What follows belongs to an exercise in optimizing a design on an open flow for small area and a short achievable clock period; a production flow would make more cautious choices. RTL that was checked went through simulation tests only; none was proved equivalent to the original. Some runs may be left out. An edit can pass the tests and still lose a function that they never use. For runs 2 and 8, only the layout was checked, not whether the RTL still works. No activity file was given, so power comes from the tool's default toggle rates.

$ cat design/flow/design.v
module mac_first (
  input  wire [3:0] w,
  input  wire [3:0] i,
  output wire [7:0] lo,
  output wire [1:0] cd,
  output wire c8
);
wire [15:0] pp;
genvar x, y;
generate for (x = 0; x < 4; x = x + 1) begin : gx
  for (y = 0; y < 4; y = y + 1) begin : gy
    assign pp[4*x+y] = w[x] & i[y];
  end
end endgenerate
wire t1s, t1c;
ha u1 (.a(pp[1]), .b(pp[4]), .s(t1s), .co(t1c));
wire t2s, t2c;
fa u2 (.a(pp[2]), .b(pp[5]), .c(pp[8]), .s(t2s), .co(t2c));
wire t3s, t3c;
ha u3 (.a(t1c), .b(t2s), .s(t3s), .co(t3c));
wire t4s, t4c;
fa u4 (.a(pp[3]), .b(pp[6]), .c(pp[9]), .s(t4s), .co(t4c));
wire t5s, t5c;
fa u5 (.a(pp[12]), .b(t2c), .c(t4s), .s(t5s), .co(t5c));
wire t6s, t6c;
fa u6 (.a(pp[7]), .b(pp[10]), .c(pp[13]), .s(t6s), .co(t6c));
wire t7s, t7c;
fa u7 (.a(t4c), .b(t6s), .c(t5c), .s(t7s), .co(t7c));
wire t8s, t8c;
fa u8 (.a(pp[11]), .b(pp[14]), .c(t6c), .s(t8s), .co(t8c));
wire t9s, t9c;
ha u9 (.a(t8s), .b(t7c), .s(t9s), .co(t9c));
wire t10s, t10c;
ha u10 (.a(pp[15]), .b(t8c), .s(t10s), .co(t10c));
assign lo = {t10c, t10s, t9s, t7s, t3c, t3s, t1s, pp[0]};
assign cd = {t9c, t5s};
assign c8 = 1'b0;
endmodule
module mac_unit (
  input  wire [3:0] w,
  input  wire [3:0] i,
  input  wire [7:0] psum,
  input  wire [1:0] cin,
  output wire [7:0] lo,
  output wire [1:0] cd,
  output wire c8
);
wire [15:0] pp;
genvar x, y;
generate for (x = 0; x < 4; x = x + 1) begin : gx
  for (y = 0; y < 4; y = y + 1) begin : gy
    assign pp[4*x+y] = w[x] & i[y];
  end
end endgenerate
wire t1s, t1c;
ha u1 (.a(psum[0]), .b(pp[0]), .s(t1s), .co(t1c));
wire t2s, t2c;
fa u2 (.a(psum[1]), .b(pp[1]), .c(pp[4]), .s(t2s), .co(t2c));
wire t3s, t3c;
ha u3 (.a(t1c), .b(t2s), .s(t3s), .co(t3c));
wire t4s, t4c;
fa u4 (.a(psum[2]), .b(pp[2]), .c(pp[5]), .s(t4s), .co(t4c));
wire t5s, t5c;
fa u5 (.a(pp[8]), .b(t2c), .c(t4s), .s(t5s), .co(t5c));
wire t6s, t6c;
ha u6 (.a(t3c), .b(t5s), .s(t6s), .co(t6c));
wire t7s, t7c;
fa u7 (.a(psum[3]), .b(cin[0]), .c(pp[3]), .s(t7s), .co(t7c));
wire t8s, t8c;
fa u8 (.a(pp[6]), .b(pp[9]), .c(pp[12]), .s(t8s), .co(t8c));
wire t9s, t9c;
fa u9 (.a(t4c), .b(t7s), .c(t8s), .s(t9s), .co(t9c));
wire t10s, t10c;
ha u10 (.a(t5c), .b(t9s), .s(t10s), .co(t10c));
wire t11s, t11c;
fa u11 (.a(psum[4]), .b(pp[7]), .c(pp[10]), .s(t11s), .co(t11c));
wire t12s, t12c;
fa u12 (.a(pp[13]), .b(t7c), .c(t8c), .s(t12s), .co(t12c));
wire t13s, t13c;
fa u13 (.a(t11s), .b(t9c), .c(t12s), .s(t13s), .co(t13c));
wire t14s, t14c;
ha u14 (.a(t10c), .b(t13s), .s(t14s), .co(t14c));
wire t15s, t15c;
fa u15 (.a(psum[5]), .b(pp[11]), .c(pp[14]), .s(t15s), .co(t15c));
wire t16s, t16c;
fa u16 (.a(t11c), .b(t15s), .c(t12c), .s(t16s), .co(t16c));
wire t17s, t17c;
fa u17 (.a(t13c), .b(t16s), .c(t14c), .s(t17s), .co(t17c));
wire t18s, t18c;
fa u18 (.a(psum[6]), .b(cin[1]), .c(pp[15]), .s(t18s), .co(t18c));
wire t19s, t19c;
fa u19 (.a(t15c), .b(t18s), .c(t16c), .s(t19s), .co(t19c));
wire t20s, t20c;
fa u20 (.a(psum[7]), .b(t18c), .c(t19c), .s(t20s), .co(t20c));
assign lo = {t20s, t19s, t17s, t14s, t6c, t6s, t3s, t1s};
assign cd = {t17c, t10s};
assign c8 = t20c;
endmodule
module fa (input wire a, input wire b, input wire c, output wire s, output wire co);
assign s = a ^ b ^ c;
assign co = (a & b) | (a & c) | (b & c);
endmodule
module ha (input wire a, input wire b, output wire s, output wire co);
assign s = a ^ b;
assign co = a & b;
endmodule
module pe_array (
  input wire [3:0] sw_output_1,
  input wire [3:0] sw_output_2,
  input wire [3:0] sw_output_3,
  input wire [3:0] sw_output_4,
  input wire [3:0] sw_output_5,
  input wire [3:0] sw_output_6,
  input wire [3:0] sw_output_7,
  input wire [3:0] sw_output_8,
  input wire [3:0] sw_output_9,
  input wire [3:0] sw_output_10,
  input wire [3:0] sw_output_11,
  input wire [3:0] sw_output_12,
  input wire [3:0] sw_output_13,
  input wire [3:0] sw_output_14,
  input wire [3:0] sw_output_15,
  input wire [3:0] sw_output_16,
  input wire [3:0] sw_output_17,
  input wire [3:0] sw_output_18,
  input wire [3:0] sw_output_19,
  input wire [3:0] sw_output_20,
  input wire [3:0] sw_output_21,
  input wire [3:0] sw_output_22,
  input wire [3:0] sw_output_23,
  input wire [3:0] sw_output_24,
  input wire [3:0] sw_output_25,
  input wire [3:0] sw_output_26,
  input wire [3:0] sw_output_27,
  input wire [3:0] sw_output_28,
  input wire [3:0] sw_output_29,
  input wire [3:0] sw_output_30,
  input wire [3:0] sw_output_31,
  input wire [3:0] sw_output_32,
  input wire [3:0] sw_output_33,
  input wire [3:0] sw_output_34,
  input wire [3:0] sw_output_35,
  input wire [3:0] sw_output_36,
  input wire [3:0] sw_output_37,
  input wire [3:0] sw_output_38,
  input wire [3:0] sw_output_39,
  input wire [3:0] sw_output_40,
  input wire [3:0] sw_output_41,
  input wire [3:0] sw_output_42,
  input wire [3:0] sw_output_43,
  input wire [3:0] sw_output_44,
  input wire [3:0] sw_output_45,
  input wire [3:0] sw_output_46,
  input wire [3:0] sw_output_47,
  input wire [3:0] sw_output_48,
  input wire [3:0] sw_output_49,
  input wire [3:0] sw_output_50,
  input wire [3:0] sw_output_51,
  input wire [3:0] sw_output_52,
  input wire [3:0] sw_output_53,
  input wire [3:0] sw_output_54,
  input wire [3:0] sw_output_55,
  input wire [3:0] sw_output_56,
  input wire [3:0] sw_output_57,
  input wire [3:0] sw_output_58,
  input wire [3:0] sw_output_59,
  input wire [3:0] sw_output_60,
  input wire [3:0] sw_output_61,
  input wire [3:0] sw_output_62,
  input wire [3:0] sw_output_63,
  input wire [3:0] sw_output_64,
  input wire [3:0] sw_output_65,
  input wire [3:0] sw_output_66,
  input wire [3:0] sw_output_67,
  input wire [3:0] sw_output_68,
  input wire [3:0] sw_output_69,
  input wire [3:0] sw_output_70,
  input wire [3:0] sw_output_71,
  input wire [3:0] sw_output_72,
  input wire [3:0] sw_output_73,
  input wire [3:0] sw_output_74,
  input wire [3:0] sw_output_75,
  input wire [3:0] sw_output_76,
  input wire [3:0] sw_output_77,
  input wire [3:0] sw_output_78,
  input wire [3:0] sw_output_79,
  input wire [3:0] sw_output_80,
  input wire [3:0] sw_output_81,
  input wire [3:0] sw_output_82,
  input wire [3:0] sw_output_83,
  input wire [3:0] sw_output_84,
  input wire [3:0] sw_output_85,
  input wire [3:0] sw_output_86,
  input wire [3:0] sw_output_87,
  input wire [3:0] sw_output_88,
  input wire [3:0] sw_output_89,
  input wire [3:0] sw_output_90,
  input wire [3:0] sw_output_91,
  input wire [3:0] sw_output_92,
  input wire [3:0] sw_output_93,
  input wire [3:0] sw_output_94,
  input wire [3:0] sw_output_95,
  input wire [3:0] sw_output_96,
  input wire [3:0] sw_output_97,
  input wire [3:0] sw_output_98,
  input wire [3:0] sw_output_99,
  input wire [3:0] sw_output_100,
  input wire [3:0] sw_output_101,
  input wire [3:0] sw_output_102,
  input wire [3:0] sw_output_103,
  input wire [3:0] sw_output_104,
  input wire [3:0] sw_output_105,
  input wire [3:0] sw_output_106,
  input wire [3:0] sw_output_107,
  input wire [3:0] sw_output_108,
  input wire [3:0] sw_output_109,
  input wire [3:0] sw_output_110,
  input wire [3:0] sw_output_111,
  input wire [3:0] sw_output_112,
  input wire [3:0] sw_output_113,
  input wire [3:0] sw_output_114,
  input wire [3:0] sw_output_115,
  input wire [3:0] sw_output_116,
  input wire [3:0] sw_output_117,
  input wire [3:0] sw_output_118,
  input wire [3:0] sw_output_119,
  input wire [3:0] sw_output_120,
  input wire [3:0] sw_output_121,
  input wire [3:0] sw_output_122,
  input wire [3:0] sw_output_123,
  input wire [3:0] sw_output_124,
  input wire [3:0] sw_output_125,
  input wire [3:0] sw_output_126,
  input wire [3:0] sw_output_127,
  input wire [3:0] sw_output_128,
  input wire [3:0] sw_output_129,
  input wire [3:0] sw_output_130,
  input wire [3:0] sw_output_131,
  input wire [3:0] sw_output_132,
  input wire [3:0] sw_output_133,
  input wire [3:0] sw_output_134,
  input wire [3:0] sw_output_135,
  input wire [3:0] sw_output_136,
  input wire [3:0] sw_output_137,
  input wire [3:0] sw_output_138,
  input wire [3:0] sw_output_139,
  input wire [3:0] sw_output_140,
  input wire [3:0] sw_output_141,
  input wire [3:0] sw_output_142,
  input wire [3:0] sw_output_143,
  input wire [3:0] sw_output_144,
  input wire [3:0] sw_output_145,
  input wire [3:0] sw_output_146,
  input wire [3:0] sw_output_147,
  input wire [3:0] sw_output_148,
  input wire [3:0] sw_output_149,
  input wire [3:0] sw_output_150,
  input wire [3:0] sw_output_151,
  input wire [3:0] sw_output_152,
  input wire [3:0] sw_output_153,
  input wire [3:0] sw_output_154,
  input wire [3:0] sw_output_155,
  input wire [3:0] sw_output_156,
  input wire [3:0] sw_output_157,
  input wire [3:0] sw_output_158,
  input wire [3:0] sw_output_159,
  input wire [3:0] sw_output_160,
  input wire [3:0] sw_output_161,
  input wire [3:0] sw_output_162,
  input wire clk,
  input wire reset,
  input wire pe_array_enable,
  output wire [11:0] final_output_1,
  output wire [11:0] final_output_2,
  output wire [11:0] final_output_3,
  output wire [11:0] final_output_4,
  output wire [11:0] final_output_5,
  output wire [11:0] final_output_6,
  output wire [11:0] final_output_7,
  output wire [11:0] final_output_8,
  output wire [11:0] final_output_9
);
reg reset_d;
always @(posedge clk) reset_d <= reset;
wire dclr = reset | reset_d;
wire oclr = dclr;
wire [7:0] lo_0_0;
wire [1:0] cd_0_0;
wire c8_0_0;
mac_first pe_0_0 (.w(sw_output_1), .i(sw_output_82), .lo(lo_0_0), .cd(cd_0_0), .c8(c8_0_0));
reg [7:0] s_0_0, d_0_0;
reg [1:0] scd_0_0, dcd_0_0;
reg sc8_0_0, dc8_0_0;
always @(posedge clk) begin
  s_0_0 <= lo_0_0;
  scd_0_0 <= cd_0_0;
  sc8_0_0 <= c8_0_0;
  d_0_0 <= dclr ? 8'd0 : s_0_0;
  dcd_0_0 <= dclr ? 2'd0 : scd_0_0;
  dc8_0_0 <= dclr ? 1'b0 : sc8_0_0;
end
wire [7:0] lo_0_1;
wire [1:0] cd_0_1;
wire c8_0_1;
mac_unit pe_0_1 (.w(sw_output_2), .i(sw_output_83), .psum(d_0_0), .cin(dcd_0_0), .lo(lo_0_1), .cd(cd_0_1), .c8(c8_0_1));
reg [7:0] s_0_1, d_0_1;
reg [1:0] scd_0_1, dcd_0_1;
reg sc8_0_1, dc8_0_1;
always @(posedge clk) begin
  s_0_1 <= lo_0_1;
  scd_0_1 <= cd_0_1;
  sc8_0_1 <= c8_0_1;
  d_0_1 <= dclr ? 8'd0 : s_0_1;
  dcd_0_1 <= dclr ? 2'd0 : scd_0_1;
  dc8_0_1 <= dclr ? 1'b0 : sc8_0_1;
end
wire [7:0] lo_0_2;
wire [1:0] cd_0_2;
wire c8_0_2;
mac_unit pe_0_2 (.w(sw_output_3), .i(sw_output_84), .psum(d_0_1), .cin(dcd_0_1), .lo(lo_0_2), .cd(cd_0_2), .c8(c8_0_2));
reg [7:0] s_0_2, d_0_2;
reg [1:0] scd_0_2, dcd_0_2;
reg sc8_0_2, dc8_0_2;
always @(posedge clk) begin
  s_0_2 <= lo_0_2;
  scd_0_2 <= cd_0_2;
  sc8_0_2 <= c8_0_2;
  d_0_2 <= dclr ? 8'd0 : s_0_2;
  dcd_0_2 <= dclr ? 2'd0 : scd_0_2;
  dc8_0_2 <= dclr ? 1'b0 : sc8_0_2;
end
reg [0:0] sh_0_2, dh_0_2;
always @(posedge clk) begin
  sh_0_2 <= dc8_0_1;
  dh_0_2 <= dclr ? 1'd0 : sh_0_2;
end
wire [7:0] lo_0_3;
wire [1:0] cd_0_3;
wire c8_0_3;
mac_unit pe_0_3 (.w(sw_output_4), .i(sw_output_85), .psum(d_0_2), .cin(dcd_0_2), .lo(lo_0_3), .cd(cd_0_3), .c8(c8_0_3));
reg [7:0] s_0_3, d_0_3;
reg [1:0] scd_0_3, dcd_0_3;
reg sc8_0_3, dc8_0_3;
always @(posedge clk) begin
  s_0_3 <= lo_0_3;
  scd_0_3 <= cd_0_3;
  sc8_0_3 <= c8_0_3;
  d_0_3 <= dclr ? 8'd0 : s_0_3;
  dcd_0_3 <= dclr ? 2'd0 : scd_0_3;
  dc8_0_3 <= dclr ? 1'b0 : sc8_0_3;
end
reg [1:0] sh_0_3, dh_0_3;
always @(posedge clk) begin
  sh_0_3 <= dh_0_2 + dc8_0_2;
  dh_0_3 <= dclr ? 2'd0 : sh_0_3;
end
wire [7:0] lo_0_4;
wire [1:0] cd_0_4;
wire c8_0_4;
mac_unit pe_0_4 (.w(sw_output_5), .i(sw_output_86), .psum(d_0_3), .cin(dcd_0_3), .lo(lo_0_4), .cd(cd_0_4), .c8(c8_0_4));
reg [7:0] s_0_4, d_0_4;
reg [1:0] scd_0_4, dcd_0_4;
reg sc8_0_4, dc8_0_4;
always @(posedge clk) begin
  s_0_4 <= lo_0_4;
  scd_0_4 <= cd_0_4;
  sc8_0_4 <= c8_0_4;
  d_0_4 <= dclr ? 8'd0 : s_0_4;
  dcd_0_4 <= dclr ? 2'd0 : scd_0_4;
  dc8_0_4 <= dclr ? 1'b0 : sc8_0_4;
end
reg [1:0] sh_0_4, dh_0_4;
always @(posedge clk) begin
  sh_0_4 <= dh_0_3 + dc8_0_3;
  dh_0_4 <= dclr ? 2'd0 : sh_0_4;
end
wire [7:0] lo_0_5;
wire [1:0] cd_0_5;
wire c8_0_5;
mac_unit pe_0_5 (.w(sw_output_6), .i(sw_output_87), .psum(d_0_4), .cin(dcd_0_4), .lo(lo_0_5), .cd(cd_0_5), .c8(c8_0_5));
reg [7:0] s_0_5, d_0_5;
reg [1:0] scd_0_5, dcd_0_5;
reg sc8_0_5, dc8_0_5;
always @(posedge clk) begin
  s_0_5 <= lo_0_5;
  scd_0_5 <= cd_0_5;
  sc8_0_5 <= c8_0_5;
  d_0_5 <= dclr ? 8'd0 : s_0_5;
  dcd_0_5 <= dclr ? 2'd0 : scd_0_5;
  dc8_0_5 <= dclr ? 1'b0 : sc8_0_5;
end
reg [2:0] sh_0_5, dh_0_5;
always @(posedge clk) begin
  sh_0_5 <= dh_0_4 + dc8_0_4;
  dh_0_5 <= dclr ? 3'd0 : sh_0_5;
end
wire [7:0] lo_0_6;
wire [1:0] cd_0_6;
wire c8_0_6;
mac_unit pe_0_6 (.w(sw_output_7), .i(sw_output_88), .psum(d_0_5), .cin(dcd_0_5), .lo(lo_0_6), .cd(cd_0_6), .c8(c8_0_6));
reg [7:0] s_0_6, d_0_6;
reg [1:0] scd_0_6, dcd_0_6;
reg sc8_0_6, dc8_0_6;
always @(posedge clk) begin
  s_0_6 <= lo_0_6;
  scd_0_6 <= cd_0_6;
  sc8_0_6 <= c8_0_6;
  d_0_6 <= dclr ? 8'd0 : s_0_6;
  dcd_0_6 <= dclr ? 2'd0 : scd_0_6;
  dc8_0_6 <= dclr ? 1'b0 : sc8_0_6;
end
reg [2:0] sh_0_6, dh_0_6;
always @(posedge clk) begin
  sh_0_6 <= dh_0_5 + dc8_0_5;
  dh_0_6 <= dclr ? 3'd0 : sh_0_6;
end
wire [7:0] lo_0_7;
wire [1:0] cd_0_7;
wire c8_0_7;
mac_unit pe_0_7 (.w(sw_output_8), .i(sw_output_89), .psum(d_0_6), .cin(dcd_0_6), .lo(lo_0_7), .cd(cd_0_7), .c8(c8_0_7));
reg [7:0] s_0_7, d_0_7;
reg [1:0] scd_0_7, dcd_0_7;
reg sc8_0_7, dc8_0_7;
always @(posedge clk) begin
  s_0_7 <= lo_0_7;
  scd_0_7 <= cd_0_7;
  sc8_0_7 <= c8_0_7;
  d_0_7 <= dclr ? 8'd0 : s_0_7;
  dcd_0_7 <= dclr ? 2'd0 : scd_0_7;
  dc8_0_7 <= dclr ? 1'b0 : sc8_0_7;
end
reg [2:0] sh_0_7, dh_0_7;
always @(posedge clk) begin
  sh_0_7 <= dh_0_6 + dc8_0_6;
  dh_0_7 <= dclr ? 3'd0 : sh_0_7;
end
wire [7:0] lo_0_8;
wire [1:0] cd_0_8;
wire c8_0_8;
mac_unit pe_0_8 (.w(sw_output_9), .i(sw_output_90), .psum(d_0_7), .cin(dcd_0_7), .lo(lo_0_8), .cd(cd_0_8), .c8(c8_0_8));
reg [7:0] s_0_8, d_0_8;
reg [1:0] scd_0_8, dcd_0_8;
reg sc8_0_8, dc8_0_8;
always @(posedge clk) begin
  s_0_8 <= lo_0_8;
  scd_0_8 <= cd_0_8;
  sc8_0_8 <= c8_0_8;
  d_0_8 <= dclr ? 8'd0 : s_0_8;
  dcd_0_8 <= dclr ? 2'd0 : scd_0_8;
  dc8_0_8 <= dclr ? 1'b0 : sc8_0_8;
end
reg [2:0] sh_0_8, dh_0_8;
always @(posedge clk) begin
  sh_0_8 <= dh_0_7 + dc8_0_7;
  dh_0_8 <= dclr ? 3'd0 : sh_0_8;
end
reg [10:0] o_0;
always @(posedge clk) o_0 <= oclr ? 11'd0 : {sh_0_8, s_0_8} + {sc8_0_8, 8'd0} + (scd_0_8[0] << 3) + (scd_0_8[1] << 6);
assign final_output_1 = {1'b0, o_0 & {11{pe_array_enable}}};
wire [7:0] lo_1_0;
wire [1:0] cd_1_0;
wire c8_1_0;
mac_first pe_1_0 (.w(sw_output_10), .i(sw_output_91), .lo(lo_1_0), .cd(cd_1_0), .c8(c8_1_0));
reg [7:0] s_1_0, d_1_0;
reg [1:0] scd_1_0, dcd_1_0;
reg sc8_1_0, dc8_1_0;
always @(posedge clk) begin
  s_1_0 <= lo_1_0;
  scd_1_0 <= cd_1_0;
  sc8_1_0 <= c8_1_0;
  d_1_0 <= dclr ? 8'd0 : s_1_0;
  dcd_1_0 <= dclr ? 2'd0 : scd_1_0;
  dc8_1_0 <= dclr ? 1'b0 : sc8_1_0;
end
wire [7:0] lo_1_1;
wire [1:0] cd_1_1;
wire c8_1_1;
mac_unit pe_1_1 (.w(sw_output_11), .i(sw_output_92), .psum(d_1_0), .cin(dcd_1_0), .lo(lo_1_1), .cd(cd_1_1), .c8(c8_1_1));
reg [7:0] s_1_1, d_1_1;
reg [1:0] scd_1_1, dcd_1_1;
reg sc8_1_1, dc8_1_1;
always @(posedge clk) begin
  s_1_1 <= lo_1_1;
  scd_1_1 <= cd_1_1;
  sc8_1_1 <= c8_1_1;
  d_1_1 <= dclr ? 8'd0 : s_1_1;
  dcd_1_1 <= dclr ? 2'd0 : scd_1_1;
  dc8_1_1 <= dclr ? 1'b0 : sc8_1_1;
end
wire [7:0] lo_1_2;
wire [1:0] cd_1_2;
wire c8_1_2;
mac_unit pe_1_2 (.w(sw_output_12), .i(sw_output_93), .psum(d_1_1), .cin(dcd_1_1), .lo(lo_1_2), .cd(cd_1_2), .c8(c8_1_2));
reg [7:0] s_1_2, d_1_2;
reg [1:0] scd_1_2, dcd_1_2;
reg sc8_1_2, dc8_1_2;
always @(posedge clk) begin
  s_1_2 <= lo_1_2;
  scd_1_2 <= cd_1_2;
  sc8_1_2 <= c8_1_2;
  d_1_2 <= dclr ? 8'd0 : s_1_2;
  dcd_1_2 <= dclr ? 2'd0 : scd_1_2;
  dc8_1_2 <= dclr ? 1'b0 : sc8_1_2;
end
reg [0:0] sh_1_2, dh_1_2;
always @(posedge clk) begin
  sh_1_2 <= dc8_1_1;
  dh_1_2 <= dclr ? 1'd0 : sh_1_2;
end
wire [7:0] lo_1_3;
wire [1:0] cd_1_3;
wire c8_1_3;
mac_unit pe_1_3 (.w(sw_output_13), .i(sw_output_94), .psum(d_1_2), .cin(dcd_1_2), .lo(lo_1_3), .cd(cd_1_3), .c8(c8_1_3));
reg [7:0] s_1_3, d_1_3;
reg [1:0] scd_1_3, dcd_1_3;
reg sc8_1_3, dc8_1_3;
always @(posedge clk) begin
  s_1_3 <= lo_1_3;
  scd_1_3 <= cd_1_3;
  sc8_1_3 <= c8_1_3;
  d_1_3 <= dclr ? 8'd0 : s_1_3;
  dcd_1_3 <= dclr ? 2'd0 : scd_1_3;
  dc8_1_3 <= dclr ? 1'b0 : sc8_1_3;
end
reg [1:0] sh_1_3, dh_1_3;
always @(posedge clk) begin
  sh_1_3 <= dh_1_2 + dc8_1_2;
  dh_1_3 <= dclr ? 2'd0 : sh_1_3;
end
wire [7:0] lo_1_4;
wire [1:0] cd_1_4;
wire c8_1_4;
mac_unit pe_1_4 (.w(sw_output_14), .i(sw_output_95), .psum(d_1_3), .cin(dcd_1_3), .lo(lo_1_4), .cd(cd_1_4), .c8(c8_1_4));
reg [7:0] s_1_4, d_1_4;
reg [1:0] scd_1_4, dcd_1_4;
reg sc8_1_4, dc8_1_4;
always @(posedge clk) begin
  s_1_4 <= lo_1_4;
  scd_1_4 <= cd_1_4;
  sc8_1_4 <= c8_1_4;
  d_1_4 <= dclr ? 8'd0 : s_1_4;
  dcd_1_4 <= dclr ? 2'd0 : scd_1_4;
  dc8_1_4 <= dclr ? 1'b0 : sc8_1_4;
end
reg [1:0] sh_1_4, dh_1_4;
always @(posedge clk) begin
  sh_1_4 <= dh_1_3 + dc8_1_3;
  dh_1_4 <= dclr ? 2'd0 : sh_1_4;
end
wire [7:0] lo_1_5;
wire [1:0] cd_1_5;
wire c8_1_5;
mac_unit pe_1_5 (.w(sw_output_15), .i(sw_output_96), .psum(d_1_4), .cin(dcd_1_4), .lo(lo_1_5), .cd(cd_1_5), .c8(c8_1_5));
reg [7:0] s_1_5, d_1_5;
reg [1:0] scd_1_5, dcd_1_5;
reg sc8_1_5, dc8_1_5;
always @(posedge clk) begin
  s_1_5 <= lo_1_5;
  scd_1_5 <= cd_1_5;
  sc8_1_5 <= c8_1_5;
  d_1_5 <= dclr ? 8'd0 : s_1_5;
  dcd_1_5 <= dclr ? 2'd0 : scd_1_5;
  dc8_1_5 <= dclr ? 1'b0 : sc8_1_5;
end
reg [2:0] sh_1_5, dh_1_5;
always @(posedge clk) begin
  sh_1_5 <= dh_1_4 + dc8_1_4;
  dh_1_5 <= dclr ? 3'd0 : sh_1_5;
end
wire [7:0] lo_1_6;
wire [1:0] cd_1_6;
wire c8_1_6;
mac_unit pe_1_6 (.w(sw_output_16), .i(sw_output_97), .psum(d_1_5), .cin(dcd_1_5), .lo(lo_1_6), .cd(cd_1_6), .c8(c8_1_6));
reg [7:0] s_1_6, d_1_6;
reg [1:0] scd_1_6, dcd_1_6;
reg sc8_1_6, dc8_1_6;
always @(posedge clk) begin
  s_1_6 <= lo_1_6;
  scd_1_6 <= cd_1_6;
  sc8_1_6 <= c8_1_6;
  d_1_6 <= dclr ? 8'd0 : s_1_6;
  dcd_1_6 <= dclr ? 2'd0 : scd_1_6;
  dc8_1_6 <= dclr ? 1'b0 : sc8_1_6;
end
reg [2:0] sh_1_6, dh_1_6;
always @(posedge clk) begin
  sh_1_6 <= dh_1_5 + dc8_1_5;
  dh_1_6 <= dclr ? 3'd0 : sh_1_6;
end
wire [7:0] lo_1_7;
wire [1:0] cd_1_7;
wire c8_1_7;
mac_unit pe_1_7 (.w(sw_output_17), .i(sw_output_98), .psum(d_1_6), .cin(dcd_1_6), .lo(lo_1_7), .cd(cd_1_7), .c8(c8_1_7));
reg [7:0] s_1_7, d_1_7;
reg [1:0] scd_1_7, dcd_1_7;
reg sc8_1_7, dc8_1_7;
always @(posedge clk) begin
  s_1_7 <= lo_1_7;
  scd_1_7 <= cd_1_7;
  sc8_1_7 <= c8_1_7;
  d_1_7 <= dclr ? 8'd0 : s_1_7;
  dcd_1_7 <= dclr ? 2'd0 : scd_1_7;
  dc8_1_7 <= dclr ? 1'b0 : sc8_1_7;
end
reg [2:0] sh_1_7, dh_1_7;
always @(posedge clk) begin
  sh_1_7 <= dh_1_6 + dc8_1_6;
  dh_1_7 <= dclr ? 3'd0 : sh_1_7;
end
wire [7:0] lo_1_8;
wire [1:0] cd_1_8;
wire c8_1_8;
mac_unit pe_1_8 (.w(sw_output_18), .i(sw_output_99), .psum(d_1_7), .cin(dcd_1_7), .lo(lo_1_8), .cd(cd_1_8), .c8(c8_1_8));
reg [7:0] s_1_8, d_1_8;
reg [1:0] scd_1_8, dcd_1_8;
reg sc8_1_8, dc8_1_8;
always @(posedge clk) begin
  s_1_8 <= lo_1_8;
  scd_1_8 <= cd_1_8;
  sc8_1_8 <= c8_1_8;
  d_1_8 <= dclr ? 8'd0 : s_1_8;
  dcd_1_8 <= dclr ? 2'd0 : scd_1_8;
  dc8_1_8 <= dclr ? 1'b0 : sc8_1_8;
end
reg [2:0] sh_1_8, dh_1_8;
always @(posedge clk) begin
  sh_1_8 <= dh_1_7 + dc8_1_7;
  dh_1_8 <= dclr ? 3'd0 : sh_1_8;
end
reg [10:0] o_1;
always @(posedge clk) o_1 <= oclr ? 11'd0 : {sh_1_8, s_1_8} + {sc8_1_8, 8'd0} + (scd_1_8[0] << 3) + (scd_1_8[1] << 6);
assign final_output_2 = {1'b0, o_1 & {11{pe_array_enable}}};
wire [7:0] lo_2_0;
wire [1:0] cd_2_0;
wire c8_2_0;
mac_first pe_2_0 (.w(sw_output_19), .i(sw_output_100), .lo(lo_2_0), .cd(cd_2_0), .c8(c8_2_0));
reg [7:0] s_2_0, d_2_0;
reg [1:0] scd_2_0, dcd_2_0;
reg sc8_2_0, dc8_2_0;
always @(posedge clk) begin
  s_2_0 <= lo_2_0;
  scd_2_0 <= cd_2_0;
  sc8_2_0 <= c8_2_0;
  d_2_0 <= dclr ? 8'd0 : s_2_0;
  dcd_2_0 <= dclr ? 2'd0 : scd_2_0;
  dc8_2_0 <= dclr ? 1'b0 : sc8_2_0;
end
wire [7:0] lo_2_1;
wire [1:0] cd_2_1;
wire c8_2_1;
mac_unit pe_2_1 (.w(sw_output_20), .i(sw_output_101), .psum(d_2_0), .cin(dcd_2_0), .lo(lo_2_1), .cd(cd_2_1), .c8(c8_2_1));
reg [7:0] s_2_1, d_2_1;
reg [1:0] scd_2_1, dcd_2_1;
reg sc8_2_1, dc8_2_1;
always @(posedge clk) begin
  s_2_1 <= lo_2_1;
  scd_2_1 <= cd_2_1;
  sc8_2_1 <= c8_2_1;
  d_2_1 <= dclr ? 8'd0 : s_2_1;
  dcd_2_1 <= dclr ? 2'd0 : scd_2_1;
  dc8_2_1 <= dclr ? 1'b0 : sc8_2_1;
end
wire [7:0] lo_2_2;
wire [1:0] cd_2_2;
wire c8_2_2;
mac_unit pe_2_2 (.w(sw_output_21), .i(sw_output_102), .psum(d_2_1), .cin(dcd_2_1), .lo(lo_2_2), .cd(cd_2_2), .c8(c8_2_2));
reg [7:0] s_2_2, d_2_2;
reg [1:0] scd_2_2, dcd_2_2;
reg sc8_2_2, dc8_2_2;
always @(posedge clk) begin
  s_2_2 <= lo_2_2;
  scd_2_2 <= cd_2_2;
  sc8_2_2 <= c8_2_2;
  d_2_2 <= dclr ? 8'd0 : s_2_2;
  dcd_2_2 <= dclr ? 2'd0 : scd_2_2;
  dc8_2_2 <= dclr ? 1'b0 : sc8_2_2;
end
reg [0:0] sh_2_2, dh_2_2;
always @(posedge clk) begin
  sh_2_2 <= dc8_2_1;
  dh_2_2 <= dclr ? 1'd0 : sh_2_2;
end
wire [7:0] lo_2_3;
wire [1:0] cd_2_3;
wire c8_2_3;
mac_unit pe_2_3 (.w(sw_output_22), .i(sw_output_103), .psum(d_2_2), .cin(dcd_2_2), .lo(lo_2_3), .cd(cd_2_3), .c8(c8_2_3));
reg [7:0] s_2_3, d_2_3;
reg [1:0] scd_2_3, dcd_2_3;
reg sc8_2_3, dc8_2_3;
always @(posedge clk) begin
  s_2_3 <= lo_2_3;
  scd_2_3 <= cd_2_3;
  sc8_2_3 <= c8_2_3;
  d_2_3 <= dclr ? 8'd0 : s_2_3;
  dcd_2_3 <= dclr ? 2'd0 : scd_2_3;
  dc8_2_3 <= dclr ? 1'b0 : sc8_2_3;
end
reg [1:0] sh_2_3, dh_2_3;
always @(posedge clk) begin
  sh_2_3 <= dh_2_2 + dc8_2_2;
  dh_2_3 <= dclr ? 2'd0 : sh_2_3;
end
wire [7:0] lo_2_4;
wire [1:0] cd_2_4;
wire c8_2_4;
mac_unit pe_2_4 (.w(sw_output_23), .i(sw_output_104), .psum(d_2_3), .cin(dcd_2_3), .lo(lo_2_4), .cd(cd_2_4), .c8(c8_2_4));
reg [7:0] s_2_4, d_2_4;
reg [1:0] scd_2_4, dcd_2_4;
reg sc8_2_4, dc8_2_4;
always @(posedge clk) begin
  s_2_4 <= lo_2_4;
  scd_2_4 <= cd_2_4;
  sc8_2_4 <= c8_2_4;
  d_2_4 <= dclr ? 8'd0 : s_2_4;
  dcd_2_4 <= dclr ? 2'd0 : scd_2_4;
  dc8_2_4 <= dclr ? 1'b0 : sc8_2_4;
end
reg [1:0] sh_2_4, dh_2_4;
always @(posedge clk) begin
  sh_2_4 <= dh_2_3 + dc8_2_3;
  dh_2_4 <= dclr ? 2'd0 : sh_2_4;
end
wire [7:0] lo_2_5;
wire [1:0] cd_2_5;
wire c8_2_5;
mac_unit pe_2_5 (.w(sw_output_24), .i(sw_output_105), .psum(d_2_4), .cin(dcd_2_4), .lo(lo_2_5), .cd(cd_2_5), .c8(c8_2_5));
reg [7:0] s_2_5, d_2_5;
reg [1:0] scd_2_5, dcd_2_5;
reg sc8_2_5, dc8_2_5;
always @(posedge clk) begin
  s_2_5 <= lo_2_5;
  scd_2_5 <= cd_2_5;
  sc8_2_5 <= c8_2_5;
  d_2_5 <= dclr ? 8'd0 : s_2_5;
  dcd_2_5 <= dclr ? 2'd0 : scd_2_5;
  dc8_2_5 <= dclr ? 1'b0 : sc8_2_5;
end
reg [2:0] sh_2_5, dh_2_5;
always @(posedge clk) begin
  sh_2_5 <= dh_2_4 + dc8_2_4;
  dh_2_5 <= dclr ? 3'd0 : sh_2_5;
end
wire [7:0] lo_2_6;
wire [1:0] cd_2_6;
wire c8_2_6;
mac_unit pe_2_6 (.w(sw_output_25), .i(sw_output_106), .psum(d_2_5), .cin(dcd_2_5), .lo(lo_2_6), .cd(cd_2_6), .c8(c8_2_6));
reg [7:0] s_2_6, d_2_6;
reg [1:0] scd_2_6, dcd_2_6;
reg sc8_2_6, dc8_2_6;
always @(posedge clk) begin
  s_2_6 <= lo_2_6;
  scd_2_6 <= cd_2_6;
  sc8_2_6 <= c8_2_6;
  d_2_6 <= dclr ? 8'd0 : s_2_6;
  dcd_2_6 <= dclr ? 2'd0 : scd_2_6;
  dc8_2_6 <= dclr ? 1'b0 : sc8_2_6;
end
reg [2:0] sh_2_6, dh_2_6;
always @(posedge clk) begin
  sh_2_6 <= dh_2_5 + dc8_2_5;
  dh_2_6 <= dclr ? 3'd0 : sh_2_6;
end
wire [7:0] lo_2_7;
wire [1:0] cd_2_7;
wire c8_2_7;
mac_unit pe_2_7 (.w(sw_output_26), .i(sw_output_107), .psum(d_2_6), .cin(dcd_2_6), .lo(lo_2_7), .cd(cd_2_7), .c8(c8_2_7));
reg [7:0] s_2_7, d_2_7;
reg [1:0] scd_2_7, dcd_2_7;
reg sc8_2_7, dc8_2_7;
always @(posedge clk) begin
  s_2_7 <= lo_2_7;
  scd_2_7 <= cd_2_7;
  sc8_2_7 <= c8_2_7;
  d_2_7 <= dclr ? 8'd0 : s_2_7;
  dcd_2_7 <= dclr ? 2'd0 : scd_2_7;
  dc8_2_7 <= dclr ? 1'b0 : sc8_2_7;
end
reg [2:0] sh_2_7, dh_2_7;
always @(posedge clk) begin
  sh_2_7 <= dh_2_6 + dc8_2_6;
  dh_2_7 <= dclr ? 3'd0 : sh_2_7;
end
wire [7:0] lo_2_8;
wire [1:0] cd_2_8;
wire c8_2_8;
mac_unit pe_2_8 (.w(sw_output_27), .i(sw_output_108), .psum(d_2_7), .cin(dcd_2_7), .lo(lo_2_8), .cd(cd_2_8), .c8(c8_2_8));
reg [7:0] s_2_8, d_2_8;
reg [1:0] scd_2_8, dcd_2_8;
reg sc8_2_8, dc8_2_8;
always @(posedge clk) begin
  s_2_8 <= lo_2_8;
  scd_2_8 <= cd_2_8;
  sc8_2_8 <= c8_2_8;
  d_2_8 <= dclr ? 8'd0 : s_2_8;
  dcd_2_8 <= dclr ? 2'd0 : scd_2_8;
  dc8_2_8 <= dclr ? 1'b0 : sc8_2_8;
end
reg [2:0] sh_2_8, dh_2_8;
always @(posedge clk) begin
  sh_2_8 <= dh_2_7 + dc8_2_7;
  dh_2_8 <= dclr ? 3'd0 : sh_2_8;
end
reg [10:0] o_2;
always @(posedge clk) o_2 <= oclr ? 11'd0 : {sh_2_8, s_2_8} + {sc8_2_8, 8'd0} + (scd_2_8[0] << 3) + (scd_2_8[1] << 6);
assign final_output_3 = {1'b0, o_2 & {11{pe_array_enable}}};
wire [7:0] lo_3_0;
wire [1:0] cd_3_0;
wire c8_3_0;
mac_first pe_3_0 (.w(sw_output_28), .i(sw_output_109), .lo(lo_3_0), .cd(cd_3_0), .c8(c8_3_0));
reg [7:0] s_3_0, d_3_0;
reg [1:0] scd_3_0, dcd_3_0;
reg sc8_3_0, dc8_3_0;
always @(posedge clk) begin
  s_3_0 <= lo_3_0;
  scd_3_0 <= cd_3_0;
  sc8_3_0 <= c8_3_0;
  d_3_0 <= dclr ? 8'd0 : s_3_0;
  dcd_3_0 <= dclr ? 2'd0 : scd_3_0;
  dc8_3_0 <= dclr ? 1'b0 : sc8_3_0;
end
wire [7:0] lo_3_1;
wire [1:0] cd_3_1;
wire c8_3_1;
mac_unit pe_3_1 (.w(sw_output_29), .i(sw_output_110), .psum(d_3_0), .cin(dcd_3_0), .lo(lo_3_1), .cd(cd_3_1), .c8(c8_3_1));
reg [7:0] s_3_1, d_3_1;
reg [1:0] scd_3_1, dcd_3_1;
reg sc8_3_1, dc8_3_1;
always @(posedge clk) begin
  s_3_1 <= lo_3_1;
  scd_3_1 <= cd_3_1;
  sc8_3_1 <= c8_3_1;
  d_3_1 <= dclr ? 8'd0 : s_3_1;
  dcd_3_1 <= dclr ? 2'd0 : scd_3_1;
  dc8_3_1 <= dclr ? 1'b0 : sc8_3_1;
end
wire [7:0] lo_3_2;
wire [1:0] cd_3_2;
wire c8_3_2;
mac_unit pe_3_2 (.w(sw_output_30), .i(sw_output_111), .psum(d_3_1), .cin(dcd_3_1), .lo(lo_3_2), .cd(cd_3_2), .c8(c8_3_2));
reg [7:0] s_3_2, d_3_2;
reg [1:0] scd_3_2, dcd_3_2;
reg sc8_3_2, dc8_3_2;
always @(posedge clk) begin
  s_3_2 <= lo_3_2;
  scd_3_2 <= cd_3_2;
  sc8_3_2 <= c8_3_2;
  d_3_2 <= dclr ? 8'd0 : s_3_2;
  dcd_3_2 <= dclr ? 2'd0 : scd_3_2;
  dc8_3_2 <= dclr ? 1'b0 : sc8_3_2;
end
reg [0:0] sh_3_2, dh_3_2;
always @(posedge clk) begin
  sh_3_2 <= dc8_3_1;
  dh_3_2 <= dclr ? 1'd0 : sh_3_2;
end
wire [7:0] lo_3_3;
wire [1:0] cd_3_3;
wire c8_3_3;
mac_unit pe_3_3 (.w(sw_output_31), .i(sw_output_112), .psum(d_3_2), .cin(dcd_3_2), .lo(lo_3_3), .cd(cd_3_3), .c8(c8_3_3));
reg [7:0] s_3_3, d_3_3;
reg [1:0] scd_3_3, dcd_3_3;
reg sc8_3_3, dc8_3_3;
always @(posedge clk) begin
  s_3_3 <= lo_3_3;
  scd_3_3 <= cd_3_3;
  sc8_3_3 <= c8_3_3;
  d_3_3 <= dclr ? 8'd0 : s_3_3;
  dcd_3_3 <= dclr ? 2'd0 : scd_3_3;
  dc8_3_3 <= dclr ? 1'b0 : sc8_3_3;
end
reg [1:0] sh_3_3, dh_3_3;
always @(posedge clk) begin
  sh_3_3 <= dh_3_2 + dc8_3_2;
  dh_3_3 <= dclr ? 2'd0 : sh_3_3;
end
wire [7:0] lo_3_4;
wire [1:0] cd_3_4;
wire c8_3_4;
mac_unit pe_3_4 (.w(sw_output_32), .i(sw_output_113), .psum(d_3_3), .cin(dcd_3_3), .lo(lo_3_4), .cd(cd_3_4), .c8(c8_3_4));
reg [7:0] s_3_4, d_3_4;
reg [1:0] scd_3_4, dcd_3_4;
reg sc8_3_4, dc8_3_4;
always @(posedge clk) begin
  s_3_4 <= lo_3_4;
  scd_3_4 <= cd_3_4;
  sc8_3_4 <= c8_3_4;
  d_3_4 <= dclr ? 8'd0 : s_3_4;
  dcd_3_4 <= dclr ? 2'd0 : scd_3_4;
  dc8_3_4 <= dclr ? 1'b0 : sc8_3_4;
end
reg [1:0] sh_3_4, dh_3_4;
always @(posedge clk) begin
  sh_3_4 <= dh_3_3 + dc8_3_3;
  dh_3_4 <= dclr ? 2'd0 : sh_3_4;
end
wire [7:0] lo_3_5;
wire [1:0] cd_3_5;
wire c8_3_5;
mac_unit pe_3_5 (.w(sw_output_33), .i(sw_output_114), .psum(d_3_4), .cin(dcd_3_4), .lo(lo_3_5), .cd(cd_3_5), .c8(c8_3_5));
reg [7:0] s_3_5, d_3_5;
reg [1:0] scd_3_5, dcd_3_5;
reg sc8_3_5, dc8_3_5;
always @(posedge clk) begin
  s_3_5 <= lo_3_5;
  scd_3_5 <= cd_3_5;
  sc8_3_5 <= c8_3_5;
  d_3_5 <= dclr ? 8'd0 : s_3_5;
  dcd_3_5 <= dclr ? 2'd0 : scd_3_5;
  dc8_3_5 <= dclr ? 1'b0 : sc8_3_5;
end
reg [2:0] sh_3_5, dh_3_5;
always @(posedge clk) begin
  sh_3_5 <= dh_3_4 + dc8_3_4;
  dh_3_5 <= dclr ? 3'd0 : sh_3_5;
end
wire [7:0] lo_3_6;
wire [1:0] cd_3_6;
wire c8_3_6;
mac_unit pe_3_6 (.w(sw_output_34), .i(sw_output_115), .psum(d_3_5), .cin(dcd_3_5), .lo(lo_3_6), .cd(cd_3_6), .c8(c8_3_6));
reg [7:0] s_3_6, d_3_6;
reg [1:0] scd_3_6, dcd_3_6;
reg sc8_3_6, dc8_3_6;
always @(posedge clk) begin
  s_3_6 <= lo_3_6;
  scd_3_6 <= cd_3_6;
  sc8_3_6 <= c8_3_6;
  d_3_6 <= dclr ? 8'd0 : s_3_6;
  dcd_3_6 <= dclr ? 2'd0 : scd_3_6;
  dc8_3_6 <= dclr ? 1'b0 : sc8_3_6;
end
reg [2:0] sh_3_6, dh_3_6;
always @(posedge clk) begin
  sh_3_6 <= dh_3_5 + dc8_3_5;
  dh_3_6 <= dclr ? 3'd0 : sh_3_6;
end
wire [7:0] lo_3_7;
wire [1:0] cd_3_7;
wire c8_3_7;
mac_unit pe_3_7 (.w(sw_output_35), .i(sw_output_116), .psum(d_3_6), .cin(dcd_3_6), .lo(lo_3_7), .cd(cd_3_7), .c8(c8_3_7));
reg [7:0] s_3_7, d_3_7;
reg [1:0] scd_3_7, dcd_3_7;
reg sc8_3_7, dc8_3_7;
always @(posedge clk) begin
  s_3_7 <= lo_3_7;
  scd_3_7 <= cd_3_7;
  sc8_3_7 <= c8_3_7;
  d_3_7 <= dclr ? 8'd0 : s_3_7;
  dcd_3_7 <= dclr ? 2'd0 : scd_3_7;
  dc8_3_7 <= dclr ? 1'b0 : sc8_3_7;
end
reg [2:0] sh_3_7, dh_3_7;
always @(posedge clk) begin
  sh_3_7 <= dh_3_6 + dc8_3_6;
  dh_3_7 <= dclr ? 3'd0 : sh_3_7;
end
wire [7:0] lo_3_8;
wire [1:0] cd_3_8;
wire c8_3_8;
mac_unit pe_3_8 (.w(sw_output_36), .i(sw_output_117), .psum(d_3_7), .cin(dcd_3_7), .lo(lo_3_8), .cd(cd_3_8), .c8(c8_3_8));
reg [7:0] s_3_8, d_3_8;
reg [1:0] scd_3_8, dcd_3_8;
reg sc8_3_8, dc8_3_8;
always @(posedge clk) begin
  s_3_8 <= lo_3_8;
  scd_3_8 <= cd_3_8;
  sc8_3_8 <= c8_3_8;
  d_3_8 <= dclr ? 8'd0 : s_3_8;
  dcd_3_8 <= dclr ? 2'd0 : scd_3_8;
  dc8_3_8 <= dclr ? 1'b0 : sc8_3_8;
end
reg [2:0] sh_3_8, dh_3_8;
always @(posedge clk) begin
  sh_3_8 <= dh_3_7 + dc8_3_7;
  dh_3_8 <= dclr ? 3'd0 : sh_3_8;
end
reg [10:0] o_3;
always @(posedge clk) o_3 <= oclr ? 11'd0 : {sh_3_8, s_3_8} + {sc8_3_8, 8'd0} + (scd_3_8[0] << 3) + (scd_3_8[1] << 6);
assign final_output_4 = {1'b0, o_3 & {11{pe_array_enable}}};
wire [7:0] lo_4_0;
wire [1:0] cd_4_0;
wire c8_4_0;
mac_first pe_4_0 (.w(sw_output_37), .i(sw_output_118), .lo(lo_4_0), .cd(cd_4_0), .c8(c8_4_0));
reg [7:0] s_4_0, d_4_0;
reg [1:0] scd_4_0, dcd_4_0;
reg sc8_4_0, dc8_4_0;
always @(posedge clk) begin
  s_4_0 <= lo_4_0;
  scd_4_0 <= cd_4_0;
  sc8_4_0 <= c8_4_0;
  d_4_0 <= dclr ? 8'd0 : s_4_0;
  dcd_4_0 <= dclr ? 2'd0 : scd_4_0;
  dc8_4_0 <= dclr ? 1'b0 : sc8_4_0;
end
wire [7:0] lo_4_1;
wire [1:0] cd_4_1;
wire c8_4_1;
mac_unit pe_4_1 (.w(sw_output_38), .i(sw_output_119), .psum(d_4_0), .cin(dcd_4_0), .lo(lo_4_1), .cd(cd_4_1), .c8(c8_4_1));
reg [7:0] s_4_1, d_4_1;
reg [1:0] scd_4_1, dcd_4_1;
reg sc8_4_1, dc8_4_1;
always @(posedge clk) begin
  s_4_1 <= lo_4_1;
  scd_4_1 <= cd_4_1;
  sc8_4_1 <= c8_4_1;
  d_4_1 <= dclr ? 8'd0 : s_4_1;
  dcd_4_1 <= dclr ? 2'd0 : scd_4_1;
  dc8_4_1 <= dclr ? 1'b0 : sc8_4_1;
end
wire [7:0] lo_4_2;
wire [1:0] cd_4_2;
wire c8_4_2;
mac_unit pe_4_2 (.w(sw_output_39), .i(sw_output_120), .psum(d_4_1), .cin(dcd_4_1), .lo(lo_4_2), .cd(cd_4_2), .c8(c8_4_2));
reg [7:0] s_4_2, d_4_2;
reg [1:0] scd_4_2, dcd_4_2;
reg sc8_4_2, dc8_4_2;
always @(posedge clk) begin
  s_4_2 <= lo_4_2;
  scd_4_2 <= cd_4_2;
  sc8_4_2 <= c8_4_2;
  d_4_2 <= dclr ? 8'd0 : s_4_2;
  dcd_4_2 <= dclr ? 2'd0 : scd_4_2;
  dc8_4_2 <= dclr ? 1'b0 : sc8_4_2;
end
reg [0:0] sh_4_2, dh_4_2;
always @(posedge clk) begin
  sh_4_2 <= dc8_4_1;
  dh_4_2 <= dclr ? 1'd0 : sh_4_2;
end
wire [7:0] lo_4_3;
wire [1:0] cd_4_3;
wire c8_4_3;
mac_unit pe_4_3 (.w(sw_output_40), .i(sw_output_121), .psum(d_4_2), .cin(dcd_4_2), .lo(lo_4_3), .cd(cd_4_3), .c8(c8_4_3));
reg [7:0] s_4_3, d_4_3;
reg [1:0] scd_4_3, dcd_4_3;
reg sc8_4_3, dc8_4_3;
always @(posedge clk) begin
  s_4_3 <= lo_4_3;
  scd_4_3 <= cd_4_3;
  sc8_4_3 <= c8_4_3;
  d_4_3 <= dclr ? 8'd0 : s_4_3;
  dcd_4_3 <= dclr ? 2'd0 : scd_4_3;
  dc8_4_3 <= dclr ? 1'b0 : sc8_4_3;
end
reg [1:0] sh_4_3, dh_4_3;
always @(posedge clk) begin
  sh_4_3 <= dh_4_2 + dc8_4_2;
  dh_4_3 <= dclr ? 2'd0 : sh_4_3;
end
wire [7:0] lo_4_4;
wire [1:0] cd_4_4;
wire c8_4_4;
mac_unit pe_4_4 (.w(sw_output_41), .i(sw_output_122), .psum(d_4_3), .cin(dcd_4_3), .lo(lo_4_4), .cd(cd_4_4), .c8(c8_4_4));
reg [7:0] s_4_4, d_4_4;
reg [1:0] scd_4_4, dcd_4_4;
reg sc8_4_4, dc8_4_4;
always @(posedge clk) begin
  s_4_4 <= lo_4_4;
  scd_4_4 <= cd_4_4;
  sc8_4_4 <= c8_4_4;
  d_4_4 <= dclr ? 8'd0 : s_4_4;
  dcd_4_4 <= dclr ? 2'd0 : scd_4_4;
  dc8_4_4 <= dclr ? 1'b0 : sc8_4_4;
end
reg [1:0] sh_4_4, dh_4_4;
always @(posedge clk) begin
  sh_4_4 <= dh_4_3 + dc8_4_3;
  dh_4_4 <= dclr ? 2'd0 : sh_4_4;
end
wire [7:0] lo_4_5;
wire [1:0] cd_4_5;
wire c8_4_5;
mac_unit pe_4_5 (.w(sw_output_42), .i(sw_output_123), .psum(d_4_4), .cin(dcd_4_4), .lo(lo_4_5), .cd(cd_4_5), .c8(c8_4_5));
reg [7:0] s_4_5, d_4_5;
reg [1:0] scd_4_5, dcd_4_5;
reg sc8_4_5, dc8_4_5;
always @(posedge clk) begin
  s_4_5 <= lo_4_5;
  scd_4_5 <= cd_4_5;
  sc8_4_5 <= c8_4_5;
  d_4_5 <= dclr ? 8'd0 : s_4_5;
  dcd_4_5 <= dclr ? 2'd0 : scd_4_5;
  dc8_4_5 <= dclr ? 1'b0 : sc8_4_5;
end
reg [2:0] sh_4_5, dh_4_5;
always @(posedge clk) begin
  sh_4_5 <= dh_4_4 + dc8_4_4;
  dh_4_5 <= dclr ? 3'd0 : sh_4_5;
end
wire [7:0] lo_4_6;
wire [1:0] cd_4_6;
wire c8_4_6;
mac_unit pe_4_6 (.w(sw_output_43), .i(sw_output_124), .psum(d_4_5), .cin(dcd_4_5), .lo(lo_4_6), .cd(cd_4_6), .c8(c8_4_6));
reg [7:0] s_4_6, d_4_6;
reg [1:0] scd_4_6, dcd_4_6;
reg sc8_4_6, dc8_4_6;
always @(posedge clk) begin
  s_4_6 <= lo_4_6;
  scd_4_6 <= cd_4_6;
  sc8_4_6 <= c8_4_6;
  d_4_6 <= dclr ? 8'd0 : s_4_6;
  dcd_4_6 <= dclr ? 2'd0 : scd_4_6;
  dc8_4_6 <= dclr ? 1'b0 : sc8_4_6;
end
reg [2:0] sh_4_6, dh_4_6;
always @(posedge clk) begin
  sh_4_6 <= dh_4_5 + dc8_4_5;
  dh_4_6 <= dclr ? 3'd0 : sh_4_6;
end
wire [7:0] lo_4_7;
wire [1:0] cd_4_7;
wire c8_4_7;
mac_unit pe_4_7 (.w(sw_output_44), .i(sw_output_125), .psum(d_4_6), .cin(dcd_4_6), .lo(lo_4_7), .cd(cd_4_7), .c8(c8_4_7));
reg [7:0] s_4_7, d_4_7;
reg [1:0] scd_4_7, dcd_4_7;
reg sc8_4_7, dc8_4_7;
always @(posedge clk) begin
  s_4_7 <= lo_4_7;
  scd_4_7 <= cd_4_7;
  sc8_4_7 <= c8_4_7;
  d_4_7 <= dclr ? 8'd0 : s_4_7;
  dcd_4_7 <= dclr ? 2'd0 : scd_4_7;
  dc8_4_7 <= dclr ? 1'b0 : sc8_4_7;
end
reg [2:0] sh_4_7, dh_4_7;
always @(posedge clk) begin
  sh_4_7 <= dh_4_6 + dc8_4_6;
  dh_4_7 <= dclr ? 3'd0 : sh_4_7;
end
wire [7:0] lo_4_8;
wire [1:0] cd_4_8;
wire c8_4_8;
mac_unit pe_4_8 (.w(sw_output_45), .i(sw_output_126), .psum(d_4_7), .cin(dcd_4_7), .lo(lo_4_8), .cd(cd_4_8), .c8(c8_4_8));
reg [7:0] s_4_8, d_4_8;
reg [1:0] scd_4_8, dcd_4_8;
reg sc8_4_8, dc8_4_8;
always @(posedge clk) begin
  s_4_8 <= lo_4_8;
  scd_4_8 <= cd_4_8;
  sc8_4_8 <= c8_4_8;
  d_4_8 <= dclr ? 8'd0 : s_4_8;
  dcd_4_8 <= dclr ? 2'd0 : scd_4_8;
  dc8_4_8 <= dclr ? 1'b0 : sc8_4_8;
end
reg [2:0] sh_4_8, dh_4_8;
always @(posedge clk) begin
  sh_4_8 <= dh_4_7 + dc8_4_7;
  dh_4_8 <= dclr ? 3'd0 : sh_4_8;
end
reg [10:0] o_4;
always @(posedge clk) o_4 <= oclr ? 11'd0 : {sh_4_8, s_4_8} + {sc8_4_8, 8'd0} + (scd_4_8[0] << 3) + (scd_4_8[1] << 6);
assign final_output_5 = {1'b0, o_4 & {11{pe_array_enable}}};
wire [7:0] lo_5_0;
wire [1:0] cd_5_0;
wire c8_5_0;
mac_first pe_5_0 (.w(sw_output_46), .i(sw_output_127), .lo(lo_5_0), .cd(cd_5_0), .c8(c8_5_0));
reg [7:0] s_5_0, d_5_0;
reg [1:0] scd_5_0, dcd_5_0;
reg sc8_5_0, dc8_5_0;
always @(posedge clk) begin
  s_5_0 <= lo_5_0;
  scd_5_0 <= cd_5_0;
  sc8_5_0 <= c8_5_0;
  d_5_0 <= dclr ? 8'd0 : s_5_0;
  dcd_5_0 <= dclr ? 2'd0 : scd_5_0;
  dc8_5_0 <= dclr ? 1'b0 : sc8_5_0;
end
wire [7:0] lo_5_1;
wire [1:0] cd_5_1;
wire c8_5_1;
mac_unit pe_5_1 (.w(sw_output_47), .i(sw_output_128), .psum(d_5_0), .cin(dcd_5_0), .lo(lo_5_1), .cd(cd_5_1), .c8(c8_5_1));
reg [7:0] s_5_1, d_5_1;
reg [1:0] scd_5_1, dcd_5_1;
reg sc8_5_1, dc8_5_1;
always @(posedge clk) begin
  s_5_1 <= lo_5_1;
  scd_5_1 <= cd_5_1;
  sc8_5_1 <= c8_5_1;
  d_5_1 <= dclr ? 8'd0 : s_5_1;
  dcd_5_1 <= dclr ? 2'd0 : scd_5_1;
  dc8_5_1 <= dclr ? 1'b0 : sc8_5_1;
end
wire [7:0] lo_5_2;
wire [1:0] cd_5_2;
wire c8_5_2;
mac_unit pe_5_2 (.w(sw_output_48), .i(sw_output_129), .psum(d_5_1), .cin(dcd_5_1), .lo(lo_5_2), .cd(cd_5_2), .c8(c8_5_2));
reg [7:0] s_5_2, d_5_2;
reg [1:0] scd_5_2, dcd_5_2;
reg sc8_5_2, dc8_5_2;
always @(posedge clk) begin
  s_5_2 <= lo_5_2;
  scd_5_2 <= cd_5_2;
  sc8_5_2 <= c8_5_2;
  d_5_2 <= dclr ? 8'd0 : s_5_2;
  dcd_5_2 <= dclr ? 2'd0 : scd_5_2;
  dc8_5_2 <= dclr ? 1'b0 : sc8_5_2;
end
reg [0:0] sh_5_2, dh_5_2;
always @(posedge clk) begin
  sh_5_2 <= dc8_5_1;
  dh_5_2 <= dclr ? 1'd0 : sh_5_2;
end
wire [7:0] lo_5_3;
wire [1:0] cd_5_3;
wire c8_5_3;
mac_unit pe_5_3 (.w(sw_output_49), .i(sw_output_130), .psum(d_5_2), .cin(dcd_5_2), .lo(lo_5_3), .cd(cd_5_3), .c8(c8_5_3));
reg [7:0] s_5_3, d_5_3;
reg [1:0] scd_5_3, dcd_5_3;
reg sc8_5_3, dc8_5_3;
always @(posedge clk) begin
  s_5_3 <= lo_5_3;
  scd_5_3 <= cd_5_3;
  sc8_5_3 <= c8_5_3;
  d_5_3 <= dclr ? 8'd0 : s_5_3;
  dcd_5_3 <= dclr ? 2'd0 : scd_5_3;
  dc8_5_3 <= dclr ? 1'b0 : sc8_5_3;
end
reg [1:0] sh_5_3, dh_5_3;
always @(posedge clk) begin
  sh_5_3 <= dh_5_2 + dc8_5_2;
  dh_5_3 <= dclr ? 2'd0 : sh_5_3;
end
wire [7:0] lo_5_4;
wire [1:0] cd_5_4;
wire c8_5_4;
mac_unit pe_5_4 (.w(sw_output_50), .i(sw_output_131), .psum(d_5_3), .cin(dcd_5_3), .lo(lo_5_4), .cd(cd_5_4), .c8(c8_5_4));
reg [7:0] s_5_4, d_5_4;
reg [1:0] scd_5_4, dcd_5_4;
reg sc8_5_4, dc8_5_4;
always @(posedge clk) begin
  s_5_4 <= lo_5_4;
  scd_5_4 <= cd_5_4;
  sc8_5_4 <= c8_5_4;
  d_5_4 <= dclr ? 8'd0 : s_5_4;
  dcd_5_4 <= dclr ? 2'd0 : scd_5_4;
  dc8_5_4 <= dclr ? 1'b0 : sc8_5_4;
end
reg [1:0] sh_5_4, dh_5_4;
always @(posedge clk) begin
  sh_5_4 <= dh_5_3 + dc8_5_3;
  dh_5_4 <= dclr ? 2'd0 : sh_5_4;
end
wire [7:0] lo_5_5;
wire [1:0] cd_5_5;
wire c8_5_5;
mac_unit pe_5_5 (.w(sw_output_51), .i(sw_output_132), .psum(d_5_4), .cin(dcd_5_4), .lo(lo_5_5), .cd(cd_5_5), .c8(c8_5_5));
reg [7:0] s_5_5, d_5_5;
reg [1:0] scd_5_5, dcd_5_5;
reg sc8_5_5, dc8_5_5;
always @(posedge clk) begin
  s_5_5 <= lo_5_5;
  scd_5_5 <= cd_5_5;
  sc8_5_5 <= c8_5_5;
  d_5_5 <= dclr ? 8'd0 : s_5_5;
  dcd_5_5 <= dclr ? 2'd0 : scd_5_5;
  dc8_5_5 <= dclr ? 1'b0 : sc8_5_5;
end
reg [2:0] sh_5_5, dh_5_5;
always @(posedge clk) begin
  sh_5_5 <= dh_5_4 + dc8_5_4;
  dh_5_5 <= dclr ? 3'd0 : sh_5_5;
end
wire [7:0] lo_5_6;
wire [1:0] cd_5_6;
wire c8_5_6;
mac_unit pe_5_6 (.w(sw_output_52), .i(sw_output_133), .psum(d_5_5), .cin(dcd_5_5), .lo(lo_5_6), .cd(cd_5_6), .c8(c8_5_6));
reg [7:0] s_5_6, d_5_6;
reg [1:0] scd_5_6, dcd_5_6;
reg sc8_5_6, dc8_5_6;
always @(posedge clk) begin
  s_5_6 <= lo_5_6;
  scd_5_6 <= cd_5_6;
  sc8_5_6 <= c8_5_6;
  d_5_6 <= dclr ? 8'd0 : s_5_6;
  dcd_5_6 <= dclr ? 2'd0 : scd_5_6;
  dc8_5_6 <= dclr ? 1'b0 : sc8_5_6;
end
reg [2:0] sh_5_6, dh_5_6;
always @(posedge clk) begin
  sh_5_6 <= dh_5_5 + dc8_5_5;
  dh_5_6 <= dclr ? 3'd0 : sh_5_6;
end
wire [7:0] lo_5_7;
wire [1:0] cd_5_7;
wire c8_5_7;
mac_unit pe_5_7 (.w(sw_output_53), .i(sw_output_134), .psum(d_5_6), .cin(dcd_5_6), .lo(lo_5_7), .cd(cd_5_7), .c8(c8_5_7));
reg [7:0] s_5_7, d_5_7;
reg [1:0] scd_5_7, dcd_5_7;
reg sc8_5_7, dc8_5_7;
always @(posedge clk) begin
  s_5_7 <= lo_5_7;
  scd_5_7 <= cd_5_7;
  sc8_5_7 <= c8_5_7;
  d_5_7 <= dclr ? 8'd0 : s_5_7;
  dcd_5_7 <= dclr ? 2'd0 : scd_5_7;
  dc8_5_7 <= dclr ? 1'b0 : sc8_5_7;
end
reg [2:0] sh_5_7, dh_5_7;
always @(posedge clk) begin
  sh_5_7 <= dh_5_6 + dc8_5_6;
  dh_5_7 <= dclr ? 3'd0 : sh_5_7;
end
wire [7:0] lo_5_8;
wire [1:0] cd_5_8;
wire c8_5_8;
mac_unit pe_5_8 (.w(sw_output_54), .i(sw_output_135), .psum(d_5_7), .cin(dcd_5_7), .lo(lo_5_8), .cd(cd_5_8), .c8(c8_5_8));
reg [7:0] s_5_8, d_5_8;
reg [1:0] scd_5_8, dcd_5_8;
reg sc8_5_8, dc8_5_8;
always @(posedge clk) begin
  s_5_8 <= lo_5_8;
  scd_5_8 <= cd_5_8;
  sc8_5_8 <= c8_5_8;
  d_5_8 <= dclr ? 8'd0 : s_5_8;
  dcd_5_8 <= dclr ? 2'd0 : scd_5_8;
  dc8_5_8 <= dclr ? 1'b0 : sc8_5_8;
end
reg [2:0] sh_5_8, dh_5_8;
always @(posedge clk) begin
  sh_5_8 <= dh_5_7 + dc8_5_7;
  dh_5_8 <= dclr ? 3'd0 : sh_5_8;
end
reg [10:0] o_5;
always @(posedge clk) o_5 <= oclr ? 11'd0 : {sh_5_8, s_5_8} + {sc8_5_8, 8'd0} + (scd_5_8[0] << 3) + (scd_5_8[1] << 6);
assign final_output_6 = {1'b0, o_5 & {11{pe_array_enable}}};
wire [7:0] lo_6_0;
wire [1:0] cd_6_0;
wire c8_6_0;
mac_first pe_6_0 (.w(sw_output_55), .i(sw_output_136), .lo(lo_6_0), .cd(cd_6_0), .c8(c8_6_0));
reg [7:0] s_6_0, d_6_0;
reg [1:0] scd_6_0, dcd_6_0;
reg sc8_6_0, dc8_6_0;
always @(posedge clk) begin
  s_6_0 <= lo_6_0;
  scd_6_0 <= cd_6_0;
  sc8_6_0 <= c8_6_0;
  d_6_0 <= dclr ? 8'd0 : s_6_0;
  dcd_6_0 <= dclr ? 2'd0 : scd_6_0;
  dc8_6_0 <= dclr ? 1'b0 : sc8_6_0;
end
wire [7:0] lo_6_1;
wire [1:0] cd_6_1;
wire c8_6_1;
mac_unit pe_6_1 (.w(sw_output_56), .i(sw_output_137), .psum(d_6_0), .cin(dcd_6_0), .lo(lo_6_1), .cd(cd_6_1), .c8(c8_6_1));
reg [7:0] s_6_1, d_6_1;
reg [1:0] scd_6_1, dcd_6_1;
reg sc8_6_1, dc8_6_1;
always @(posedge clk) begin
  s_6_1 <= lo_6_1;
  scd_6_1 <= cd_6_1;
  sc8_6_1 <= c8_6_1;
  d_6_1 <= dclr ? 8'd0 : s_6_1;
  dcd_6_1 <= dclr ? 2'd0 : scd_6_1;
  dc8_6_1 <= dclr ? 1'b0 : sc8_6_1;
end
wire [7:0] lo_6_2;
wire [1:0] cd_6_2;
wire c8_6_2;
mac_unit pe_6_2 (.w(sw_output_57), .i(sw_output_138), .psum(d_6_1), .cin(dcd_6_1), .lo(lo_6_2), .cd(cd_6_2), .c8(c8_6_2));
reg [7:0] s_6_2, d_6_2;
reg [1:0] scd_6_2, dcd_6_2;
reg sc8_6_2, dc8_6_2;
always @(posedge clk) begin
  s_6_2 <= lo_6_2;
  scd_6_2 <= cd_6_2;
  sc8_6_2 <= c8_6_2;
  d_6_2 <= dclr ? 8'd0 : s_6_2;
  dcd_6_2 <= dclr ? 2'd0 : scd_6_2;
  dc8_6_2 <= dclr ? 1'b0 : sc8_6_2;
end
reg [0:0] sh_6_2, dh_6_2;
always @(posedge clk) begin
  sh_6_2 <= dc8_6_1;
  dh_6_2 <= dclr ? 1'd0 : sh_6_2;
end
wire [7:0] lo_6_3;
wire [1:0] cd_6_3;
wire c8_6_3;
mac_unit pe_6_3 (.w(sw_output_58), .i(sw_output_139), .psum(d_6_2), .cin(dcd_6_2), .lo(lo_6_3), .cd(cd_6_3), .c8(c8_6_3));
reg [7:0] s_6_3, d_6_3;
reg [1:0] scd_6_3, dcd_6_3;
reg sc8_6_3, dc8_6_3;
always @(posedge clk) begin
  s_6_3 <= lo_6_3;
  scd_6_3 <= cd_6_3;
  sc8_6_3 <= c8_6_3;
  d_6_3 <= dclr ? 8'd0 : s_6_3;
  dcd_6_3 <= dclr ? 2'd0 : scd_6_3;
  dc8_6_3 <= dclr ? 1'b0 : sc8_6_3;
end
reg [1:0] sh_6_3, dh_6_3;
always @(posedge clk) begin
  sh_6_3 <= dh_6_2 + dc8_6_2;
  dh_6_3 <= dclr ? 2'd0 : sh_6_3;
end
wire [7:0] lo_6_4;
wire [1:0] cd_6_4;
wire c8_6_4;
mac_unit pe_6_4 (.w(sw_output_59), .i(sw_output_140), .psum(d_6_3), .cin(dcd_6_3), .lo(lo_6_4), .cd(cd_6_4), .c8(c8_6_4));
reg [7:0] s_6_4, d_6_4;
reg [1:0] scd_6_4, dcd_6_4;
reg sc8_6_4, dc8_6_4;
always @(posedge clk) begin
  s_6_4 <= lo_6_4;
  scd_6_4 <= cd_6_4;
  sc8_6_4 <= c8_6_4;
  d_6_4 <= dclr ? 8'd0 : s_6_4;
  dcd_6_4 <= dclr ? 2'd0 : scd_6_4;
  dc8_6_4 <= dclr ? 1'b0 : sc8_6_4;
end
reg [1:0] sh_6_4, dh_6_4;
always @(posedge clk) begin
  sh_6_4 <= dh_6_3 + dc8_6_3;
  dh_6_4 <= dclr ? 2'd0 : sh_6_4;
end
wire [7:0] lo_6_5;
wire [1:0] cd_6_5;
wire c8_6_5;
mac_unit pe_6_5 (.w(sw_output_60), .i(sw_output_141), .psum(d_6_4), .cin(dcd_6_4), .lo(lo_6_5), .cd(cd_6_5), .c8(c8_6_5));
reg [7:0] s_6_5, d_6_5;
reg [1:0] scd_6_5, dcd_6_5;
reg sc8_6_5, dc8_6_5;
always @(posedge clk) begin
  s_6_5 <= lo_6_5;
  scd_6_5 <= cd_6_5;
  sc8_6_5 <= c8_6_5;
  d_6_5 <= dclr ? 8'd0 : s_6_5;
  dcd_6_5 <= dclr ? 2'd0 : scd_6_5;
  dc8_6_5 <= dclr ? 1'b0 : sc8_6_5;
end
reg [2:0] sh_6_5, dh_6_5;
always @(posedge clk) begin
  sh_6_5 <= dh_6_4 + dc8_6_4;
  dh_6_5 <= dclr ? 3'd0 : sh_6_5;
end
wire [7:0] lo_6_6;
wire [1:0] cd_6_6;
wire c8_6_6;
mac_unit pe_6_6 (.w(sw_output_61), .i(sw_output_142), .psum(d_6_5), .cin(dcd_6_5), .lo(lo_6_6), .cd(cd_6_6), .c8(c8_6_6));
reg [7:0] s_6_6, d_6_6;
reg [1:0] scd_6_6, dcd_6_6;
reg sc8_6_6, dc8_6_6;
always @(posedge clk) begin
  s_6_6 <= lo_6_6;
  scd_6_6 <= cd_6_6;
  sc8_6_6 <= c8_6_6;
  d_6_6 <= dclr ? 8'd0 : s_6_6;
  dcd_6_6 <= dclr ? 2'd0 : scd_6_6;
  dc8_6_6 <= dclr ? 1'b0 : sc8_6_6;
end
reg [2:0] sh_6_6, dh_6_6;
always @(posedge clk) begin
  sh_6_6 <= dh_6_5 + dc8_6_5;
  dh_6_6 <= dclr ? 3'd0 : sh_6_6;
end
wire [7:0] lo_6_7;
wire [1:0] cd_6_7;
wire c8_6_7;
mac_unit pe_6_7 (.w(sw_output_62), .i(sw_output_143), .psum(d_6_6), .cin(dcd_6_6), .lo(lo_6_7), .cd(cd_6_7), .c8(c8_6_7));
reg [7:0] s_6_7, d_6_7;
reg [1:0] scd_6_7, dcd_6_7;
reg sc8_6_7, dc8_6_7;
always @(posedge clk) begin
  s_6_7 <= lo_6_7;
  scd_6_7 <= cd_6_7;
  sc8_6_7 <= c8_6_7;
  d_6_7 <= dclr ? 8'd0 : s_6_7;
  dcd_6_7 <= dclr ? 2'd0 : scd_6_7;
  dc8_6_7 <= dclr ? 1'b0 : sc8_6_7;
end
reg [2:0] sh_6_7, dh_6_7;
always @(posedge clk) begin
  sh_6_7 <= dh_6_6 + dc8_6_6;
  dh_6_7 <= dclr ? 3'd0 : sh_6_7;
end
wire [7:0] lo_6_8;
wire [1:0] cd_6_8;
wire c8_6_8;
mac_unit pe_6_8 (.w(sw_output_63), .i(sw_output_144), .psum(d_6_7), .cin(dcd_6_7), .lo(lo_6_8), .cd(cd_6_8), .c8(c8_6_8));
reg [7:0] s_6_8, d_6_8;
reg [1:0] scd_6_8, dcd_6_8;
reg sc8_6_8, dc8_6_8;
always @(posedge clk) begin
  s_6_8 <= lo_6_8;
  scd_6_8 <= cd_6_8;
  sc8_6_8 <= c8_6_8;
  d_6_8 <= dclr ? 8'd0 : s_6_8;
  dcd_6_8 <= dclr ? 2'd0 : scd_6_8;
  dc8_6_8 <= dclr ? 1'b0 : sc8_6_8;
end
reg [2:0] sh_6_8, dh_6_8;
always @(posedge clk) begin
  sh_6_8 <= dh_6_7 + dc8_6_7;
  dh_6_8 <= dclr ? 3'd0 : sh_6_8;
end
reg [10:0] o_6;
always @(posedge clk) o_6 <= oclr ? 11'd0 : {sh_6_8, s_6_8} + {sc8_6_8, 8'd0} + (scd_6_8[0] << 3) + (scd_6_8[1] << 6);
assign final_output_7 = {1'b0, o_6 & {11{pe_array_enable}}};
wire [7:0] lo_7_0;
wire [1:0] cd_7_0;
wire c8_7_0;
mac_first pe_7_0 (.w(sw_output_64), .i(sw_output_145), .lo(lo_7_0), .cd(cd_7_0), .c8(c8_7_0));
reg [7:0] s_7_0, d_7_0;
reg [1:0] scd_7_0, dcd_7_0;
reg sc8_7_0, dc8_7_0;
always @(posedge clk) begin
  s_7_0 <= lo_7_0;
  scd_7_0 <= cd_7_0;
  sc8_7_0 <= c8_7_0;
  d_7_0 <= dclr ? 8'd0 : s_7_0;
  dcd_7_0 <= dclr ? 2'd0 : scd_7_0;
  dc8_7_0 <= dclr ? 1'b0 : sc8_7_0;
end
wire [7:0] lo_7_1;
wire [1:0] cd_7_1;
wire c8_7_1;
mac_unit pe_7_1 (.w(sw_output_65), .i(sw_output_146), .psum(d_7_0), .cin(dcd_7_0), .lo(lo_7_1), .cd(cd_7_1), .c8(c8_7_1));
reg [7:0] s_7_1, d_7_1;
reg [1:0] scd_7_1, dcd_7_1;
reg sc8_7_1, dc8_7_1;
always @(posedge clk) begin
  s_7_1 <= lo_7_1;
  scd_7_1 <= cd_7_1;
  sc8_7_1 <= c8_7_1;
  d_7_1 <= dclr ? 8'd0 : s_7_1;
  dcd_7_1 <= dclr ? 2'd0 : scd_7_1;
  dc8_7_1 <= dclr ? 1'b0 : sc8_7_1;
end
wire [7:0] lo_7_2;
wire [1:0] cd_7_2;
wire c8_7_2;
mac_unit pe_7_2 (.w(sw_output_66), .i(sw_output_147), .psum(d_7_1), .cin(dcd_7_1), .lo(lo_7_2), .cd(cd_7_2), .c8(c8_7_2));
reg [7:0] s_7_2, d_7_2;
reg [1:0] scd_7_2, dcd_7_2;
reg sc8_7_2, dc8_7_2;
always @(posedge clk) begin
  s_7_2 <= lo_7_2;
  scd_7_2 <= cd_7_2;
  sc8_7_2 <= c8_7_2;
  d_7_2 <= dclr ? 8'd0 : s_7_2;
  dcd_7_2 <= dclr ? 2'd0 : scd_7_2;
  dc8_7_2 <= dclr ? 1'b0 : sc8_7_2;
end
reg [0:0] sh_7_2, dh_7_2;
always @(posedge clk) begin
  sh_7_2 <= dc8_7_1;
  dh_7_2 <= dclr ? 1'd0 : sh_7_2;
end
wire [7:0] lo_7_3;
wire [1:0] cd_7_3;
wire c8_7_3;
mac_unit pe_7_3 (.w(sw_output_67), .i(sw_output_148), .psum(d_7_2), .cin(dcd_7_2), .lo(lo_7_3), .cd(cd_7_3), .c8(c8_7_3));
reg [7:0] s_7_3, d_7_3;
reg [1:0] scd_7_3, dcd_7_3;
reg sc8_7_3, dc8_7_3;
always @(posedge clk) begin
  s_7_3 <= lo_7_3;
  scd_7_3 <= cd_7_3;
  sc8_7_3 <= c8_7_3;
  d_7_3 <= dclr ? 8'd0 : s_7_3;
  dcd_7_3 <= dclr ? 2'd0 : scd_7_3;
  dc8_7_3 <= dclr ? 1'b0 : sc8_7_3;
end
reg [1:0] sh_7_3, dh_7_3;
always @(posedge clk) begin
  sh_7_3 <= dh_7_2 + dc8_7_2;
  dh_7_3 <= dclr ? 2'd0 : sh_7_3;
end
wire [7:0] lo_7_4;
wire [1:0] cd_7_4;
wire c8_7_4;
mac_unit pe_7_4 (.w(sw_output_68), .i(sw_output_149), .psum(d_7_3), .cin(dcd_7_3), .lo(lo_7_4), .cd(cd_7_4), .c8(c8_7_4));
reg [7:0] s_7_4, d_7_4;
reg [1:0] scd_7_4, dcd_7_4;
reg sc8_7_4, dc8_7_4;
always @(posedge clk) begin
  s_7_4 <= lo_7_4;
  scd_7_4 <= cd_7_4;
  sc8_7_4 <= c8_7_4;
  d_7_4 <= dclr ? 8'd0 : s_7_4;
  dcd_7_4 <= dclr ? 2'd0 : scd_7_4;
  dc8_7_4 <= dclr ? 1'b0 : sc8_7_4;
end
reg [1:0] sh_7_4, dh_7_4;
always @(posedge clk) begin
  sh_7_4 <= dh_7_3 + dc8_7_3;
  dh_7_4 <= dclr ? 2'd0 : sh_7_4;
end
wire [7:0] lo_7_5;
wire [1:0] cd_7_5;
wire c8_7_5;
mac_unit pe_7_5 (.w(sw_output_69), .i(sw_output_150), .psum(d_7_4), .cin(dcd_7_4), .lo(lo_7_5), .cd(cd_7_5), .c8(c8_7_5));
reg [7:0] s_7_5, d_7_5;
reg [1:0] scd_7_5, dcd_7_5;
reg sc8_7_5, dc8_7_5;
always @(posedge clk) begin
  s_7_5 <= lo_7_5;
  scd_7_5 <= cd_7_5;
  sc8_7_5 <= c8_7_5;
  d_7_5 <= dclr ? 8'd0 : s_7_5;
  dcd_7_5 <= dclr ? 2'd0 : scd_7_5;
  dc8_7_5 <= dclr ? 1'b0 : sc8_7_5;
end
reg [2:0] sh_7_5, dh_7_5;
always @(posedge clk) begin
  sh_7_5 <= dh_7_4 + dc8_7_4;
  dh_7_5 <= dclr ? 3'd0 : sh_7_5;
end
wire [7:0] lo_7_6;
wire [1:0] cd_7_6;
wire c8_7_6;
mac_unit pe_7_6 (.w(sw_output_70), .i(sw_output_151), .psum(d_7_5), .cin(dcd_7_5), .lo(lo_7_6), .cd(cd_7_6), .c8(c8_7_6));
reg [7:0] s_7_6, d_7_6;
reg [1:0] scd_7_6, dcd_7_6;
reg sc8_7_6, dc8_7_6;
always @(posedge clk) begin
  s_7_6 <= lo_7_6;
  scd_7_6 <= cd_7_6;
  sc8_7_6 <= c8_7_6;
  d_7_6 <= dclr ? 8'd0 : s_7_6;
  dcd_7_6 <= dclr ? 2'd0 : scd_7_6;
  dc8_7_6 <= dclr ? 1'b0 : sc8_7_6;
end
reg [2:0] sh_7_6, dh_7_6;
always @(posedge clk) begin
  sh_7_6 <= dh_7_5 + dc8_7_5;
  dh_7_6 <= dclr ? 3'd0 : sh_7_6;
end
wire [7:0] lo_7_7;
wire [1:0] cd_7_7;
wire c8_7_7;
mac_unit pe_7_7 (.w(sw_output_71), .i(sw_output_152), .psum(d_7_6), .cin(dcd_7_6), .lo(lo_7_7), .cd(cd_7_7), .c8(c8_7_7));
reg [7:0] s_7_7, d_7_7;
reg [1:0] scd_7_7, dcd_7_7;
reg sc8_7_7, dc8_7_7;
always @(posedge clk) begin
  s_7_7 <= lo_7_7;
  scd_7_7 <= cd_7_7;
  sc8_7_7 <= c8_7_7;
  d_7_7 <= dclr ? 8'd0 : s_7_7;
  dcd_7_7 <= dclr ? 2'd0 : scd_7_7;
  dc8_7_7 <= dclr ? 1'b0 : sc8_7_7;
end
reg [2:0] sh_7_7, dh_7_7;
always @(posedge clk) begin
  sh_7_7 <= dh_7_6 + dc8_7_6;
  dh_7_7 <= dclr ? 3'd0 : sh_7_7;
end
wire [7:0] lo_7_8;
wire [1:0] cd_7_8;
wire c8_7_8;
mac_unit pe_7_8 (.w(sw_output_72), .i(sw_output_153), .psum(d_7_7), .cin(dcd_7_7), .lo(lo_7_8), .cd(cd_7_8), .c8(c8_7_8));
reg [7:0] s_7_8, d_7_8;
reg [1:0] scd_7_8, dcd_7_8;
reg sc8_7_8, dc8_7_8;
always @(posedge clk) begin
  s_7_8 <= lo_7_8;
  scd_7_8 <= cd_7_8;
  sc8_7_8 <= c8_7_8;
  d_7_8 <= dclr ? 8'd0 : s_7_8;
  dcd_7_8 <= dclr ? 2'd0 : scd_7_8;
  dc8_7_8 <= dclr ? 1'b0 : sc8_7_8;
end
reg [2:0] sh_7_8, dh_7_8;
always @(posedge clk) begin
  sh_7_8 <= dh_7_7 + dc8_7_7;
  dh_7_8 <= dclr ? 3'd0 : sh_7_8;
end
reg [10:0] o_7;
always @(posedge clk) o_7 <= oclr ? 11'd0 : {sh_7_8, s_7_8} + {sc8_7_8, 8'd0} + (scd_7_8[0] << 3) + (scd_7_8[1] << 6);
assign final_output_8 = {1'b0, o_7 & {11{pe_array_enable}}};
wire [7:0] lo_8_0;
wire [1:0] cd_8_0;
wire c8_8_0;
mac_first pe_8_0 (.w(sw_output_73), .i(sw_output_154), .lo(lo_8_0), .cd(cd_8_0), .c8(c8_8_0));
reg [7:0] s_8_0, d_8_0;
reg [1:0] scd_8_0, dcd_8_0;
reg sc8_8_0, dc8_8_0;
always @(posedge clk) begin
  s_8_0 <= lo_8_0;
  scd_8_0 <= cd_8_0;
  sc8_8_0 <= c8_8_0;
  d_8_0 <= dclr ? 8'd0 : s_8_0;
  dcd_8_0 <= dclr ? 2'd0 : scd_8_0;
  dc8_8_0 <= dclr ? 1'b0 : sc8_8_0;
end
wire [7:0] lo_8_1;
wire [1:0] cd_8_1;
wire c8_8_1;
mac_unit pe_8_1 (.w(sw_output_74), .i(sw_output_155), .psum(d_8_0), .cin(dcd_8_0), .lo(lo_8_1), .cd(cd_8_1), .c8(c8_8_1));
reg [7:0] s_8_1, d_8_1;
reg [1:0] scd_8_1, dcd_8_1;
reg sc8_8_1, dc8_8_1;
always @(posedge clk) begin
  s_8_1 <= lo_8_1;
  scd_8_1 <= cd_8_1;
  sc8_8_1 <= c8_8_1;
  d_8_1 <= dclr ? 8'd0 : s_8_1;
  dcd_8_1 <= dclr ? 2'd0 : scd_8_1;
  dc8_8_1 <= dclr ? 1'b0 : sc8_8_1;
end
wire [7:0] lo_8_2;
wire [1:0] cd_8_2;
wire c8_8_2;
mac_unit pe_8_2 (.w(sw_output_75), .i(sw_output_156), .psum(d_8_1), .cin(dcd_8_1), .lo(lo_8_2), .cd(cd_8_2), .c8(c8_8_2));
reg [7:0] s_8_2, d_8_2;
reg [1:0] scd_8_2, dcd_8_2;
reg sc8_8_2, dc8_8_2;
always @(posedge clk) begin
  s_8_2 <= lo_8_2;
  scd_8_2 <= cd_8_2;
  sc8_8_2 <= c8_8_2;
  d_8_2 <= dclr ? 8'd0 : s_8_2;
  dcd_8_2 <= dclr ? 2'd0 : scd_8_2;
  dc8_8_2 <= dclr ? 1'b0 : sc8_8_2;
end
reg [0:0] sh_8_2, dh_8_2;
always @(posedge clk) begin
  sh_8_2 <= dc8_8_1;
  dh_8_2 <= dclr ? 1'd0 : sh_8_2;
end
wire [7:0] lo_8_3;
wire [1:0] cd_8_3;
wire c8_8_3;
mac_unit pe_8_3 (.w(sw_output_76), .i(sw_output_157), .psum(d_8_2), .cin(dcd_8_2), .lo(lo_8_3), .cd(cd_8_3), .c8(c8_8_3));
reg [7:0] s_8_3, d_8_3;
reg [1:0] scd_8_3, dcd_8_3;
reg sc8_8_3, dc8_8_3;
always @(posedge clk) begin
  s_8_3 <= lo_8_3;
  scd_8_3 <= cd_8_3;
  sc8_8_3 <= c8_8_3;
  d_8_3 <= dclr ? 8'd0 : s_8_3;
  dcd_8_3 <= dclr ? 2'd0 : scd_8_3;
  dc8_8_3 <= dclr ? 1'b0 : sc8_8_3;
end
reg [1:0] sh_8_3, dh_8_3;
always @(posedge clk) begin
  sh_8_3 <= dh_8_2 + dc8_8_2;
  dh_8_3 <= dclr ? 2'd0 : sh_8_3;
end
wire [7:0] lo_8_4;
wire [1:0] cd_8_4;
wire c8_8_4;
mac_unit pe_8_4 (.w(sw_output_77), .i(sw_output_158), .psum(d_8_3), .cin(dcd_8_3), .lo(lo_8_4), .cd(cd_8_4), .c8(c8_8_4));
reg [7:0] s_8_4, d_8_4;
reg [1:0] scd_8_4, dcd_8_4;
reg sc8_8_4, dc8_8_4;
always @(posedge clk) begin
  s_8_4 <= lo_8_4;
  scd_8_4 <= cd_8_4;
  sc8_8_4 <= c8_8_4;
  d_8_4 <= dclr ? 8'd0 : s_8_4;
  dcd_8_4 <= dclr ? 2'd0 : scd_8_4;
  dc8_8_4 <= dclr ? 1'b0 : sc8_8_4;
end
reg [1:0] sh_8_4, dh_8_4;
always @(posedge clk) begin
  sh_8_4 <= dh_8_3 + dc8_8_3;
  dh_8_4 <= dclr ? 2'd0 : sh_8_4;
end
wire [7:0] lo_8_5;
wire [1:0] cd_8_5;
wire c8_8_5;
mac_unit pe_8_5 (.w(sw_output_78), .i(sw_output_159), .psum(d_8_4), .cin(dcd_8_4), .lo(lo_8_5), .cd(cd_8_5), .c8(c8_8_5));
reg [7:0] s_8_5, d_8_5;
reg [1:0] scd_8_5, dcd_8_5;
reg sc8_8_5, dc8_8_5;
always @(posedge clk) begin
  s_8_5 <= lo_8_5;
  scd_8_5 <= cd_8_5;
  sc8_8_5 <= c8_8_5;
  d_8_5 <= dclr ? 8'd0 : s_8_5;
  dcd_8_5 <= dclr ? 2'd0 : scd_8_5;
  dc8_8_5 <= dclr ? 1'b0 : sc8_8_5;
end
reg [2:0] sh_8_5, dh_8_5;
always @(posedge clk) begin
  sh_8_5 <= dh_8_4 + dc8_8_4;
  dh_8_5 <= dclr ? 3'd0 : sh_8_5;
end
wire [7:0] lo_8_6;
wire [1:0] cd_8_6;
wire c8_8_6;
mac_unit pe_8_6 (.w(sw_output_79), .i(sw_output_160), .psum(d_8_5), .cin(dcd_8_5), .lo(lo_8_6), .cd(cd_8_6), .c8(c8_8_6));
reg [7:0] s_8_6, d_8_6;
reg [1:0] scd_8_6, dcd_8_6;
reg sc8_8_6, dc8_8_6;
always @(posedge clk) begin
  s_8_6 <= lo_8_6;
  scd_8_6 <= cd_8_6;
  sc8_8_6 <= c8_8_6;
  d_8_6 <= dclr ? 8'd0 : s_8_6;
  dcd_8_6 <= dclr ? 2'd0 : scd_8_6;
  dc8_8_6 <= dclr ? 1'b0 : sc8_8_6;
end
reg [2:0] sh_8_6, dh_8_6;
always @(posedge clk) begin
  sh_8_6 <= dh_8_5 + dc8_8_5;
  dh_8_6 <= dclr ? 3'd0 : sh_8_6;
end
wire [7:0] lo_8_7;
wire [1:0] cd_8_7;
wire c8_8_7;
mac_unit pe_8_7 (.w(sw_output_80), .i(sw_output_161), .psum(d_8_6), .cin(dcd_8_6), .lo(lo_8_7), .cd(cd_8_7), .c8(c8_8_7));
reg [7:0] s_8_7, d_8_7;
reg [1:0] scd_8_7, dcd_8_7;
reg sc8_8_7, dc8_8_7;
always @(posedge clk) begin
  s_8_7 <= lo_8_7;
  scd_8_7 <= cd_8_7;
  sc8_8_7 <= c8_8_7;
  d_8_7 <= dclr ? 8'd0 : s_8_7;
  dcd_8_7 <= dclr ? 2'd0 : scd_8_7;
  dc8_8_7 <= dclr ? 1'b0 : sc8_8_7;
end
reg [2:0] sh_8_7, dh_8_7;
always @(posedge clk) begin
  sh_8_7 <= dh_8_6 + dc8_8_6;
  dh_8_7 <= dclr ? 3'd0 : sh_8_7;
end
wire [7:0] lo_8_8;
wire [1:0] cd_8_8;
wire c8_8_8;
mac_unit pe_8_8 (.w(sw_output_81), .i(sw_output_162), .psum(d_8_7), .cin(dcd_8_7), .lo(lo_8_8), .cd(cd_8_8), .c8(c8_8_8));
reg [7:0] s_8_8, d_8_8;
reg [1:0] scd_8_8, dcd_8_8;
reg sc8_8_8, dc8_8_8;
always @(posedge clk) begin
  s_8_8 <= lo_8_8;
  scd_8_8 <= cd_8_8;
  sc8_8_8 <= c8_8_8;
  d_8_8 <= dclr ? 8'd0 : s_8_8;
  dcd_8_8 <= dclr ? 2'd0 : scd_8_8;
  dc8_8_8 <= dclr ? 1'b0 : sc8_8_8;
end
reg [2:0] sh_8_8, dh_8_8;
always @(posedge clk) begin
  sh_8_8 <= dh_8_7 + dc8_8_7;
  dh_8_8 <= dclr ? 3'd0 : sh_8_8;
end
reg [10:0] o_8;
always @(posedge clk) o_8 <= oclr ? 11'd0 : {sh_8_8, s_8_8} + {sc8_8_8, 8'd0} + (scd_8_8[0] << 3) + (scd_8_8[1] << 6);
assign final_output_9 = {1'b0, o_8 & {11{pe_array_enable}}};
endmodule
$ cat design/flow/flow/run.sh
#!/bin/bash
# Standard layout, with plain buffers (instead of delay cells) on the ports.
set -euo pipefail
bash standard.sh "BUFFER_PORTS_ARGS=-buffer_cell sky130_fd_sc_hd__buf_2" finish > standard_flow.log 2>&1
$ cat design/flow/standard.sh
#!/bin/bash
# synth_recipe.tcl (not shown) runs the flow's synth.tcl, then flattens the netlist and writes it again
# the make line also repeats each setting of config.mk as NAME=value (left out here)
make -C /OpenROAD-flow-scripts/flow DESIGN_CONFIG=/design/flow/config.mk WORK_HOME=/design/flow/orfs CLKGATE_MAP_FILE= SYNTH_SCRIPT=/design/flow/synth_recipe.tcl "${@:-finish}"
$ cat design/flow/config.mk
export PLATFORM = sky130hd
export DESIGN_NAME = pe_array
export DESIGN_NICKNAME = pe_array
export VERILOG_FILES = /design/flow/design.v
export SDC_FILE = /design/flow/constraint.sdc
export NUM_CORES = 4
export LEC_CHECK = 0
export CAP_MARGIN = 20
export CORE_MARGIN = 2
export CORE_UTILIZATION = 60
export CTS_CLUSTER_DIAMETER = 100
export CTS_CLUSTER_SIZE = 30
export SETUP_SLACK_MARGIN = 2.0
export SLEW_MARGIN = 20
export SYNTH_HIERARCHICAL = 1
$ cat design/flow/constraint.sdc
create_clock -name core_clock -period 4.5 [get_ports {clk}]
set_input_delay 0.9000 -clock core_clock [delete_from_list [all_inputs] [get_ports {clk}]]
set_output_delay 0.9000 -clock core_clock [all_outputs]
set_load 0.01 [all_outputs]
==> reports/results.txt, run 1 <==
The worst hold path begins at dc8_8_1. Net switching is 26.0% of the power. The average instance in the mapped netlist occupies 12.8 µm².

Max-cap violations in this run came to 0. Setup violations remaining at the end of the flow were counted as 0. The end point of the critical path was s_4_8[5].

In this run, the number of DRC markers left after iteration 0 of detailed routing was 1,731. Across all register-to-register paths, the minimum setup slack is 1960 ps. The tools report the all-layer global routing usage as 21.6%.

The cell at the root of the clock tree was sky130_fd_sc_hd__clkbuf_16. Entering global routing, the biggest net connects 275 pins. In this run the critical register-to-register path is captured at s_8_4[5]. For this design the top-level I/O count stands at 759.

The tools report the worst-case vdd ir drop as 0.444 mV. During synthesis, Yosys emitted a total of 7 warnings. The starting density of the core is 60.5%. The final-layout setup total negative slack was 0 ps; the share of layout cells above drive strength 1 was 25.1%.

The hold-critical path endpoint was sh_8_2. The clock buffer count from CTS is 78. Kind of start point of the critical path: an input port. Fill cells in the final layout number 12.0k. The setup path with the least slack is of type in2reg. On the final layout, the worst hold slack is 338 ps. The worst-case reg-to-reg path depth works out to 5. Required time of the critical path: 5130 ps.

The mapped netlist covers 0.0933 mm². The congestion estimate from routability-driven global placement came to 0.885. The clock edge transition at the registers on the reported setup and hold paths was 100 ps; the detail-routed net length per standard cell was 18.0 µm. The floorplan row count was 144; the final clock skew was 25.7 ps. The number of instances in the placed design was 9,124.

The total number of vias is 45.0k. The length of the first detailed-routing pass in iterations came out at 5. In this run the worst hold path is classified as reg2reg.

The die is 398 µm wide. The startpoint of the worst register-to-register path was d_8_3[3]. The latest clock arrival within the worst-skew pair was 700 ps; the part of the power in the clock network was 22.7%.

The share of total power dissipated in combinational logic is 20.0%. The critical path starts at sw_output_45[1]. For the number of nets in the finished design, the log shows 9,475.

The switching power summed over all nets is 9890 µW, and the reported leakage power is 0.0437 µW. The final critical path takes up 58.8% of the cycle. Subtracting the final worst setup slack from the clock period gives 2650 ps. The H-tree generated during clock tree synthesis spans 3 levels. Across all setup checks in the final design, the least slack found is 1850 ps. Summed over all layers, the routed wires come to 167,000 µm.

Registers are responsible for 57.2% of the overall power. For this design the ratio of total power to cell area is 381 mW/mm². The floorplan die height is 398 µm. The number of hold-slack violations in the final timing report came out at 0. The tools report the remaining global-route overflow as 0.

Headroom to the max-slew limit came out at 31.9%. Leaving out filler cells and counting taps, the final layout contains 9,275. Detailed placement ended at an HPWL of 132,000 µm. The maximum clock frequency was 378 MHz; the total count of max-transition violations in the final report was 0. Dividing the detail-routed via count by the number of cells gives 4.85.

The count of buffers from port buffering came out at 749. Setup repair after global routing could not meet its margin everywhere. In the routed design, unresolved DRC markers number 0. For the footprint of the multi-input gates, the log shows 0.0495 mm². The floorplan step defined a die boundary enclosing 0.159 mm². Registers take 0.0409 mm². After technology mapping, the gate count stands at 7,259.

The actual slew at the worst max-slew pin is 1020 ps. TritonCTS built the clock tree. The flow ran to the end and the layout has no timing, DRC or antenna violations. No sink is reached through more buffers than the 3 on the longest clock path.

Data arrives at the worst endpoint at 3280 ps. Buffers inserted to repair hold after CTS numbered 0. The number of antenna violations at the first check in global routing was 101.

Synthesis-to-layout area growth: 6.86%. For the core footprint, the log shows 0.154 mm². The element type at the critical path end is a register. For the post-route cell area, the log shows 0.0997 mm². The worst setup timing slack at the placement stage is 1150 ps. After detailed placement, the total cell area comes to 0.0968 mm². Along the worst path, the maximum fanout reaches 4.

The number of instances on the worst hold path was 0; the number of global-route vias before repair was 49.2k.
## run 1: placed cells by master (no fill, tap or decap), types with 58 or more instances in the layout
cell                           n
sky130_fd_sc_hd__and2_1     2230
sky130_fd_sc_hd__dfxtp_1    2038
sky130_fd_sc_hd__buf_2       704
sky130_fd_sc_hd__fa_2        662
sky130_fd_sc_hd__fa_1        472
sky130_fd_sc_hd__ha_1        369
sky130_fd_sc_hd__ha_4        152
sky130_fd_sc_hd__and2_4      119
sky130_fd_sc_hd__clkbuf_16    82
sky130_fd_sc_hd__diode_2      58
## run 1: per-stage QoR
stage | util [%] | total power [µW]
final | 64.6 | 38000
after global routing | 64.6 | 40600
after CTS | 64.3 | 38700
after detailed placement | 62.8 | 29900
after global placement | 62.8 | 29600
after floorplan | - | 31300
## run 1: flip-flops by register name, indices dropped and copies added, names as in the netlist, 11 cells and up
name and cells:
o_0 11, o_1 11, o_2 11, o_3 11
o_4 11, o_5 11, o_6 11, o_7 11
o_8 11
## run 1: repair_timing
action / in CTS / in global routing
gates cloned: 6 / 1
pin swaps: 7 / 54
gates resized for setup: 57 / 88
buffers inserted: 0 / 1
setup endpoints to repair: 169 / 103
## run 1: worst max-delay path: stages
cell and delay (ps):
sky130_fd_sc_hd__buf_2 140, sky130_fd_sc_hd__and2_4 170, sky130_fd_sc_hd__fa_2 390, sky130_fd_sc_hd__fa_2 540
sky130_fd_sc_hd__fa_1 450, sky130_fd_sc_hd__ha_4 180, sky130_fd_sc_hd__fa_2 520
## run 1: routing by layer
| layer | up-vias | track usage (%) | wire (µm) |
|---|---|---|---|
| li1 | 21500 | - | - |
| met1 | 22500 | 27.4 | 69200 |
| met2 | 682 | 36.9 | 82400 |
| met3 | 295 | 4.68 | 9330 |
| met4 | 50 | 6.96 | 5470 |
| met5 | - | 0 | 311 |
## run 1: power by group through the flow
stage,clock [µW],combinational [µW],sequential [µW]
finish,8640,7620,21800
global route,9630,8920,22100
CTS,9060,7840,21800
detailed placement,0,7740,22200
global placement,0,7460,22200
floorplan,0,9400,21900
## run 1: area by class of cell
cell class | instances | area share [%]
sequential | 2044 | 41.1
tap | 2044 | 2.57
antenna | 58 | 0.146
multi-input combinational | 4268 | 49.7
clock inverter | 3 | 0.0552
inverter | 9 | 0.0339
clock buffer | 82 | 2.05
timing repair buffer | 767 | 4.40
==> run_1/power_grid.png <==
The bar under the picture is 100 µm long. Pins as bars on the die edge.
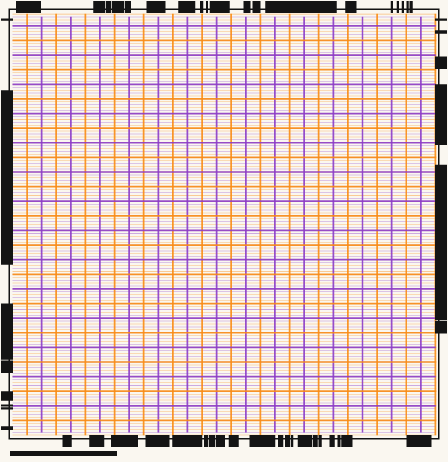
- purple: VDD
- orange: VSS
- rows: 144
- signal pins: 759
- met4 straps: 29

==> run_1/placement_by_type.png <==
The bar under the picture is 100 µm long. Fill, decap, tap and diode cells in grey.
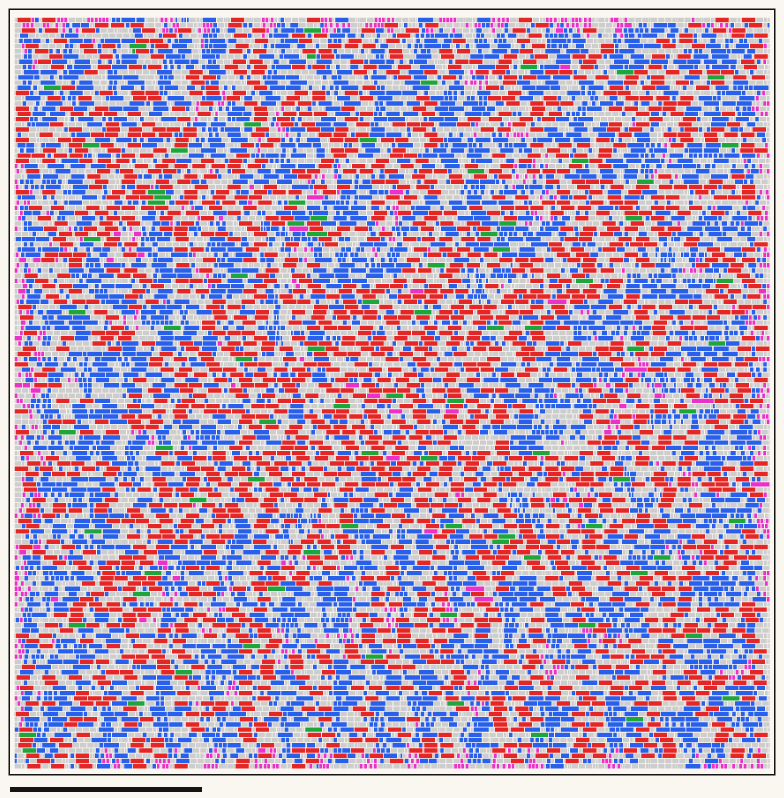
- green: clock drivers and dummy loads (cells 85; share of their area 2.2%)
- blue: combinational and other logic (cells 4,277; share of their area 51%)
- magenta: remaining buffers and delay cells (cells 767; share of their area 4.5%)
- red: sequential cells (cells 2,044; share of their area 42%)

==> run_1/clk_routes.png <==
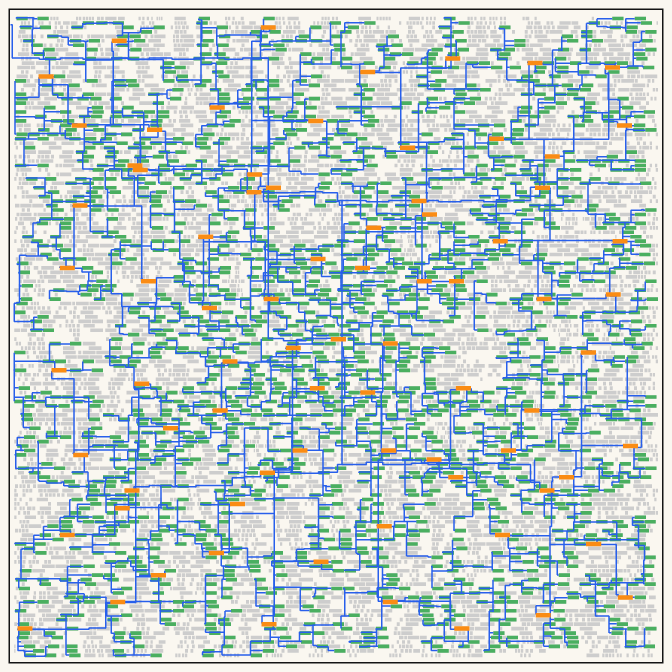
- green: flip-flops (count 2,044)
- orange: clock drivers (count 78)
- blue: clock wires (length 20.3 mm)
- flops lie: all over the die
- routed clock nets: 79

==> run_1/wires.png <==
The bar under the picture is 100 µm long. Only two layers are drawn.
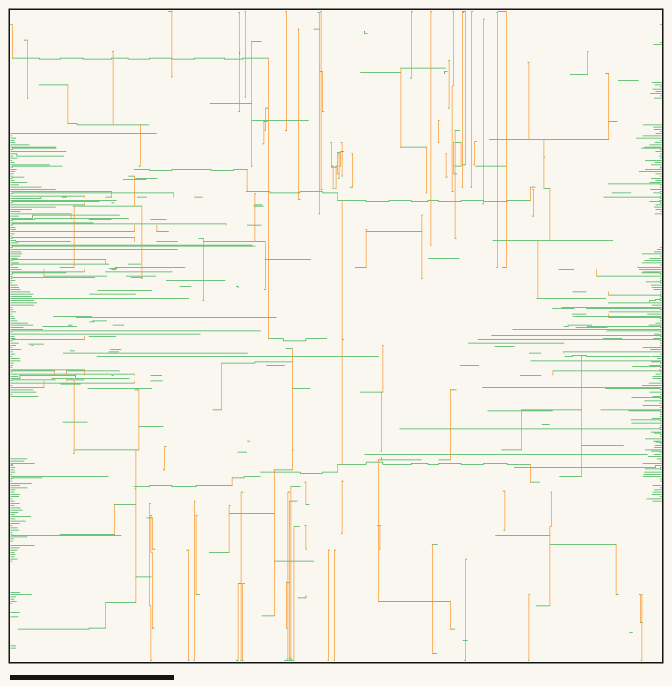

==> run 2: a larger rewrite; changed files in full <==
==> design/flow/design.v <==
module mac_first (
  input  wire [3:0] w,
  input  wire [3:0] i,
  output wire [7:0] lo,
  output wire [1:0] cd
);
wire [15:0] pp;
genvar x, y;
generate for (x = 0; x < 4; x = x + 1) begin : gx
  for (y = 0; y < 4; y = y + 1) begin : gy
    assign pp[4*x+y] = w[x] & i[y];
  end
end endgenerate
wire t1s, t1c;
ha u1 (.a(pp[1]), .b(pp[4]), .s(t1s), .co(t1c));
wire t2s, t2c;
fa u2 (.a(pp[2]), .b(pp[5]), .c(pp[8]), .s(t2s), .co(t2c));
wire t3s, t3c;
ha u3 (.a(t1c), .b(t2s), .s(t3s), .co(t3c));
wire t4s, t4c;
fa u4 (.a(pp[3]), .b(pp[6]), .c(pp[9]), .s(t4s), .co(t4c));
wire t5s, t5c;
fa u5 (.a(pp[12]), .b(t2c), .c(t4s), .s(t5s), .co(t5c));
wire t6s, t6c;
fa u6 (.a(pp[7]), .b(pp[10]), .c(pp[13]), .s(t6s), .co(t6c));
wire t7s, t7c;
fa u7 (.a(t4c), .b(t6s), .c(t5c), .s(t7s), .co(t7c));
wire t8s, t8c;
fa u8 (.a(pp[11]), .b(pp[14]), .c(t6c), .s(t8s), .co(t8c));
wire t9s, t9c;
ha u9 (.a(t8s), .b(t7c), .s(t9s), .co(t9c));
wire t10s, t10c;
ha u10 (.a(pp[15]), .b(t8c), .s(t10s), .co(t10c));
assign lo = {t10c, t10s, t9s, t7s, t3c, t3s, t1s, pp[0]};
assign cd = {t9c, t5s};
endmodule
module resolve_0_8_n (
  input  wire [7:0] lo,
  input  wire [1:0] cd,
  input  wire clr,
  output wire [7:0] v
);
wire t1s, t1c;
ha u1 (.a(lo[3]), .b(cd[0]), .s(t1s), .co(t1c));
wire t2s, t2c;
ha u2 (.a(lo[4]), .b(t1c), .s(t2s), .co(t2c));
wire t3s, t3c;
ha u3 (.a(lo[5]), .b(t2c), .s(t3s), .co(t3c));
wire t4s, t4c;
fa u4 (.a(lo[6]), .b(cd[1]), .c(t3c), .s(t4s), .co(t4c));
wire t5s, t5c;
ha u5 (.a(lo[7]), .b(t4c), .s(t5s), .co(t5c));
assign v = {t5s, t4s, t3s, t2s, t1s, lo[2], lo[1], lo[0]} & {8{~clr}};
endmodule
module mac_unit (
  input  wire [3:0] w,
  input  wire [3:0] i,
  input  wire [7:0] psum,
  output wire [7:0] lo,
  output wire [1:0] cd,
  output wire c8
);
wire [15:0] pp;
genvar x, y;
generate for (x = 0; x < 4; x = x + 1) begin : gx
  for (y = 0; y < 4; y = y + 1) begin : gy
    assign pp[4*x+y] = w[x] & i[y];
  end
end endgenerate
wire t1s, t1c;
ha u1 (.a(psum[0]), .b(pp[0]), .s(t1s), .co(t1c));
wire t2s, t2c;
fa u2 (.a(psum[1]), .b(pp[1]), .c(pp[4]), .s(t2s), .co(t2c));
wire t3s, t3c;
ha u3 (.a(t1c), .b(t2s), .s(t3s), .co(t3c));
wire t4s, t4c;
fa u4 (.a(psum[2]), .b(pp[2]), .c(pp[5]), .s(t4s), .co(t4c));
wire t5s, t5c;
fa u5 (.a(pp[8]), .b(t2c), .c(t4s), .s(t5s), .co(t5c));
wire t6s, t6c;
ha u6 (.a(t3c), .b(t5s), .s(t6s), .co(t6c));
wire t7s, t7c;
fa u7 (.a(psum[3]), .b(pp[3]), .c(pp[6]), .s(t7s), .co(t7c));
wire t8s, t8c;
fa u8 (.a(pp[9]), .b(pp[12]), .c(t4c), .s(t8s), .co(t8c));
wire t9s, t9c;
fa u9 (.a(t7s), .b(t5c), .c(t8s), .s(t9s), .co(t9c));
wire t10s, t10c;
fa u10 (.a(psum[4]), .b(pp[7]), .c(pp[10]), .s(t10s), .co(t10c));
wire t11s, t11c;
fa u11 (.a(pp[13]), .b(t7c), .c(t10s), .s(t11s), .co(t11c));
wire t12s, t12c;
fa u12 (.a(t8c), .b(t11s), .c(t9c), .s(t12s), .co(t12c));
wire t13s, t13c;
fa u13 (.a(psum[5]), .b(pp[11]), .c(pp[14]), .s(t13s), .co(t13c));
wire t14s, t14c;
fa u14 (.a(t10c), .b(t13s), .c(t11c), .s(t14s), .co(t14c));
wire t15s, t15c;
ha u15 (.a(t14s), .b(t12c), .s(t15s), .co(t15c));
wire t16s, t16c;
fa u16 (.a(psum[6]), .b(pp[15]), .c(t13c), .s(t16s), .co(t16c));
wire t17s, t17c;
ha u17 (.a(t16s), .b(t14c), .s(t17s), .co(t17c));
wire t18s, t18c;
fa u18 (.a(psum[7]), .b(t16c), .c(t17c), .s(t18s), .co(t18c));
assign lo = {t18s, t17s, t15s, t12s, t6c, t6s, t3s, t1s};
assign cd = {t15c, t9s};
assign c8 = t18c;
endmodule
module resolve_0_9 (
  input  wire [7:0] lo,
  input  wire [1:0] cd,
  input  wire c8,
  input  wire clr,
  output wire [8:0] v
);
wire t1s, t1c;
ha u1 (.a(lo[3]), .b(cd[0]), .s(t1s), .co(t1c));
wire t2s, t2c;
ha u2 (.a(lo[4]), .b(t1c), .s(t2s), .co(t2c));
wire t3s, t3c;
ha u3 (.a(lo[5]), .b(t2c), .s(t3s), .co(t3c));
wire t4s, t4c;
fa u4 (.a(lo[6]), .b(cd[1]), .c(t3c), .s(t4s), .co(t4c));
wire t5s, t5c;
ha u5 (.a(lo[7]), .b(t4c), .s(t5s), .co(t5c));
wire t6s, t6c;
ha u6 (.a(c8), .b(t5c), .s(t6s), .co(t6c));
assign v = {t6s, t5s, t4s, t3s, t2s, t1s, lo[2], lo[1], lo[0]} & {9{~clr}};
endmodule
module resolve_1_10 (
  input  wire [7:0] lo,
  input  wire [1:0] cd,
  input  wire c8,
  input  wire [0:0] hi,
  input  wire clr,
  output wire [9:0] v
);
wire t1s, t1c;
ha u1 (.a(lo[3]), .b(cd[0]), .s(t1s), .co(t1c));
wire t2s, t2c;
ha u2 (.a(lo[4]), .b(t1c), .s(t2s), .co(t2c));
wire t3s, t3c;
ha u3 (.a(lo[5]), .b(t2c), .s(t3s), .co(t3c));
wire t4s, t4c;
fa u4 (.a(lo[6]), .b(cd[1]), .c(t3c), .s(t4s), .co(t4c));
wire t5s, t5c;
ha u5 (.a(lo[7]), .b(t4c), .s(t5s), .co(t5c));
wire t6s, t6c;
fa u6 (.a(c8), .b(hi[0]), .c(t5c), .s(t6s), .co(t6c));
assign v = {t6c, t6s, t5s, t4s, t3s, t2s, t1s, lo[2], lo[1], lo[0]} & {10{~clr}};
endmodule
module resolve_2_10 (
  input  wire [7:0] lo,
  input  wire [1:0] cd,
  input  wire c8,
  input  wire [1:0] hi,
  input  wire clr,
  output wire [9:0] v
);
wire t1s, t1c;
ha u1 (.a(lo[3]), .b(cd[0]), .s(t1s), .co(t1c));
wire t2s, t2c;
ha u2 (.a(lo[4]), .b(t1c), .s(t2s), .co(t2c));
wire t3s, t3c;
ha u3 (.a(lo[5]), .b(t2c), .s(t3s), .co(t3c));
wire t4s, t4c;
fa u4 (.a(lo[6]), .b(cd[1]), .c(t3c), .s(t4s), .co(t4c));
wire t5s, t5c;
ha u5 (.a(lo[7]), .b(t4c), .s(t5s), .co(t5c));
wire t6s, t6c;
fa u6 (.a(c8), .b(hi[0]), .c(t5c), .s(t6s), .co(t6c));
wire t7s, t7c;
ha u7 (.a(hi[1]), .b(t6c), .s(t7s), .co(t7c));
assign v = {t7s, t6s, t5s, t4s, t3s, t2s, t1s, lo[2], lo[1], lo[0]} & {10{~clr}};
endmodule
module resolve_2_11 (
  input  wire [7:0] lo,
  input  wire [1:0] cd,
  input  wire c8,
  input  wire [1:0] hi,
  input  wire clr,
  output wire [10:0] v
);
wire t1s, t1c;
ha u1 (.a(lo[3]), .b(cd[0]), .s(t1s), .co(t1c));
wire t2s, t2c;
ha u2 (.a(lo[4]), .b(t1c), .s(t2s), .co(t2c));
wire t3s, t3c;
ha u3 (.a(lo[5]), .b(t2c), .s(t3s), .co(t3c));
wire t4s, t4c;
fa u4 (.a(lo[6]), .b(cd[1]), .c(t3c), .s(t4s), .co(t4c));
wire t5s, t5c;
ha u5 (.a(lo[7]), .b(t4c), .s(t5s), .co(t5c));
wire t6s, t6c;
fa u6 (.a(c8), .b(hi[0]), .c(t5c), .s(t6s), .co(t6c));
wire t7s, t7c;
ha u7 (.a(hi[1]), .b(t6c), .s(t7s), .co(t7c));
assign v = {t7c, t7s, t6s, t5s, t4s, t3s, t2s, t1s, lo[2], lo[1], lo[0]} & {11{~clr}};
endmodule
module resolve_3_11 (
  input  wire [7:0] lo,
  input  wire [1:0] cd,
  input  wire c8,
  input  wire [2:0] hi,
  input  wire clr,
  output wire [10:0] v
);
wire t1s, t1c;
ha u1 (.a(lo[3]), .b(cd[0]), .s(t1s), .co(t1c));
wire t2s, t2c;
ha u2 (.a(lo[4]), .b(t1c), .s(t2s), .co(t2c));
wire t3s, t3c;
ha u3 (.a(lo[5]), .b(t2c), .s(t3s), .co(t3c));
wire t4s, t4c;
fa u4 (.a(lo[6]), .b(cd[1]), .c(t3c), .s(t4s), .co(t4c));
wire t5s, t5c;
ha u5 (.a(lo[7]), .b(t4c), .s(t5s), .co(t5c));
wire t6s, t6c;
fa u6 (.a(c8), .b(hi[0]), .c(t5c), .s(t6s), .co(t6c));
wire t7s, t7c;
ha u7 (.a(hi[1]), .b(t6c), .s(t7s), .co(t7c));
wire t8s, t8c;
ha u8 (.a(hi[2]), .b(t7c), .s(t8s), .co(t8c));
assign v = {t8s, t7s, t6s, t5s, t4s, t3s, t2s, t1s, lo[2], lo[1], lo[0]} & {11{~clr}};
endmodule
module fa (input wire a, input wire b, input wire c, output wire s, output wire co);
assign s = a ^ b ^ c;
assign co = (a & b) | (a & c) | (b & c);
endmodule
module ha (input wire a, input wire b, output wire s, output wire co);
assign s = a ^ b;
assign co = a & b;
endmodule
module pe_array (
  input wire [3:0] sw_output_1,
  input wire [3:0] sw_output_2,
  input wire [3:0] sw_output_3,
  input wire [3:0] sw_output_4,
  input wire [3:0] sw_output_5,
  input wire [3:0] sw_output_6,
  input wire [3:0] sw_output_7,
  input wire [3:0] sw_output_8,
  input wire [3:0] sw_output_9,
  input wire [3:0] sw_output_10,
  input wire [3:0] sw_output_11,
  input wire [3:0] sw_output_12,
  input wire [3:0] sw_output_13,
  input wire [3:0] sw_output_14,
  input wire [3:0] sw_output_15,
  input wire [3:0] sw_output_16,
  input wire [3:0] sw_output_17,
  input wire [3:0] sw_output_18,
  input wire [3:0] sw_output_19,
  input wire [3:0] sw_output_20,
  input wire [3:0] sw_output_21,
  input wire [3:0] sw_output_22,
  input wire [3:0] sw_output_23,
  input wire [3:0] sw_output_24,
  input wire [3:0] sw_output_25,
  input wire [3:0] sw_output_26,
  input wire [3:0] sw_output_27,
  input wire [3:0] sw_output_28,
  input wire [3:0] sw_output_29,
  input wire [3:0] sw_output_30,
  input wire [3:0] sw_output_31,
  input wire [3:0] sw_output_32,
  input wire [3:0] sw_output_33,
  input wire [3:0] sw_output_34,
  input wire [3:0] sw_output_35,
  input wire [3:0] sw_output_36,
  input wire [3:0] sw_output_37,
  input wire [3:0] sw_output_38,
  input wire [3:0] sw_output_39,
  input wire [3:0] sw_output_40,
  input wire [3:0] sw_output_41,
  input wire [3:0] sw_output_42,
  input wire [3:0] sw_output_43,
  input wire [3:0] sw_output_44,
  input wire [3:0] sw_output_45,
  input wire [3:0] sw_output_46,
  input wire [3:0] sw_output_47,
  input wire [3:0] sw_output_48,
  input wire [3:0] sw_output_49,
  input wire [3:0] sw_output_50,
  input wire [3:0] sw_output_51,
  input wire [3:0] sw_output_52,
  input wire [3:0] sw_output_53,
  input wire [3:0] sw_output_54,
  input wire [3:0] sw_output_55,
  input wire [3:0] sw_output_56,
  input wire [3:0] sw_output_57,
  input wire [3:0] sw_output_58,
  input wire [3:0] sw_output_59,
  input wire [3:0] sw_output_60,
  input wire [3:0] sw_output_61,
  input wire [3:0] sw_output_62,
  input wire [3:0] sw_output_63,
  input wire [3:0] sw_output_64,
  input wire [3:0] sw_output_65,
  input wire [3:0] sw_output_66,
  input wire [3:0] sw_output_67,
  input wire [3:0] sw_output_68,
  input wire [3:0] sw_output_69,
  input wire [3:0] sw_output_70,
  input wire [3:0] sw_output_71,
  input wire [3:0] sw_output_72,
  input wire [3:0] sw_output_73,
  input wire [3:0] sw_output_74,
  input wire [3:0] sw_output_75,
  input wire [3:0] sw_output_76,
  input wire [3:0] sw_output_77,
  input wire [3:0] sw_output_78,
  input wire [3:0] sw_output_79,
  input wire [3:0] sw_output_80,
  input wire [3:0] sw_output_81,
  input wire [3:0] sw_output_82,
  input wire [3:0] sw_output_83,
  input wire [3:0] sw_output_84,
  input wire [3:0] sw_output_85,
  input wire [3:0] sw_output_86,
  input wire [3:0] sw_output_87,
  input wire [3:0] sw_output_88,
  input wire [3:0] sw_output_89,
  input wire [3:0] sw_output_90,
  input wire [3:0] sw_output_91,
  input wire [3:0] sw_output_92,
  input wire [3:0] sw_output_93,
  input wire [3:0] sw_output_94,
  input wire [3:0] sw_output_95,
  input wire [3:0] sw_output_96,
  input wire [3:0] sw_output_97,
  input wire [3:0] sw_output_98,
  input wire [3:0] sw_output_99,
  input wire [3:0] sw_output_100,
  input wire [3:0] sw_output_101,
  input wire [3:0] sw_output_102,
  input wire [3:0] sw_output_103,
  input wire [3:0] sw_output_104,
  input wire [3:0] sw_output_105,
  input wire [3:0] sw_output_106,
  input wire [3:0] sw_output_107,
  input wire [3:0] sw_output_108,
  input wire [3:0] sw_output_109,
  input wire [3:0] sw_output_110,
  input wire [3:0] sw_output_111,
  input wire [3:0] sw_output_112,
  input wire [3:0] sw_output_113,
  input wire [3:0] sw_output_114,
  input wire [3:0] sw_output_115,
  input wire [3:0] sw_output_116,
  input wire [3:0] sw_output_117,
  input wire [3:0] sw_output_118,
  input wire [3:0] sw_output_119,
  input wire [3:0] sw_output_120,
  input wire [3:0] sw_output_121,
  input wire [3:0] sw_output_122,
  input wire [3:0] sw_output_123,
  input wire [3:0] sw_output_124,
  input wire [3:0] sw_output_125,
  input wire [3:0] sw_output_126,
  input wire [3:0] sw_output_127,
  input wire [3:0] sw_output_128,
  input wire [3:0] sw_output_129,
  input wire [3:0] sw_output_130,
  input wire [3:0] sw_output_131,
  input wire [3:0] sw_output_132,
  input wire [3:0] sw_output_133,
  input wire [3:0] sw_output_134,
  input wire [3:0] sw_output_135,
  input wire [3:0] sw_output_136,
  input wire [3:0] sw_output_137,
  input wire [3:0] sw_output_138,
  input wire [3:0] sw_output_139,
  input wire [3:0] sw_output_140,
  input wire [3:0] sw_output_141,
  input wire [3:0] sw_output_142,
  input wire [3:0] sw_output_143,
  input wire [3:0] sw_output_144,
  input wire [3:0] sw_output_145,
  input wire [3:0] sw_output_146,
  input wire [3:0] sw_output_147,
  input wire [3:0] sw_output_148,
  input wire [3:0] sw_output_149,
  input wire [3:0] sw_output_150,
  input wire [3:0] sw_output_151,
  input wire [3:0] sw_output_152,
  input wire [3:0] sw_output_153,
  input wire [3:0] sw_output_154,
  input wire [3:0] sw_output_155,
  input wire [3:0] sw_output_156,
  input wire [3:0] sw_output_157,
  input wire [3:0] sw_output_158,
  input wire [3:0] sw_output_159,
  input wire [3:0] sw_output_160,
  input wire [3:0] sw_output_161,
  input wire [3:0] sw_output_162,
  input wire clk,
  input wire reset,
  input wire pe_array_enable,
  output wire [11:0] final_output_1,
  output wire [11:0] final_output_2,
  output wire [11:0] final_output_3,
  output wire [11:0] final_output_4,
  output wire [11:0] final_output_5,
  output wire [11:0] final_output_6,
  output wire [11:0] final_output_7,
  output wire [11:0] final_output_8,
  output wire [11:0] final_output_9
);
reg reset_d;
always @(posedge clk) reset_d <= reset;
wire clr = reset | reset_d;
wire [7:0] lo_0_0;
wire [1:0] cd_0_0;
mac_first pe_0_0 (.w(sw_output_1), .i(sw_output_82), .lo(lo_0_0), .cd(cd_0_0));
reg [7:0] s_0_0;
reg [1:0] scd_0_0;
always @(posedge clk) begin
  s_0_0 <= lo_0_0;
  scd_0_0 <= cd_0_0;
end
wire [7:0] v_0_0;
resolve_0_8_n rs_0_0 (.lo(s_0_0), .cd(scd_0_0), .clr(clr), .v(v_0_0));
reg [7:0] d_0_0;
always @(posedge clk) d_0_0 <= v_0_0;
wire [7:0] lo_0_1;
wire [1:0] cd_0_1;
wire c8_0_1;
mac_unit pe_0_1 (.w(sw_output_2), .i(sw_output_83), .psum(d_0_0[7:0]), .lo(lo_0_1), .cd(cd_0_1), .c8(c8_0_1));
reg [7:0] s_0_1;
reg [1:0] scd_0_1;
reg sc8_0_1;
always @(posedge clk) begin
  s_0_1 <= lo_0_1;
  scd_0_1 <= cd_0_1;
  sc8_0_1 <= c8_0_1;
end
wire [8:0] v_0_1;
resolve_0_9 rs_0_1 (.lo(s_0_1), .cd(scd_0_1), .c8(sc8_0_1), .clr(clr), .v(v_0_1));
reg [8:0] d_0_1;
always @(posedge clk) d_0_1 <= v_0_1;
wire [7:0] lo_0_2;
wire [1:0] cd_0_2;
wire c8_0_2;
mac_unit pe_0_2 (.w(sw_output_3), .i(sw_output_84), .psum(d_0_1[7:0]), .lo(lo_0_2), .cd(cd_0_2), .c8(c8_0_2));
reg [7:0] s_0_2;
reg [1:0] scd_0_2;
reg sc8_0_2;
reg [0:0] sh_0_2;
always @(posedge clk) begin
  s_0_2 <= lo_0_2;
  scd_0_2 <= cd_0_2;
  sc8_0_2 <= c8_0_2;
  sh_0_2 <= d_0_1[8:8];
end
wire [9:0] v_0_2;
resolve_1_10 rs_0_2 (.lo(s_0_2), .cd(scd_0_2), .c8(sc8_0_2), .hi(sh_0_2), .clr(clr), .v(v_0_2));
reg [9:0] d_0_2;
always @(posedge clk) d_0_2 <= v_0_2;
wire [7:0] lo_0_3;
wire [1:0] cd_0_3;
wire c8_0_3;
mac_unit pe_0_3 (.w(sw_output_4), .i(sw_output_85), .psum(d_0_2[7:0]), .lo(lo_0_3), .cd(cd_0_3), .c8(c8_0_3));
reg [7:0] s_0_3;
reg [1:0] scd_0_3;
reg sc8_0_3;
reg [1:0] sh_0_3;
always @(posedge clk) begin
  s_0_3 <= lo_0_3;
  scd_0_3 <= cd_0_3;
  sc8_0_3 <= c8_0_3;
  sh_0_3 <= d_0_2[9:8];
end
wire [9:0] v_0_3;
resolve_2_10 rs_0_3 (.lo(s_0_3), .cd(scd_0_3), .c8(sc8_0_3), .hi(sh_0_3), .clr(clr), .v(v_0_3));
reg [9:0] d_0_3;
always @(posedge clk) d_0_3 <= v_0_3;
wire [7:0] lo_0_4;
wire [1:0] cd_0_4;
wire c8_0_4;
mac_unit pe_0_4 (.w(sw_output_5), .i(sw_output_86), .psum(d_0_3[7:0]), .lo(lo_0_4), .cd(cd_0_4), .c8(c8_0_4));
reg [7:0] s_0_4;
reg [1:0] scd_0_4;
reg sc8_0_4;
reg [1:0] sh_0_4;
always @(posedge clk) begin
  s_0_4 <= lo_0_4;
  scd_0_4 <= cd_0_4;
  sc8_0_4 <= c8_0_4;
  sh_0_4 <= d_0_3[9:8];
end
wire [10:0] v_0_4;
resolve_2_11 rs_0_4 (.lo(s_0_4), .cd(scd_0_4), .c8(sc8_0_4), .hi(sh_0_4), .clr(clr), .v(v_0_4));
reg [10:0] d_0_4;
always @(posedge clk) d_0_4 <= v_0_4;
wire [7:0] lo_0_5;
wire [1:0] cd_0_5;
wire c8_0_5;
mac_unit pe_0_5 (.w(sw_output_6), .i(sw_output_87), .psum(d_0_4[7:0]), .lo(lo_0_5), .cd(cd_0_5), .c8(c8_0_5));
reg [7:0] s_0_5;
reg [1:0] scd_0_5;
reg sc8_0_5;
reg [2:0] sh_0_5;
always @(posedge clk) begin
  s_0_5 <= lo_0_5;
  scd_0_5 <= cd_0_5;
  sc8_0_5 <= c8_0_5;
  sh_0_5 <= d_0_4[10:8];
end
wire [10:0] v_0_5;
resolve_3_11 rs_0_5 (.lo(s_0_5), .cd(scd_0_5), .c8(sc8_0_5), .hi(sh_0_5), .clr(clr), .v(v_0_5));
reg [10:0] d_0_5;
always @(posedge clk) d_0_5 <= v_0_5;
wire [7:0] lo_0_6;
wire [1:0] cd_0_6;
wire c8_0_6;
mac_unit pe_0_6 (.w(sw_output_7), .i(sw_output_88), .psum(d_0_5[7:0]), .lo(lo_0_6), .cd(cd_0_6), .c8(c8_0_6));
reg [7:0] s_0_6;
reg [1:0] scd_0_6;
reg sc8_0_6;
reg [2:0] sh_0_6;
always @(posedge clk) begin
  s_0_6 <= lo_0_6;
  scd_0_6 <= cd_0_6;
  sc8_0_6 <= c8_0_6;
  sh_0_6 <= d_0_5[10:8];
end
wire [10:0] v_0_6;
resolve_3_11 rs_0_6 (.lo(s_0_6), .cd(scd_0_6), .c8(sc8_0_6), .hi(sh_0_6), .clr(clr), .v(v_0_6));
reg [10:0] d_0_6;
always @(posedge clk) d_0_6 <= v_0_6;
wire [7:0] lo_0_7;
wire [1:0] cd_0_7;
wire c8_0_7;
mac_unit pe_0_7 (.w(sw_output_8), .i(sw_output_89), .psum(d_0_6[7:0]), .lo(lo_0_7), .cd(cd_0_7), .c8(c8_0_7));
reg [7:0] s_0_7;
reg [1:0] scd_0_7;
reg sc8_0_7;
reg [2:0] sh_0_7;
always @(posedge clk) begin
  s_0_7 <= lo_0_7;
  scd_0_7 <= cd_0_7;
  sc8_0_7 <= c8_0_7;
  sh_0_7 <= d_0_6[10:8];
end
wire [10:0] v_0_7;
resolve_3_11 rs_0_7 (.lo(s_0_7), .cd(scd_0_7), .c8(sc8_0_7), .hi(sh_0_7), .clr(clr), .v(v_0_7));
reg [10:0] d_0_7;
always @(posedge clk) d_0_7 <= v_0_7;
wire [7:0] lo_0_8;
wire [1:0] cd_0_8;
wire c8_0_8;
mac_unit pe_0_8 (.w(sw_output_9), .i(sw_output_90), .psum(d_0_7[7:0]), .lo(lo_0_8), .cd(cd_0_8), .c8(c8_0_8));
reg [7:0] s_0_8;
reg [1:0] scd_0_8;
reg sc8_0_8;
reg [2:0] sh_0_8;
always @(posedge clk) begin
  s_0_8 <= lo_0_8;
  scd_0_8 <= cd_0_8;
  sc8_0_8 <= c8_0_8;
  sh_0_8 <= d_0_7[10:8];
end
wire [10:0] v_0_8;
resolve_3_11 rs_0_8 (.lo(s_0_8), .cd(scd_0_8), .c8(sc8_0_8), .hi(sh_0_8), .clr(clr), .v(v_0_8));
reg [10:0] o_0;
always @(posedge clk) o_0 <= v_0_8;
assign final_output_1 = {1'b0, o_0 & {11{pe_array_enable}}};
wire [7:0] lo_1_0;
wire [1:0] cd_1_0;
mac_first pe_1_0 (.w(sw_output_10), .i(sw_output_91), .lo(lo_1_0), .cd(cd_1_0));
reg [7:0] s_1_0;
reg [1:0] scd_1_0;
always @(posedge clk) begin
  s_1_0 <= lo_1_0;
  scd_1_0 <= cd_1_0;
end
wire [7:0] v_1_0;
resolve_0_8_n rs_1_0 (.lo(s_1_0), .cd(scd_1_0), .clr(clr), .v(v_1_0));
reg [7:0] d_1_0;
always @(posedge clk) d_1_0 <= v_1_0;
wire [7:0] lo_1_1;
wire [1:0] cd_1_1;
wire c8_1_1;
mac_unit pe_1_1 (.w(sw_output_11), .i(sw_output_92), .psum(d_1_0[7:0]), .lo(lo_1_1), .cd(cd_1_1), .c8(c8_1_1));
reg [7:0] s_1_1;
reg [1:0] scd_1_1;
reg sc8_1_1;
always @(posedge clk) begin
  s_1_1 <= lo_1_1;
  scd_1_1 <= cd_1_1;
  sc8_1_1 <= c8_1_1;
end
wire [8:0] v_1_1;
resolve_0_9 rs_1_1 (.lo(s_1_1), .cd(scd_1_1), .c8(sc8_1_1), .clr(clr), .v(v_1_1));
reg [8:0] d_1_1;
always @(posedge clk) d_1_1 <= v_1_1;
wire [7:0] lo_1_2;
wire [1:0] cd_1_2;
wire c8_1_2;
mac_unit pe_1_2 (.w(sw_output_12), .i(sw_output_93), .psum(d_1_1[7:0]), .lo(lo_1_2), .cd(cd_1_2), .c8(c8_1_2));
reg [7:0] s_1_2;
reg [1:0] scd_1_2;
reg sc8_1_2;
reg [0:0] sh_1_2;
always @(posedge clk) begin
  s_1_2 <= lo_1_2;
  scd_1_2 <= cd_1_2;
  sc8_1_2 <= c8_1_2;
  sh_1_2 <= d_1_1[8:8];
end
wire [9:0] v_1_2;
resolve_1_10 rs_1_2 (.lo(s_1_2), .cd(scd_1_2), .c8(sc8_1_2), .hi(sh_1_2), .clr(clr), .v(v_1_2));
reg [9:0] d_1_2;
always @(posedge clk) d_1_2 <= v_1_2;
wire [7:0] lo_1_3;
wire [1:0] cd_1_3;
wire c8_1_3;
mac_unit pe_1_3 (.w(sw_output_13), .i(sw_output_94), .psum(d_1_2[7:0]), .lo(lo_1_3), .cd(cd_1_3), .c8(c8_1_3));
reg [7:0] s_1_3;
reg [1:0] scd_1_3;
reg sc8_1_3;
reg [1:0] sh_1_3;
always @(posedge clk) begin
  s_1_3 <= lo_1_3;
  scd_1_3 <= cd_1_3;
  sc8_1_3 <= c8_1_3;
  sh_1_3 <= d_1_2[9:8];
end
wire [9:0] v_1_3;
resolve_2_10 rs_1_3 (.lo(s_1_3), .cd(scd_1_3), .c8(sc8_1_3), .hi(sh_1_3), .clr(clr), .v(v_1_3));
reg [9:0] d_1_3;
always @(posedge clk) d_1_3 <= v_1_3;
wire [7:0] lo_1_4;
wire [1:0] cd_1_4;
wire c8_1_4;
mac_unit pe_1_4 (.w(sw_output_14), .i(sw_output_95), .psum(d_1_3[7:0]), .lo(lo_1_4), .cd(cd_1_4), .c8(c8_1_4));
reg [7:0] s_1_4;
reg [1:0] scd_1_4;
reg sc8_1_4;
reg [1:0] sh_1_4;
always @(posedge clk) begin
  s_1_4 <= lo_1_4;
  scd_1_4 <= cd_1_4;
  sc8_1_4 <= c8_1_4;
  sh_1_4 <= d_1_3[9:8];
end
wire [10:0] v_1_4;
resolve_2_11 rs_1_4 (.lo(s_1_4), .cd(scd_1_4), .c8(sc8_1_4), .hi(sh_1_4), .clr(clr), .v(v_1_4));
reg [10:0] d_1_4;
always @(posedge clk) d_1_4 <= v_1_4;
wire [7:0] lo_1_5;
wire [1:0] cd_1_5;
wire c8_1_5;
mac_unit pe_1_5 (.w(sw_output_15), .i(sw_output_96), .psum(d_1_4[7:0]), .lo(lo_1_5), .cd(cd_1_5), .c8(c8_1_5));
reg [7:0] s_1_5;
reg [1:0] scd_1_5;
reg sc8_1_5;
reg [2:0] sh_1_5;
always @(posedge clk) begin
  s_1_5 <= lo_1_5;
  scd_1_5 <= cd_1_5;
  sc8_1_5 <= c8_1_5;
  sh_1_5 <= d_1_4[10:8];
end
wire [10:0] v_1_5;
resolve_3_11 rs_1_5 (.lo(s_1_5), .cd(scd_1_5), .c8(sc8_1_5), .hi(sh_1_5), .clr(clr), .v(v_1_5));
reg [10:0] d_1_5;
always @(posedge clk) d_1_5 <= v_1_5;
wire [7:0] lo_1_6;
wire [1:0] cd_1_6;
wire c8_1_6;
mac_unit pe_1_6 (.w(sw_output_16), .i(sw_output_97), .psum(d_1_5[7:0]), .lo(lo_1_6), .cd(cd_1_6), .c8(c8_1_6));
reg [7:0] s_1_6;
reg [1:0] scd_1_6;
reg sc8_1_6;
reg [2:0] sh_1_6;
always @(posedge clk) begin
  s_1_6 <= lo_1_6;
  scd_1_6 <= cd_1_6;
  sc8_1_6 <= c8_1_6;
  sh_1_6 <= d_1_5[10:8];
end
wire [10:0] v_1_6;
resolve_3_11 rs_1_6 (.lo(s_1_6), .cd(scd_1_6), .c8(sc8_1_6), .hi(sh_1_6), .clr(clr), .v(v_1_6));
reg [10:0] d_1_6;
always @(posedge clk) d_1_6 <= v_1_6;
wire [7:0] lo_1_7;
wire [1:0] cd_1_7;
wire c8_1_7;
mac_unit pe_1_7 (.w(sw_output_17), .i(sw_output_98), .psum(d_1_6[7:0]), .lo(lo_1_7), .cd(cd_1_7), .c8(c8_1_7));
reg [7:0] s_1_7;
reg [1:0] scd_1_7;
reg sc8_1_7;
reg [2:0] sh_1_7;
always @(posedge clk) begin
  s_1_7 <= lo_1_7;
  scd_1_7 <= cd_1_7;
  sc8_1_7 <= c8_1_7;
  sh_1_7 <= d_1_6[10:8];
end
wire [10:0] v_1_7;
resolve_3_11 rs_1_7 (.lo(s_1_7), .cd(scd_1_7), .c8(sc8_1_7), .hi(sh_1_7), .clr(clr), .v(v_1_7));
reg [10:0] d_1_7;
always @(posedge clk) d_1_7 <= v_1_7;
wire [7:0] lo_1_8;
wire [1:0] cd_1_8;
wire c8_1_8;
mac_unit pe_1_8 (.w(sw_output_18), .i(sw_output_99), .psum(d_1_7[7:0]), .lo(lo_1_8), .cd(cd_1_8), .c8(c8_1_8));
reg [7:0] s_1_8;
reg [1:0] scd_1_8;
reg sc8_1_8;
reg [2:0] sh_1_8;
always @(posedge clk) begin
  s_1_8 <= lo_1_8;
  scd_1_8 <= cd_1_8;
  sc8_1_8 <= c8_1_8;
  sh_1_8 <= d_1_7[10:8];
end
wire [10:0] v_1_8;
resolve_3_11 rs_1_8 (.lo(s_1_8), .cd(scd_1_8), .c8(sc8_1_8), .hi(sh_1_8), .clr(clr), .v(v_1_8));
reg [10:0] o_1;
always @(posedge clk) o_1 <= v_1_8;
assign final_output_2 = {1'b0, o_1 & {11{pe_array_enable}}};
wire [7:0] lo_2_0;
wire [1:0] cd_2_0;
mac_first pe_2_0 (.w(sw_output_19), .i(sw_output_100), .lo(lo_2_0), .cd(cd_2_0));
reg [7:0] s_2_0;
reg [1:0] scd_2_0;
always @(posedge clk) begin
  s_2_0 <= lo_2_0;
  scd_2_0 <= cd_2_0;
end
wire [7:0] v_2_0;
resolve_0_8_n rs_2_0 (.lo(s_2_0), .cd(scd_2_0), .clr(clr), .v(v_2_0));
reg [7:0] d_2_0;
always @(posedge clk) d_2_0 <= v_2_0;
wire [7:0] lo_2_1;
wire [1:0] cd_2_1;
wire c8_2_1;
mac_unit pe_2_1 (.w(sw_output_20), .i(sw_output_101), .psum(d_2_0[7:0]), .lo(lo_2_1), .cd(cd_2_1), .c8(c8_2_1));
reg [7:0] s_2_1;
reg [1:0] scd_2_1;
reg sc8_2_1;
always @(posedge clk) begin
  s_2_1 <= lo_2_1;
  scd_2_1 <= cd_2_1;
  sc8_2_1 <= c8_2_1;
end
wire [8:0] v_2_1;
resolve_0_9 rs_2_1 (.lo(s_2_1), .cd(scd_2_1), .c8(sc8_2_1), .clr(clr), .v(v_2_1));
reg [8:0] d_2_1;
always @(posedge clk) d_2_1 <= v_2_1;
wire [7:0] lo_2_2;
wire [1:0] cd_2_2;
wire c8_2_2;
mac_unit pe_2_2 (.w(sw_output_21), .i(sw_output_102), .psum(d_2_1[7:0]), .lo(lo_2_2), .cd(cd_2_2), .c8(c8_2_2));
reg [7:0] s_2_2;
reg [1:0] scd_2_2;
reg sc8_2_2;
reg [0:0] sh_2_2;
always @(posedge clk) begin
  s_2_2 <= lo_2_2;
  scd_2_2 <= cd_2_2;
  sc8_2_2 <= c8_2_2;
  sh_2_2 <= d_2_1[8:8];
end
wire [9:0] v_2_2;
resolve_1_10 rs_2_2 (.lo(s_2_2), .cd(scd_2_2), .c8(sc8_2_2), .hi(sh_2_2), .clr(clr), .v(v_2_2));
reg [9:0] d_2_2;
always @(posedge clk) d_2_2 <= v_2_2;
wire [7:0] lo_2_3;
wire [1:0] cd_2_3;
wire c8_2_3;
mac_unit pe_2_3 (.w(sw_output_22), .i(sw_output_103), .psum(d_2_2[7:0]), .lo(lo_2_3), .cd(cd_2_3), .c8(c8_2_3));
reg [7:0] s_2_3;
reg [1:0] scd_2_3;
reg sc8_2_3;
reg [1:0] sh_2_3;
always @(posedge clk) begin
  s_2_3 <= lo_2_3;
  scd_2_3 <= cd_2_3;
  sc8_2_3 <= c8_2_3;
  sh_2_3 <= d_2_2[9:8];
end
wire [9:0] v_2_3;
resolve_2_10 rs_2_3 (.lo(s_2_3), .cd(scd_2_3), .c8(sc8_2_3), .hi(sh_2_3), .clr(clr), .v(v_2_3));
reg [9:0] d_2_3;
always @(posedge clk) d_2_3 <= v_2_3;
wire [7:0] lo_2_4;
wire [1:0] cd_2_4;
wire c8_2_4;
mac_unit pe_2_4 (.w(sw_output_23), .i(sw_output_104), .psum(d_2_3[7:0]), .lo(lo_2_4), .cd(cd_2_4), .c8(c8_2_4));
reg [7:0] s_2_4;
reg [1:0] scd_2_4;
reg sc8_2_4;
reg [1:0] sh_2_4;
always @(posedge clk) begin
  s_2_4 <= lo_2_4;
  scd_2_4 <= cd_2_4;
  sc8_2_4 <= c8_2_4;
  sh_2_4 <= d_2_3[9:8];
end
wire [10:0] v_2_4;
resolve_2_11 rs_2_4 (.lo(s_2_4), .cd(scd_2_4), .c8(sc8_2_4), .hi(sh_2_4), .clr(clr), .v(v_2_4));
reg [10:0] d_2_4;
always @(posedge clk) d_2_4 <= v_2_4;
wire [7:0] lo_2_5;
wire [1:0] cd_2_5;
wire c8_2_5;
mac_unit pe_2_5 (.w(sw_output_24), .i(sw_output_105), .psum(d_2_4[7:0]), .lo(lo_2_5), .cd(cd_2_5), .c8(c8_2_5));
reg [7:0] s_2_5;
reg [1:0] scd_2_5;
reg sc8_2_5;
reg [2:0] sh_2_5;
always @(posedge clk) begin
  s_2_5 <= lo_2_5;
  scd_2_5 <= cd_2_5;
  sc8_2_5 <= c8_2_5;
  sh_2_5 <= d_2_4[10:8];
end
wire [10:0] v_2_5;
resolve_3_11 rs_2_5 (.lo(s_2_5), .cd(scd_2_5), .c8(sc8_2_5), .hi(sh_2_5), .clr(clr), .v(v_2_5));
reg [10:0] d_2_5;
always @(posedge clk) d_2_5 <= v_2_5;
wire [7:0] lo_2_6;
wire [1:0] cd_2_6;
wire c8_2_6;
mac_unit pe_2_6 (.w(sw_output_25), .i(sw_output_106), .psum(d_2_5[7:0]), .lo(lo_2_6), .cd(cd_2_6), .c8(c8_2_6));
reg [7:0] s_2_6;
reg [1:0] scd_2_6;
reg sc8_2_6;
reg [2:0] sh_2_6;
always @(posedge clk) begin
  s_2_6 <= lo_2_6;
  scd_2_6 <= cd_2_6;
  sc8_2_6 <= c8_2_6;
  sh_2_6 <= d_2_5[10:8];
end
wire [10:0] v_2_6;
resolve_3_11 rs_2_6 (.lo(s_2_6), .cd(scd_2_6), .c8(sc8_2_6), .hi(sh_2_6), .clr(clr), .v(v_2_6));
reg [10:0] d_2_6;
always @(posedge clk) d_2_6 <= v_2_6;
wire [7:0] lo_2_7;
wire [1:0] cd_2_7;
wire c8_2_7;
mac_unit pe_2_7 (.w(sw_output_26), .i(sw_output_107), .psum(d_2_6[7:0]), .lo(lo_2_7), .cd(cd_2_7), .c8(c8_2_7));
reg [7:0] s_2_7;
reg [1:0] scd_2_7;
reg sc8_2_7;
reg [2:0] sh_2_7;
always @(posedge clk) begin
  s_2_7 <= lo_2_7;
  scd_2_7 <= cd_2_7;
  sc8_2_7 <= c8_2_7;
  sh_2_7 <= d_2_6[10:8];
end
wire [10:0] v_2_7;
resolve_3_11 rs_2_7 (.lo(s_2_7), .cd(scd_2_7), .c8(sc8_2_7), .hi(sh_2_7), .clr(clr), .v(v_2_7));
reg [10:0] d_2_7;
always @(posedge clk) d_2_7 <= v_2_7;
wire [7:0] lo_2_8;
wire [1:0] cd_2_8;
wire c8_2_8;
mac_unit pe_2_8 (.w(sw_output_27), .i(sw_output_108), .psum(d_2_7[7:0]), .lo(lo_2_8), .cd(cd_2_8), .c8(c8_2_8));
reg [7:0] s_2_8;
reg [1:0] scd_2_8;
reg sc8_2_8;
reg [2:0] sh_2_8;
always @(posedge clk) begin
  s_2_8 <= lo_2_8;
  scd_2_8 <= cd_2_8;
  sc8_2_8 <= c8_2_8;
  sh_2_8 <= d_2_7[10:8];
end
wire [10:0] v_2_8;
resolve_3_11 rs_2_8 (.lo(s_2_8), .cd(scd_2_8), .c8(sc8_2_8), .hi(sh_2_8), .clr(clr), .v(v_2_8));
reg [10:0] o_2;
always @(posedge clk) o_2 <= v_2_8;
assign final_output_3 = {1'b0, o_2 & {11{pe_array_enable}}};
wire [7:0] lo_3_0;
wire [1:0] cd_3_0;
mac_first pe_3_0 (.w(sw_output_28), .i(sw_output_109), .lo(lo_3_0), .cd(cd_3_0));
reg [7:0] s_3_0;
reg [1:0] scd_3_0;
always @(posedge clk) begin
  s_3_0 <= lo_3_0;
  scd_3_0 <= cd_3_0;
end
wire [7:0] v_3_0;
resolve_0_8_n rs_3_0 (.lo(s_3_0), .cd(scd_3_0), .clr(clr), .v(v_3_0));
reg [7:0] d_3_0;
always @(posedge clk) d_3_0 <= v_3_0;
wire [7:0] lo_3_1;
wire [1:0] cd_3_1;
wire c8_3_1;
mac_unit pe_3_1 (.w(sw_output_29), .i(sw_output_110), .psum(d_3_0[7:0]), .lo(lo_3_1), .cd(cd_3_1), .c8(c8_3_1));
reg [7:0] s_3_1;
reg [1:0] scd_3_1;
reg sc8_3_1;
always @(posedge clk) begin
  s_3_1 <= lo_3_1;
  scd_3_1 <= cd_3_1;
  sc8_3_1 <= c8_3_1;
end
wire [8:0] v_3_1;
resolve_0_9 rs_3_1 (.lo(s_3_1), .cd(scd_3_1), .c8(sc8_3_1), .clr(clr), .v(v_3_1));
reg [8:0] d_3_1;
always @(posedge clk) d_3_1 <= v_3_1;
wire [7:0] lo_3_2;
wire [1:0] cd_3_2;
wire c8_3_2;
mac_unit pe_3_2 (.w(sw_output_30), .i(sw_output_111), .psum(d_3_1[7:0]), .lo(lo_3_2), .cd(cd_3_2), .c8(c8_3_2));
reg [7:0] s_3_2;
reg [1:0] scd_3_2;
reg sc8_3_2;
reg [0:0] sh_3_2;
always @(posedge clk) begin
  s_3_2 <= lo_3_2;
  scd_3_2 <= cd_3_2;
  sc8_3_2 <= c8_3_2;
  sh_3_2 <= d_3_1[8:8];
end
wire [9:0] v_3_2;
resolve_1_10 rs_3_2 (.lo(s_3_2), .cd(scd_3_2), .c8(sc8_3_2), .hi(sh_3_2), .clr(clr), .v(v_3_2));
reg [9:0] d_3_2;
always @(posedge clk) d_3_2 <= v_3_2;
wire [7:0] lo_3_3;
wire [1:0] cd_3_3;
wire c8_3_3;
mac_unit pe_3_3 (.w(sw_output_31), .i(sw_output_112), .psum(d_3_2[7:0]), .lo(lo_3_3), .cd(cd_3_3), .c8(c8_3_3));
reg [7:0] s_3_3;
reg [1:0] scd_3_3;
reg sc8_3_3;
reg [1:0] sh_3_3;
always @(posedge clk) begin
  s_3_3 <= lo_3_3;
  scd_3_3 <= cd_3_3;
  sc8_3_3 <= c8_3_3;
  sh_3_3 <= d_3_2[9:8];
end
wire [9:0] v_3_3;
resolve_2_10 rs_3_3 (.lo(s_3_3), .cd(scd_3_3), .c8(sc8_3_3), .hi(sh_3_3), .clr(clr), .v(v_3_3));
reg [9:0] d_3_3;
always @(posedge clk) d_3_3 <= v_3_3;
wire [7:0] lo_3_4;
wire [1:0] cd_3_4;
wire c8_3_4;
mac_unit pe_3_4 (.w(sw_output_32), .i(sw_output_113), .psum(d_3_3[7:0]), .lo(lo_3_4), .cd(cd_3_4), .c8(c8_3_4));
reg [7:0] s_3_4;
reg [1:0] scd_3_4;
reg sc8_3_4;
reg [1:0] sh_3_4;
always @(posedge clk) begin
  s_3_4 <= lo_3_4;
  scd_3_4 <= cd_3_4;
  sc8_3_4 <= c8_3_4;
  sh_3_4 <= d_3_3[9:8];
end
wire [10:0] v_3_4;
resolve_2_11 rs_3_4 (.lo(s_3_4), .cd(scd_3_4), .c8(sc8_3_4), .hi(sh_3_4), .clr(clr), .v(v_3_4));
reg [10:0] d_3_4;
always @(posedge clk) d_3_4 <= v_3_4;
wire [7:0] lo_3_5;
wire [1:0] cd_3_5;
wire c8_3_5;
mac_unit pe_3_5 (.w(sw_output_33), .i(sw_output_114), .psum(d_3_4[7:0]), .lo(lo_3_5), .cd(cd_3_5), .c8(c8_3_5));
reg [7:0] s_3_5;
reg [1:0] scd_3_5;
reg sc8_3_5;
reg [2:0] sh_3_5;
always @(posedge clk) begin
  s_3_5 <= lo_3_5;
  scd_3_5 <= cd_3_5;
  sc8_3_5 <= c8_3_5;
  sh_3_5 <= d_3_4[10:8];
end
wire [10:0] v_3_5;
resolve_3_11 rs_3_5 (.lo(s_3_5), .cd(scd_3_5), .c8(sc8_3_5), .hi(sh_3_5), .clr(clr), .v(v_3_5));
reg [10:0] d_3_5;
always @(posedge clk) d_3_5 <= v_3_5;
wire [7:0] lo_3_6;
wire [1:0] cd_3_6;
wire c8_3_6;
mac_unit pe_3_6 (.w(sw_output_34), .i(sw_output_115), .psum(d_3_5[7:0]), .lo(lo_3_6), .cd(cd_3_6), .c8(c8_3_6));
reg [7:0] s_3_6;
reg [1:0] scd_3_6;
reg sc8_3_6;
reg [2:0] sh_3_6;
always @(posedge clk) begin
  s_3_6 <= lo_3_6;
  scd_3_6 <= cd_3_6;
  sc8_3_6 <= c8_3_6;
  sh_3_6 <= d_3_5[10:8];
end
wire [10:0] v_3_6;
resolve_3_11 rs_3_6 (.lo(s_3_6), .cd(scd_3_6), .c8(sc8_3_6), .hi(sh_3_6), .clr(clr), .v(v_3_6));
reg [10:0] d_3_6;
always @(posedge clk) d_3_6 <= v_3_6;
wire [7:0] lo_3_7;
wire [1:0] cd_3_7;
wire c8_3_7;
mac_unit pe_3_7 (.w(sw_output_35), .i(sw_output_116), .psum(d_3_6[7:0]), .lo(lo_3_7), .cd(cd_3_7), .c8(c8_3_7));
reg [7:0] s_3_7;
reg [1:0] scd_3_7;
reg sc8_3_7;
reg [2:0] sh_3_7;
always @(posedge clk) begin
  s_3_7 <= lo_3_7;
  scd_3_7 <= cd_3_7;
  sc8_3_7 <= c8_3_7;
  sh_3_7 <= d_3_6[10:8];
end
wire [10:0] v_3_7;
resolve_3_11 rs_3_7 (.lo(s_3_7), .cd(scd_3_7), .c8(sc8_3_7), .hi(sh_3_7), .clr(clr), .v(v_3_7));
reg [10:0] d_3_7;
always @(posedge clk) d_3_7 <= v_3_7;
wire [7:0] lo_3_8;
wire [1:0] cd_3_8;
wire c8_3_8;
mac_unit pe_3_8 (.w(sw_output_36), .i(sw_output_117), .psum(d_3_7[7:0]), .lo(lo_3_8), .cd(cd_3_8), .c8(c8_3_8));
reg [7:0] s_3_8;
reg [1:0] scd_3_8;
reg sc8_3_8;
reg [2:0] sh_3_8;
always @(posedge clk) begin
  s_3_8 <= lo_3_8;
  scd_3_8 <= cd_3_8;
  sc8_3_8 <= c8_3_8;
  sh_3_8 <= d_3_7[10:8];
end
wire [10:0] v_3_8;
resolve_3_11 rs_3_8 (.lo(s_3_8), .cd(scd_3_8), .c8(sc8_3_8), .hi(sh_3_8), .clr(clr), .v(v_3_8));
reg [10:0] o_3;
always @(posedge clk) o_3 <= v_3_8;
assign final_output_4 = {1'b0, o_3 & {11{pe_array_enable}}};
wire [7:0] lo_4_0;
wire [1:0] cd_4_0;
mac_first pe_4_0 (.w(sw_output_37), .i(sw_output_118), .lo(lo_4_0), .cd(cd_4_0));
reg [7:0] s_4_0;
reg [1:0] scd_4_0;
always @(posedge clk) begin
  s_4_0 <= lo_4_0;
  scd_4_0 <= cd_4_0;
end
wire [7:0] v_4_0;
resolve_0_8_n rs_4_0 (.lo(s_4_0), .cd(scd_4_0), .clr(clr), .v(v_4_0));
reg [7:0] d_4_0;
always @(posedge clk) d_4_0 <= v_4_0;
wire [7:0] lo_4_1;
wire [1:0] cd_4_1;
wire c8_4_1;
mac_unit pe_4_1 (.w(sw_output_38), .i(sw_output_119), .psum(d_4_0[7:0]), .lo(lo_4_1), .cd(cd_4_1), .c8(c8_4_1));
reg [7:0] s_4_1;
reg [1:0] scd_4_1;
reg sc8_4_1;
always @(posedge clk) begin
  s_4_1 <= lo_4_1;
  scd_4_1 <= cd_4_1;
  sc8_4_1 <= c8_4_1;
end
wire [8:0] v_4_1;
resolve_0_9 rs_4_1 (.lo(s_4_1), .cd(scd_4_1), .c8(sc8_4_1), .clr(clr), .v(v_4_1));
reg [8:0] d_4_1;
always @(posedge clk) d_4_1 <= v_4_1;
wire [7:0] lo_4_2;
wire [1:0] cd_4_2;
wire c8_4_2;
mac_unit pe_4_2 (.w(sw_output_39), .i(sw_output_120), .psum(d_4_1[7:0]), .lo(lo_4_2), .cd(cd_4_2), .c8(c8_4_2));
reg [7:0] s_4_2;
reg [1:0] scd_4_2;
reg sc8_4_2;
reg [0:0] sh_4_2;
always @(posedge clk) begin
  s_4_2 <= lo_4_2;
  scd_4_2 <= cd_4_2;
  sc8_4_2 <= c8_4_2;
  sh_4_2 <= d_4_1[8:8];
end
wire [9:0] v_4_2;
resolve_1_10 rs_4_2 (.lo(s_4_2), .cd(scd_4_2), .c8(sc8_4_2), .hi(sh_4_2), .clr(clr), .v(v_4_2));
reg [9:0] d_4_2;
always @(posedge clk) d_4_2 <= v_4_2;
wire [7:0] lo_4_3;
wire [1:0] cd_4_3;
wire c8_4_3;
mac_unit pe_4_3 (.w(sw_output_40), .i(sw_output_121), .psum(d_4_2[7:0]), .lo(lo_4_3), .cd(cd_4_3), .c8(c8_4_3));
reg [7:0] s_4_3;
reg [1:0] scd_4_3;
reg sc8_4_3;
reg [1:0] sh_4_3;
always @(posedge clk) begin
  s_4_3 <= lo_4_3;
  scd_4_3 <= cd_4_3;
  sc8_4_3 <= c8_4_3;
  sh_4_3 <= d_4_2[9:8];
end
wire [9:0] v_4_3;
resolve_2_10 rs_4_3 (.lo(s_4_3), .cd(scd_4_3), .c8(sc8_4_3), .hi(sh_4_3), .clr(clr), .v(v_4_3));
reg [9:0] d_4_3;
always @(posedge clk) d_4_3 <= v_4_3;
wire [7:0] lo_4_4;
wire [1:0] cd_4_4;
wire c8_4_4;
mac_unit pe_4_4 (.w(sw_output_41), .i(sw_output_122), .psum(d_4_3[7:0]), .lo(lo_4_4), .cd(cd_4_4), .c8(c8_4_4));
reg [7:0] s_4_4;
reg [1:0] scd_4_4;
reg sc8_4_4;
reg [1:0] sh_4_4;
always @(posedge clk) begin
  s_4_4 <= lo_4_4;
  scd_4_4 <= cd_4_4;
  sc8_4_4 <= c8_4_4;
  sh_4_4 <= d_4_3[9:8];
end
wire [10:0] v_4_4;
resolve_2_11 rs_4_4 (.lo(s_4_4), .cd(scd_4_4), .c8(sc8_4_4), .hi(sh_4_4), .clr(clr), .v(v_4_4));
reg [10:0] d_4_4;
always @(posedge clk) d_4_4 <= v_4_4;
wire [7:0] lo_4_5;
wire [1:0] cd_4_5;
wire c8_4_5;
mac_unit pe_4_5 (.w(sw_output_42), .i(sw_output_123), .psum(d_4_4[7:0]), .lo(lo_4_5), .cd(cd_4_5), .c8(c8_4_5));
reg [7:0] s_4_5;
reg [1:0] scd_4_5;
reg sc8_4_5;
reg [2:0] sh_4_5;
always @(posedge clk) begin
  s_4_5 <= lo_4_5;
  scd_4_5 <= cd_4_5;
  sc8_4_5 <= c8_4_5;
  sh_4_5 <= d_4_4[10:8];
end
wire [10:0] v_4_5;
resolve_3_11 rs_4_5 (.lo(s_4_5), .cd(scd_4_5), .c8(sc8_4_5), .hi(sh_4_5), .clr(clr), .v(v_4_5));
reg [10:0] d_4_5;
always @(posedge clk) d_4_5 <= v_4_5;
wire [7:0] lo_4_6;
wire [1:0] cd_4_6;
wire c8_4_6;
mac_unit pe_4_6 (.w(sw_output_43), .i(sw_output_124), .psum(d_4_5[7:0]), .lo(lo_4_6), .cd(cd_4_6), .c8(c8_4_6));
reg [7:0] s_4_6;
reg [1:0] scd_4_6;
reg sc8_4_6;
reg [2:0] sh_4_6;
always @(posedge clk) begin
  s_4_6 <= lo_4_6;
  scd_4_6 <= cd_4_6;
  sc8_4_6 <= c8_4_6;
  sh_4_6 <= d_4_5[10:8];
end
wire [10:0] v_4_6;
resolve_3_11 rs_4_6 (.lo(s_4_6), .cd(scd_4_6), .c8(sc8_4_6), .hi(sh_4_6), .clr(clr), .v(v_4_6));
reg [10:0] d_4_6;
always @(posedge clk) d_4_6 <= v_4_6;
wire [7:0] lo_4_7;
wire [1:0] cd_4_7;
wire c8_4_7;
mac_unit pe_4_7 (.w(sw_output_44), .i(sw_output_125), .psum(d_4_6[7:0]), .lo(lo_4_7), .cd(cd_4_7), .c8(c8_4_7));
reg [7:0] s_4_7;
reg [1:0] scd_4_7;
reg sc8_4_7;
reg [2:0] sh_4_7;
always @(posedge clk) begin
  s_4_7 <= lo_4_7;
  scd_4_7 <= cd_4_7;
  sc8_4_7 <= c8_4_7;
  sh_4_7 <= d_4_6[10:8];
end
wire [10:0] v_4_7;
resolve_3_11 rs_4_7 (.lo(s_4_7), .cd(scd_4_7), .c8(sc8_4_7), .hi(sh_4_7), .clr(clr), .v(v_4_7));
reg [10:0] d_4_7;
always @(posedge clk) d_4_7 <= v_4_7;
wire [7:0] lo_4_8;
wire [1:0] cd_4_8;
wire c8_4_8;
mac_unit pe_4_8 (.w(sw_output_45), .i(sw_output_126), .psum(d_4_7[7:0]), .lo(lo_4_8), .cd(cd_4_8), .c8(c8_4_8));
reg [7:0] s_4_8;
reg [1:0] scd_4_8;
reg sc8_4_8;
reg [2:0] sh_4_8;
always @(posedge clk) begin
  s_4_8 <= lo_4_8;
  scd_4_8 <= cd_4_8;
  sc8_4_8 <= c8_4_8;
  sh_4_8 <= d_4_7[10:8];
end
wire [10:0] v_4_8;
resolve_3_11 rs_4_8 (.lo(s_4_8), .cd(scd_4_8), .c8(sc8_4_8), .hi(sh_4_8), .clr(clr), .v(v_4_8));
reg [10:0] o_4;
always @(posedge clk) o_4 <= v_4_8;
assign final_output_5 = {1'b0, o_4 & {11{pe_array_enable}}};
wire [7:0] lo_5_0;
wire [1:0] cd_5_0;
mac_first pe_5_0 (.w(sw_output_46), .i(sw_output_127), .lo(lo_5_0), .cd(cd_5_0));
reg [7:0] s_5_0;
reg [1:0] scd_5_0;
always @(posedge clk) begin
  s_5_0 <= lo_5_0;
  scd_5_0 <= cd_5_0;
end
wire [7:0] v_5_0;
resolve_0_8_n rs_5_0 (.lo(s_5_0), .cd(scd_5_0), .clr(clr), .v(v_5_0));
reg [7:0] d_5_0;
always @(posedge clk) d_5_0 <= v_5_0;
wire [7:0] lo_5_1;
wire [1:0] cd_5_1;
wire c8_5_1;
mac_unit pe_5_1 (.w(sw_output_47), .i(sw_output_128), .psum(d_5_0[7:0]), .lo(lo_5_1), .cd(cd_5_1), .c8(c8_5_1));
reg [7:0] s_5_1;
reg [1:0] scd_5_1;
reg sc8_5_1;
always @(posedge clk) begin
  s_5_1 <= lo_5_1;
  scd_5_1 <= cd_5_1;
  sc8_5_1 <= c8_5_1;
end
wire [8:0] v_5_1;
resolve_0_9 rs_5_1 (.lo(s_5_1), .cd(scd_5_1), .c8(sc8_5_1), .clr(clr), .v(v_5_1));
reg [8:0] d_5_1;
always @(posedge clk) d_5_1 <= v_5_1;
wire [7:0] lo_5_2;
wire [1:0] cd_5_2;
wire c8_5_2;
mac_unit pe_5_2 (.w(sw_output_48), .i(sw_output_129), .psum(d_5_1[7:0]), .lo(lo_5_2), .cd(cd_5_2), .c8(c8_5_2));
reg [7:0] s_5_2;
reg [1:0] scd_5_2;
reg sc8_5_2;
reg [0:0] sh_5_2;
always @(posedge clk) begin
  s_5_2 <= lo_5_2;
  scd_5_2 <= cd_5_2;
  sc8_5_2 <= c8_5_2;
  sh_5_2 <= d_5_1[8:8];
end
wire [9:0] v_5_2;
resolve_1_10 rs_5_2 (.lo(s_5_2), .cd(scd_5_2), .c8(sc8_5_2), .hi(sh_5_2), .clr(clr), .v(v_5_2));
reg [9:0] d_5_2;
always @(posedge clk) d_5_2 <= v_5_2;
wire [7:0] lo_5_3;
wire [1:0] cd_5_3;
wire c8_5_3;
mac_unit pe_5_3 (.w(sw_output_49), .i(sw_output_130), .psum(d_5_2[7:0]), .lo(lo_5_3), .cd(cd_5_3), .c8(c8_5_3));
reg [7:0] s_5_3;
reg [1:0] scd_5_3;
reg sc8_5_3;
reg [1:0] sh_5_3;
always @(posedge clk) begin
  s_5_3 <= lo_5_3;
  scd_5_3 <= cd_5_3;
  sc8_5_3 <= c8_5_3;
  sh_5_3 <= d_5_2[9:8];
end
wire [9:0] v_5_3;
resolve_2_10 rs_5_3 (.lo(s_5_3), .cd(scd_5_3), .c8(sc8_5_3), .hi(sh_5_3), .clr(clr), .v(v_5_3));
reg [9:0] d_5_3;
always @(posedge clk) d_5_3 <= v_5_3;
wire [7:0] lo_5_4;
wire [1:0] cd_5_4;
wire c8_5_4;
mac_unit pe_5_4 (.w(sw_output_50), .i(sw_output_131), .psum(d_5_3[7:0]), .lo(lo_5_4), .cd(cd_5_4), .c8(c8_5_4));
reg [7:0] s_5_4;
reg [1:0] scd_5_4;
reg sc8_5_4;
reg [1:0] sh_5_4;
always @(posedge clk) begin
  s_5_4 <= lo_5_4;
  scd_5_4 <= cd_5_4;
  sc8_5_4 <= c8_5_4;
  sh_5_4 <= d_5_3[9:8];
end
wire [10:0] v_5_4;
resolve_2_11 rs_5_4 (.lo(s_5_4), .cd(scd_5_4), .c8(sc8_5_4), .hi(sh_5_4), .clr(clr), .v(v_5_4));
reg [10:0] d_5_4;
always @(posedge clk) d_5_4 <= v_5_4;
wire [7:0] lo_5_5;
wire [1:0] cd_5_5;
wire c8_5_5;
mac_unit pe_5_5 (.w(sw_output_51), .i(sw_output_132), .psum(d_5_4[7:0]), .lo(lo_5_5), .cd(cd_5_5), .c8(c8_5_5));
reg [7:0] s_5_5;
reg [1:0] scd_5_5;
reg sc8_5_5;
reg [2:0] sh_5_5;
always @(posedge clk) begin
  s_5_5 <= lo_5_5;
  scd_5_5 <= cd_5_5;
  sc8_5_5 <= c8_5_5;
  sh_5_5 <= d_5_4[10:8];
end
wire [10:0] v_5_5;
resolve_3_11 rs_5_5 (.lo(s_5_5), .cd(scd_5_5), .c8(sc8_5_5), .hi(sh_5_5), .clr(clr), .v(v_5_5));
reg [10:0] d_5_5;
always @(posedge clk) d_5_5 <= v_5_5;
wire [7:0] lo_5_6;
wire [1:0] cd_5_6;
wire c8_5_6;
mac_unit pe_5_6 (.w(sw_output_52), .i(sw_output_133), .psum(d_5_5[7:0]), .lo(lo_5_6), .cd(cd_5_6), .c8(c8_5_6));
reg [7:0] s_5_6;
reg [1:0] scd_5_6;
reg sc8_5_6;
reg [2:0] sh_5_6;
always @(posedge clk) begin
  s_5_6 <= lo_5_6;
  scd_5_6 <= cd_5_6;
  sc8_5_6 <= c8_5_6;
  sh_5_6 <= d_5_5[10:8];
end
wire [10:0] v_5_6;
resolve_3_11 rs_5_6 (.lo(s_5_6), .cd(scd_5_6), .c8(sc8_5_6), .hi(sh_5_6), .clr(clr), .v(v_5_6));
reg [10:0] d_5_6;
always @(posedge clk) d_5_6 <= v_5_6;
wire [7:0] lo_5_7;
wire [1:0] cd_5_7;
wire c8_5_7;
mac_unit pe_5_7 (.w(sw_output_53), .i(sw_output_134), .psum(d_5_6[7:0]), .lo(lo_5_7), .cd(cd_5_7), .c8(c8_5_7));
reg [7:0] s_5_7;
reg [1:0] scd_5_7;
reg sc8_5_7;
reg [2:0] sh_5_7;
always @(posedge clk) begin
  s_5_7 <= lo_5_7;
  scd_5_7 <= cd_5_7;
  sc8_5_7 <= c8_5_7;
  sh_5_7 <= d_5_6[10:8];
end
wire [10:0] v_5_7;
resolve_3_11 rs_5_7 (.lo(s_5_7), .cd(scd_5_7), .c8(sc8_5_7), .hi(sh_5_7), .clr(clr), .v(v_5_7));
reg [10:0] d_5_7;
always @(posedge clk) d_5_7 <= v_5_7;
wire [7:0] lo_5_8;
wire [1:0] cd_5_8;
wire c8_5_8;
mac_unit pe_5_8 (.w(sw_output_54), .i(sw_output_135), .psum(d_5_7[7:0]), .lo(lo_5_8), .cd(cd_5_8), .c8(c8_5_8));
reg [7:0] s_5_8;
reg [1:0] scd_5_8;
reg sc8_5_8;
reg [2:0] sh_5_8;
always @(posedge clk) begin
  s_5_8 <= lo_5_8;
  scd_5_8 <= cd_5_8;
  sc8_5_8 <= c8_5_8;
  sh_5_8 <= d_5_7[10:8];
end
wire [10:0] v_5_8;
resolve_3_11 rs_5_8 (.lo(s_5_8), .cd(scd_5_8), .c8(sc8_5_8), .hi(sh_5_8), .clr(clr), .v(v_5_8));
reg [10:0] o_5;
always @(posedge clk) o_5 <= v_5_8;
assign final_output_6 = {1'b0, o_5 & {11{pe_array_enable}}};
wire [7:0] lo_6_0;
wire [1:0] cd_6_0;
mac_first pe_6_0 (.w(sw_output_55), .i(sw_output_136), .lo(lo_6_0), .cd(cd_6_0));
reg [7:0] s_6_0;
reg [1:0] scd_6_0;
always @(posedge clk) begin
  s_6_0 <= lo_6_0;
  scd_6_0 <= cd_6_0;
end
wire [7:0] v_6_0;
resolve_0_8_n rs_6_0 (.lo(s_6_0), .cd(scd_6_0), .clr(clr), .v(v_6_0));
reg [7:0] d_6_0;
always @(posedge clk) d_6_0 <= v_6_0;
wire [7:0] lo_6_1;
wire [1:0] cd_6_1;
wire c8_6_1;
mac_unit pe_6_1 (.w(sw_output_56), .i(sw_output_137), .psum(d_6_0[7:0]), .lo(lo_6_1), .cd(cd_6_1), .c8(c8_6_1));
reg [7:0] s_6_1;
reg [1:0] scd_6_1;
reg sc8_6_1;
always @(posedge clk) begin
  s_6_1 <= lo_6_1;
  scd_6_1 <= cd_6_1;
  sc8_6_1 <= c8_6_1;
end
wire [8:0] v_6_1;
resolve_0_9 rs_6_1 (.lo(s_6_1), .cd(scd_6_1), .c8(sc8_6_1), .clr(clr), .v(v_6_1));
reg [8:0] d_6_1;
always @(posedge clk) d_6_1 <= v_6_1;
wire [7:0] lo_6_2;
wire [1:0] cd_6_2;
wire c8_6_2;
mac_unit pe_6_2 (.w(sw_output_57), .i(sw_output_138), .psum(d_6_1[7:0]), .lo(lo_6_2), .cd(cd_6_2), .c8(c8_6_2));
reg [7:0] s_6_2;
reg [1:0] scd_6_2;
reg sc8_6_2;
reg [0:0] sh_6_2;
always @(posedge clk) begin
  s_6_2 <= lo_6_2;
  scd_6_2 <= cd_6_2;
  sc8_6_2 <= c8_6_2;
  sh_6_2 <= d_6_1[8:8];
end
wire [9:0] v_6_2;
resolve_1_10 rs_6_2 (.lo(s_6_2), .cd(scd_6_2), .c8(sc8_6_2), .hi(sh_6_2), .clr(clr), .v(v_6_2));
reg [9:0] d_6_2;
always @(posedge clk) d_6_2 <= v_6_2;
wire [7:0] lo_6_3;
wire [1:0] cd_6_3;
wire c8_6_3;
mac_unit pe_6_3 (.w(sw_output_58), .i(sw_output_139), .psum(d_6_2[7:0]), .lo(lo_6_3), .cd(cd_6_3), .c8(c8_6_3));
reg [7:0] s_6_3;
reg [1:0] scd_6_3;
reg sc8_6_3;
reg [1:0] sh_6_3;
always @(posedge clk) begin
  s_6_3 <= lo_6_3;
  scd_6_3 <= cd_6_3;
  sc8_6_3 <= c8_6_3;
  sh_6_3 <= d_6_2[9:8];
end
wire [9:0] v_6_3;
resolve_2_10 rs_6_3 (.lo(s_6_3), .cd(scd_6_3), .c8(sc8_6_3), .hi(sh_6_3), .clr(clr), .v(v_6_3));
reg [9:0] d_6_3;
always @(posedge clk) d_6_3 <= v_6_3;
wire [7:0] lo_6_4;
wire [1:0] cd_6_4;
wire c8_6_4;
mac_unit pe_6_4 (.w(sw_output_59), .i(sw_output_140), .psum(d_6_3[7:0]), .lo(lo_6_4), .cd(cd_6_4), .c8(c8_6_4));
reg [7:0] s_6_4;
reg [1:0] scd_6_4;
reg sc8_6_4;
reg [1:0] sh_6_4;
always @(posedge clk) begin
  s_6_4 <= lo_6_4;
  scd_6_4 <= cd_6_4;
  sc8_6_4 <= c8_6_4;
  sh_6_4 <= d_6_3[9:8];
end
wire [10:0] v_6_4;
resolve_2_11 rs_6_4 (.lo(s_6_4), .cd(scd_6_4), .c8(sc8_6_4), .hi(sh_6_4), .clr(clr), .v(v_6_4));
reg [10:0] d_6_4;
always @(posedge clk) d_6_4 <= v_6_4;
wire [7:0] lo_6_5;
wire [1:0] cd_6_5;
wire c8_6_5;
mac_unit pe_6_5 (.w(sw_output_60), .i(sw_output_141), .psum(d_6_4[7:0]), .lo(lo_6_5), .cd(cd_6_5), .c8(c8_6_5));
reg [7:0] s_6_5;
reg [1:0] scd_6_5;
reg sc8_6_5;
reg [2:0] sh_6_5;
always @(posedge clk) begin
  s_6_5 <= lo_6_5;
  scd_6_5 <= cd_6_5;
  sc8_6_5 <= c8_6_5;
  sh_6_5 <= d_6_4[10:8];
end
wire [10:0] v_6_5;
resolve_3_11 rs_6_5 (.lo(s_6_5), .cd(scd_6_5), .c8(sc8_6_5), .hi(sh_6_5), .clr(clr), .v(v_6_5));
reg [10:0] d_6_5;
always @(posedge clk) d_6_5 <= v_6_5;
wire [7:0] lo_6_6;
wire [1:0] cd_6_6;
wire c8_6_6;
mac_unit pe_6_6 (.w(sw_output_61), .i(sw_output_142), .psum(d_6_5[7:0]), .lo(lo_6_6), .cd(cd_6_6), .c8(c8_6_6));
reg [7:0] s_6_6;
reg [1:0] scd_6_6;
reg sc8_6_6;
reg [2:0] sh_6_6;
always @(posedge clk) begin
  s_6_6 <= lo_6_6;
  scd_6_6 <= cd_6_6;
  sc8_6_6 <= c8_6_6;
  sh_6_6 <= d_6_5[10:8];
end
wire [10:0] v_6_6;
resolve_3_11 rs_6_6 (.lo(s_6_6), .cd(scd_6_6), .c8(sc8_6_6), .hi(sh_6_6), .clr(clr), .v(v_6_6));
reg [10:0] d_6_6;
always @(posedge clk) d_6_6 <= v_6_6;
wire [7:0] lo_6_7;
wire [1:0] cd_6_7;
wire c8_6_7;
mac_unit pe_6_7 (.w(sw_output_62), .i(sw_output_143), .psum(d_6_6[7:0]), .lo(lo_6_7), .cd(cd_6_7), .c8(c8_6_7));
reg [7:0] s_6_7;
reg [1:0] scd_6_7;
reg sc8_6_7;
reg [2:0] sh_6_7;
always @(posedge clk) begin
  s_6_7 <= lo_6_7;
  scd_6_7 <= cd_6_7;
  sc8_6_7 <= c8_6_7;
  sh_6_7 <= d_6_6[10:8];
end
wire [10:0] v_6_7;
resolve_3_11 rs_6_7 (.lo(s_6_7), .cd(scd_6_7), .c8(sc8_6_7), .hi(sh_6_7), .clr(clr), .v(v_6_7));
reg [10:0] d_6_7;
always @(posedge clk) d_6_7 <= v_6_7;
wire [7:0] lo_6_8;
wire [1:0] cd_6_8;
wire c8_6_8;
mac_unit pe_6_8 (.w(sw_output_63), .i(sw_output_144), .psum(d_6_7[7:0]), .lo(lo_6_8), .cd(cd_6_8), .c8(c8_6_8));
reg [7:0] s_6_8;
reg [1:0] scd_6_8;
reg sc8_6_8;
reg [2:0] sh_6_8;
always @(posedge clk) begin
  s_6_8 <= lo_6_8;
  scd_6_8 <= cd_6_8;
  sc8_6_8 <= c8_6_8;
  sh_6_8 <= d_6_7[10:8];
end
wire [10:0] v_6_8;
resolve_3_11 rs_6_8 (.lo(s_6_8), .cd(scd_6_8), .c8(sc8_6_8), .hi(sh_6_8), .clr(clr), .v(v_6_8));
reg [10:0] o_6;
always @(posedge clk) o_6 <= v_6_8;
assign final_output_7 = {1'b0, o_6 & {11{pe_array_enable}}};
wire [7:0] lo_7_0;
wire [1:0] cd_7_0;
mac_first pe_7_0 (.w(sw_output_64), .i(sw_output_145), .lo(lo_7_0), .cd(cd_7_0));
reg [7:0] s_7_0;
reg [1:0] scd_7_0;
always @(posedge clk) begin
  s_7_0 <= lo_7_0;
  scd_7_0 <= cd_7_0;
end
wire [7:0] v_7_0;
resolve_0_8_n rs_7_0 (.lo(s_7_0), .cd(scd_7_0), .clr(clr), .v(v_7_0));
reg [7:0] d_7_0;
always @(posedge clk) d_7_0 <= v_7_0;
wire [7:0] lo_7_1;
wire [1:0] cd_7_1;
wire c8_7_1;
mac_unit pe_7_1 (.w(sw_output_65), .i(sw_output_146), .psum(d_7_0[7:0]), .lo(lo_7_1), .cd(cd_7_1), .c8(c8_7_1));
reg [7:0] s_7_1;
reg [1:0] scd_7_1;
reg sc8_7_1;
always @(posedge clk) begin
  s_7_1 <= lo_7_1;
  scd_7_1 <= cd_7_1;
  sc8_7_1 <= c8_7_1;
end
wire [8:0] v_7_1;
resolve_0_9 rs_7_1 (.lo(s_7_1), .cd(scd_7_1), .c8(sc8_7_1), .clr(clr), .v(v_7_1));
reg [8:0] d_7_1;
always @(posedge clk) d_7_1 <= v_7_1;
wire [7:0] lo_7_2;
wire [1:0] cd_7_2;
wire c8_7_2;
mac_unit pe_7_2 (.w(sw_output_66), .i(sw_output_147), .psum(d_7_1[7:0]), .lo(lo_7_2), .cd(cd_7_2), .c8(c8_7_2));
reg [7:0] s_7_2;
reg [1:0] scd_7_2;
reg sc8_7_2;
reg [0:0] sh_7_2;
always @(posedge clk) begin
  s_7_2 <= lo_7_2;
  scd_7_2 <= cd_7_2;
  sc8_7_2 <= c8_7_2;
  sh_7_2 <= d_7_1[8:8];
end
wire [9:0] v_7_2;
resolve_1_10 rs_7_2 (.lo(s_7_2), .cd(scd_7_2), .c8(sc8_7_2), .hi(sh_7_2), .clr(clr), .v(v_7_2));
reg [9:0] d_7_2;
always @(posedge clk) d_7_2 <= v_7_2;
wire [7:0] lo_7_3;
wire [1:0] cd_7_3;
wire c8_7_3;
mac_unit pe_7_3 (.w(sw_output_67), .i(sw_output_148), .psum(d_7_2[7:0]), .lo(lo_7_3), .cd(cd_7_3), .c8(c8_7_3));
reg [7:0] s_7_3;
reg [1:0] scd_7_3;
reg sc8_7_3;
reg [1:0] sh_7_3;
always @(posedge clk) begin
  s_7_3 <= lo_7_3;
  scd_7_3 <= cd_7_3;
  sc8_7_3 <= c8_7_3;
  sh_7_3 <= d_7_2[9:8];
end
wire [9:0] v_7_3;
resolve_2_10 rs_7_3 (.lo(s_7_3), .cd(scd_7_3), .c8(sc8_7_3), .hi(sh_7_3), .clr(clr), .v(v_7_3));
reg [9:0] d_7_3;
always @(posedge clk) d_7_3 <= v_7_3;
wire [7:0] lo_7_4;
wire [1:0] cd_7_4;
wire c8_7_4;
mac_unit pe_7_4 (.w(sw_output_68), .i(sw_output_149), .psum(d_7_3[7:0]), .lo(lo_7_4), .cd(cd_7_4), .c8(c8_7_4));
reg [7:0] s_7_4;
reg [1:0] scd_7_4;
reg sc8_7_4;
reg [1:0] sh_7_4;
always @(posedge clk) begin
  s_7_4 <= lo_7_4;
  scd_7_4 <= cd_7_4;
  sc8_7_4 <= c8_7_4;
  sh_7_4 <= d_7_3[9:8];
end
wire [10:0] v_7_4;
resolve_2_11 rs_7_4 (.lo(s_7_4), .cd(scd_7_4), .c8(sc8_7_4), .hi(sh_7_4), .clr(clr), .v(v_7_4));
reg [10:0] d_7_4;
always @(posedge clk) d_7_4 <= v_7_4;
wire [7:0] lo_7_5;
wire [1:0] cd_7_5;
wire c8_7_5;
mac_unit pe_7_5 (.w(sw_output_69), .i(sw_output_150), .psum(d_7_4[7:0]), .lo(lo_7_5), .cd(cd_7_5), .c8(c8_7_5));
reg [7:0] s_7_5;
reg [1:0] scd_7_5;
reg sc8_7_5;
reg [2:0] sh_7_5;
always @(posedge clk) begin
  s_7_5 <= lo_7_5;
  scd_7_5 <= cd_7_5;
  sc8_7_5 <= c8_7_5;
  sh_7_5 <= d_7_4[10:8];
end
wire [10:0] v_7_5;
resolve_3_11 rs_7_5 (.lo(s_7_5), .cd(scd_7_5), .c8(sc8_7_5), .hi(sh_7_5), .clr(clr), .v(v_7_5));
reg [10:0] d_7_5;
always @(posedge clk) d_7_5 <= v_7_5;
wire [7:0] lo_7_6;
wire [1:0] cd_7_6;
wire c8_7_6;
mac_unit pe_7_6 (.w(sw_output_70), .i(sw_output_151), .psum(d_7_5[7:0]), .lo(lo_7_6), .cd(cd_7_6), .c8(c8_7_6));
reg [7:0] s_7_6;
reg [1:0] scd_7_6;
reg sc8_7_6;
reg [2:0] sh_7_6;
always @(posedge clk) begin
  s_7_6 <= lo_7_6;
  scd_7_6 <= cd_7_6;
  sc8_7_6 <= c8_7_6;
  sh_7_6 <= d_7_5[10:8];
end
wire [10:0] v_7_6;
resolve_3_11 rs_7_6 (.lo(s_7_6), .cd(scd_7_6), .c8(sc8_7_6), .hi(sh_7_6), .clr(clr), .v(v_7_6));
reg [10:0] d_7_6;
always @(posedge clk) d_7_6 <= v_7_6;
wire [7:0] lo_7_7;
wire [1:0] cd_7_7;
wire c8_7_7;
mac_unit pe_7_7 (.w(sw_output_71), .i(sw_output_152), .psum(d_7_6[7:0]), .lo(lo_7_7), .cd(cd_7_7), .c8(c8_7_7));
reg [7:0] s_7_7;
reg [1:0] scd_7_7;
reg sc8_7_7;
reg [2:0] sh_7_7;
always @(posedge clk) begin
  s_7_7 <= lo_7_7;
  scd_7_7 <= cd_7_7;
  sc8_7_7 <= c8_7_7;
  sh_7_7 <= d_7_6[10:8];
end
wire [10:0] v_7_7;
resolve_3_11 rs_7_7 (.lo(s_7_7), .cd(scd_7_7), .c8(sc8_7_7), .hi(sh_7_7), .clr(clr), .v(v_7_7));
reg [10:0] d_7_7;
always @(posedge clk) d_7_7 <= v_7_7;
wire [7:0] lo_7_8;
wire [1:0] cd_7_8;
wire c8_7_8;
mac_unit pe_7_8 (.w(sw_output_72), .i(sw_output_153), .psum(d_7_7[7:0]), .lo(lo_7_8), .cd(cd_7_8), .c8(c8_7_8));
reg [7:0] s_7_8;
reg [1:0] scd_7_8;
reg sc8_7_8;
reg [2:0] sh_7_8;
always @(posedge clk) begin
  s_7_8 <= lo_7_8;
  scd_7_8 <= cd_7_8;
  sc8_7_8 <= c8_7_8;
  sh_7_8 <= d_7_7[10:8];
end
wire [10:0] v_7_8;
resolve_3_11 rs_7_8 (.lo(s_7_8), .cd(scd_7_8), .c8(sc8_7_8), .hi(sh_7_8), .clr(clr), .v(v_7_8));
reg [10:0] o_7;
always @(posedge clk) o_7 <= v_7_8;
assign final_output_8 = {1'b0, o_7 & {11{pe_array_enable}}};
wire [7:0] lo_8_0;
wire [1:0] cd_8_0;
mac_first pe_8_0 (.w(sw_output_73), .i(sw_output_154), .lo(lo_8_0), .cd(cd_8_0));
reg [7:0] s_8_0;
reg [1:0] scd_8_0;
always @(posedge clk) begin
  s_8_0 <= lo_8_0;
  scd_8_0 <= cd_8_0;
end
wire [7:0] v_8_0;
resolve_0_8_n rs_8_0 (.lo(s_8_0), .cd(scd_8_0), .clr(clr), .v(v_8_0));
reg [7:0] d_8_0;
always @(posedge clk) d_8_0 <= v_8_0;
wire [7:0] lo_8_1;
wire [1:0] cd_8_1;
wire c8_8_1;
mac_unit pe_8_1 (.w(sw_output_74), .i(sw_output_155), .psum(d_8_0[7:0]), .lo(lo_8_1), .cd(cd_8_1), .c8(c8_8_1));
reg [7:0] s_8_1;
reg [1:0] scd_8_1;
reg sc8_8_1;
always @(posedge clk) begin
  s_8_1 <= lo_8_1;
  scd_8_1 <= cd_8_1;
  sc8_8_1 <= c8_8_1;
end
wire [8:0] v_8_1;
resolve_0_9 rs_8_1 (.lo(s_8_1), .cd(scd_8_1), .c8(sc8_8_1), .clr(clr), .v(v_8_1));
reg [8:0] d_8_1;
always @(posedge clk) d_8_1 <= v_8_1;
wire [7:0] lo_8_2;
wire [1:0] cd_8_2;
wire c8_8_2;
mac_unit pe_8_2 (.w(sw_output_75), .i(sw_output_156), .psum(d_8_1[7:0]), .lo(lo_8_2), .cd(cd_8_2), .c8(c8_8_2));
reg [7:0] s_8_2;
reg [1:0] scd_8_2;
reg sc8_8_2;
reg [0:0] sh_8_2;
always @(posedge clk) begin
  s_8_2 <= lo_8_2;
  scd_8_2 <= cd_8_2;
  sc8_8_2 <= c8_8_2;
  sh_8_2 <= d_8_1[8:8];
end
wire [9:0] v_8_2;
resolve_1_10 rs_8_2 (.lo(s_8_2), .cd(scd_8_2), .c8(sc8_8_2), .hi(sh_8_2), .clr(clr), .v(v_8_2));
reg [9:0] d_8_2;
always @(posedge clk) d_8_2 <= v_8_2;
wire [7:0] lo_8_3;
wire [1:0] cd_8_3;
wire c8_8_3;
mac_unit pe_8_3 (.w(sw_output_76), .i(sw_output_157), .psum(d_8_2[7:0]), .lo(lo_8_3), .cd(cd_8_3), .c8(c8_8_3));
reg [7:0] s_8_3;
reg [1:0] scd_8_3;
reg sc8_8_3;
reg [1:0] sh_8_3;
always @(posedge clk) begin
  s_8_3 <= lo_8_3;
  scd_8_3 <= cd_8_3;
  sc8_8_3 <= c8_8_3;
  sh_8_3 <= d_8_2[9:8];
end
wire [9:0] v_8_3;
resolve_2_10 rs_8_3 (.lo(s_8_3), .cd(scd_8_3), .c8(sc8_8_3), .hi(sh_8_3), .clr(clr), .v(v_8_3));
reg [9:0] d_8_3;
always @(posedge clk) d_8_3 <= v_8_3;
wire [7:0] lo_8_4;
wire [1:0] cd_8_4;
wire c8_8_4;
mac_unit pe_8_4 (.w(sw_output_77), .i(sw_output_158), .psum(d_8_3[7:0]), .lo(lo_8_4), .cd(cd_8_4), .c8(c8_8_4));
reg [7:0] s_8_4;
reg [1:0] scd_8_4;
reg sc8_8_4;
reg [1:0] sh_8_4;
always @(posedge clk) begin
  s_8_4 <= lo_8_4;
  scd_8_4 <= cd_8_4;
  sc8_8_4 <= c8_8_4;
  sh_8_4 <= d_8_3[9:8];
end
wire [10:0] v_8_4;
resolve_2_11 rs_8_4 (.lo(s_8_4), .cd(scd_8_4), .c8(sc8_8_4), .hi(sh_8_4), .clr(clr), .v(v_8_4));
reg [10:0] d_8_4;
always @(posedge clk) d_8_4 <= v_8_4;
wire [7:0] lo_8_5;
wire [1:0] cd_8_5;
wire c8_8_5;
mac_unit pe_8_5 (.w(sw_output_78), .i(sw_output_159), .psum(d_8_4[7:0]), .lo(lo_8_5), .cd(cd_8_5), .c8(c8_8_5));
reg [7:0] s_8_5;
reg [1:0] scd_8_5;
reg sc8_8_5;
reg [2:0] sh_8_5;
always @(posedge clk) begin
  s_8_5 <= lo_8_5;
  scd_8_5 <= cd_8_5;
  sc8_8_5 <= c8_8_5;
  sh_8_5 <= d_8_4[10:8];
end
wire [10:0] v_8_5;
resolve_3_11 rs_8_5 (.lo(s_8_5), .cd(scd_8_5), .c8(sc8_8_5), .hi(sh_8_5), .clr(clr), .v(v_8_5));
reg [10:0] d_8_5;
always @(posedge clk) d_8_5 <= v_8_5;
wire [7:0] lo_8_6;
wire [1:0] cd_8_6;
wire c8_8_6;
mac_unit pe_8_6 (.w(sw_output_79), .i(sw_output_160), .psum(d_8_5[7:0]), .lo(lo_8_6), .cd(cd_8_6), .c8(c8_8_6));
reg [7:0] s_8_6;
reg [1:0] scd_8_6;
reg sc8_8_6;
reg [2:0] sh_8_6;
always @(posedge clk) begin
  s_8_6 <= lo_8_6;
  scd_8_6 <= cd_8_6;
  sc8_8_6 <= c8_8_6;
  sh_8_6 <= d_8_5[10:8];
end
wire [10:0] v_8_6;
resolve_3_11 rs_8_6 (.lo(s_8_6), .cd(scd_8_6), .c8(sc8_8_6), .hi(sh_8_6), .clr(clr), .v(v_8_6));
reg [10:0] d_8_6;
always @(posedge clk) d_8_6 <= v_8_6;
wire [7:0] lo_8_7;
wire [1:0] cd_8_7;
wire c8_8_7;
mac_unit pe_8_7 (.w(sw_output_80), .i(sw_output_161), .psum(d_8_6[7:0]), .lo(lo_8_7), .cd(cd_8_7), .c8(c8_8_7));
reg [7:0] s_8_7;
reg [1:0] scd_8_7;
reg sc8_8_7;
reg [2:0] sh_8_7;
always @(posedge clk) begin
  s_8_7 <= lo_8_7;
  scd_8_7 <= cd_8_7;
  sc8_8_7 <= c8_8_7;
  sh_8_7 <= d_8_6[10:8];
end
wire [10:0] v_8_7;
resolve_3_11 rs_8_7 (.lo(s_8_7), .cd(scd_8_7), .c8(sc8_8_7), .hi(sh_8_7), .clr(clr), .v(v_8_7));
reg [10:0] d_8_7;
always @(posedge clk) d_8_7 <= v_8_7;
wire [7:0] lo_8_8;
wire [1:0] cd_8_8;
wire c8_8_8;
mac_unit pe_8_8 (.w(sw_output_81), .i(sw_output_162), .psum(d_8_7[7:0]), .lo(lo_8_8), .cd(cd_8_8), .c8(c8_8_8));
reg [7:0] s_8_8;
reg [1:0] scd_8_8;
reg sc8_8_8;
reg [2:0] sh_8_8;
always @(posedge clk) begin
  s_8_8 <= lo_8_8;
  scd_8_8 <= cd_8_8;
  sc8_8_8 <= c8_8_8;
  sh_8_8 <= d_8_7[10:8];
end
wire [10:0] v_8_8;
resolve_3_11 rs_8_8 (.lo(s_8_8), .cd(scd_8_8), .c8(sc8_8_8), .hi(sh_8_8), .clr(clr), .v(v_8_8));
reg [10:0] o_8;
always @(posedge clk) o_8 <= v_8_8;
assign final_output_9 = {1'b0, o_8 & {11{pe_array_enable}}};
endmodule
==> design/flow/config.mk <==
export PLATFORM = sky130hd
export DESIGN_NAME = pe_array
export DESIGN_NICKNAME = pe_array
export VERILOG_FILES = /design/flow/design.v
export SDC_FILE = /design/flow/constraint.sdc
export NUM_CORES = 4
export LEC_CHECK = 0
export CAP_MARGIN = 20
export CORE_MARGIN = 2
export CORE_UTILIZATION = 60
export SETUP_SLACK_MARGIN = 2.0
export SLEW_MARGIN = 20
export SYNTH_HIERARCHICAL = 1
==> run_2/wires.png <==
The bar under the picture is 100 µm long. Only two layers are drawn.
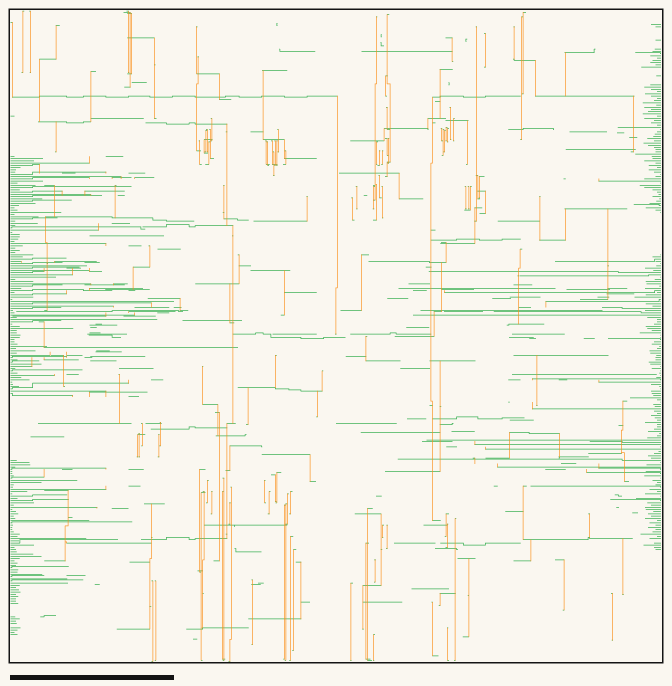
- green: metal 3 (wire length 11,200 µm)
- orange: metal 4 (wire length 5,620 µm)

==> run 2 against run 1 <==
Cell count hardly changed. Synthesized cell count is 4.7% lower. Hold slack worse by 110 ps.
==> reports/results.txt, run 2 <==
The run finished with no timing, DRC or antenna violations. Setup repair after global routing could not meet its margin everywhere. The worst-case vdd ir drop is 0.428 mV. CTS placed an instance of sky130_fd_sc_hd__clkbuf_16 at the clock tree root.

The length of the first detailed-routing pass in iterations is 4. The netlist uses 13 different library cells. Of the total power, the share spent switching nets is 24.7%.

For this block, the via count after detailed routing is 43.3k. The initialized floorplan defines 144 standard-cell rows. The share of layout cells above drive strength 1 was 24.8%. The path class of the tightest hold or removal check is in2reg. The startpoint identified for the worst register-to-register timing path is d_3_3[4]. By area the synthesized netlist is led by sky130_fd_sc_hd__dfxtp_1, sky130_fd_sc_hd__fa_1, sky130_fd_sc_hd__ha_1. After synthesis the cells add up to 0.0926 mm².

In the synthesized netlist, the number of instances is 6,916. Summing all non-filler instances in the final layout gives an area of 0.0999 mm². The final clock skew was 20.7 ps. The synthesis-to-layout area growth is 7.85%. The proportion of synthesized flip-flops having asynchronous set or reset was 0%.

For the number of DRC markers in iteration 0, the log shows 1,297. Worst-path cell with the longest stage delay: sky130_fd_sc_hd__fa_1. Each instance of the synthesized netlist takes up on average 13.4 µm². The most frequent standard cell in the layout excluding fill and tap cells was sky130_fd_sc_hd__dfxtp_1. Yosys mapped a number of flops with a built-in enable equal to 0.

The critical path goes through buf_2 -> and2_1 -> fa_1 -> fa_1 -> fa_1 -> ha_1 -> fa_1. The total overflow left after global routing is 0. Data arrives at the worst endpoint at 3160 ps. The analysis attributes to net switching a power of 10,800 µW. The clock network accounts for 36.2% of the total power. Summed over its instances, the top area cell type makes up 40.3% of the synthesized netlist area. The tools report the number of hold-slack violations in the final timing report as 0. The commonest cells after synthesis are sky130_fd_sc_hd__dfxtp_1, sky130_fd_sc_hd__and2_1, sky130_fd_sc_hd__fa_1.

The die covers 0.157 mm². Synthesis inferred 1,864 register bits. At the pin with the least slew margin, the transition time is 786 ps. The cell taking the most area after synthesis is sky130_fd_sc_hd__dfxtp_1. The worst setup path is of the in2reg kind. For the reported leakage power, the log shows 0.0463 µW. Placed cell area: 0.0926 mm². The average vias per placed instance was 4.66.

The worst setup path is launched from an input port. For the all-layer global routing usage, the log shows 20.3%. Startpoint of the tightest hold check path: reset. For this design, the CTS-stage hold fixing added 0 buffers. The run gives 81 as the largest net degree at the start of global routing. For this run, the register share of the synthesized area comes to 40.3%. CTS built an H-tree with a depth of 4. Setup violations remaining at the end of the flow were counted as 0. The clock net sink count came out at 1,864. The number of global-route vias before repair was 47.0k.

TritonCTS built the clock tree. The ratio of total power to cell area is 437 mW/mm². The maximum clock frequency was 399 MHz; the wire length of the first global-routing pass was 250,000 µm. The register share of total power was 47.3%.

Before CTS, the worst setup slack after placement is 1080 ps. The cell that appears most often on the critical path is sky130_fd_sc_hd__fa_1. After clock tree synthesis, the setup repair step added 0 buffers.

The largest fanout on the critical path was 4; the worst-case clock buffer depth was 3. The combinational share of power was 16.5%; the count of buffers from port buffering was 749. In the synthesized netlist the dominant register cell turns out to be sky130_fd_sc_hd__dfxtp_1. Counting the buffers created by CTS gives 194. The floorplan step set the die height to 397 µm. After layout, the worst path uses 55.7% of the clock period. The element type at the critical path end is a register. The starting density of the core is 60.2%. The worst max-slew margin expressed relative to the limit is 47.6%. Leaving out fill and tap cells, the most frequent cells in the layout are sky130_fd_sc_hd__dfxtp_1, sky130_fd_sc_hd__and2_1, sky130_fd_sc_hd__fa_1, sky130_fd_sc_hd__buf_2, sky130_fd_sc_hd__ha_1.

For this run, design rule violations remaining after detail routing come to 0. Internal power comes to 32,800 µW. After clock tree synthesis, the clock-pin slew on the worst setup and hold paths is 60 ps. Once detail routing completed, the nets flagged for antenna violations numbered 0. Detailed placement ended at an HPWL of 126,000 µm. The count of filler cells inserted in the layout is 11.8k.

The total count of max-transition violations in the final report is 0. The run gives 0.868 as the placer's final routability congestion estimate. The required time of the critical path was 5160 ps; the count of max-cap constraint violations was 0. Biggest cell delay along the critical path: 480 ps. The run gives 790 ps as the latest clock arrival within the worst-skew pair. In this run the standard cell core region covers 0.154 mm². The logs give 7 for the synthesis warning total and 43,600 µW for the total power consumption of the routed design. For this block, the routed nets add up to 156,000 µm of wire. The net count of the finished layout is 9,630. In this run the worst setup path begins at sw_output_2[1].

Yosys instantiated no cell more often than sky130_fd_sc_hd__dfxtp_1. In this run the register-to-register setup slack is 2030 ps. The tools report the number of antenna violations at the first check in global routing as 173.

Pin placement for this block handled 759 I/O pins. Dividing the detail-routed wire length by the instance count gives 16.8 µm. The number of instances in the placed design is 8,873, and the die width is 397 µm.
==> run_2/worst_path.png <==
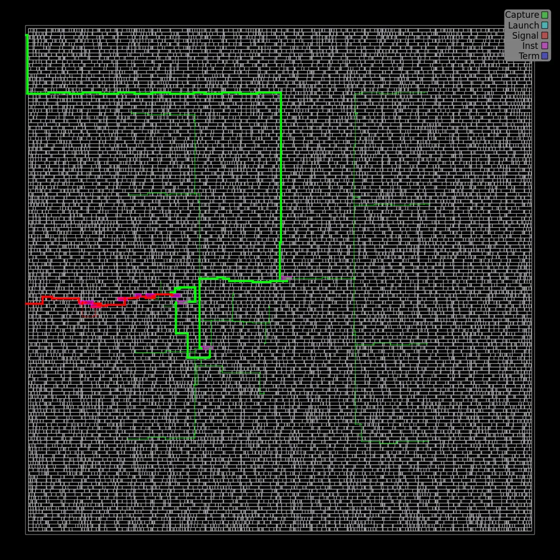
crit path time final: 2510 ps
accumulated negative setup slack: 0 ps
Final Worst Setup Slack: 1990 ps
Post-Layout Cell Count: 9,277
core occupancy in the finished layout: 65.0%

run 2: worst max-delay path: cells and delay by family:
kind	cells	cell delay [ps]
AND/OR/NAND/NOR	1	170
adder cells (fa/ha/maj)	5	1980
buffers and inverters	1	120
run 2: cells by family after synthesis:
kind of cell	Yosys count	share of synthesized area (%)
AND/OR/NAND/NOR	2224	16.9
adder cells (fa/ha/maj)	1953	35.6
flip-flops	1864	40.3
buffers and inverters	874	7.25
other	1	0.00405
run 2: Yosys stat by module (local to each module, per instance):
module / flops+latches / area (µm²) / times used / cells
pe_array: 1864 / 38100 / 1 / 1984
mac_first: 0 / 175 / 9 / 26
mac_unit: 0 / 175 / 72 / 26
resolve_2_11: 0 / 118 / 9 / 12
resolve_3_11: 0 / 118 / 36 / 12
resolve_1_10: 0 / 62.6 / 9 / 10
resolve_2_10: 0 / 62.6 / 9 / 10
resolve_0_9: 0 / 56.3 / 9 / 9
resolve_0_8_n: 0 / 50.0 / 9 / 8
fa: 0 / 20.0 / 1134 / 1
ha: 0 / 12.5 / 819 / 1
run 2: power groups by stage:
stage | Combinational (µW) | Sequential [µW] | Clock (µW)
3_5_place_dp | 7130 | 21000 | 0
6_report | 7200 | 20600 | 15800
3_3_place_gp | 7010 | 20900 | 0
2_1_floorplan | 8340 | 20600 | 0
5_1_grt | 8640 | 20900 | 16900
4_1_cts | 7370 | 20700 | 16200
run 2: what timing repair did:
item                       in CTS  in global routing
gates cloned                    0                  1
gates resized for setup        82                137
setup endpoints to repair     139                 98
pin swaps                       5                 23
run 2: final timing paths:
kind	endpoint	cells past startpoint
worst min-delay path	reset_d	1
worst max-delay path	s_0_1[7]	7
worst max register to register	s_3_4[7]	5
worst min register to register	sh_4_8[2]	0
run 2: routing by layer:
layer  wire (µm)  track usage, %
met1       67300            26.3
met2       71000            32.2
met3       11200            6.09
met4        5620            7.22
met5         584               0
run 2: final cells by class:
type / count / area (µm²) / area share, %
diodes: 61 / 153 / 0.153
clock buffers: 287 / 5860 / 5.86
clock inverters: 55 / 557 / 0.558
multi-input cells: 4186 / 49200 / 49.3
flip-flops and latches: 1864 / 37300 / 37.4
well taps: 2044 / 2560 / 2.56
repair buffers: 780 / 4170 / 4.17
run 2: through the flow:
stage | utilization (%) | hold WS (ps)
after floorplan | - | 310
after global placement | 60.2 | 310
after detailed placement | 60.2 | 312
after CTS | 64.6 | 153
after global routing | 64.9 | 173
final | 65.0 | 229
==> run_2/clk_routes.png <==
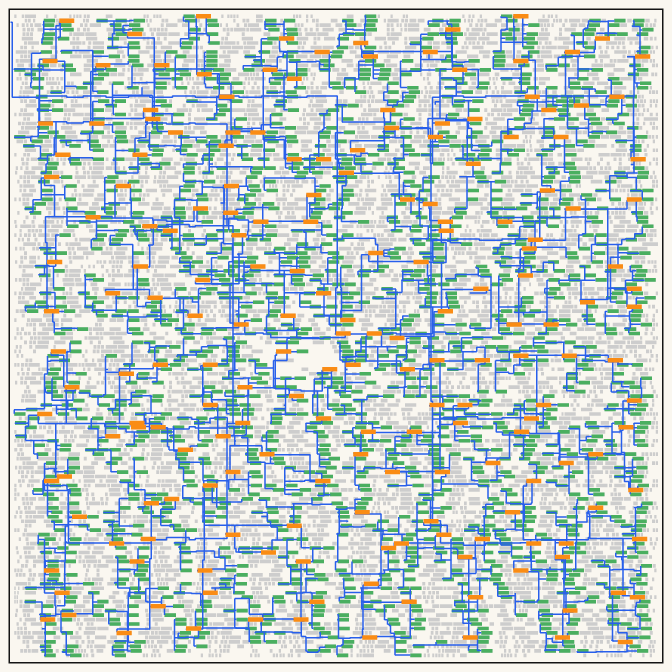

## Run 3: large edit since run 2, in outline
design/flow/design.v: 1818 -> 2208 lines; modules unchanged: 2
  mac_first: edited, 36 -> 34 lines
  resolve_lo_n: new, 18 lines
  mac_unit: edited, 55 -> 53 lines
  resolve_lo: new, 19 lines
  resolve_3_11: edited, 26 -> 24 lines
  pe_array: edited, 1584 -> 2052 lines
  removed: resolve_0_8_n, resolve_0_9, resolve_1_10, resolve_2_10, resolve_2_11
==> module resolve_lo_n as of run 3 <==
module resolve_lo_n (
  input  wire [7:0] lo,
  input  wire [2:0] cd,
  input  wire clr,
  output wire [7:0] v,
  output wire vc8
);
wire t1s, t1c;
ha u1 (.a(lo[4]), .b(cd[0]), .s(t1s), .co(t1c));
wire t2s, t2c;
fa u2 (.a(lo[5]), .b(cd[1]), .c(t1c), .s(t2s), .co(t2c));
wire t3s, t3c;
fa u3 (.a(lo[6]), .b(cd[2]), .c(t2c), .s(t3s), .co(t3c));
wire t4s, t4c;
ha u4 (.a(lo[7]), .b(t3c), .s(t4s), .co(t4c));
assign v = {t4s, t3s, t2s, t1s, lo[3], lo[2], lo[1], lo[0]} & {8{~clr}};
assign vc8 = (t4c) & ~clr;
endmodule
==> module mac_first as of run 3 <==
module mac_first (
  input  wire [3:0] w,
  input  wire [3:0] i,
  output wire [7:0] lo,
  output wire [2:0] cd
);
wire [15:0] pp;
genvar x, y;
generate for (x = 0; x < 4; x = x + 1) begin : gx
  for (y = 0; y < 4; y = y + 1) begin : gy
    assign pp[4*x+y] = w[x] & i[y];
  end
end endgenerate
wire t1s, t1c;
ha u1 (.a(pp[1]), .b(pp[4]), .s(t1s), .co(t1c));
wire t2s, t2c;
fa u2 (.a(pp[2]), .b(pp[5]), .c(pp[8]), .s(t2s), .co(t2c));
wire t3s, t3c;
ha u3 (.a(t1c), .b(t2s), .s(t3s), .co(t3c));
wire t4s, t4c;
fa u4 (.a(pp[3]), .b(pp[6]), .c(pp[9]), .s(t4s), .co(t4c));
wire t5s, t5c;
fa u5 (.a(pp[12]), .b(t2c), .c(t4s), .s(t5s), .co(t5c));
wire t6s, t6c;
ha u6 (.a(t3c), .b(t5s), .s(t6s), .co(t6c));
wire t7s, t7c;
fa u7 (.a(pp[7]), .b(pp[10]), .c(pp[13]), .s(t7s), .co(t7c));
wire t8s, t8c;
fa u8 (.a(t4c), .b(t7s), .c(t5c), .s(t8s), .co(t8c));
wire t9s, t9c;
fa u9 (.a(pp[11]), .b(pp[14]), .c(t7c), .s(t9s), .co(t9c));
assign lo = {1'b0, pp[15], t9s, t6c, t6s, t3s, t1s, pp[0]};
assign cd = {t9c, t8c, t8s};
endmodule
==> module mac_unit as of run 3 <==
module mac_unit (
  input  wire [3:0] w,
  input  wire [3:0] i,
  input  wire [7:0] psum,
  output wire [7:0] lo,
  output wire [2:0] cd,
  output wire c8
);
wire [15:0] pp;
genvar x, y;
generate for (x = 0; x < 4; x = x + 1) begin : gx
  for (y = 0; y < 4; y = y + 1) begin : gy
    assign pp[4*x+y] = w[x] & i[y];
  end
end endgenerate
wire t1s, t1c;
ha u1 (.a(psum[0]), .b(pp[0]), .s(t1s), .co(t1c));
wire t2s, t2c;
fa u2 (.a(psum[1]), .b(pp[1]), .c(pp[4]), .s(t2s), .co(t2c));
wire t3s, t3c;
ha u3 (.a(t1c), .b(t2s), .s(t3s), .co(t3c));
wire t4s, t4c;
fa u4 (.a(psum[2]), .b(pp[2]), .c(pp[5]), .s(t4s), .co(t4c));
wire t5s, t5c;
fa u5 (.a(pp[8]), .b(t2c), .c(t4s), .s(t5s), .co(t5c));
wire t6s, t6c;
ha u6 (.a(t3c), .b(t5s), .s(t6s), .co(t6c));
wire t7s, t7c;
fa u7 (.a(psum[3]), .b(pp[3]), .c(pp[6]), .s(t7s), .co(t7c));
wire t8s, t8c;
fa u8 (.a(pp[9]), .b(pp[12]), .c(t4c), .s(t8s), .co(t8c));
wire t9s, t9c;
fa u9 (.a(t7s), .b(t5c), .c(t8s), .s(t9s), .co(t9c));
wire t10s, t10c;
ha u10 (.a(t6c), .b(t9s), .s(t10s), .co(t10c));
wire t11s, t11c;
fa u11 (.a(psum[4]), .b(pp[7]), .c(pp[10]), .s(t11s), .co(t11c));
wire t12s, t12c;
fa u12 (.a(pp[13]), .b(t7c), .c(t11s), .s(t12s), .co(t12c));
wire t13s, t13c;
fa u13 (.a(t8c), .b(t12s), .c(t9c), .s(t13s), .co(t13c));
wire t14s, t14c;
fa u14 (.a(psum[5]), .b(pp[11]), .c(pp[14]), .s(t14s), .co(t14c));
wire t15s, t15c;
fa u15 (.a(t11c), .b(t14s), .c(t12c), .s(t15s), .co(t15c));
wire t16s, t16c;
fa u16 (.a(psum[6]), .b(pp[15]), .c(t14c), .s(t16s), .co(t16c));
wire t17s, t17c;
ha u17 (.a(psum[7]), .b(t16c), .s(t17s), .co(t17c));
assign lo = {t17s, t16s, t15s, t10c, t10s, t6s, t3s, t1s};
assign cd = {t15c, t13c, t13s};
assign c8 = t17c;
endmodule
==> module resolve_lo as of run 3 <==
module resolve_lo (
  input  wire [7:0] lo,
  input  wire [2:0] cd,
  input  wire c8,
  input  wire clr,
  output wire [7:0] v,
  output wire vc8
);
wire t1s, t1c;
ha u1 (.a(lo[4]), .b(cd[0]), .s(t1s), .co(t1c));
wire t2s, t2c;
fa u2 (.a(lo[5]), .b(cd[1]), .c(t1c), .s(t2s), .co(t2c));
wire t3s, t3c;
fa u3 (.a(lo[6]), .b(cd[2]), .c(t2c), .s(t3s), .co(t3c));
wire t4s, t4c;
ha u4 (.a(lo[7]), .b(t3c), .s(t4s), .co(t4c));
assign v = {t4s, t3s, t2s, t1s, lo[3], lo[2], lo[1], lo[0]} & {8{~clr}};
assign vc8 = (t4c | c8) & ~clr;
endmodule
==> module resolve_3_11 as of run 3 <==
module resolve_3_11 (
  input  wire [7:0] lo,
  input  wire [2:0] cd,
  input  wire c8,
  input  wire [2:0] hi,
  input  wire clr,
  output wire [10:0] v
);
wire t1s, t1c;
ha u1 (.a(lo[4]), .b(cd[0]), .s(t1s), .co(t1c));
wire t2s, t2c;
fa u2 (.a(lo[5]), .b(cd[1]), .c(t1c), .s(t2s), .co(t2c));
wire t3s, t3c;
fa u3 (.a(lo[6]), .b(cd[2]), .c(t2c), .s(t3s), .co(t3c));
wire t4s, t4c;
ha u4 (.a(lo[7]), .b(t3c), .s(t4s), .co(t4c));
wire t5s, t5c;
fa u5 (.a(c8), .b(hi[0]), .c(t4c), .s(t5s), .co(t5c));
wire t6s, t6c;
ha u6 (.a(hi[1]), .b(t5c), .s(t6s), .co(t6c));
wire t7s, t7c;
ha u7 (.a(hi[2]), .b(t6c), .s(t7s), .co(t7c));
assign v = {t7s, t6s, t5s, t4s, t3s, t2s, t1s, lo[3], lo[2], lo[1], lo[0]} & {11{~clr}};
endmodule
--- a/design/flow/config.mk
+++ b/design/flow/config.mk
@@ -9,4 +9,6 @@
 export CORE_MARGIN = 2
 export CORE_UTILIZATION = 60
+export CTS_CLUSTER_DIAMETER = 100
+export CTS_CLUSTER_SIZE = 30
 export SETUP_SLACK_MARGIN = 2.0
 export SLEW_MARGIN = 20
==> run_3/clk_routes.png <==
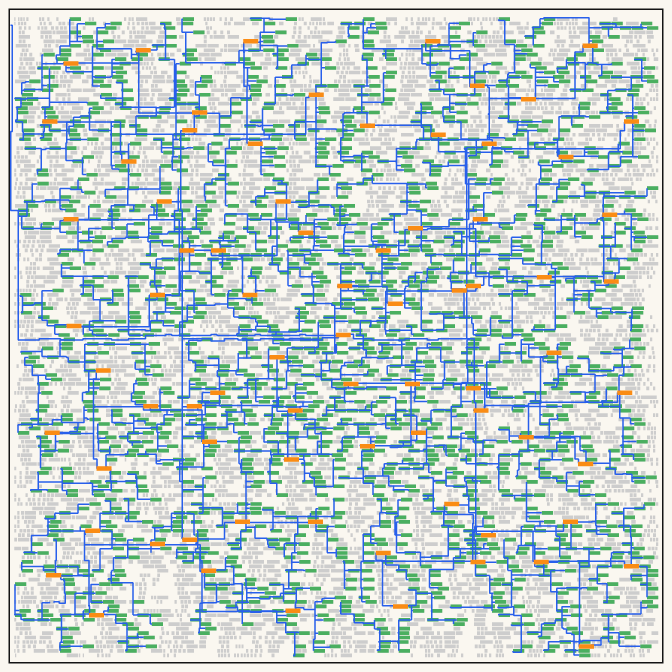
- orange: clock drivers (count 76)
- green: flip-flops (count 1,981)
- blue: clock wires (length 19,200 µm)
- flops lie: all over the die

==> run 3 against run 2 <==
Sequential cell count increased by 117. Critical path type is now reg2reg. Utilization shrank 2.9 points. Design area fell by 4.1%. Clock-buffer cell count down 203.
==> reports/results.txt, run 3 <==
The flow ran to the end and the layout has no timing, DRC or antenna violations. The sequential cell area in the final layout is 0.0397 mm². Combinational cells account for 18.3% of the total power. Most frequent cell on the critical path: sky130_fd_sc_hd__ha_4. Global routing used 33.4% of the available met2 tracks. In this run the power density over the cells is 386 mW/mm². Kind of cell adding the most delay to the critical path: adder cells. Total number of vias: 42.6k. For the count of pins on the block boundary, the log shows 759.

After detailed routing, the average wire length per cell comes to 17.4 µm. The placed wire-length estimate after detailed placement was 127,000 µm; the worst slack on hold paths was 334 ps. In the routed layout, each cell is associated on average with a via count of 4.74.

The wire length of the first global-routing pass came out at 248,000 µm. The total count of max-transition violations in the final report was 0; the required time of the critical path was 5070 ps. Floorplan die height: 399 µm. Across the run, the number of max-cap violations was 0. Together, buffers and inverters on the worst path number 0. Of the total power, the share spent switching nets is 25.9%. The endpoint identified for the worst register-to-register timing path is o_4[10]. The number of DRC markers in iteration 0 was 1,506; the latest clock arrival within the worst-skew pair was 690 ps. Walking the worst path, the cells encountered are ha_4 -> fa_2 -> fa_2 -> ha_4 -> fa_2 -> ha_4 -> ha_4 -> nor2b_4. The tools report the maximum clock frequency as 405 MHz. The worst hold path belongs to the class reg2reg. The internal portion of the total power is 27,400 µW.

The critical path is of the reg2reg type. Cells fill 62.0% of the core in the end. The length of the first detailed-routing pass in iterations is 4, and the cell count after synthesis is 6,980. A synthesized cell averages 13.4 µm². The number of instances in the placed design was 8,845.

The finished layout holds 8,974 standard cells, fillers aside. The worst register-to-register path begins at s_4_8[4]. The net count of the finished layout is 9,279. The most frequent standard cell in the layout excluding fill and tap cells was sky130_fd_sc_hd__dfxtp_1. The tools report the startpoint of the tightest hold check path as dc8_2_1. The analysis attributes to net switching a power of 9560 µW. The placer's final routability congestion estimate is 0.873, and the starting density of the core is 60.5%. The slowest stage of the critical path belongs to the cell sky130_fd_sc_hd__fa_2. Counting instances, the worst hold path has a depth of 0. The tools report the worst-case clock buffer depth as 3. The run gives 0 ps as the final-layout setup total negative slack. The part of the power in the clock network came out at 23.0%.

The clock net sink count was 1,981; the reported leakage power was 0.0452 µW. The final wirelength is 156,000 µm, and the footprint of the multi-input gates is 0.0473 mm². Share of layout cells above drive strength 1: 25.0%. The floorplan step defined a die boundary enclosing 0.159 mm².

The tools report the element type at the critical path end as a register. The largest fanout on the critical path was 1; the die width was 399 µm. The number of failing setup endpoints in the final timing report is 0, and the time the worst path needs with I/O delays and setup is 2470 ps.

Actual slew at the worst max-slew pin: 983 ps. Entering global routing, the biggest net connects 132 pins. The core footprint was 0.154 mm². Measured against its own limit, the worst slew margin works out to 34.5%.

The setup check on the worst reg-to-reg path leaves a slack of 2030 ps. The number of global-route vias before repair was 46.3k. The number of hold-slack violations in the final timing report is 0.

The cell at the root of the clock tree is sky130_fd_sc_hd__clkbuf_16. In the global route stage, met3 resource usage came out at 5.75%. The number of antenna violations at the first check in global routing is 119, and the remaining antenna violation count after routing is 0. Per report_power, the sequential group accounts for 58.7% of the total. Setup repair after global routing could not meet its margin everywhere. The Yosys step of the flow raised 7 warnings.

For the worst setup path, the data arrival time is 3030 ps.
==> run_3/wires.png <==
The bar under the picture is 100 µm long. Only two layers are drawn.
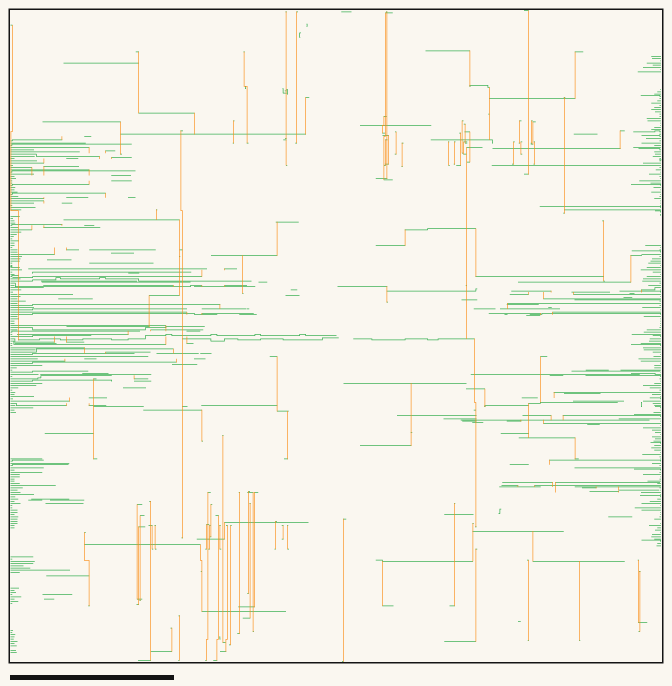
- orange: metal 4 (wire length 4,150 µm)
- green: metal 3 (wire length 10,400 µm)

## run 3: timing repair
| action | CTS | global route |
|---|---|---|
| endpoints found under the setup margin | 115 | 60 |
| buffers inserted | 1 | 0 |
| gates cloned | 1 | 1 |
| resized for setup | 64 | 22 |
| pin swaps | 19 | 17 |
## run 3: final cells by class
type,instances,share of cell area [%]
Clock inverter,5,0.0888
Timing Repair Buffer,763,4.20
Sequential cell,1981,41.4
Tap cell,2044,2.67
Antenna cell,37,0.0966
Clock buffer,84,2.14
Multi-Input combinational cell,4060,49.4
## run 3: metal layers
metal / wire, µm / up-vias / share of wire, %
li1: - / 20700 / -
met1: 67500 / 20700 / 43
met2: 73400 / 721 / 47
met3: 10400 / 312 / 6.7
met4: 4150 / 98 / 2.7
met5: 595 / - / 0.38
## run 3: power groups by stage
stage | logic [µW] | clock network (µW) | registers (µW)
2_1_floorplan | 7740 | 0 | 21800
3_3_place_gp | 6660 | 0 | 22100
3_5_place_dp | 6860 | 0 | 22200
4_1_cts | 6970 | 8910 | 21800
5_1_grt | 8110 | 9480 | 22100
6_report | 6760 | 8490 | 21700
## run 3: stage by stage
stage	area [µm²]	worst slack (ps)	power, µW
final	95800	2030	36900
after global routing	95800	1960	39600
after CTS	95600	1980	37600
after detailed placement	93100	1340	29000
after global placement	93100	1360	28800
after floorplan	93800	445	29500
## run 3: worst max-delay path by stage
| stage | from | end | slack [ps] | cells after the start |
|---|---|---|---|---|
| global route | s_0_8[4] | o_0[10] | 1960 | 8 |
| floorplan | reset | o_0[0] | 450 | 5 |
| CTS | scd_1_8[0] | o_1[10] | 1980 | 8 |
| finish | s_4_8[4] | o_4[10] | 2030 | 8 |
| global placement | sw_output_148[2] | s_7_3[3] | 1360 | 6 |
| detailed placement | sw_output_148[2] | s_7_3[3] | 1340 | 6 |
==> run_3/worst_path.png <==
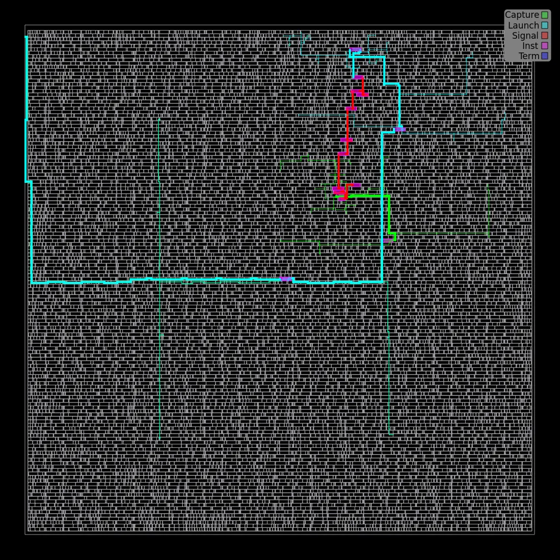

==> inputs of run 4 (changes only) <==
--- a/design/flow/config.mk
+++ b/design/flow/config.mk
@@ -10,6 +10,6 @@
 export CORE_UTILIZATION = 60
 export CTS_CLUSTER_DIAMETER = 100
 export CTS_CLUSTER_SIZE = 30
-export SETUP_SLACK_MARGIN = 2.0
+export SETUP_SLACK_MARGIN = 2.2
 export SLEW_MARGIN = 20
 export SYNTH_HIERARCHICAL = 1
==> run_4/worst_path.png <==
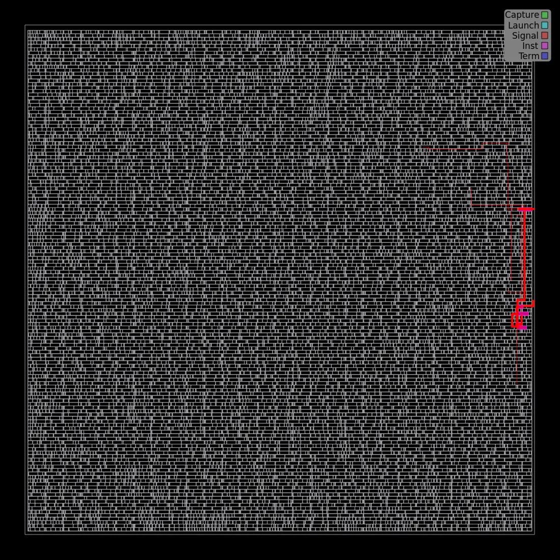
crit path time final: 2470 ps
Final Worst Setup Slack: 2030 ps
core occupancy in the finished layout: 62.8%
Post-Layout Cell Count: 8,988

==> run_4/placement_by_type.png <==
The bar under the picture is 100 µm long. Fill, decap, tap and diode cells in grey.
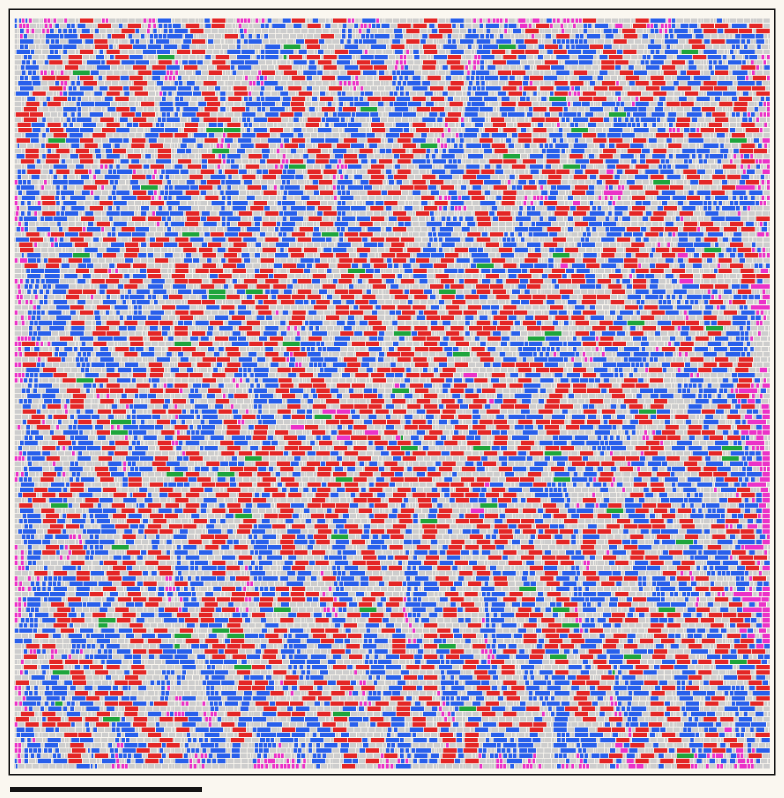
- magenta: remaining buffers and delay cells (cells 776; share of their area 5.0%)
- blue: combinational and other logic (cells 4,061; share of their area 51%)
- green: clock drivers and dummy loads (cells 89; share of their area 2.3%)
- red: sequential cells (cells 1,981; share of their area 42%)

==> run 4 against run 3 <==
Still clean. Combinational power up 3%. Clock-buffer cell count did not move. Sequential share of layout area is 0.51 points lower. Sequential power is essentially flat. Total power increased by 0.54%. Die area stayed put. Critical endpoint is now final_output_6[7].
==> reports/results.txt, run 4 <==
The run finished with no timing, DRC or antenna violations. The share of layout cells above drive strength 1 works out to 27.4%. Setup repair after global routing could not meet its margin everywhere. The cell count after synthesis was 6,980; the required time of the critical path was 3600 ps. The number of hold-slack violations in the final timing report was 0; the die width was 399 µm. In the final design database the tool counted 9,293 nets. The top cell types in the final layout, fill and taps aside, are sky130_fd_sc_hd__dfxtp_1, sky130_fd_sc_hd__and2_1, sky130_fd_sc_hd__fa_1, sky130_fd_sc_hd__buf_2, sky130_fd_sc_hd__ha_1.

Setup total negative slack on the finished layout was measured at 0 ps. Setup violations remaining at the end of the flow were counted as 0. The DRC violations left is 0, and the remaining global-route overflow is 0. Of all nets on the critical path, the largest fanout is 8. The synthesis warning total was 7; the clock buffer count from CTS was 76. The H-tree generated during clock tree synthesis spans 3 levels.

Critical path start-end classification: in2out. The tool flagged a number of max-cap violations equal to 0. For this block, the via count after detailed routing is 42.7k.

In the final routed layout, each cell accounts on average for 17.7 µm. The reported leakage power came out at 0.0454 µW. The total count of max-transition violations in the final report is 0.

Entering global routing, the biggest net connects 132 pins. The tools report the number of antenna violations at the first check in global routing as 115. The die covers 0.159 mm².

The average vias per placed instance is 4.75. After floorplanning, the core was sized to cover 0.154 mm². Element type at the critical path end: an output port.

The pre-antenna-repair detailed-routing pass consisted of 5 iterations. The run gives 1,981 as the clock net sink count. The path class of the tightest hold or removal check is reg2reg. The first global-routing pass estimated 251,000 µm of wire. The number of global-route vias before repair was 46.5k; the final clock skew was 19.0 ps.

The footprint of the multi-input gates is 0.0478 mm², and the count of buffers from port buffering is 749. The clock edge transition at the registers on the reported setup and hold paths works out to 100 ps. The synthesis-to-layout area growth is 3.85%.

The logs give 12.1k for the count of filler cells inserted in the layout and 0.0934 mm² for the cell area after synthesis. The sequential cell area in the final layout is 0.0397 mm². The placer's final routability congestion estimate was 0.873; the floorplan row count was 144. After synthesis, the mean cell area works out to 13.4 µm². Placed wire-length estimate after detailed placement: 127,000 µm.

The count of pins on the block boundary was 759. The cell sitting at the root of the clock tree is a sky130_fd_sc_hd__clkbuf_16. The logs give 35.9% for the worst max-slew margin expressed relative to the limit and 0.277 mV for the worst-case vdd ir drop. The setup check on the worst reg-to-reg path leaves a slack of 2090 ps. The kind of start point of the critical path is an input port. The share of the clock period used by the worst path after layout is 54.8%. The run gives 405 MHz as the maximum clock frequency. The clock passes through at most 3 buffers. Latest clock arrival within the worst-skew pair: 690 ps. For the worst setup path, the data arrival time is 1570 ps.

In the global route stage, overall resource usage came out at 20.4%. The number of hold buffers added after CTS was 0. After detailed routing, the total wire length is 159,000 µm.

The most frequent standard cell in the layout excluding fill and tap cells is sky130_fd_sc_hd__dfxtp_1. The detail route stage leaves a number of antenna-violating nets equal to 0. After the first detailed-routing iteration, the DRC count stood at 1,532. The completed layout was analyzed and its total power is 37,100 µW. TritonCTS built the clock tree.

The floorplan die height was 399 µm; the ratio of total power to cell area was 383 mW/mm². The actual slew at the worst max-slew pin came out at 962 ps. For this configuration, the core starts out at a cell density of 60.5%.
[run 4: final timing paths]
kind,cells after the start,start,to
min reg2reg,0,dc8_2_1,sh_2_2
max,5,pe_array_enable,final_output_6[7]
min,0,dc8_2_1,sh_2_2
max reg2reg,8,scd_3_8[0],o_3[10]
[run 4: critical path, stage by stage]
cell                     delay (ps)
sky130_fd_sc_hd__buf_16         140
sky130_fd_sc_hd__buf_12         140
sky130_fd_sc_hd__buf_16         130
sky130_fd_sc_hd__and2_4         130
sky130_fd_sc_hd__buf_6          110
[run 4: layer usage]
| layer | global-route usage, % | share of wire [%] | up-vias | routed length [µm] |
|---|---|---|---|---|
| met3 | 5.67 | 6.6 | 313 | 10400 |
| met1 | 26.0 | 43 | 20800 | 68100 |
| met5 | 0 | 0.35 | - | 553 |
| met2 | 34.1 | 48 | 733 | 75600 |
| li1 | - | - | 20800 | - |
| met4 | 5.72 | 2.6 | 90 | 4190 |
[run 4: stage by stage]
step / setup WS, ps / hold WS (ps) / cells / instance area (µm²)
3_5_place_dp: 1340 / 312 / 8845 / 93100
4_1_cts: 1980 / 339 / 8949 / 96600
3_3_place_gp: 1360 / 312 / 8845 / 93100
6_report: 2030 / 333 / 8988 / 97000
5_1_grt: 2000 / 345 / 8976 / 97000
2_1_floorplan: 445 / 310 / 6988 / 93800
[run 4: final cells by class]
cell class                 count  area share, %
clock inverter                 5         0.0877
timing repair buffer         776           4.90
clock buffer                  84           2.11
multi-input combinational   4061           49.3
tap                         2044           2.64
sequential                  1981           40.9
antenna                       37         0.0954
[run 4: power by group]
group          internal [µW]  switching [µW]  leakage, µW
Combinational           3680            3260       0.0280
Clock                   3400            5090      0.00105
Sequential             20400            1270       0.0163
[run 4: timing repair]
action | 4_1_cts | 5_1_grt
resized for setup | 236 | 102
setup buffers | 5 | 1
pin swaps | 32 | 35
cloned | 10 | 1
endpoints found under the setup margin | 584 | 213
==> run_4/wires.png <==
The bar under the picture is 100 µm long. Only two layers are drawn.
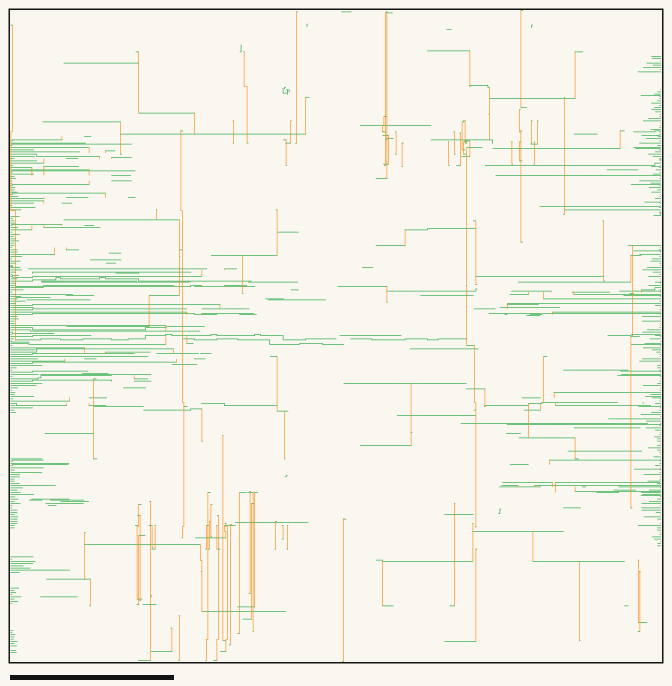

==> inputs of run 5 (changes only) <==
--- a/design/flow/config.mk
+++ b/design/flow/config.mk
@@ -7,9 +7,9 @@
 export LEC_CHECK = 0
 export CAP_MARGIN = 20
 export CORE_MARGIN = 2
-export CORE_UTILIZATION = 60
+export CORE_UTILIZATION = 70
 export CTS_CLUSTER_DIAMETER = 100
 export CTS_CLUSTER_SIZE = 30
-export SETUP_SLACK_MARGIN = 2.2
+export SETUP_SLACK_MARGIN = 2.0
 export SLEW_MARGIN = 20
 export SYNTH_HIERARCHICAL = 1
==> run_5/wires.png <==
The bar under the picture is 100 µm long. Only two layers are drawn.
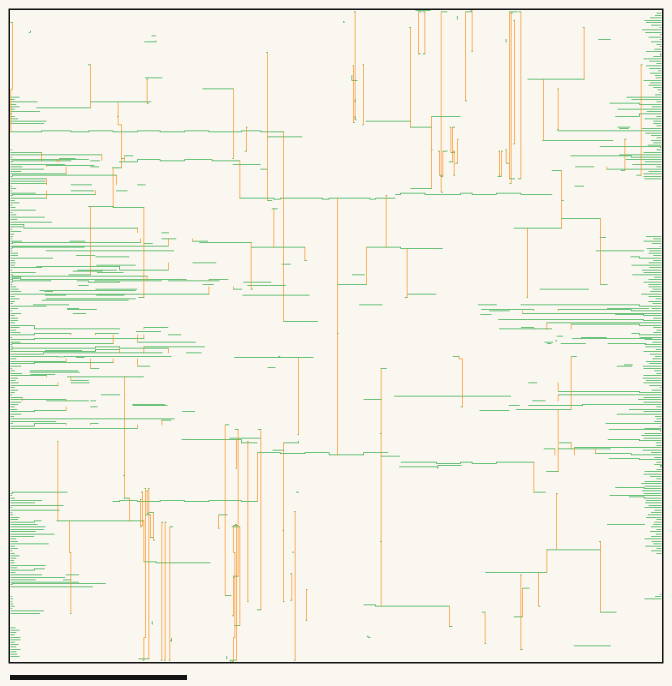
- orange: metal 4 (wire length 4,190 µm)
- green: metal 3 (wire length 9,150 µm)

==> run_5/placement_by_type.png <==
The bar under the picture is 100 µm long. Fill, decap, tap and diode cells in grey.
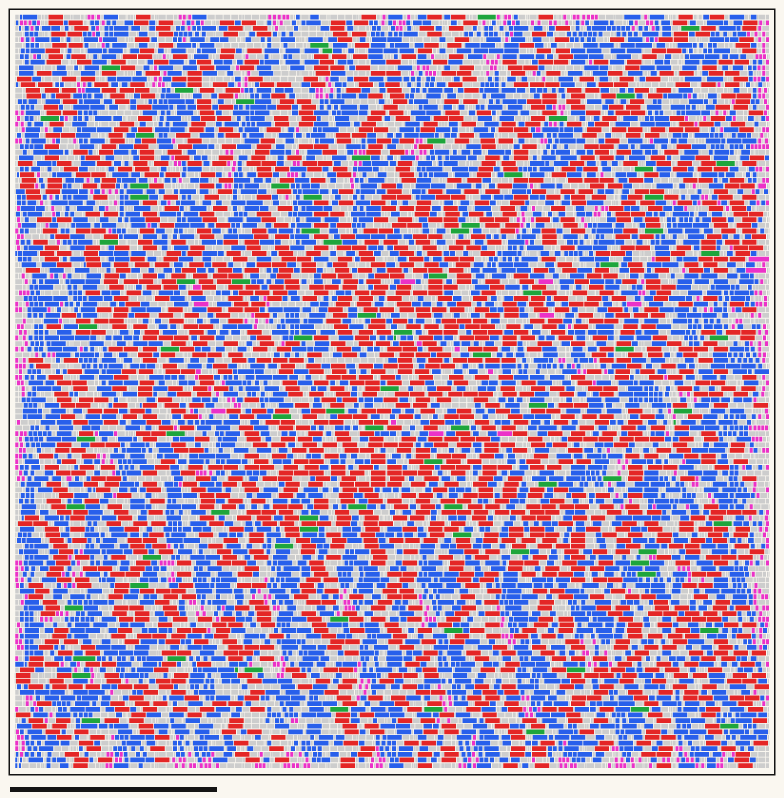
- magenta: remaining buffers and delay cells (cells 766; share of their area 4.3%)
- red: sequential cells (cells 1,981; share of their area 43%)
- green: clock drivers and dummy loads (cells 86; share of their area 2.2%)
- blue: combinational and other logic (cells 4,061; share of their area 51%)

==> run 5 against run 4 <==
Sequential power about the same. Total power shrank 0.88%. Hold slack improved by 3.0 ps. Utilization is 8.8 points higher. Non-clock buffer count is 10 lower. Combinational power is 3% lower. Design area is 1.8% lower. Clock-buffer cell count unchanged. Global-route usage increased by 2.7 points. Area after synthesis unchanged. Largest cell class unchanged. Highest routed layer unchanged.
==> reports/results.txt, run 5 <==
Element type at the critical path end: an output port. The run gives 2000 ps as the post-layout worst setup margin. Counting the buffers created by CTS gives 76.

The signal on the critical path passes through buf_16 -> buf_12 -> and2_1 -> buf_2. The register share of total power was 59.0%. The die covers 0.136 mm².

The worst setup path is of the in2out kind. The first detailed-routing pass ran for 5 iterations. The count of buffers from port buffering is 749.

In this run the number of H-tree levels came out at 3. The min-delay analysis places its worst path in the category reg2reg. Using the TritonRoute via totals, the vias-per-cell ratio works out to 4.94. For the all-layer global routing usage, the log shows 23.1%. Across the run, the number of max-cap violations was 0.

In this design, the stage delay of the slowest critical-path cell is 210 ps. Timing would allow up to 400 MHz. The tools report the core utilization of the finished layout as 71.6%. The number of failing setup endpoints in the final timing report was 0; the placed wire-length estimate after detailed placement was 125,000 µm.

The slowest stage of the critical path is the sky130_fd_sc_hd__and2_1 cell. Part of the power in the clock network: 22.7%. Adding up every negative setup slack in the final design gives 0 ps. Clock tree synthesis selected as its root buffer the cell sky130_fd_sc_hd__clkbuf_16. The library cell used most frequently in the layout, excluding fill and tap cells, is sky130_fd_sc_hd__dfxtp_1.

Data arrives at the worst endpoint at 1600 ps. Synthesis produced a netlist whose cell count is 6,980. Once layout is done, the placed cells without fillers occupy 0.0952 mm².

The combinational share of power is 18.3%, and the reported leakage power is 0.0452 µW. The worst pin sits at a relative slew slack of 35.8%. Along the worst path, the maximum fanout reaches 28. The tightest hold path in the finished design has a slack of 336 ps. The tools report the worst-case clock buffer depth as 3. For this block, the routed nets add up to 153,000 µm of wire. Entering global routing, the biggest net connects 127 pins.

Setup repair after global routing could not meet its margin everywhere. A synthesized cell averages 13.4 µm². The worst setup path is launched from an input port. Across the VDD grid, the largest voltage drop is 0.292 mV. Once detail routing completed, the nets flagged for antenna violations numbered 0. The share of layout cells above drive strength 1 was 24.9%.

The required time of the critical path was 3600 ps; the floorplan die height was 369 µm. The number of global-route vias before repair was 46.6k; the remaining global-route overflow was 0. The initial utilization of the core area, before any placement, comes to 70.3%. Across all register-to-register paths, the minimum setup slack is 2070 ps.

Between clock sinks in the finished design, the worst skew comes to 26.4 ps. Time the worst path needs with I/O delays and setup: 2500 ps. The number of antenna violations at the first check in global routing is 105, and the number of hold-repair buffers added at the cts stage is 0. In the routed design, unresolved DRC markers number 0. The internal power of the cells totals 27,300 µW. The number of nets in the finished design was 9,283; the detail-routed net length per standard cell was 17.6 µm. From synthesis to final layout, the design area changed by 1.95%. The number of hold-slack violations in the final timing report is 0, and the total count of max-transition violations in the final report is 0. The total number of vias is 43.0k. The share of the clock period used by the worst path after layout was 55.6%. The first routing iteration left 1,549 violations.

Synthesis warning total: 7. The library cells used most frequently in the layout, excluding fill and tap cells, are sky130_fd_sc_hd__dfxtp_1, sky130_fd_sc_hd__and2_1, sky130_fd_sc_hd__fa_1, sky130_fd_sc_hd__buf_2, sky130_fd_sc_hd__ha_1. Net switching is 25.9% of the power. Clock-pin slew was measured on the worst setup and hold paths at 100 ps. For the pin with the worst max-slew slack, the measured transition is 963 ps.

The run gives 0.0934 mm² as the cell area after synthesis. At the placement stage, the worst setup path has a slack of 1410 ps. TritonCTS built the clock tree. For this design the total switching power over the nets is 9550 µW. The latest clock arrival within the worst-skew pair is 700 ps. The initialized floorplan defines 134 standard-cell rows. The clock net in this run drives a total of 1,981 sinks.

The count of pins on the block boundary was 759; the count of filler cells inserted in the layout was 9,380. The placer's final routability congestion estimate is 0.905. The run finished with no timing, DRC or antenna violations. After floorplanning, the core was sized to cover 0.133 mm². The first global-routing pass estimated 246,000 µm of wire. The placed cell area is 0.0928 mm², and the ratio of total power to cell area is 387 mW/mm². From left edge to right edge, the die measures 369 µm.
## run 5: worst paths after layout
check	endpoint	depth (start not counted)	from
worst max-delay path	final_output_8[8]	4	pe_array_enable
worst min-delay path	sh_8_2	0	dc8_8_1
worst max register to register	o_3[10]	8	s_3_8[4]
worst min register to register	sh_8_2	0	dc8_8_1
## run 5: per-layer routing
metal	wire (µm)	part of all wire, %	track usage (%)
met3	9150	6.0	5.46
met5	518	0.34	0
met1	64300	42	29.7
met2	74700	49	39.2
met4	4190	2.7	6.13
## run 5: area by class of cell
class                      instances  area [µm²]  share of cell area [%]
antenna                           45         113                   0.118
clock buffer                      84        2050                    2.15
clock inverter                     2        35.0                  0.0368
multi-input combinational       4061       47100                    49.5
sequential                      1981       39700                    41.6
tap                             1768        2210                    2.32
timing repair buffer             766        4030                    4.23
## run 5: repair_timing
action	in CTS	in global routing
pin swaps	10	11
buffers inserted	0	0
resized for setup	53	17
cloned	0	1
setup endpoints to repair	111	52
## run 5: power groups by stage
stage | registers (µW) | clock network, µW | logic, µW
after floorplan | 21800 | 0 | 7740
after global placement | 22100 | 0 | 6510
after detailed placement | 22200 | 0 | 6840
after CTS | 21800 | 8690 | 6940
after global routing | 22100 | 9260 | 8080
final | 21700 | 8350 | 6750
## run 5: worst max-delay path, delay by kind of cell
kind	cells	cell delay, ps
AND/OR/NAND/NOR	1	210
buffers and inverters	3	480
## run 5: through the flow
| stage | power, µW | std cells |
|---|---|---|
| finish | 36800 | 8707 |
| global route | 39400 | 8693 |
| CTS | 37400 | 8661 |
| detailed placement | 29000 | 8575 |
| global placement | 28600 | 8575 |
| floorplan | 29500 | 6988 |
==> run_5/clk_routes.png <==
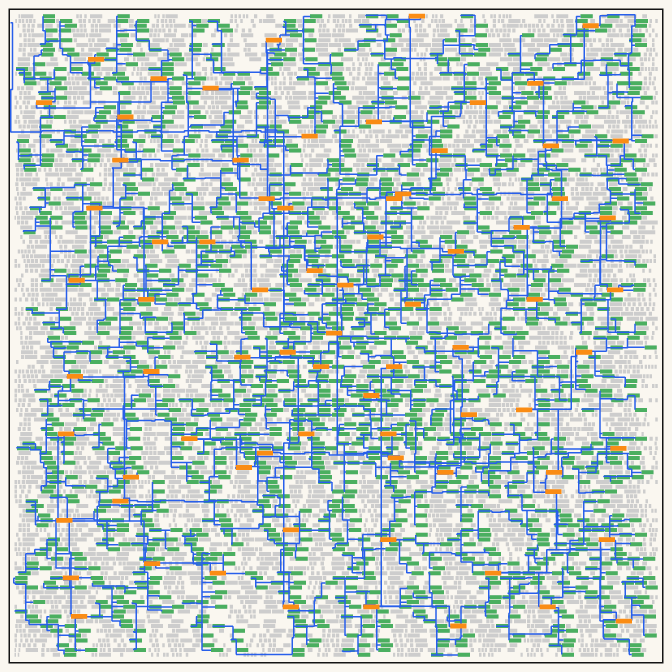

==> inputs of run 6 (changes only) <==
--- a/design/flow/config.mk
+++ b/design/flow/config.mk
@@ -7,9 +7,7 @@
 export LEC_CHECK = 0
 export CAP_MARGIN = 20
 export CORE_MARGIN = 2
-export CORE_UTILIZATION = 70
-export CTS_CLUSTER_DIAMETER = 100
-export CTS_CLUSTER_SIZE = 30
+export CORE_UTILIZATION = 60
 export SETUP_SLACK_MARGIN = 2.0
 export SLEW_MARGIN = 20
 export SYNTH_HIERARCHICAL = 1
==> run_6/clk_routes.png <==
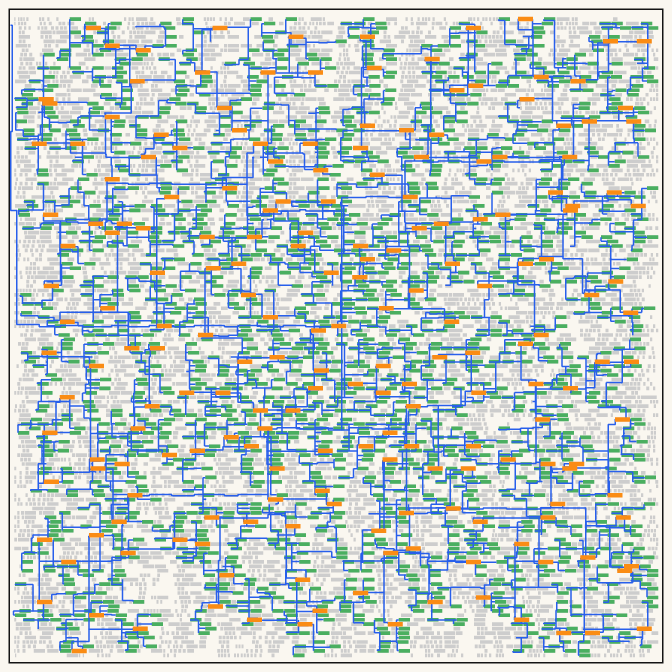
- blue: clock wires (length 22.2 mm)
- green: flip-flops (count 1,981)
- orange: clock drivers (count 203)
- flops lie: all over the die
- routed clock nets: 204

==> run 6 against run 5 <==
Still clean. Total power up 23%. Area after synthesis did not move. Global-route usage decreased by 2.4 points. Synthesized cell count did not move. Sequential power about the same. Wire length is 4.5% higher. Design area rose by 5.5%. Clock power grew 100%. First-iteration DRC count decreased by 1.3%. Via count rose by 1.6%. Critical path type is now reg2reg. Critical endpoint is now o_4[10]. Highest routed layer unchanged.
==> reports/results.txt, run 6 <==
The flow ran to the end and the layout has no timing, DRC or antenna violations. The slack of the worst reg-to-reg path was 2050 ps; the die width was 399 µm. After layout, the design draws a total of 45,400 µW. The clock network burns 37.2% of the power. Counting instances, the worst hold path has a depth of 0. The tools report the placer's final routability congestion estimate as 0.873. The floorplan row count was 144; the number of hold-slack violations in the final timing report was 0.

TritonCTS created 203 clock buffers. The worst path in the final design needs a cycle of 2450 ps, including I/O delays and setup. The actual slew at the worst max-slew pin came out at 967 ps. Endpoint of the worst-slack reg-to-reg timing path: o_4[10].

The tools report the worst max-slew margin expressed relative to the limit as 35.5%. Class of the tightest hold or removal check: reg2reg. The run gives 0.154 mm² as the core footprint. The number of nets in the finished design was 9,406. The share of the clock period used by the worst path after layout was 54.5%; the DRC violations left was 0. The average instance area after synthesis was 13.4 µm²; the required time of the critical path was 5160 ps. Clock tree synthesis selected as its root buffer the cell sky130_fd_sc_hd__clkbuf_16.

The most frequent standard cell in the layout excluding fill and tap cells is sky130_fd_sc_hd__dfxtp_1. The kind of cell adding the most delay to the critical path was adder cells. In the layout the commonest cells are sky130_fd_sc_hd__dfxtp_1, sky130_fd_sc_hd__and2_1, sky130_fd_sc_hd__fa_1, sky130_fd_sc_hd__buf_2, sky130_fd_sc_hd__ha_1.

The average vias per placed instance works out to 4.72. The logs give 60.5% for the starting density of the core and 47.6k for the number of global-route vias before repair. The tools report the final-layout setup total negative slack as 0 ps. For the final clock skew, the log shows 18.1 ps. The worst setup path is launched from a register. The ratio of total power to cell area is 452 mW/mm², and the synthesis-to-layout area growth is 7.57%. The count of buffers from port buffering is 749, and the post-layout worst setup margin is 2050 ps. In this run, placement finished with an instance count of 8,845. The startpoint of the worst register-to-register path is s_4_8[4]. Summed over all layers, the global routing overflow is 0. The worst setup timing slack at the placement stage is 1340 ps, and the arrival time at the worst endpoint is 3110 ps. The clock edge transition at the registers on the reported setup and hold paths was 60 ps. For this run, the top clock speed supported by timing is 408 MHz. For this design, the slowest cell found on the critical path is sky130_fd_sc_hd__fa_2. Of the cells placed in the final design, the portion with a size suffix greater than 1 is 27.2%. The clock tree synthesis step divided the H-tree into 4 levels.

For this design the static power due to leakage is 0.0475 µW. The number of cells on the worst reg-to-reg path is 8. Startpoint of the tightest hold check path: dc8_1_1. The worst-case vdd ir drop came out at 0.394 mV.

The count of placed standard cells in the final layout, fillers left out came out at 9,254. The length of the first detailed-routing pass in iterations came out at 4. The tools report the hold-critical path endpoint as sh_1_2. The remaining antenna violation count after routing came out at 0. TritonCTS built the clock tree. The total count of max-transition violations in the final report came out at 0. The fraction of power spent switching nets came out at 24.8%. The clock net sink count was 1,981; the combinational share of power was 14.9%.

Among the stages of the critical path, the cell type that occurs most often is sky130_fd_sc_hd__ha_4. The floorplan die height is 399 µm, and the cell area after synthesis is 0.0934 mm². Critical path start-end classification: reg2reg.

The latest clock arrival within the worst-skew pair came out at 800 ps. The first global-routing pass estimated 254,000 µm of wire. The placed wire-length estimate after detailed placement was 127,000 µm; the buffer and inverter count on the worst path was 0.

The tools report the count of max-cap constraint violations as 0. The die covers 0.159 mm². The signal on the critical path passes through ha_4 -> fa_2 -> fa_2 -> ha_4 -> fa_2 -> ha_4 -> ha_4 -> nor2b_4. In this run, flip-flops and latches consume 47.9% of the power.

The largest fanout on the critical path is 1. The number of DRC markers in iteration 0 was 1,529. Setup repair after global routing left no endpoint under its margin. For the cell count after synthesis, the log shows 6,980. The count of pins on the block boundary is 759, and the number of antenna violations at the first check in global routing is 117.

For this run, the number of Yosys warnings is 7. Largest net degree at the start of global routing: 132. Setup violations remaining at the end of the flow were counted as 0. The switching power summed over all nets is 11,200 µW, and the internal power contribution is 34,200 µW.

The worst setup path is captured at a register. In this run the deepest clock path goes through 3 buffers. The largest single stage delay on the critical path is 410 ps.
==> run_6/wires.png <==
The bar under the picture is 100 µm long. Only two layers are drawn.
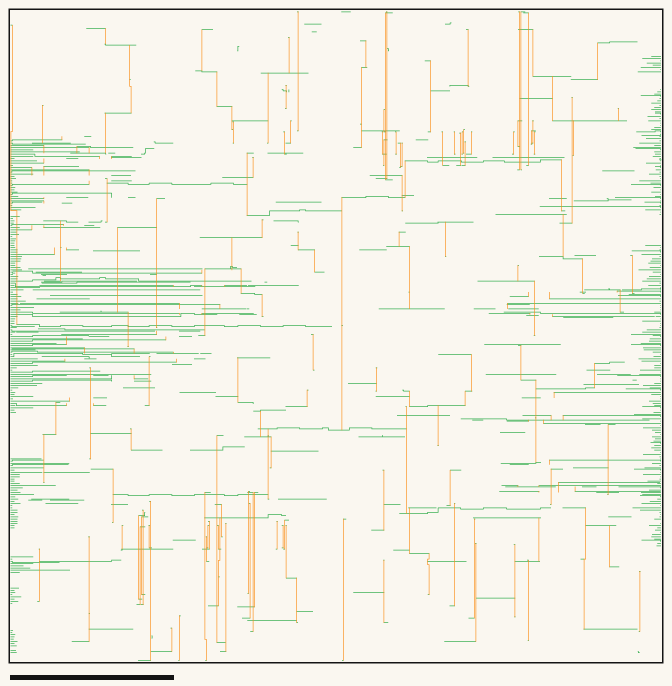
total global-route track usage: 20.6%
detailed-route wire length: 160,000 µm
via count: 43.7k
wire length per cell: 17.3 µm

## run 6: routing by layer
| layer | vias up | track usage (%) | share of wire, % |
|---|---|---|---|
| met5 | - | 0 | 0.38 |
| met4 | 94 | 6.81 | 3.2 |
| met3 | 423 | 6.57 | 6.8 |
| met2 | 855 | 33.6 | 47 |
| met1 | 21100 | 26.0 | 43 |
| li1 | 21200 | - | - |
## run 6: power by group through the flow
| stage | Combinational, µW | Sequential [µW] | Clock, µW |
|---|---|---|---|
| detailed placement | 6860 | 22200 | 0 |
| CTS | 6980 | 21800 | 17400 |
| floorplan | 7740 | 21800 | 0 |
| global placement | 6660 | 22100 | 0 |
| finish | 6760 | 21700 | 16900 |
| global route | 8120 | 22100 | 18100 |
## run 6: worst max-delay path by stage
stage | from | endpoint | slack, ps | depth (start not counted)
3_5_place_dp | sw_output_148[2] | s_7_3[3] | 1340 | 6
5_1_grt | s_4_8[4] | o_4[10] | 1990 | 8
6_report | s_4_8[4] | o_4[10] | 2050 | 8
2_1_floorplan | reset | o_0[0] | 450 | 5
4_1_cts | scd_1_8[0] | o_1[10] | 1960 | 8
3_3_place_gp | sw_output_148[2] | s_7_3[3] | 1360 | 6
## run 6: metrics by stage
stage | area, µm² | util [%] | hold slack [ps]
2_1_floorplan | 93800 | - | 310
3_3_place_gp | 93100 | 60.3 | 312
3_5_place_dp | 93100 | 60.3 | 312
4_1_cts | 100000 | 64.9 | 276
5_1_grt | 100000 | 65.1 | 306
6_report | 100000 | 65.1 | 326
## run 6: cell type report
class,count,area [µm²]
clock inverter,67,917
fill,11800,53900
multi-input combinational,4060,47300
timing repair buffer,763,4040
clock buffer,303,5940
antenna,36,90.1
tap,2044,2560
sequential,1981,39700
## run 6: worst reg2reg max path, stage by stage, from the launching register on
cell,delay (ps)
sky130_fd_sc_hd__dfxtp_2,330
sky130_fd_sc_hd__ha_4,160
sky130_fd_sc_hd__fa_2,360
sky130_fd_sc_hd__fa_2,400
sky130_fd_sc_hd__ha_4,180
sky130_fd_sc_hd__fa_2,410
sky130_fd_sc_hd__ha_4,180
sky130_fd_sc_hd__ha_4,200
sky130_fd_sc_hd__nor2b_4,110
## run 6: what timing repair did
action                                  CTS  global route
gates cloned                              2             0
endpoints found under the setup margin  113           261
pin swaps                                20            21
hold buffers                              0             0
resized for setup                        54            24
buffers inserted                          0             1
==> run_6/placement_by_type.png <==
The bar under the picture is 100 µm long. Fill, decap, tap and diode cells in grey.
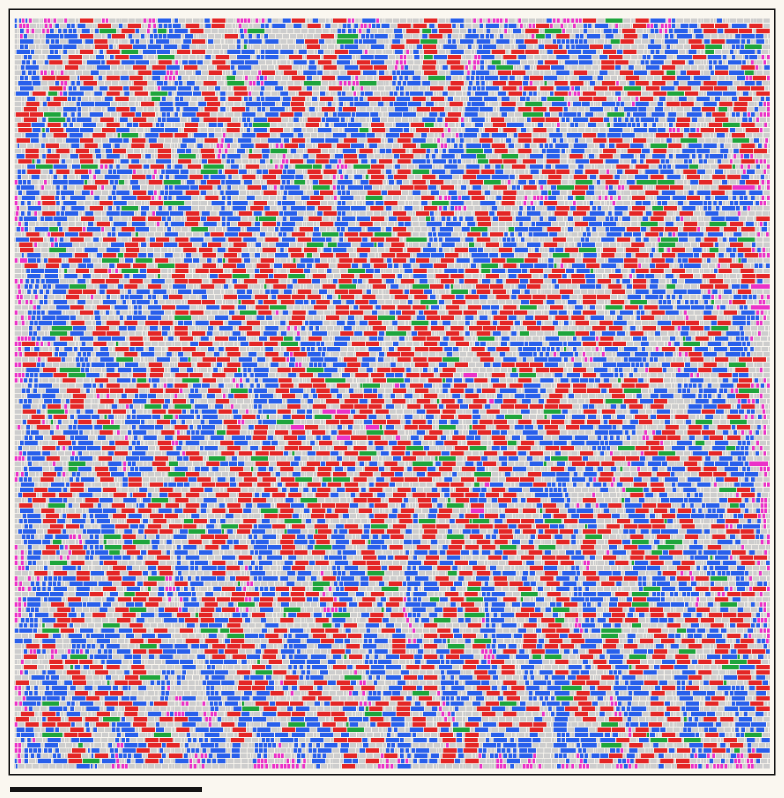

==> inputs of run 7 (changes only) <==
==> design/flow/flow/run.sh (replaced) <==
#!/bin/bash
# Standard layout, with plain buffers (instead of delay cells) on the ports.
set -euo pipefail
bash standard.sh "BUFFER_PORTS_ARGS=-buffer_cell sky130_fd_sc_hd__buf_1" finish > standard_flow.log 2>&1
--- a/design/flow/config.mk
+++ b/design/flow/config.mk
@@ -8,6 +8,8 @@
 export CAP_MARGIN = 20
 export CORE_MARGIN = 2
 export CORE_UTILIZATION = 60
+export CTS_CLUSTER_DIAMETER = 100
+export CTS_CLUSTER_SIZE = 30
 export SETUP_SLACK_MARGIN = 2.0
 export SLEW_MARGIN = 20
 export SYNTH_HIERARCHICAL = 1
==> run_7/placement_by_type.png <==
The bar under the picture is 100 µm long. Fill, decap, tap and diode cells in grey.
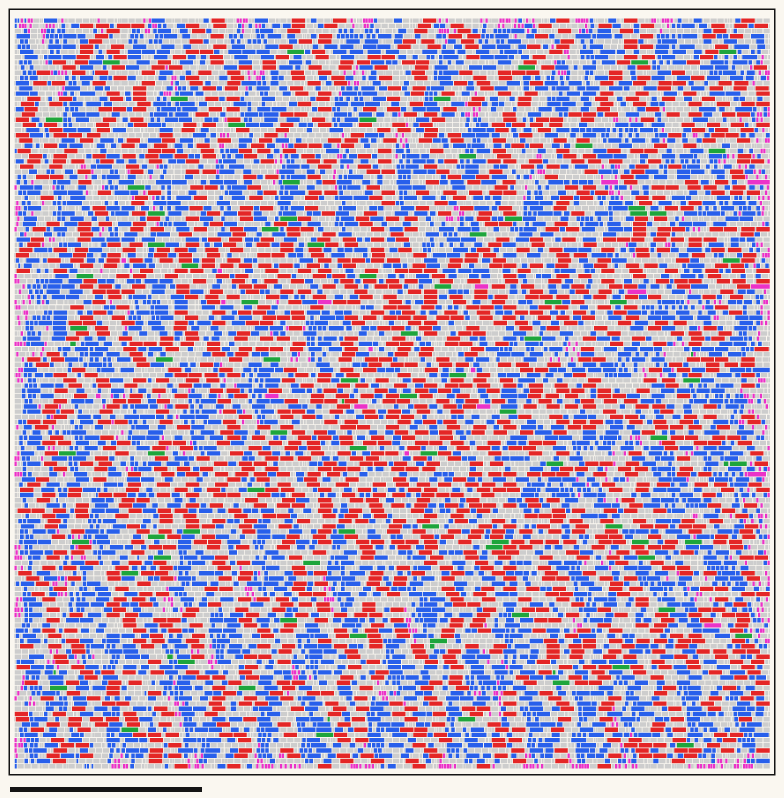
- green: clock drivers and dummy loads (cells 90; share of their area 2.3%)
- magenta: remaining buffers and delay cells (cells 765; share of their area 3.4%)
- blue: combinational and other logic (cells 4,061; share of their area 51%)
- red: sequential cells (cells 1,981; share of their area 43%)

==> run_7/worst_path.png <==
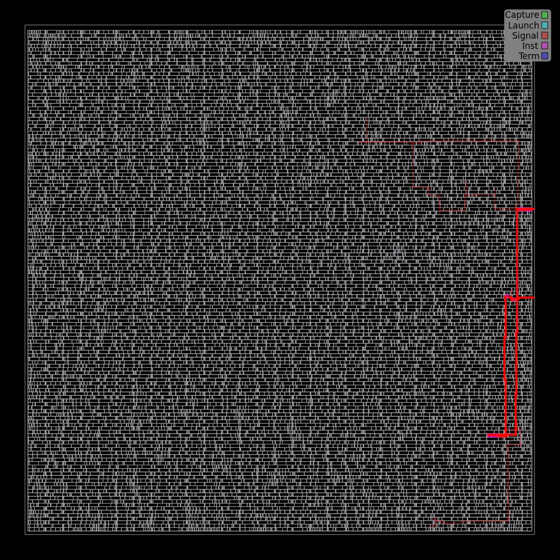
Final Worst Setup Slack: 2050 ps
core occupancy in the finished layout: 61.4%
crit path time final: 2450 ps

==> run 7 against run 6 <==
First-iteration DRC count decreased by 12%. Sequential share of layout area increased by 2.4 points. Register-to-register slack improved by 20 ps. Wire length decreased by 3.4%. Combinational power decreased by 2%. Utilization decreased by 3.7 points. Critical path type is now in2out. Clock-buffer cell count decreased by 218. Hold slack improved by 11 ps.
==> reports/results.txt, run 7 <==
The flow ran to the end and the layout has no timing, DRC or antenna violations. The length of the first detailed-routing pass in iterations is 5, and the biggest cell delay along the critical path is 190 ps. The tools report the startpoint of the tightest hold check path as dc8_2_1. STA classifies the critical path endpoint as an output port. Entering global routing, the biggest net connects 173 pins.

The logs give 46.2k for the number of global-route vias before repair and 144 for the floorplan row count. The later pin in the worst-skew pair is clocked with a latency of 690 ps. The worst-case clock buffer depth is 3, and the count of placed standard cells in the final layout, fillers left out is 8,963. The cell count after synthesis is 6,980, and the cell area after synthesis is 0.0934 mm². The all-layer global routing usage was 19.9%; the floorplan die height was 399 µm.

Setup repair after global routing could not meet its margin everywhere. The critical path start-end classification is in2out. Across the run, the number of max-cap violations was 0.

In the routed layout, each cell is associated on average with a via count of 4.73. The number of instances on the worst hold path is 0. The run gives 2070 ps as the slack of the worst reg-to-reg path. The run gives 0 as the total count of max-transition violations in the final report. The tightest hold path in the finished design has a slack of 337 ps. Traced cell by cell, the critical path runs through buf_16 -> clkbuf_16 -> and2_1 -> buf_1. The clock buffer count from CTS is 76, and the final clock skew is 14.7 ps. The detail route stage leaves a number of antenna-violating nets equal to 0. For this design the ratio of total power to cell area is 387 mW/mm².

After synthesis, the mean cell area works out to 13.4 µm². The largest fanout on the critical path was 13. The initial utilization of the core area, before any placement, comes to 60.5%. Clock-pin slew was measured on the worst setup and hold paths at 100 ps. Measured in cells, the most critical reg-to-reg path has a length of 8. Synthesis-to-layout area growth: 1.48%. The run gives 42.4k as the total number of vias. The number of instances in the placed design is 8,845.

Detail-routed net length per standard cell: 17.2 µm. The die is 399 µm wide. The actual slew at the worst max-slew pin is 938 ps.

For this block, the routed nets add up to 154,000 µm of wire. In the final design database the tool counted 9,282 nets. Worst max-slew margin expressed relative to the limit: 37.5%. STA classifies the critical path startpoint as an input port. The post-route netlist has 14.3% of its cells at a drive strength greater than 1. Number of hold-slack violations in the final timing report: 0. The largest individual stage delay along the critical path comes from the cell sky130_fd_sc_hd__clkbuf_16.

STA puts the critical path data arrival time at 1550 ps. The tools report the worst setup timing slack at the placement stage as 1190 ps. The congestion estimate from routability-driven global placement came to 0.880.

After the first detailed-routing iteration, the DRC count stood at 1,349. The cell at the root of the clock tree is sky130_fd_sc_hd__clkbuf_16. Count of buffers from port buffering: 749. The number of failing setup endpoints in the final timing report was 0. The number of antenna violations at the first check in global routing was 65; the clock net sink count was 1,981. The endpoint of the worst-slack reg-to-reg timing path is o_4[10]. The DRC violations left was 0. For hold timing, the worst endpoint is sh_2_2.

The path class of the tightest hold or removal check is reg2reg. For this design the top-level I/O count stands at 759. Total die area: 0.159 mm². The placed wire-length estimate after detailed placement came out at 124,000 µm. The first global-routing pass estimated 248,000 µm of wire. Remaining global-route overflow: 0. Timing would allow up to 409 MHz. The library cell used most frequently in the layout, excluding fill and tap cells, is sky130_fd_sc_hd__dfxtp_1. The Yosys step of the flow raised 7 warnings. Of the available clock period, the critical path in the final layout requires 54.4%. For this design the static power due to leakage is 0.0430 µW.

Setup total negative slack on the finished layout was measured at 0 ps. The startpoint of the worst register-to-register path is s_4_8[4]. In this run the standard cell core region covers 0.154 mm².

In the layout the commonest cells are sky130_fd_sc_hd__dfxtp_1, sky130_fd_sc_hd__and2_1, sky130_fd_sc_hd__fa_1, sky130_fd_sc_hd__buf_1, sky130_fd_sc_hd__ha_1. The H-tree depth is 3, and the required time of the critical path is 3600 ps. The worst-case IR drop observed on VDD is 0.347 mV. TritonCTS built the clock tree.
[run 7: power by group]
part	total (µW)	internal [µW]	switching, µW
combinational	6600	3430	3170
sequential	21700	20400	1250
clock	8400	3280	5120
[run 7: worst max-delay path by stage]
stage                                from                  to  slack (ps)  depth (start not counted)
after floorplan                     reset              o_0[0]         450                          5
after global placement    pe_array_enable   final_output_2[5]        1280                          4
after detailed placement  pe_array_enable   final_output_2[4]        1190                          4
after CTS                      scd_1_8[0]             o_1[10]        1970                          8
after global routing             s_8_8[4]             o_8[10]        1950                          8
final                     pe_array_enable  final_output_6[10]        2050                          4
[run 7: layout make-up]
cell class	count	area (µm²)
diodes	22	55.1
clock inverters	5	37.5
clock buffers	85	2040
repair buffers	765	3130
multi-input cells	4061	47300
flip-flops and latches	1981	39700
fillers	12300	59600
well taps	2044	2560
[run 7: repair_timing]
| action | 4_1_cts | 5_1_grt |
|---|---|---|
| hold endpoints to repair | 0 | 0 |
| endpoints found under the setup margin | 191 | 64 |
| gates resized for setup | 68 | 21 |
| cloned | 2 | 3 |
| pin swaps | 20 | 17 |
| hold buffers | 0 | 0 |
| setup buffers | 1 | 0 |
[run 7: worst max-delay path, delay by kind of cell]
family	cells	cell delay (ps)
buffers and inverters	3	500
and+or+nand+nor	1	130
[run 7: metrics by stage]
step | power [µW] | util [%] | instance area (µm²)
after floorplan | 29500 | - | 93800
after global placement | 28600 | 59.7 | 92100
after detailed placement | 28900 | 59.7 | 92100
after CTS | 37400 | 61.3 | 94600
after global routing | 39400 | 61.4 | 94800
final | 36700 | 61.4 | 94800
[run 7: routing by layer]
layer | wire [µm] | global-route usage (%) | up-vias
met5 | 495 | 0 | -
met3 | 10000 | 5.55 | 236
met4 | 3190 | 4.34 | 86
met2 | 72900 | 33.0 | 609
li1 | - | - | 20700
met1 | 67700 | 26.2 | 20700
==> run_7/wires.png <==
The bar under the picture is 100 µm long. Only two layers are drawn.
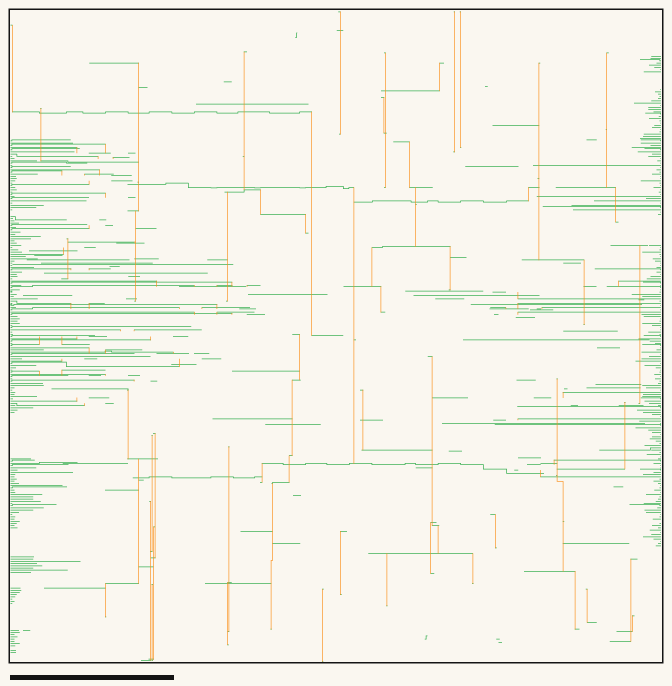

==> run 8: too many edits to list; what changed since run 7 <==
design/flow/design.v: 2208 -> 2394 lines; modules unchanged: 2
  mac_first: edited, 34 -> 34 lines
  resolve_lo_n: edited, 18 -> 18 lines
  mac_unit: edited, 53 -> 53 lines
  resolve_lo: edited, 19 -> 19 lines
  inc_0_1: new, 6 lines
  inc_1_2: new, 9 lines
  inc_2_2: new, 11 lines
  inc_2_3: new, 11 lines
  inc_3_3: new, 13 lines
  resolve_3_11: edited, 24 -> 24 lines
  hai: new, 4 lines
  xnor_g: new, 3 lines
  or_g: new, 3 lines
  pe_array: edited, 2052 -> 2178 lines
==> module resolve_lo_n as of run 8 <==
module resolve_lo_n (
  input  wire [7:0] lo,
  input  wire [2:0] cd,
  input  wire clr,
  output wire [7:0] v,
  output wire vc8
);
wire t1s, t1c;
hai u1 (.a(lo[4]), .b(cd[0]), .s(t1s), .co(t1c));
wire t2s, t2c;
fa u2 (.a(lo[5]), .b(cd[1]), .c(t1c), .s(t2s), .co(t2c));
wire t3s, t3c;
fa u3 (.a(lo[6]), .b(cd[2]), .c(t2c), .s(t3s), .co(t3c));
wire t4s, t4c;
hai u4 (.a(lo[7]), .b(t3c), .s(t4s), .co(t4c));
assign v = {t4s, t3s, t2s, t1s, lo[3], lo[2], lo[1], lo[0]} | {8{clr}};
assign vc8 = (t4c) | clr;
endmodule
==> module inc_2_2 as of run 8 <==
module inc_2_2 (
  input  wire [1:0] a,
  input  wire c,
  output wire [1:0] y
);
wire t1s, t1c;
hai u1 (.a(a[0]), .b(c), .s(t1s), .co(t1c));
wire t2s, t2c;
hai u2 (.a(a[1]), .b(t1c), .s(t2s), .co(t2c));
assign y = {t2s, t1s};
endmodule
==> module mac_first as of run 8 <==
module mac_first (
  input  wire [3:0] w,
  input  wire [3:0] i,
  output wire [7:0] lo,
  output wire [2:0] cd
);
wire [15:0] pp;
genvar x, y;
generate for (x = 0; x < 4; x = x + 1) begin : gx
  for (y = 0; y < 4; y = y + 1) begin : gy
    assign pp[4*x+y] = ~(w[x] & i[y]);
  end
end endgenerate
wire t1s, t1c;
hai u1 (.a(pp[1]), .b(pp[4]), .s(t1s), .co(t1c));
wire t2s, t2c;
fa u2 (.a(pp[2]), .b(pp[5]), .c(pp[8]), .s(t2s), .co(t2c));
wire t3s, t3c;
hai u3 (.a(t1c), .b(t2s), .s(t3s), .co(t3c));
wire t4s, t4c;
fa u4 (.a(pp[3]), .b(pp[6]), .c(pp[9]), .s(t4s), .co(t4c));
wire t5s, t5c;
fa u5 (.a(pp[12]), .b(t2c), .c(t4s), .s(t5s), .co(t5c));
wire t6s, t6c;
hai u6 (.a(t3c), .b(t5s), .s(t6s), .co(t6c));
wire t7s, t7c;
fa u7 (.a(pp[7]), .b(pp[10]), .c(pp[13]), .s(t7s), .co(t7c));
wire t8s, t8c;
fa u8 (.a(t4c), .b(t7s), .c(t5c), .s(t8s), .co(t8c));
wire t9s, t9c;
fa u9 (.a(pp[11]), .b(pp[14]), .c(t7c), .s(t9s), .co(t9c));
assign lo = {1'b1, pp[15], t9s, t6c, t6s, t3s, t1s, pp[0]};
assign cd = {t9c, t8c, t8s};
endmodule
==> module inc_1_2 as of run 8 <==
module inc_1_2 (
  input  wire [0:0] a,
  input  wire c,
  output wire [1:0] y
);
wire t1s, t1c;
hai u1 (.a(a[0]), .b(c), .s(t1s), .co(t1c));
assign y = {t1c, t1s};
endmodule
==> module xnor_g as of run 8 <==
module xnor_g (input wire a, input wire b, output wire y);
assign y = ~(a ^ b);
endmodule
==> module resolve_lo as of run 8 <==
module resolve_lo (
  input  wire [7:0] lo,
  input  wire [2:0] cd,
  input  wire c8,
  input  wire clr,
  output wire [7:0] v,
  output wire vc8
);
wire t1s, t1c;
hai u1 (.a(lo[4]), .b(cd[0]), .s(t1s), .co(t1c));
wire t2s, t2c;
fa u2 (.a(lo[5]), .b(cd[1]), .c(t1c), .s(t2s), .co(t2c));
wire t3s, t3c;
fa u3 (.a(lo[6]), .b(cd[2]), .c(t2c), .s(t3s), .co(t3c));
wire t4s, t4c;
hai u4 (.a(lo[7]), .b(t3c), .s(t4s), .co(t4c));
assign v = {t4s, t3s, t2s, t1s, lo[3], lo[2], lo[1], lo[0]} | {8{clr}};
assign vc8 = (t4c & c8) | clr;
endmodule
==> module inc_2_3 as of run 8 <==
module inc_2_3 (
  input  wire [1:0] a,
  input  wire c,
  output wire [2:0] y
);
wire t1s, t1c;
hai u1 (.a(a[0]), .b(c), .s(t1s), .co(t1c));
wire t2s, t2c;
hai u2 (.a(a[1]), .b(t1c), .s(t2s), .co(t2c));
assign y = {t2c, t2s, t1s};
endmodule
==> module inc_0_1 as of run 8 <==
module inc_0_1 (
  input  wire c,
  output wire [0:0] y
);
assign y = {c};
endmodule
==> module resolve_3_11 as of run 8 <==
module resolve_3_11 (
  input  wire [7:0] lo,
  input  wire [2:0] cd,
  input  wire c8,
  input  wire [2:0] hi,
  input  wire clr,
  output wire [10:0] v
);
wire t1s, t1c;
hai u1 (.a(lo[4]), .b(cd[0]), .s(t1s), .co(t1c));
wire t2s, t2c;
fa u2 (.a(lo[5]), .b(cd[1]), .c(t1c), .s(t2s), .co(t2c));
wire t3s, t3c;
fa u3 (.a(lo[6]), .b(cd[2]), .c(t2c), .s(t3s), .co(t3c));
wire t4s, t4c;
hai u4 (.a(lo[7]), .b(t3c), .s(t4s), .co(t4c));
wire t5s, t5c;
fa u5 (.a(c8), .b(hi[0]), .c(t4c), .s(t5s), .co(t5c));
wire t6s, t6c;
hai u6 (.a(hi[1]), .b(t5c), .s(t6s), .co(t6c));
wire t7s, t7c;
hai u7 (.a(hi[2]), .b(t6c), .s(t7s), .co(t7c));
assign v = ~{t7s, t6s, t5s, t4s, t3s, t2s, t1s, lo[3], lo[2], lo[1], lo[0]} & {11{~clr}};
endmodule
==> module or_g as of run 8 <==
module or_g (input wire a, input wire b, output wire y);
assign y = a | b;
endmodule
==> design/flow/flow/run.sh (replaced) <==
#!/bin/bash
# Standard layout, with plain buffers (instead of delay cells) on the ports.
set -euo pipefail
bash standard.sh "BUFFER_PORTS_ARGS=-buffer_cell sky130_fd_sc_hd__buf_2" finish > standard_flow.log 2>&1
==> run_8/wires.png <==
The bar under the picture is 100 µm long. Only two layers are drawn.
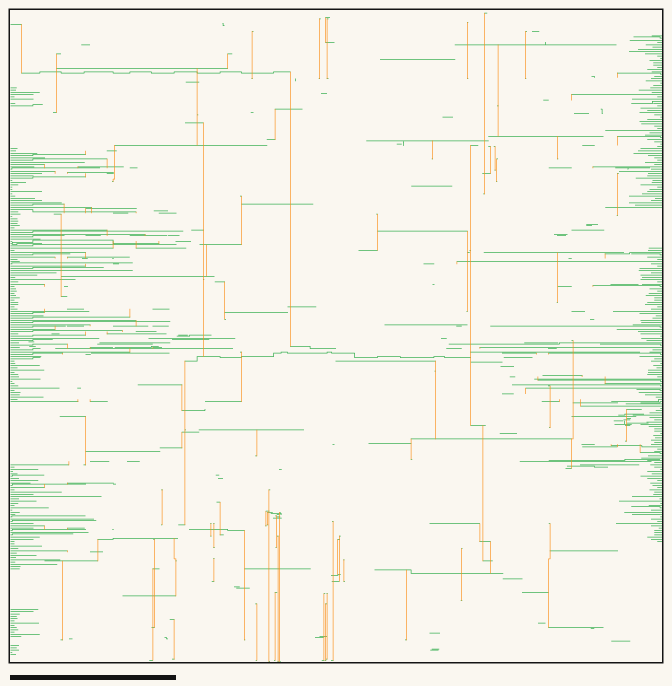
- green: metal 3 (wire length 10,700 µm)
- orange: metal 4 (wire length 3,050 µm)

==> run 8 against run 7 <==
Hold slack better by 1.0 ps. Sequential share of layout area grew 1.6 points. Register-to-register slack worse by 80 ps. Clock power about the same. Critical path type is now reg2reg. Critical endpoint is now o_5[10]. Largest cell class unchanged.
==> reports/results.txt, run 8 <==
Setup repair after global routing could not meet its margin everywhere. The worst setup path is launched from a register. Data on the critical path is required at its endpoint by 5070 ps. The die width works out to 393 µm.

Of the total power, the clock network draws 22.5%. The run gives 0.889 as the placer's final routability congestion estimate. The total count of max-transition violations in the final report was 0. The total power consumption of the routed design was 37,300 µW; the remaining global-route overflow was 0. The floorplan step set the die height to 393 µm.

The all-layer global routing usage came out at 19.4%. Leaving out fill and tap cells, the most frequent cells in the layout are sky130_fd_sc_hd__dfxtp_1, sky130_fd_sc_hd__nand2_1, sky130_fd_sc_hd__or2_1, sky130_fd_sc_hd__fa_1, sky130_fd_sc_hd__buf_2. The class of the tightest hold or removal check is reg2reg. The register share of total power came out at 58.6%. The worst register-to-register path ends at o_5[10]. A synthesized cell averages 11.7 µm².

For hold timing, the worst endpoint is sh_1_2. The run gives 0.0322 µW as the reported leakage power. The run gives 12.6k as the count of filler cells inserted in the layout.

The worst setup path is of the reg2reg kind. The element type at the critical path end is a register. For the total number of vias, the log shows 44.3k. The internal power contribution is 27,400 µW. In the final routed layout, each cell accounts on average for 15.3 µm.

Entering global routing, the biggest net connects 127 pins. Data arrives at the worst endpoint at 3080 ps. Compared with the post-synthesis result, the final layout area differs by 0.670%. The run gives 110 as the number of antenna violations at the first check in global routing.

In this run the remaining antenna-violating nets after routing total 0. The share of layout cells above drive strength 1 is 12.8%, and the latest clock arrival within the worst-skew pair is 700 ps. Synthesis produced 7,772 cells. The flow ran to the end and the layout has no timing, DRC or antenna violations. The number of instances on the worst hold path works out to 0.

For the switching power summed over all nets, the log shows 9870 µW. In this run the worst path has a maximum fanout of 2. Clock tree synthesis inserted a total of 76 buffers. Clock-pin slew was measured on the worst setup and hold paths at 110 ps. The run gives 18.9% as the combinational share of power. For this run, the post-layout net count is 9,263. The logs give 0 for the number of failing setup endpoints in the final timing report and 0.150 mm² for the core footprint. For the worst flop-to-flop path, the logic depth is 8. Max-cap violations in this run came to 0. TritonCTS built the clock tree. The H-tree depth is 3, and the cell area after synthesis is 0.0906 mm². After routing, the total negative slack on setup checks comes to 0 ps. The clock net sink count came out at 1,981.

The floorplan row count is 142, and the actual slew at the worst max-slew pin is 888 ps. For the worst-case clock buffer depth, the log shows 3. For the maximum clock frequency, the log shows 399 MHz. For this block, the routed nets add up to 147,000 µm of wire. The worst-case vdd ir drop is 0.265 mV.

The pre-antenna-repair detailed-routing pass consisted of 7 iterations. The fraction of power spent switching nets works out to 26.5%. The worst setup timing slack at the placement stage was 1380 ps; the number of DRC markers in iteration 0 was 1,621. Cell at the root of the clock tree: sky130_fd_sc_hd__clkbuf_16. In this run the most critical hold path is launched from dc8_1_1. Across the routed clock network, the largest skew measured is 19.4 ps. Leaving out fill and tap cells, the most frequent cell in the layout is sky130_fd_sc_hd__dfxtp_1. Total die area: 0.154 mm².

During synthesis, Yosys emitted a total of 7 warnings. For the DRC violations left, the log shows 0. The startpoint of the worst register-to-register path was scd_5_8[0].

The average vias per placed instance was 4.61. The placed wire-length estimate after detailed placement was 120,000 µm; the count of buffers from port buffering was 749. During I/O placement, the number of pins put on the boundary was 759.

Once the floorplan was initialized, standard cells occupied 60.4% of the core. For this design the ratio of total power to cell area is 409 mW/mm². The first global-routing pass estimated 236,000 µm of wire.

The slack of the worst reg-to-reg path was 1990 ps; the share of the clock period used by the worst path after layout was 55.8%. The logs give 0 for the number of hold-slack violations in the final timing report and 45.7k for the number of global-route vias before repair. In this run the tightest slew margin relative to its limit is 40.8%.
==> run_8/worst_path.png <==
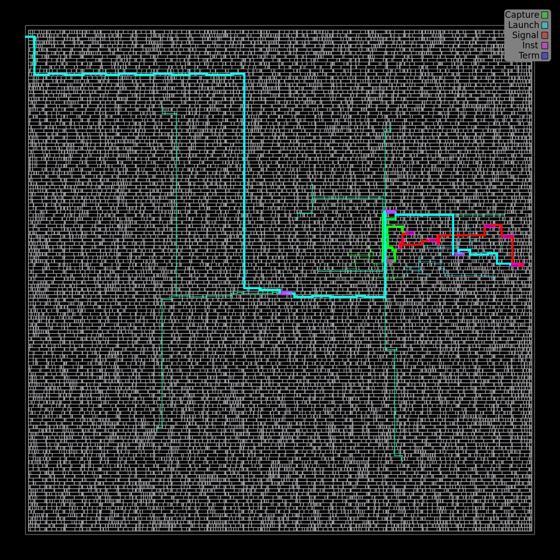
crit path time final: 2510 ps
Final Worst Setup Slack: 1990 ps
core occupancy in the finished layout: 60.8%
Post-Layout Cell Count: 9,602

-- run 8: final cells by class --
type / instances / area (µm²) / share of cell area, %
diodes: 53 / 133 / 0.145
clock buffers: 85 / 2050 / 2.25
clock inverters: 3 / 30.0 / 0.0329
multi-input cells: 4699 / 42800 / 47.0
flip-flops and latches: 1981 / 39700 / 43.5
well taps: 2016 / 2520 / 2.77
repair buffers: 765 / 3970 / 4.35
-- run 8: worst max-delay path, stage by stage, from the launching register on --
cell	delay [ps]
sky130_fd_sc_hd__dfxtp_2	340
sky130_fd_sc_hd__or2_4	250
sky130_fd_sc_hd__fa_2	350
sky130_fd_sc_hd__fa_2	380
sky130_fd_sc_hd__or2_1	260
sky130_fd_sc_hd__fa_2	360
sky130_fd_sc_hd__or2_1	250
sky130_fd_sc_hd__xnor2_1	150
sky130_fd_sc_hd__nor2_1	50
-- run 8: layer usage --
layer	routed length, µm	GRT usage (%)
met3	10700	5.60
met2	70900	33.1
met5	648	0
met4	3050	5.11
met1	61900	24.2
-- run 8: repair_timing --
action,4_1_cts,5_1_grt
endpoints found under the setup margin,108,99
hold buffers,0,0
resized for setup,30,14
buffers inserted,1,1
pin swaps,6,8
gates cloned,0,0
-- run 8: worst max path at each step --
stage,end,slack [ps],from
finish,o_5[10],1990,scd_5_8[0]
global route,o_5[10],1910,scd_5_8[0]
CTS,o_5[10],1950,scd_5_8[0]
detailed placement,final_output_3[9],1380,pe_array_enable
global placement,scd_6_5[0],1460,sw_output_141[2]
floorplan,o_1[0],450,reset
-- run 8: through the flow --
step	hold slack (ps)	utilization [%]	std cells	cell area, µm²
finish	338	60.8	9602	91200
global route	345	60.8	9580	91200
CTS	329	60.7	9548	91000
detailed placement	312	59.3	9459	88900
global placement	312	59.3	9459	88900
floorplan	363	-	7780	90600
-- run 8: power by group through the flow --
stage	Clock, µW	Combinational, µW	Sequential [µW]
after detailed placement	0	7230	22300
after global placement	0	6990	22200
final	8400	7060	21900
after floorplan	0	8270	22000
after global routing	9400	8390	22200
after CTS	8820	7260	21900

[port drivers added, routing unchanged]
The flow's constraints put no driver on any port. The routed layouts listed below were extracted and timed again, unchanged, in two steps. Step 1 sets driving cells, clkbuf_16 on the clock port and buf_2 on the other inputs (assumed; they add their load-dependent delay and slew). Step 2 adds t to the input delays and takes it off the output delays; t is the mean of the earliest and latest rising clock arrival at the registers after step 1. Input paths then give back, and output paths get back, about the clock's delay inside the block. Slacks: no drivers / after step 1 / after step 2; pairs: no drivers / after step 1.
run | t, ns | setup WS [ns] | worst hold slack (ns) | clock arrival spread, ns | worst data-port slew with drivers (ns)
run 1 | 0.774 | 1.852 / 1.713 / 1.094 | 0.338 / 0.338 / 0.338 | 0.036 / 0.036 | 0.32
run 2 | 0.861 | 1.995 / 1.965 / 1.148 | 0.229 / 0.171 / 0.317 | 0.027 / 0.027 | 0.16
run 3 | 0.766 | 2.033 / 1.897 / 1.352 | 0.334 / 0.334 / 0.334 | 0.030 / 0.030 | 0.17
run 4 | 0.768 | 2.032 / 1.691 / 1.438 | 0.333 / 0.333 / 0.333 | 0.028 / 0.029 | 0.43
run 5 | 0.760 | 1.998 / 1.907 / 1.396 | 0.336 / 0.336 / 0.336 | 0.029 / 0.029 | 0.15
run 6 | 0.872 | 2.048 / 1.919 / 1.349 | 0.326 / 0.289 / 0.326 | 0.026 / 0.026 | 0.17
run 7 | 0.766 | 2.054 / 1.833 / 1.342 | 0.337 / 0.337 / 0.337 | 0.016 / 0.017 | 0.23
run 8 | 0.778 | 1.991 / 1.991 / 1.399 | 0.338 / 0.331 / 0.338 | 0.024 / 0.024 | 0.16
After both steps setup and hold are still met in every run listed. The setup slack of run 2, which loses most, moves by -0.030 ns with the drivers and by -0.847 ns with both steps.
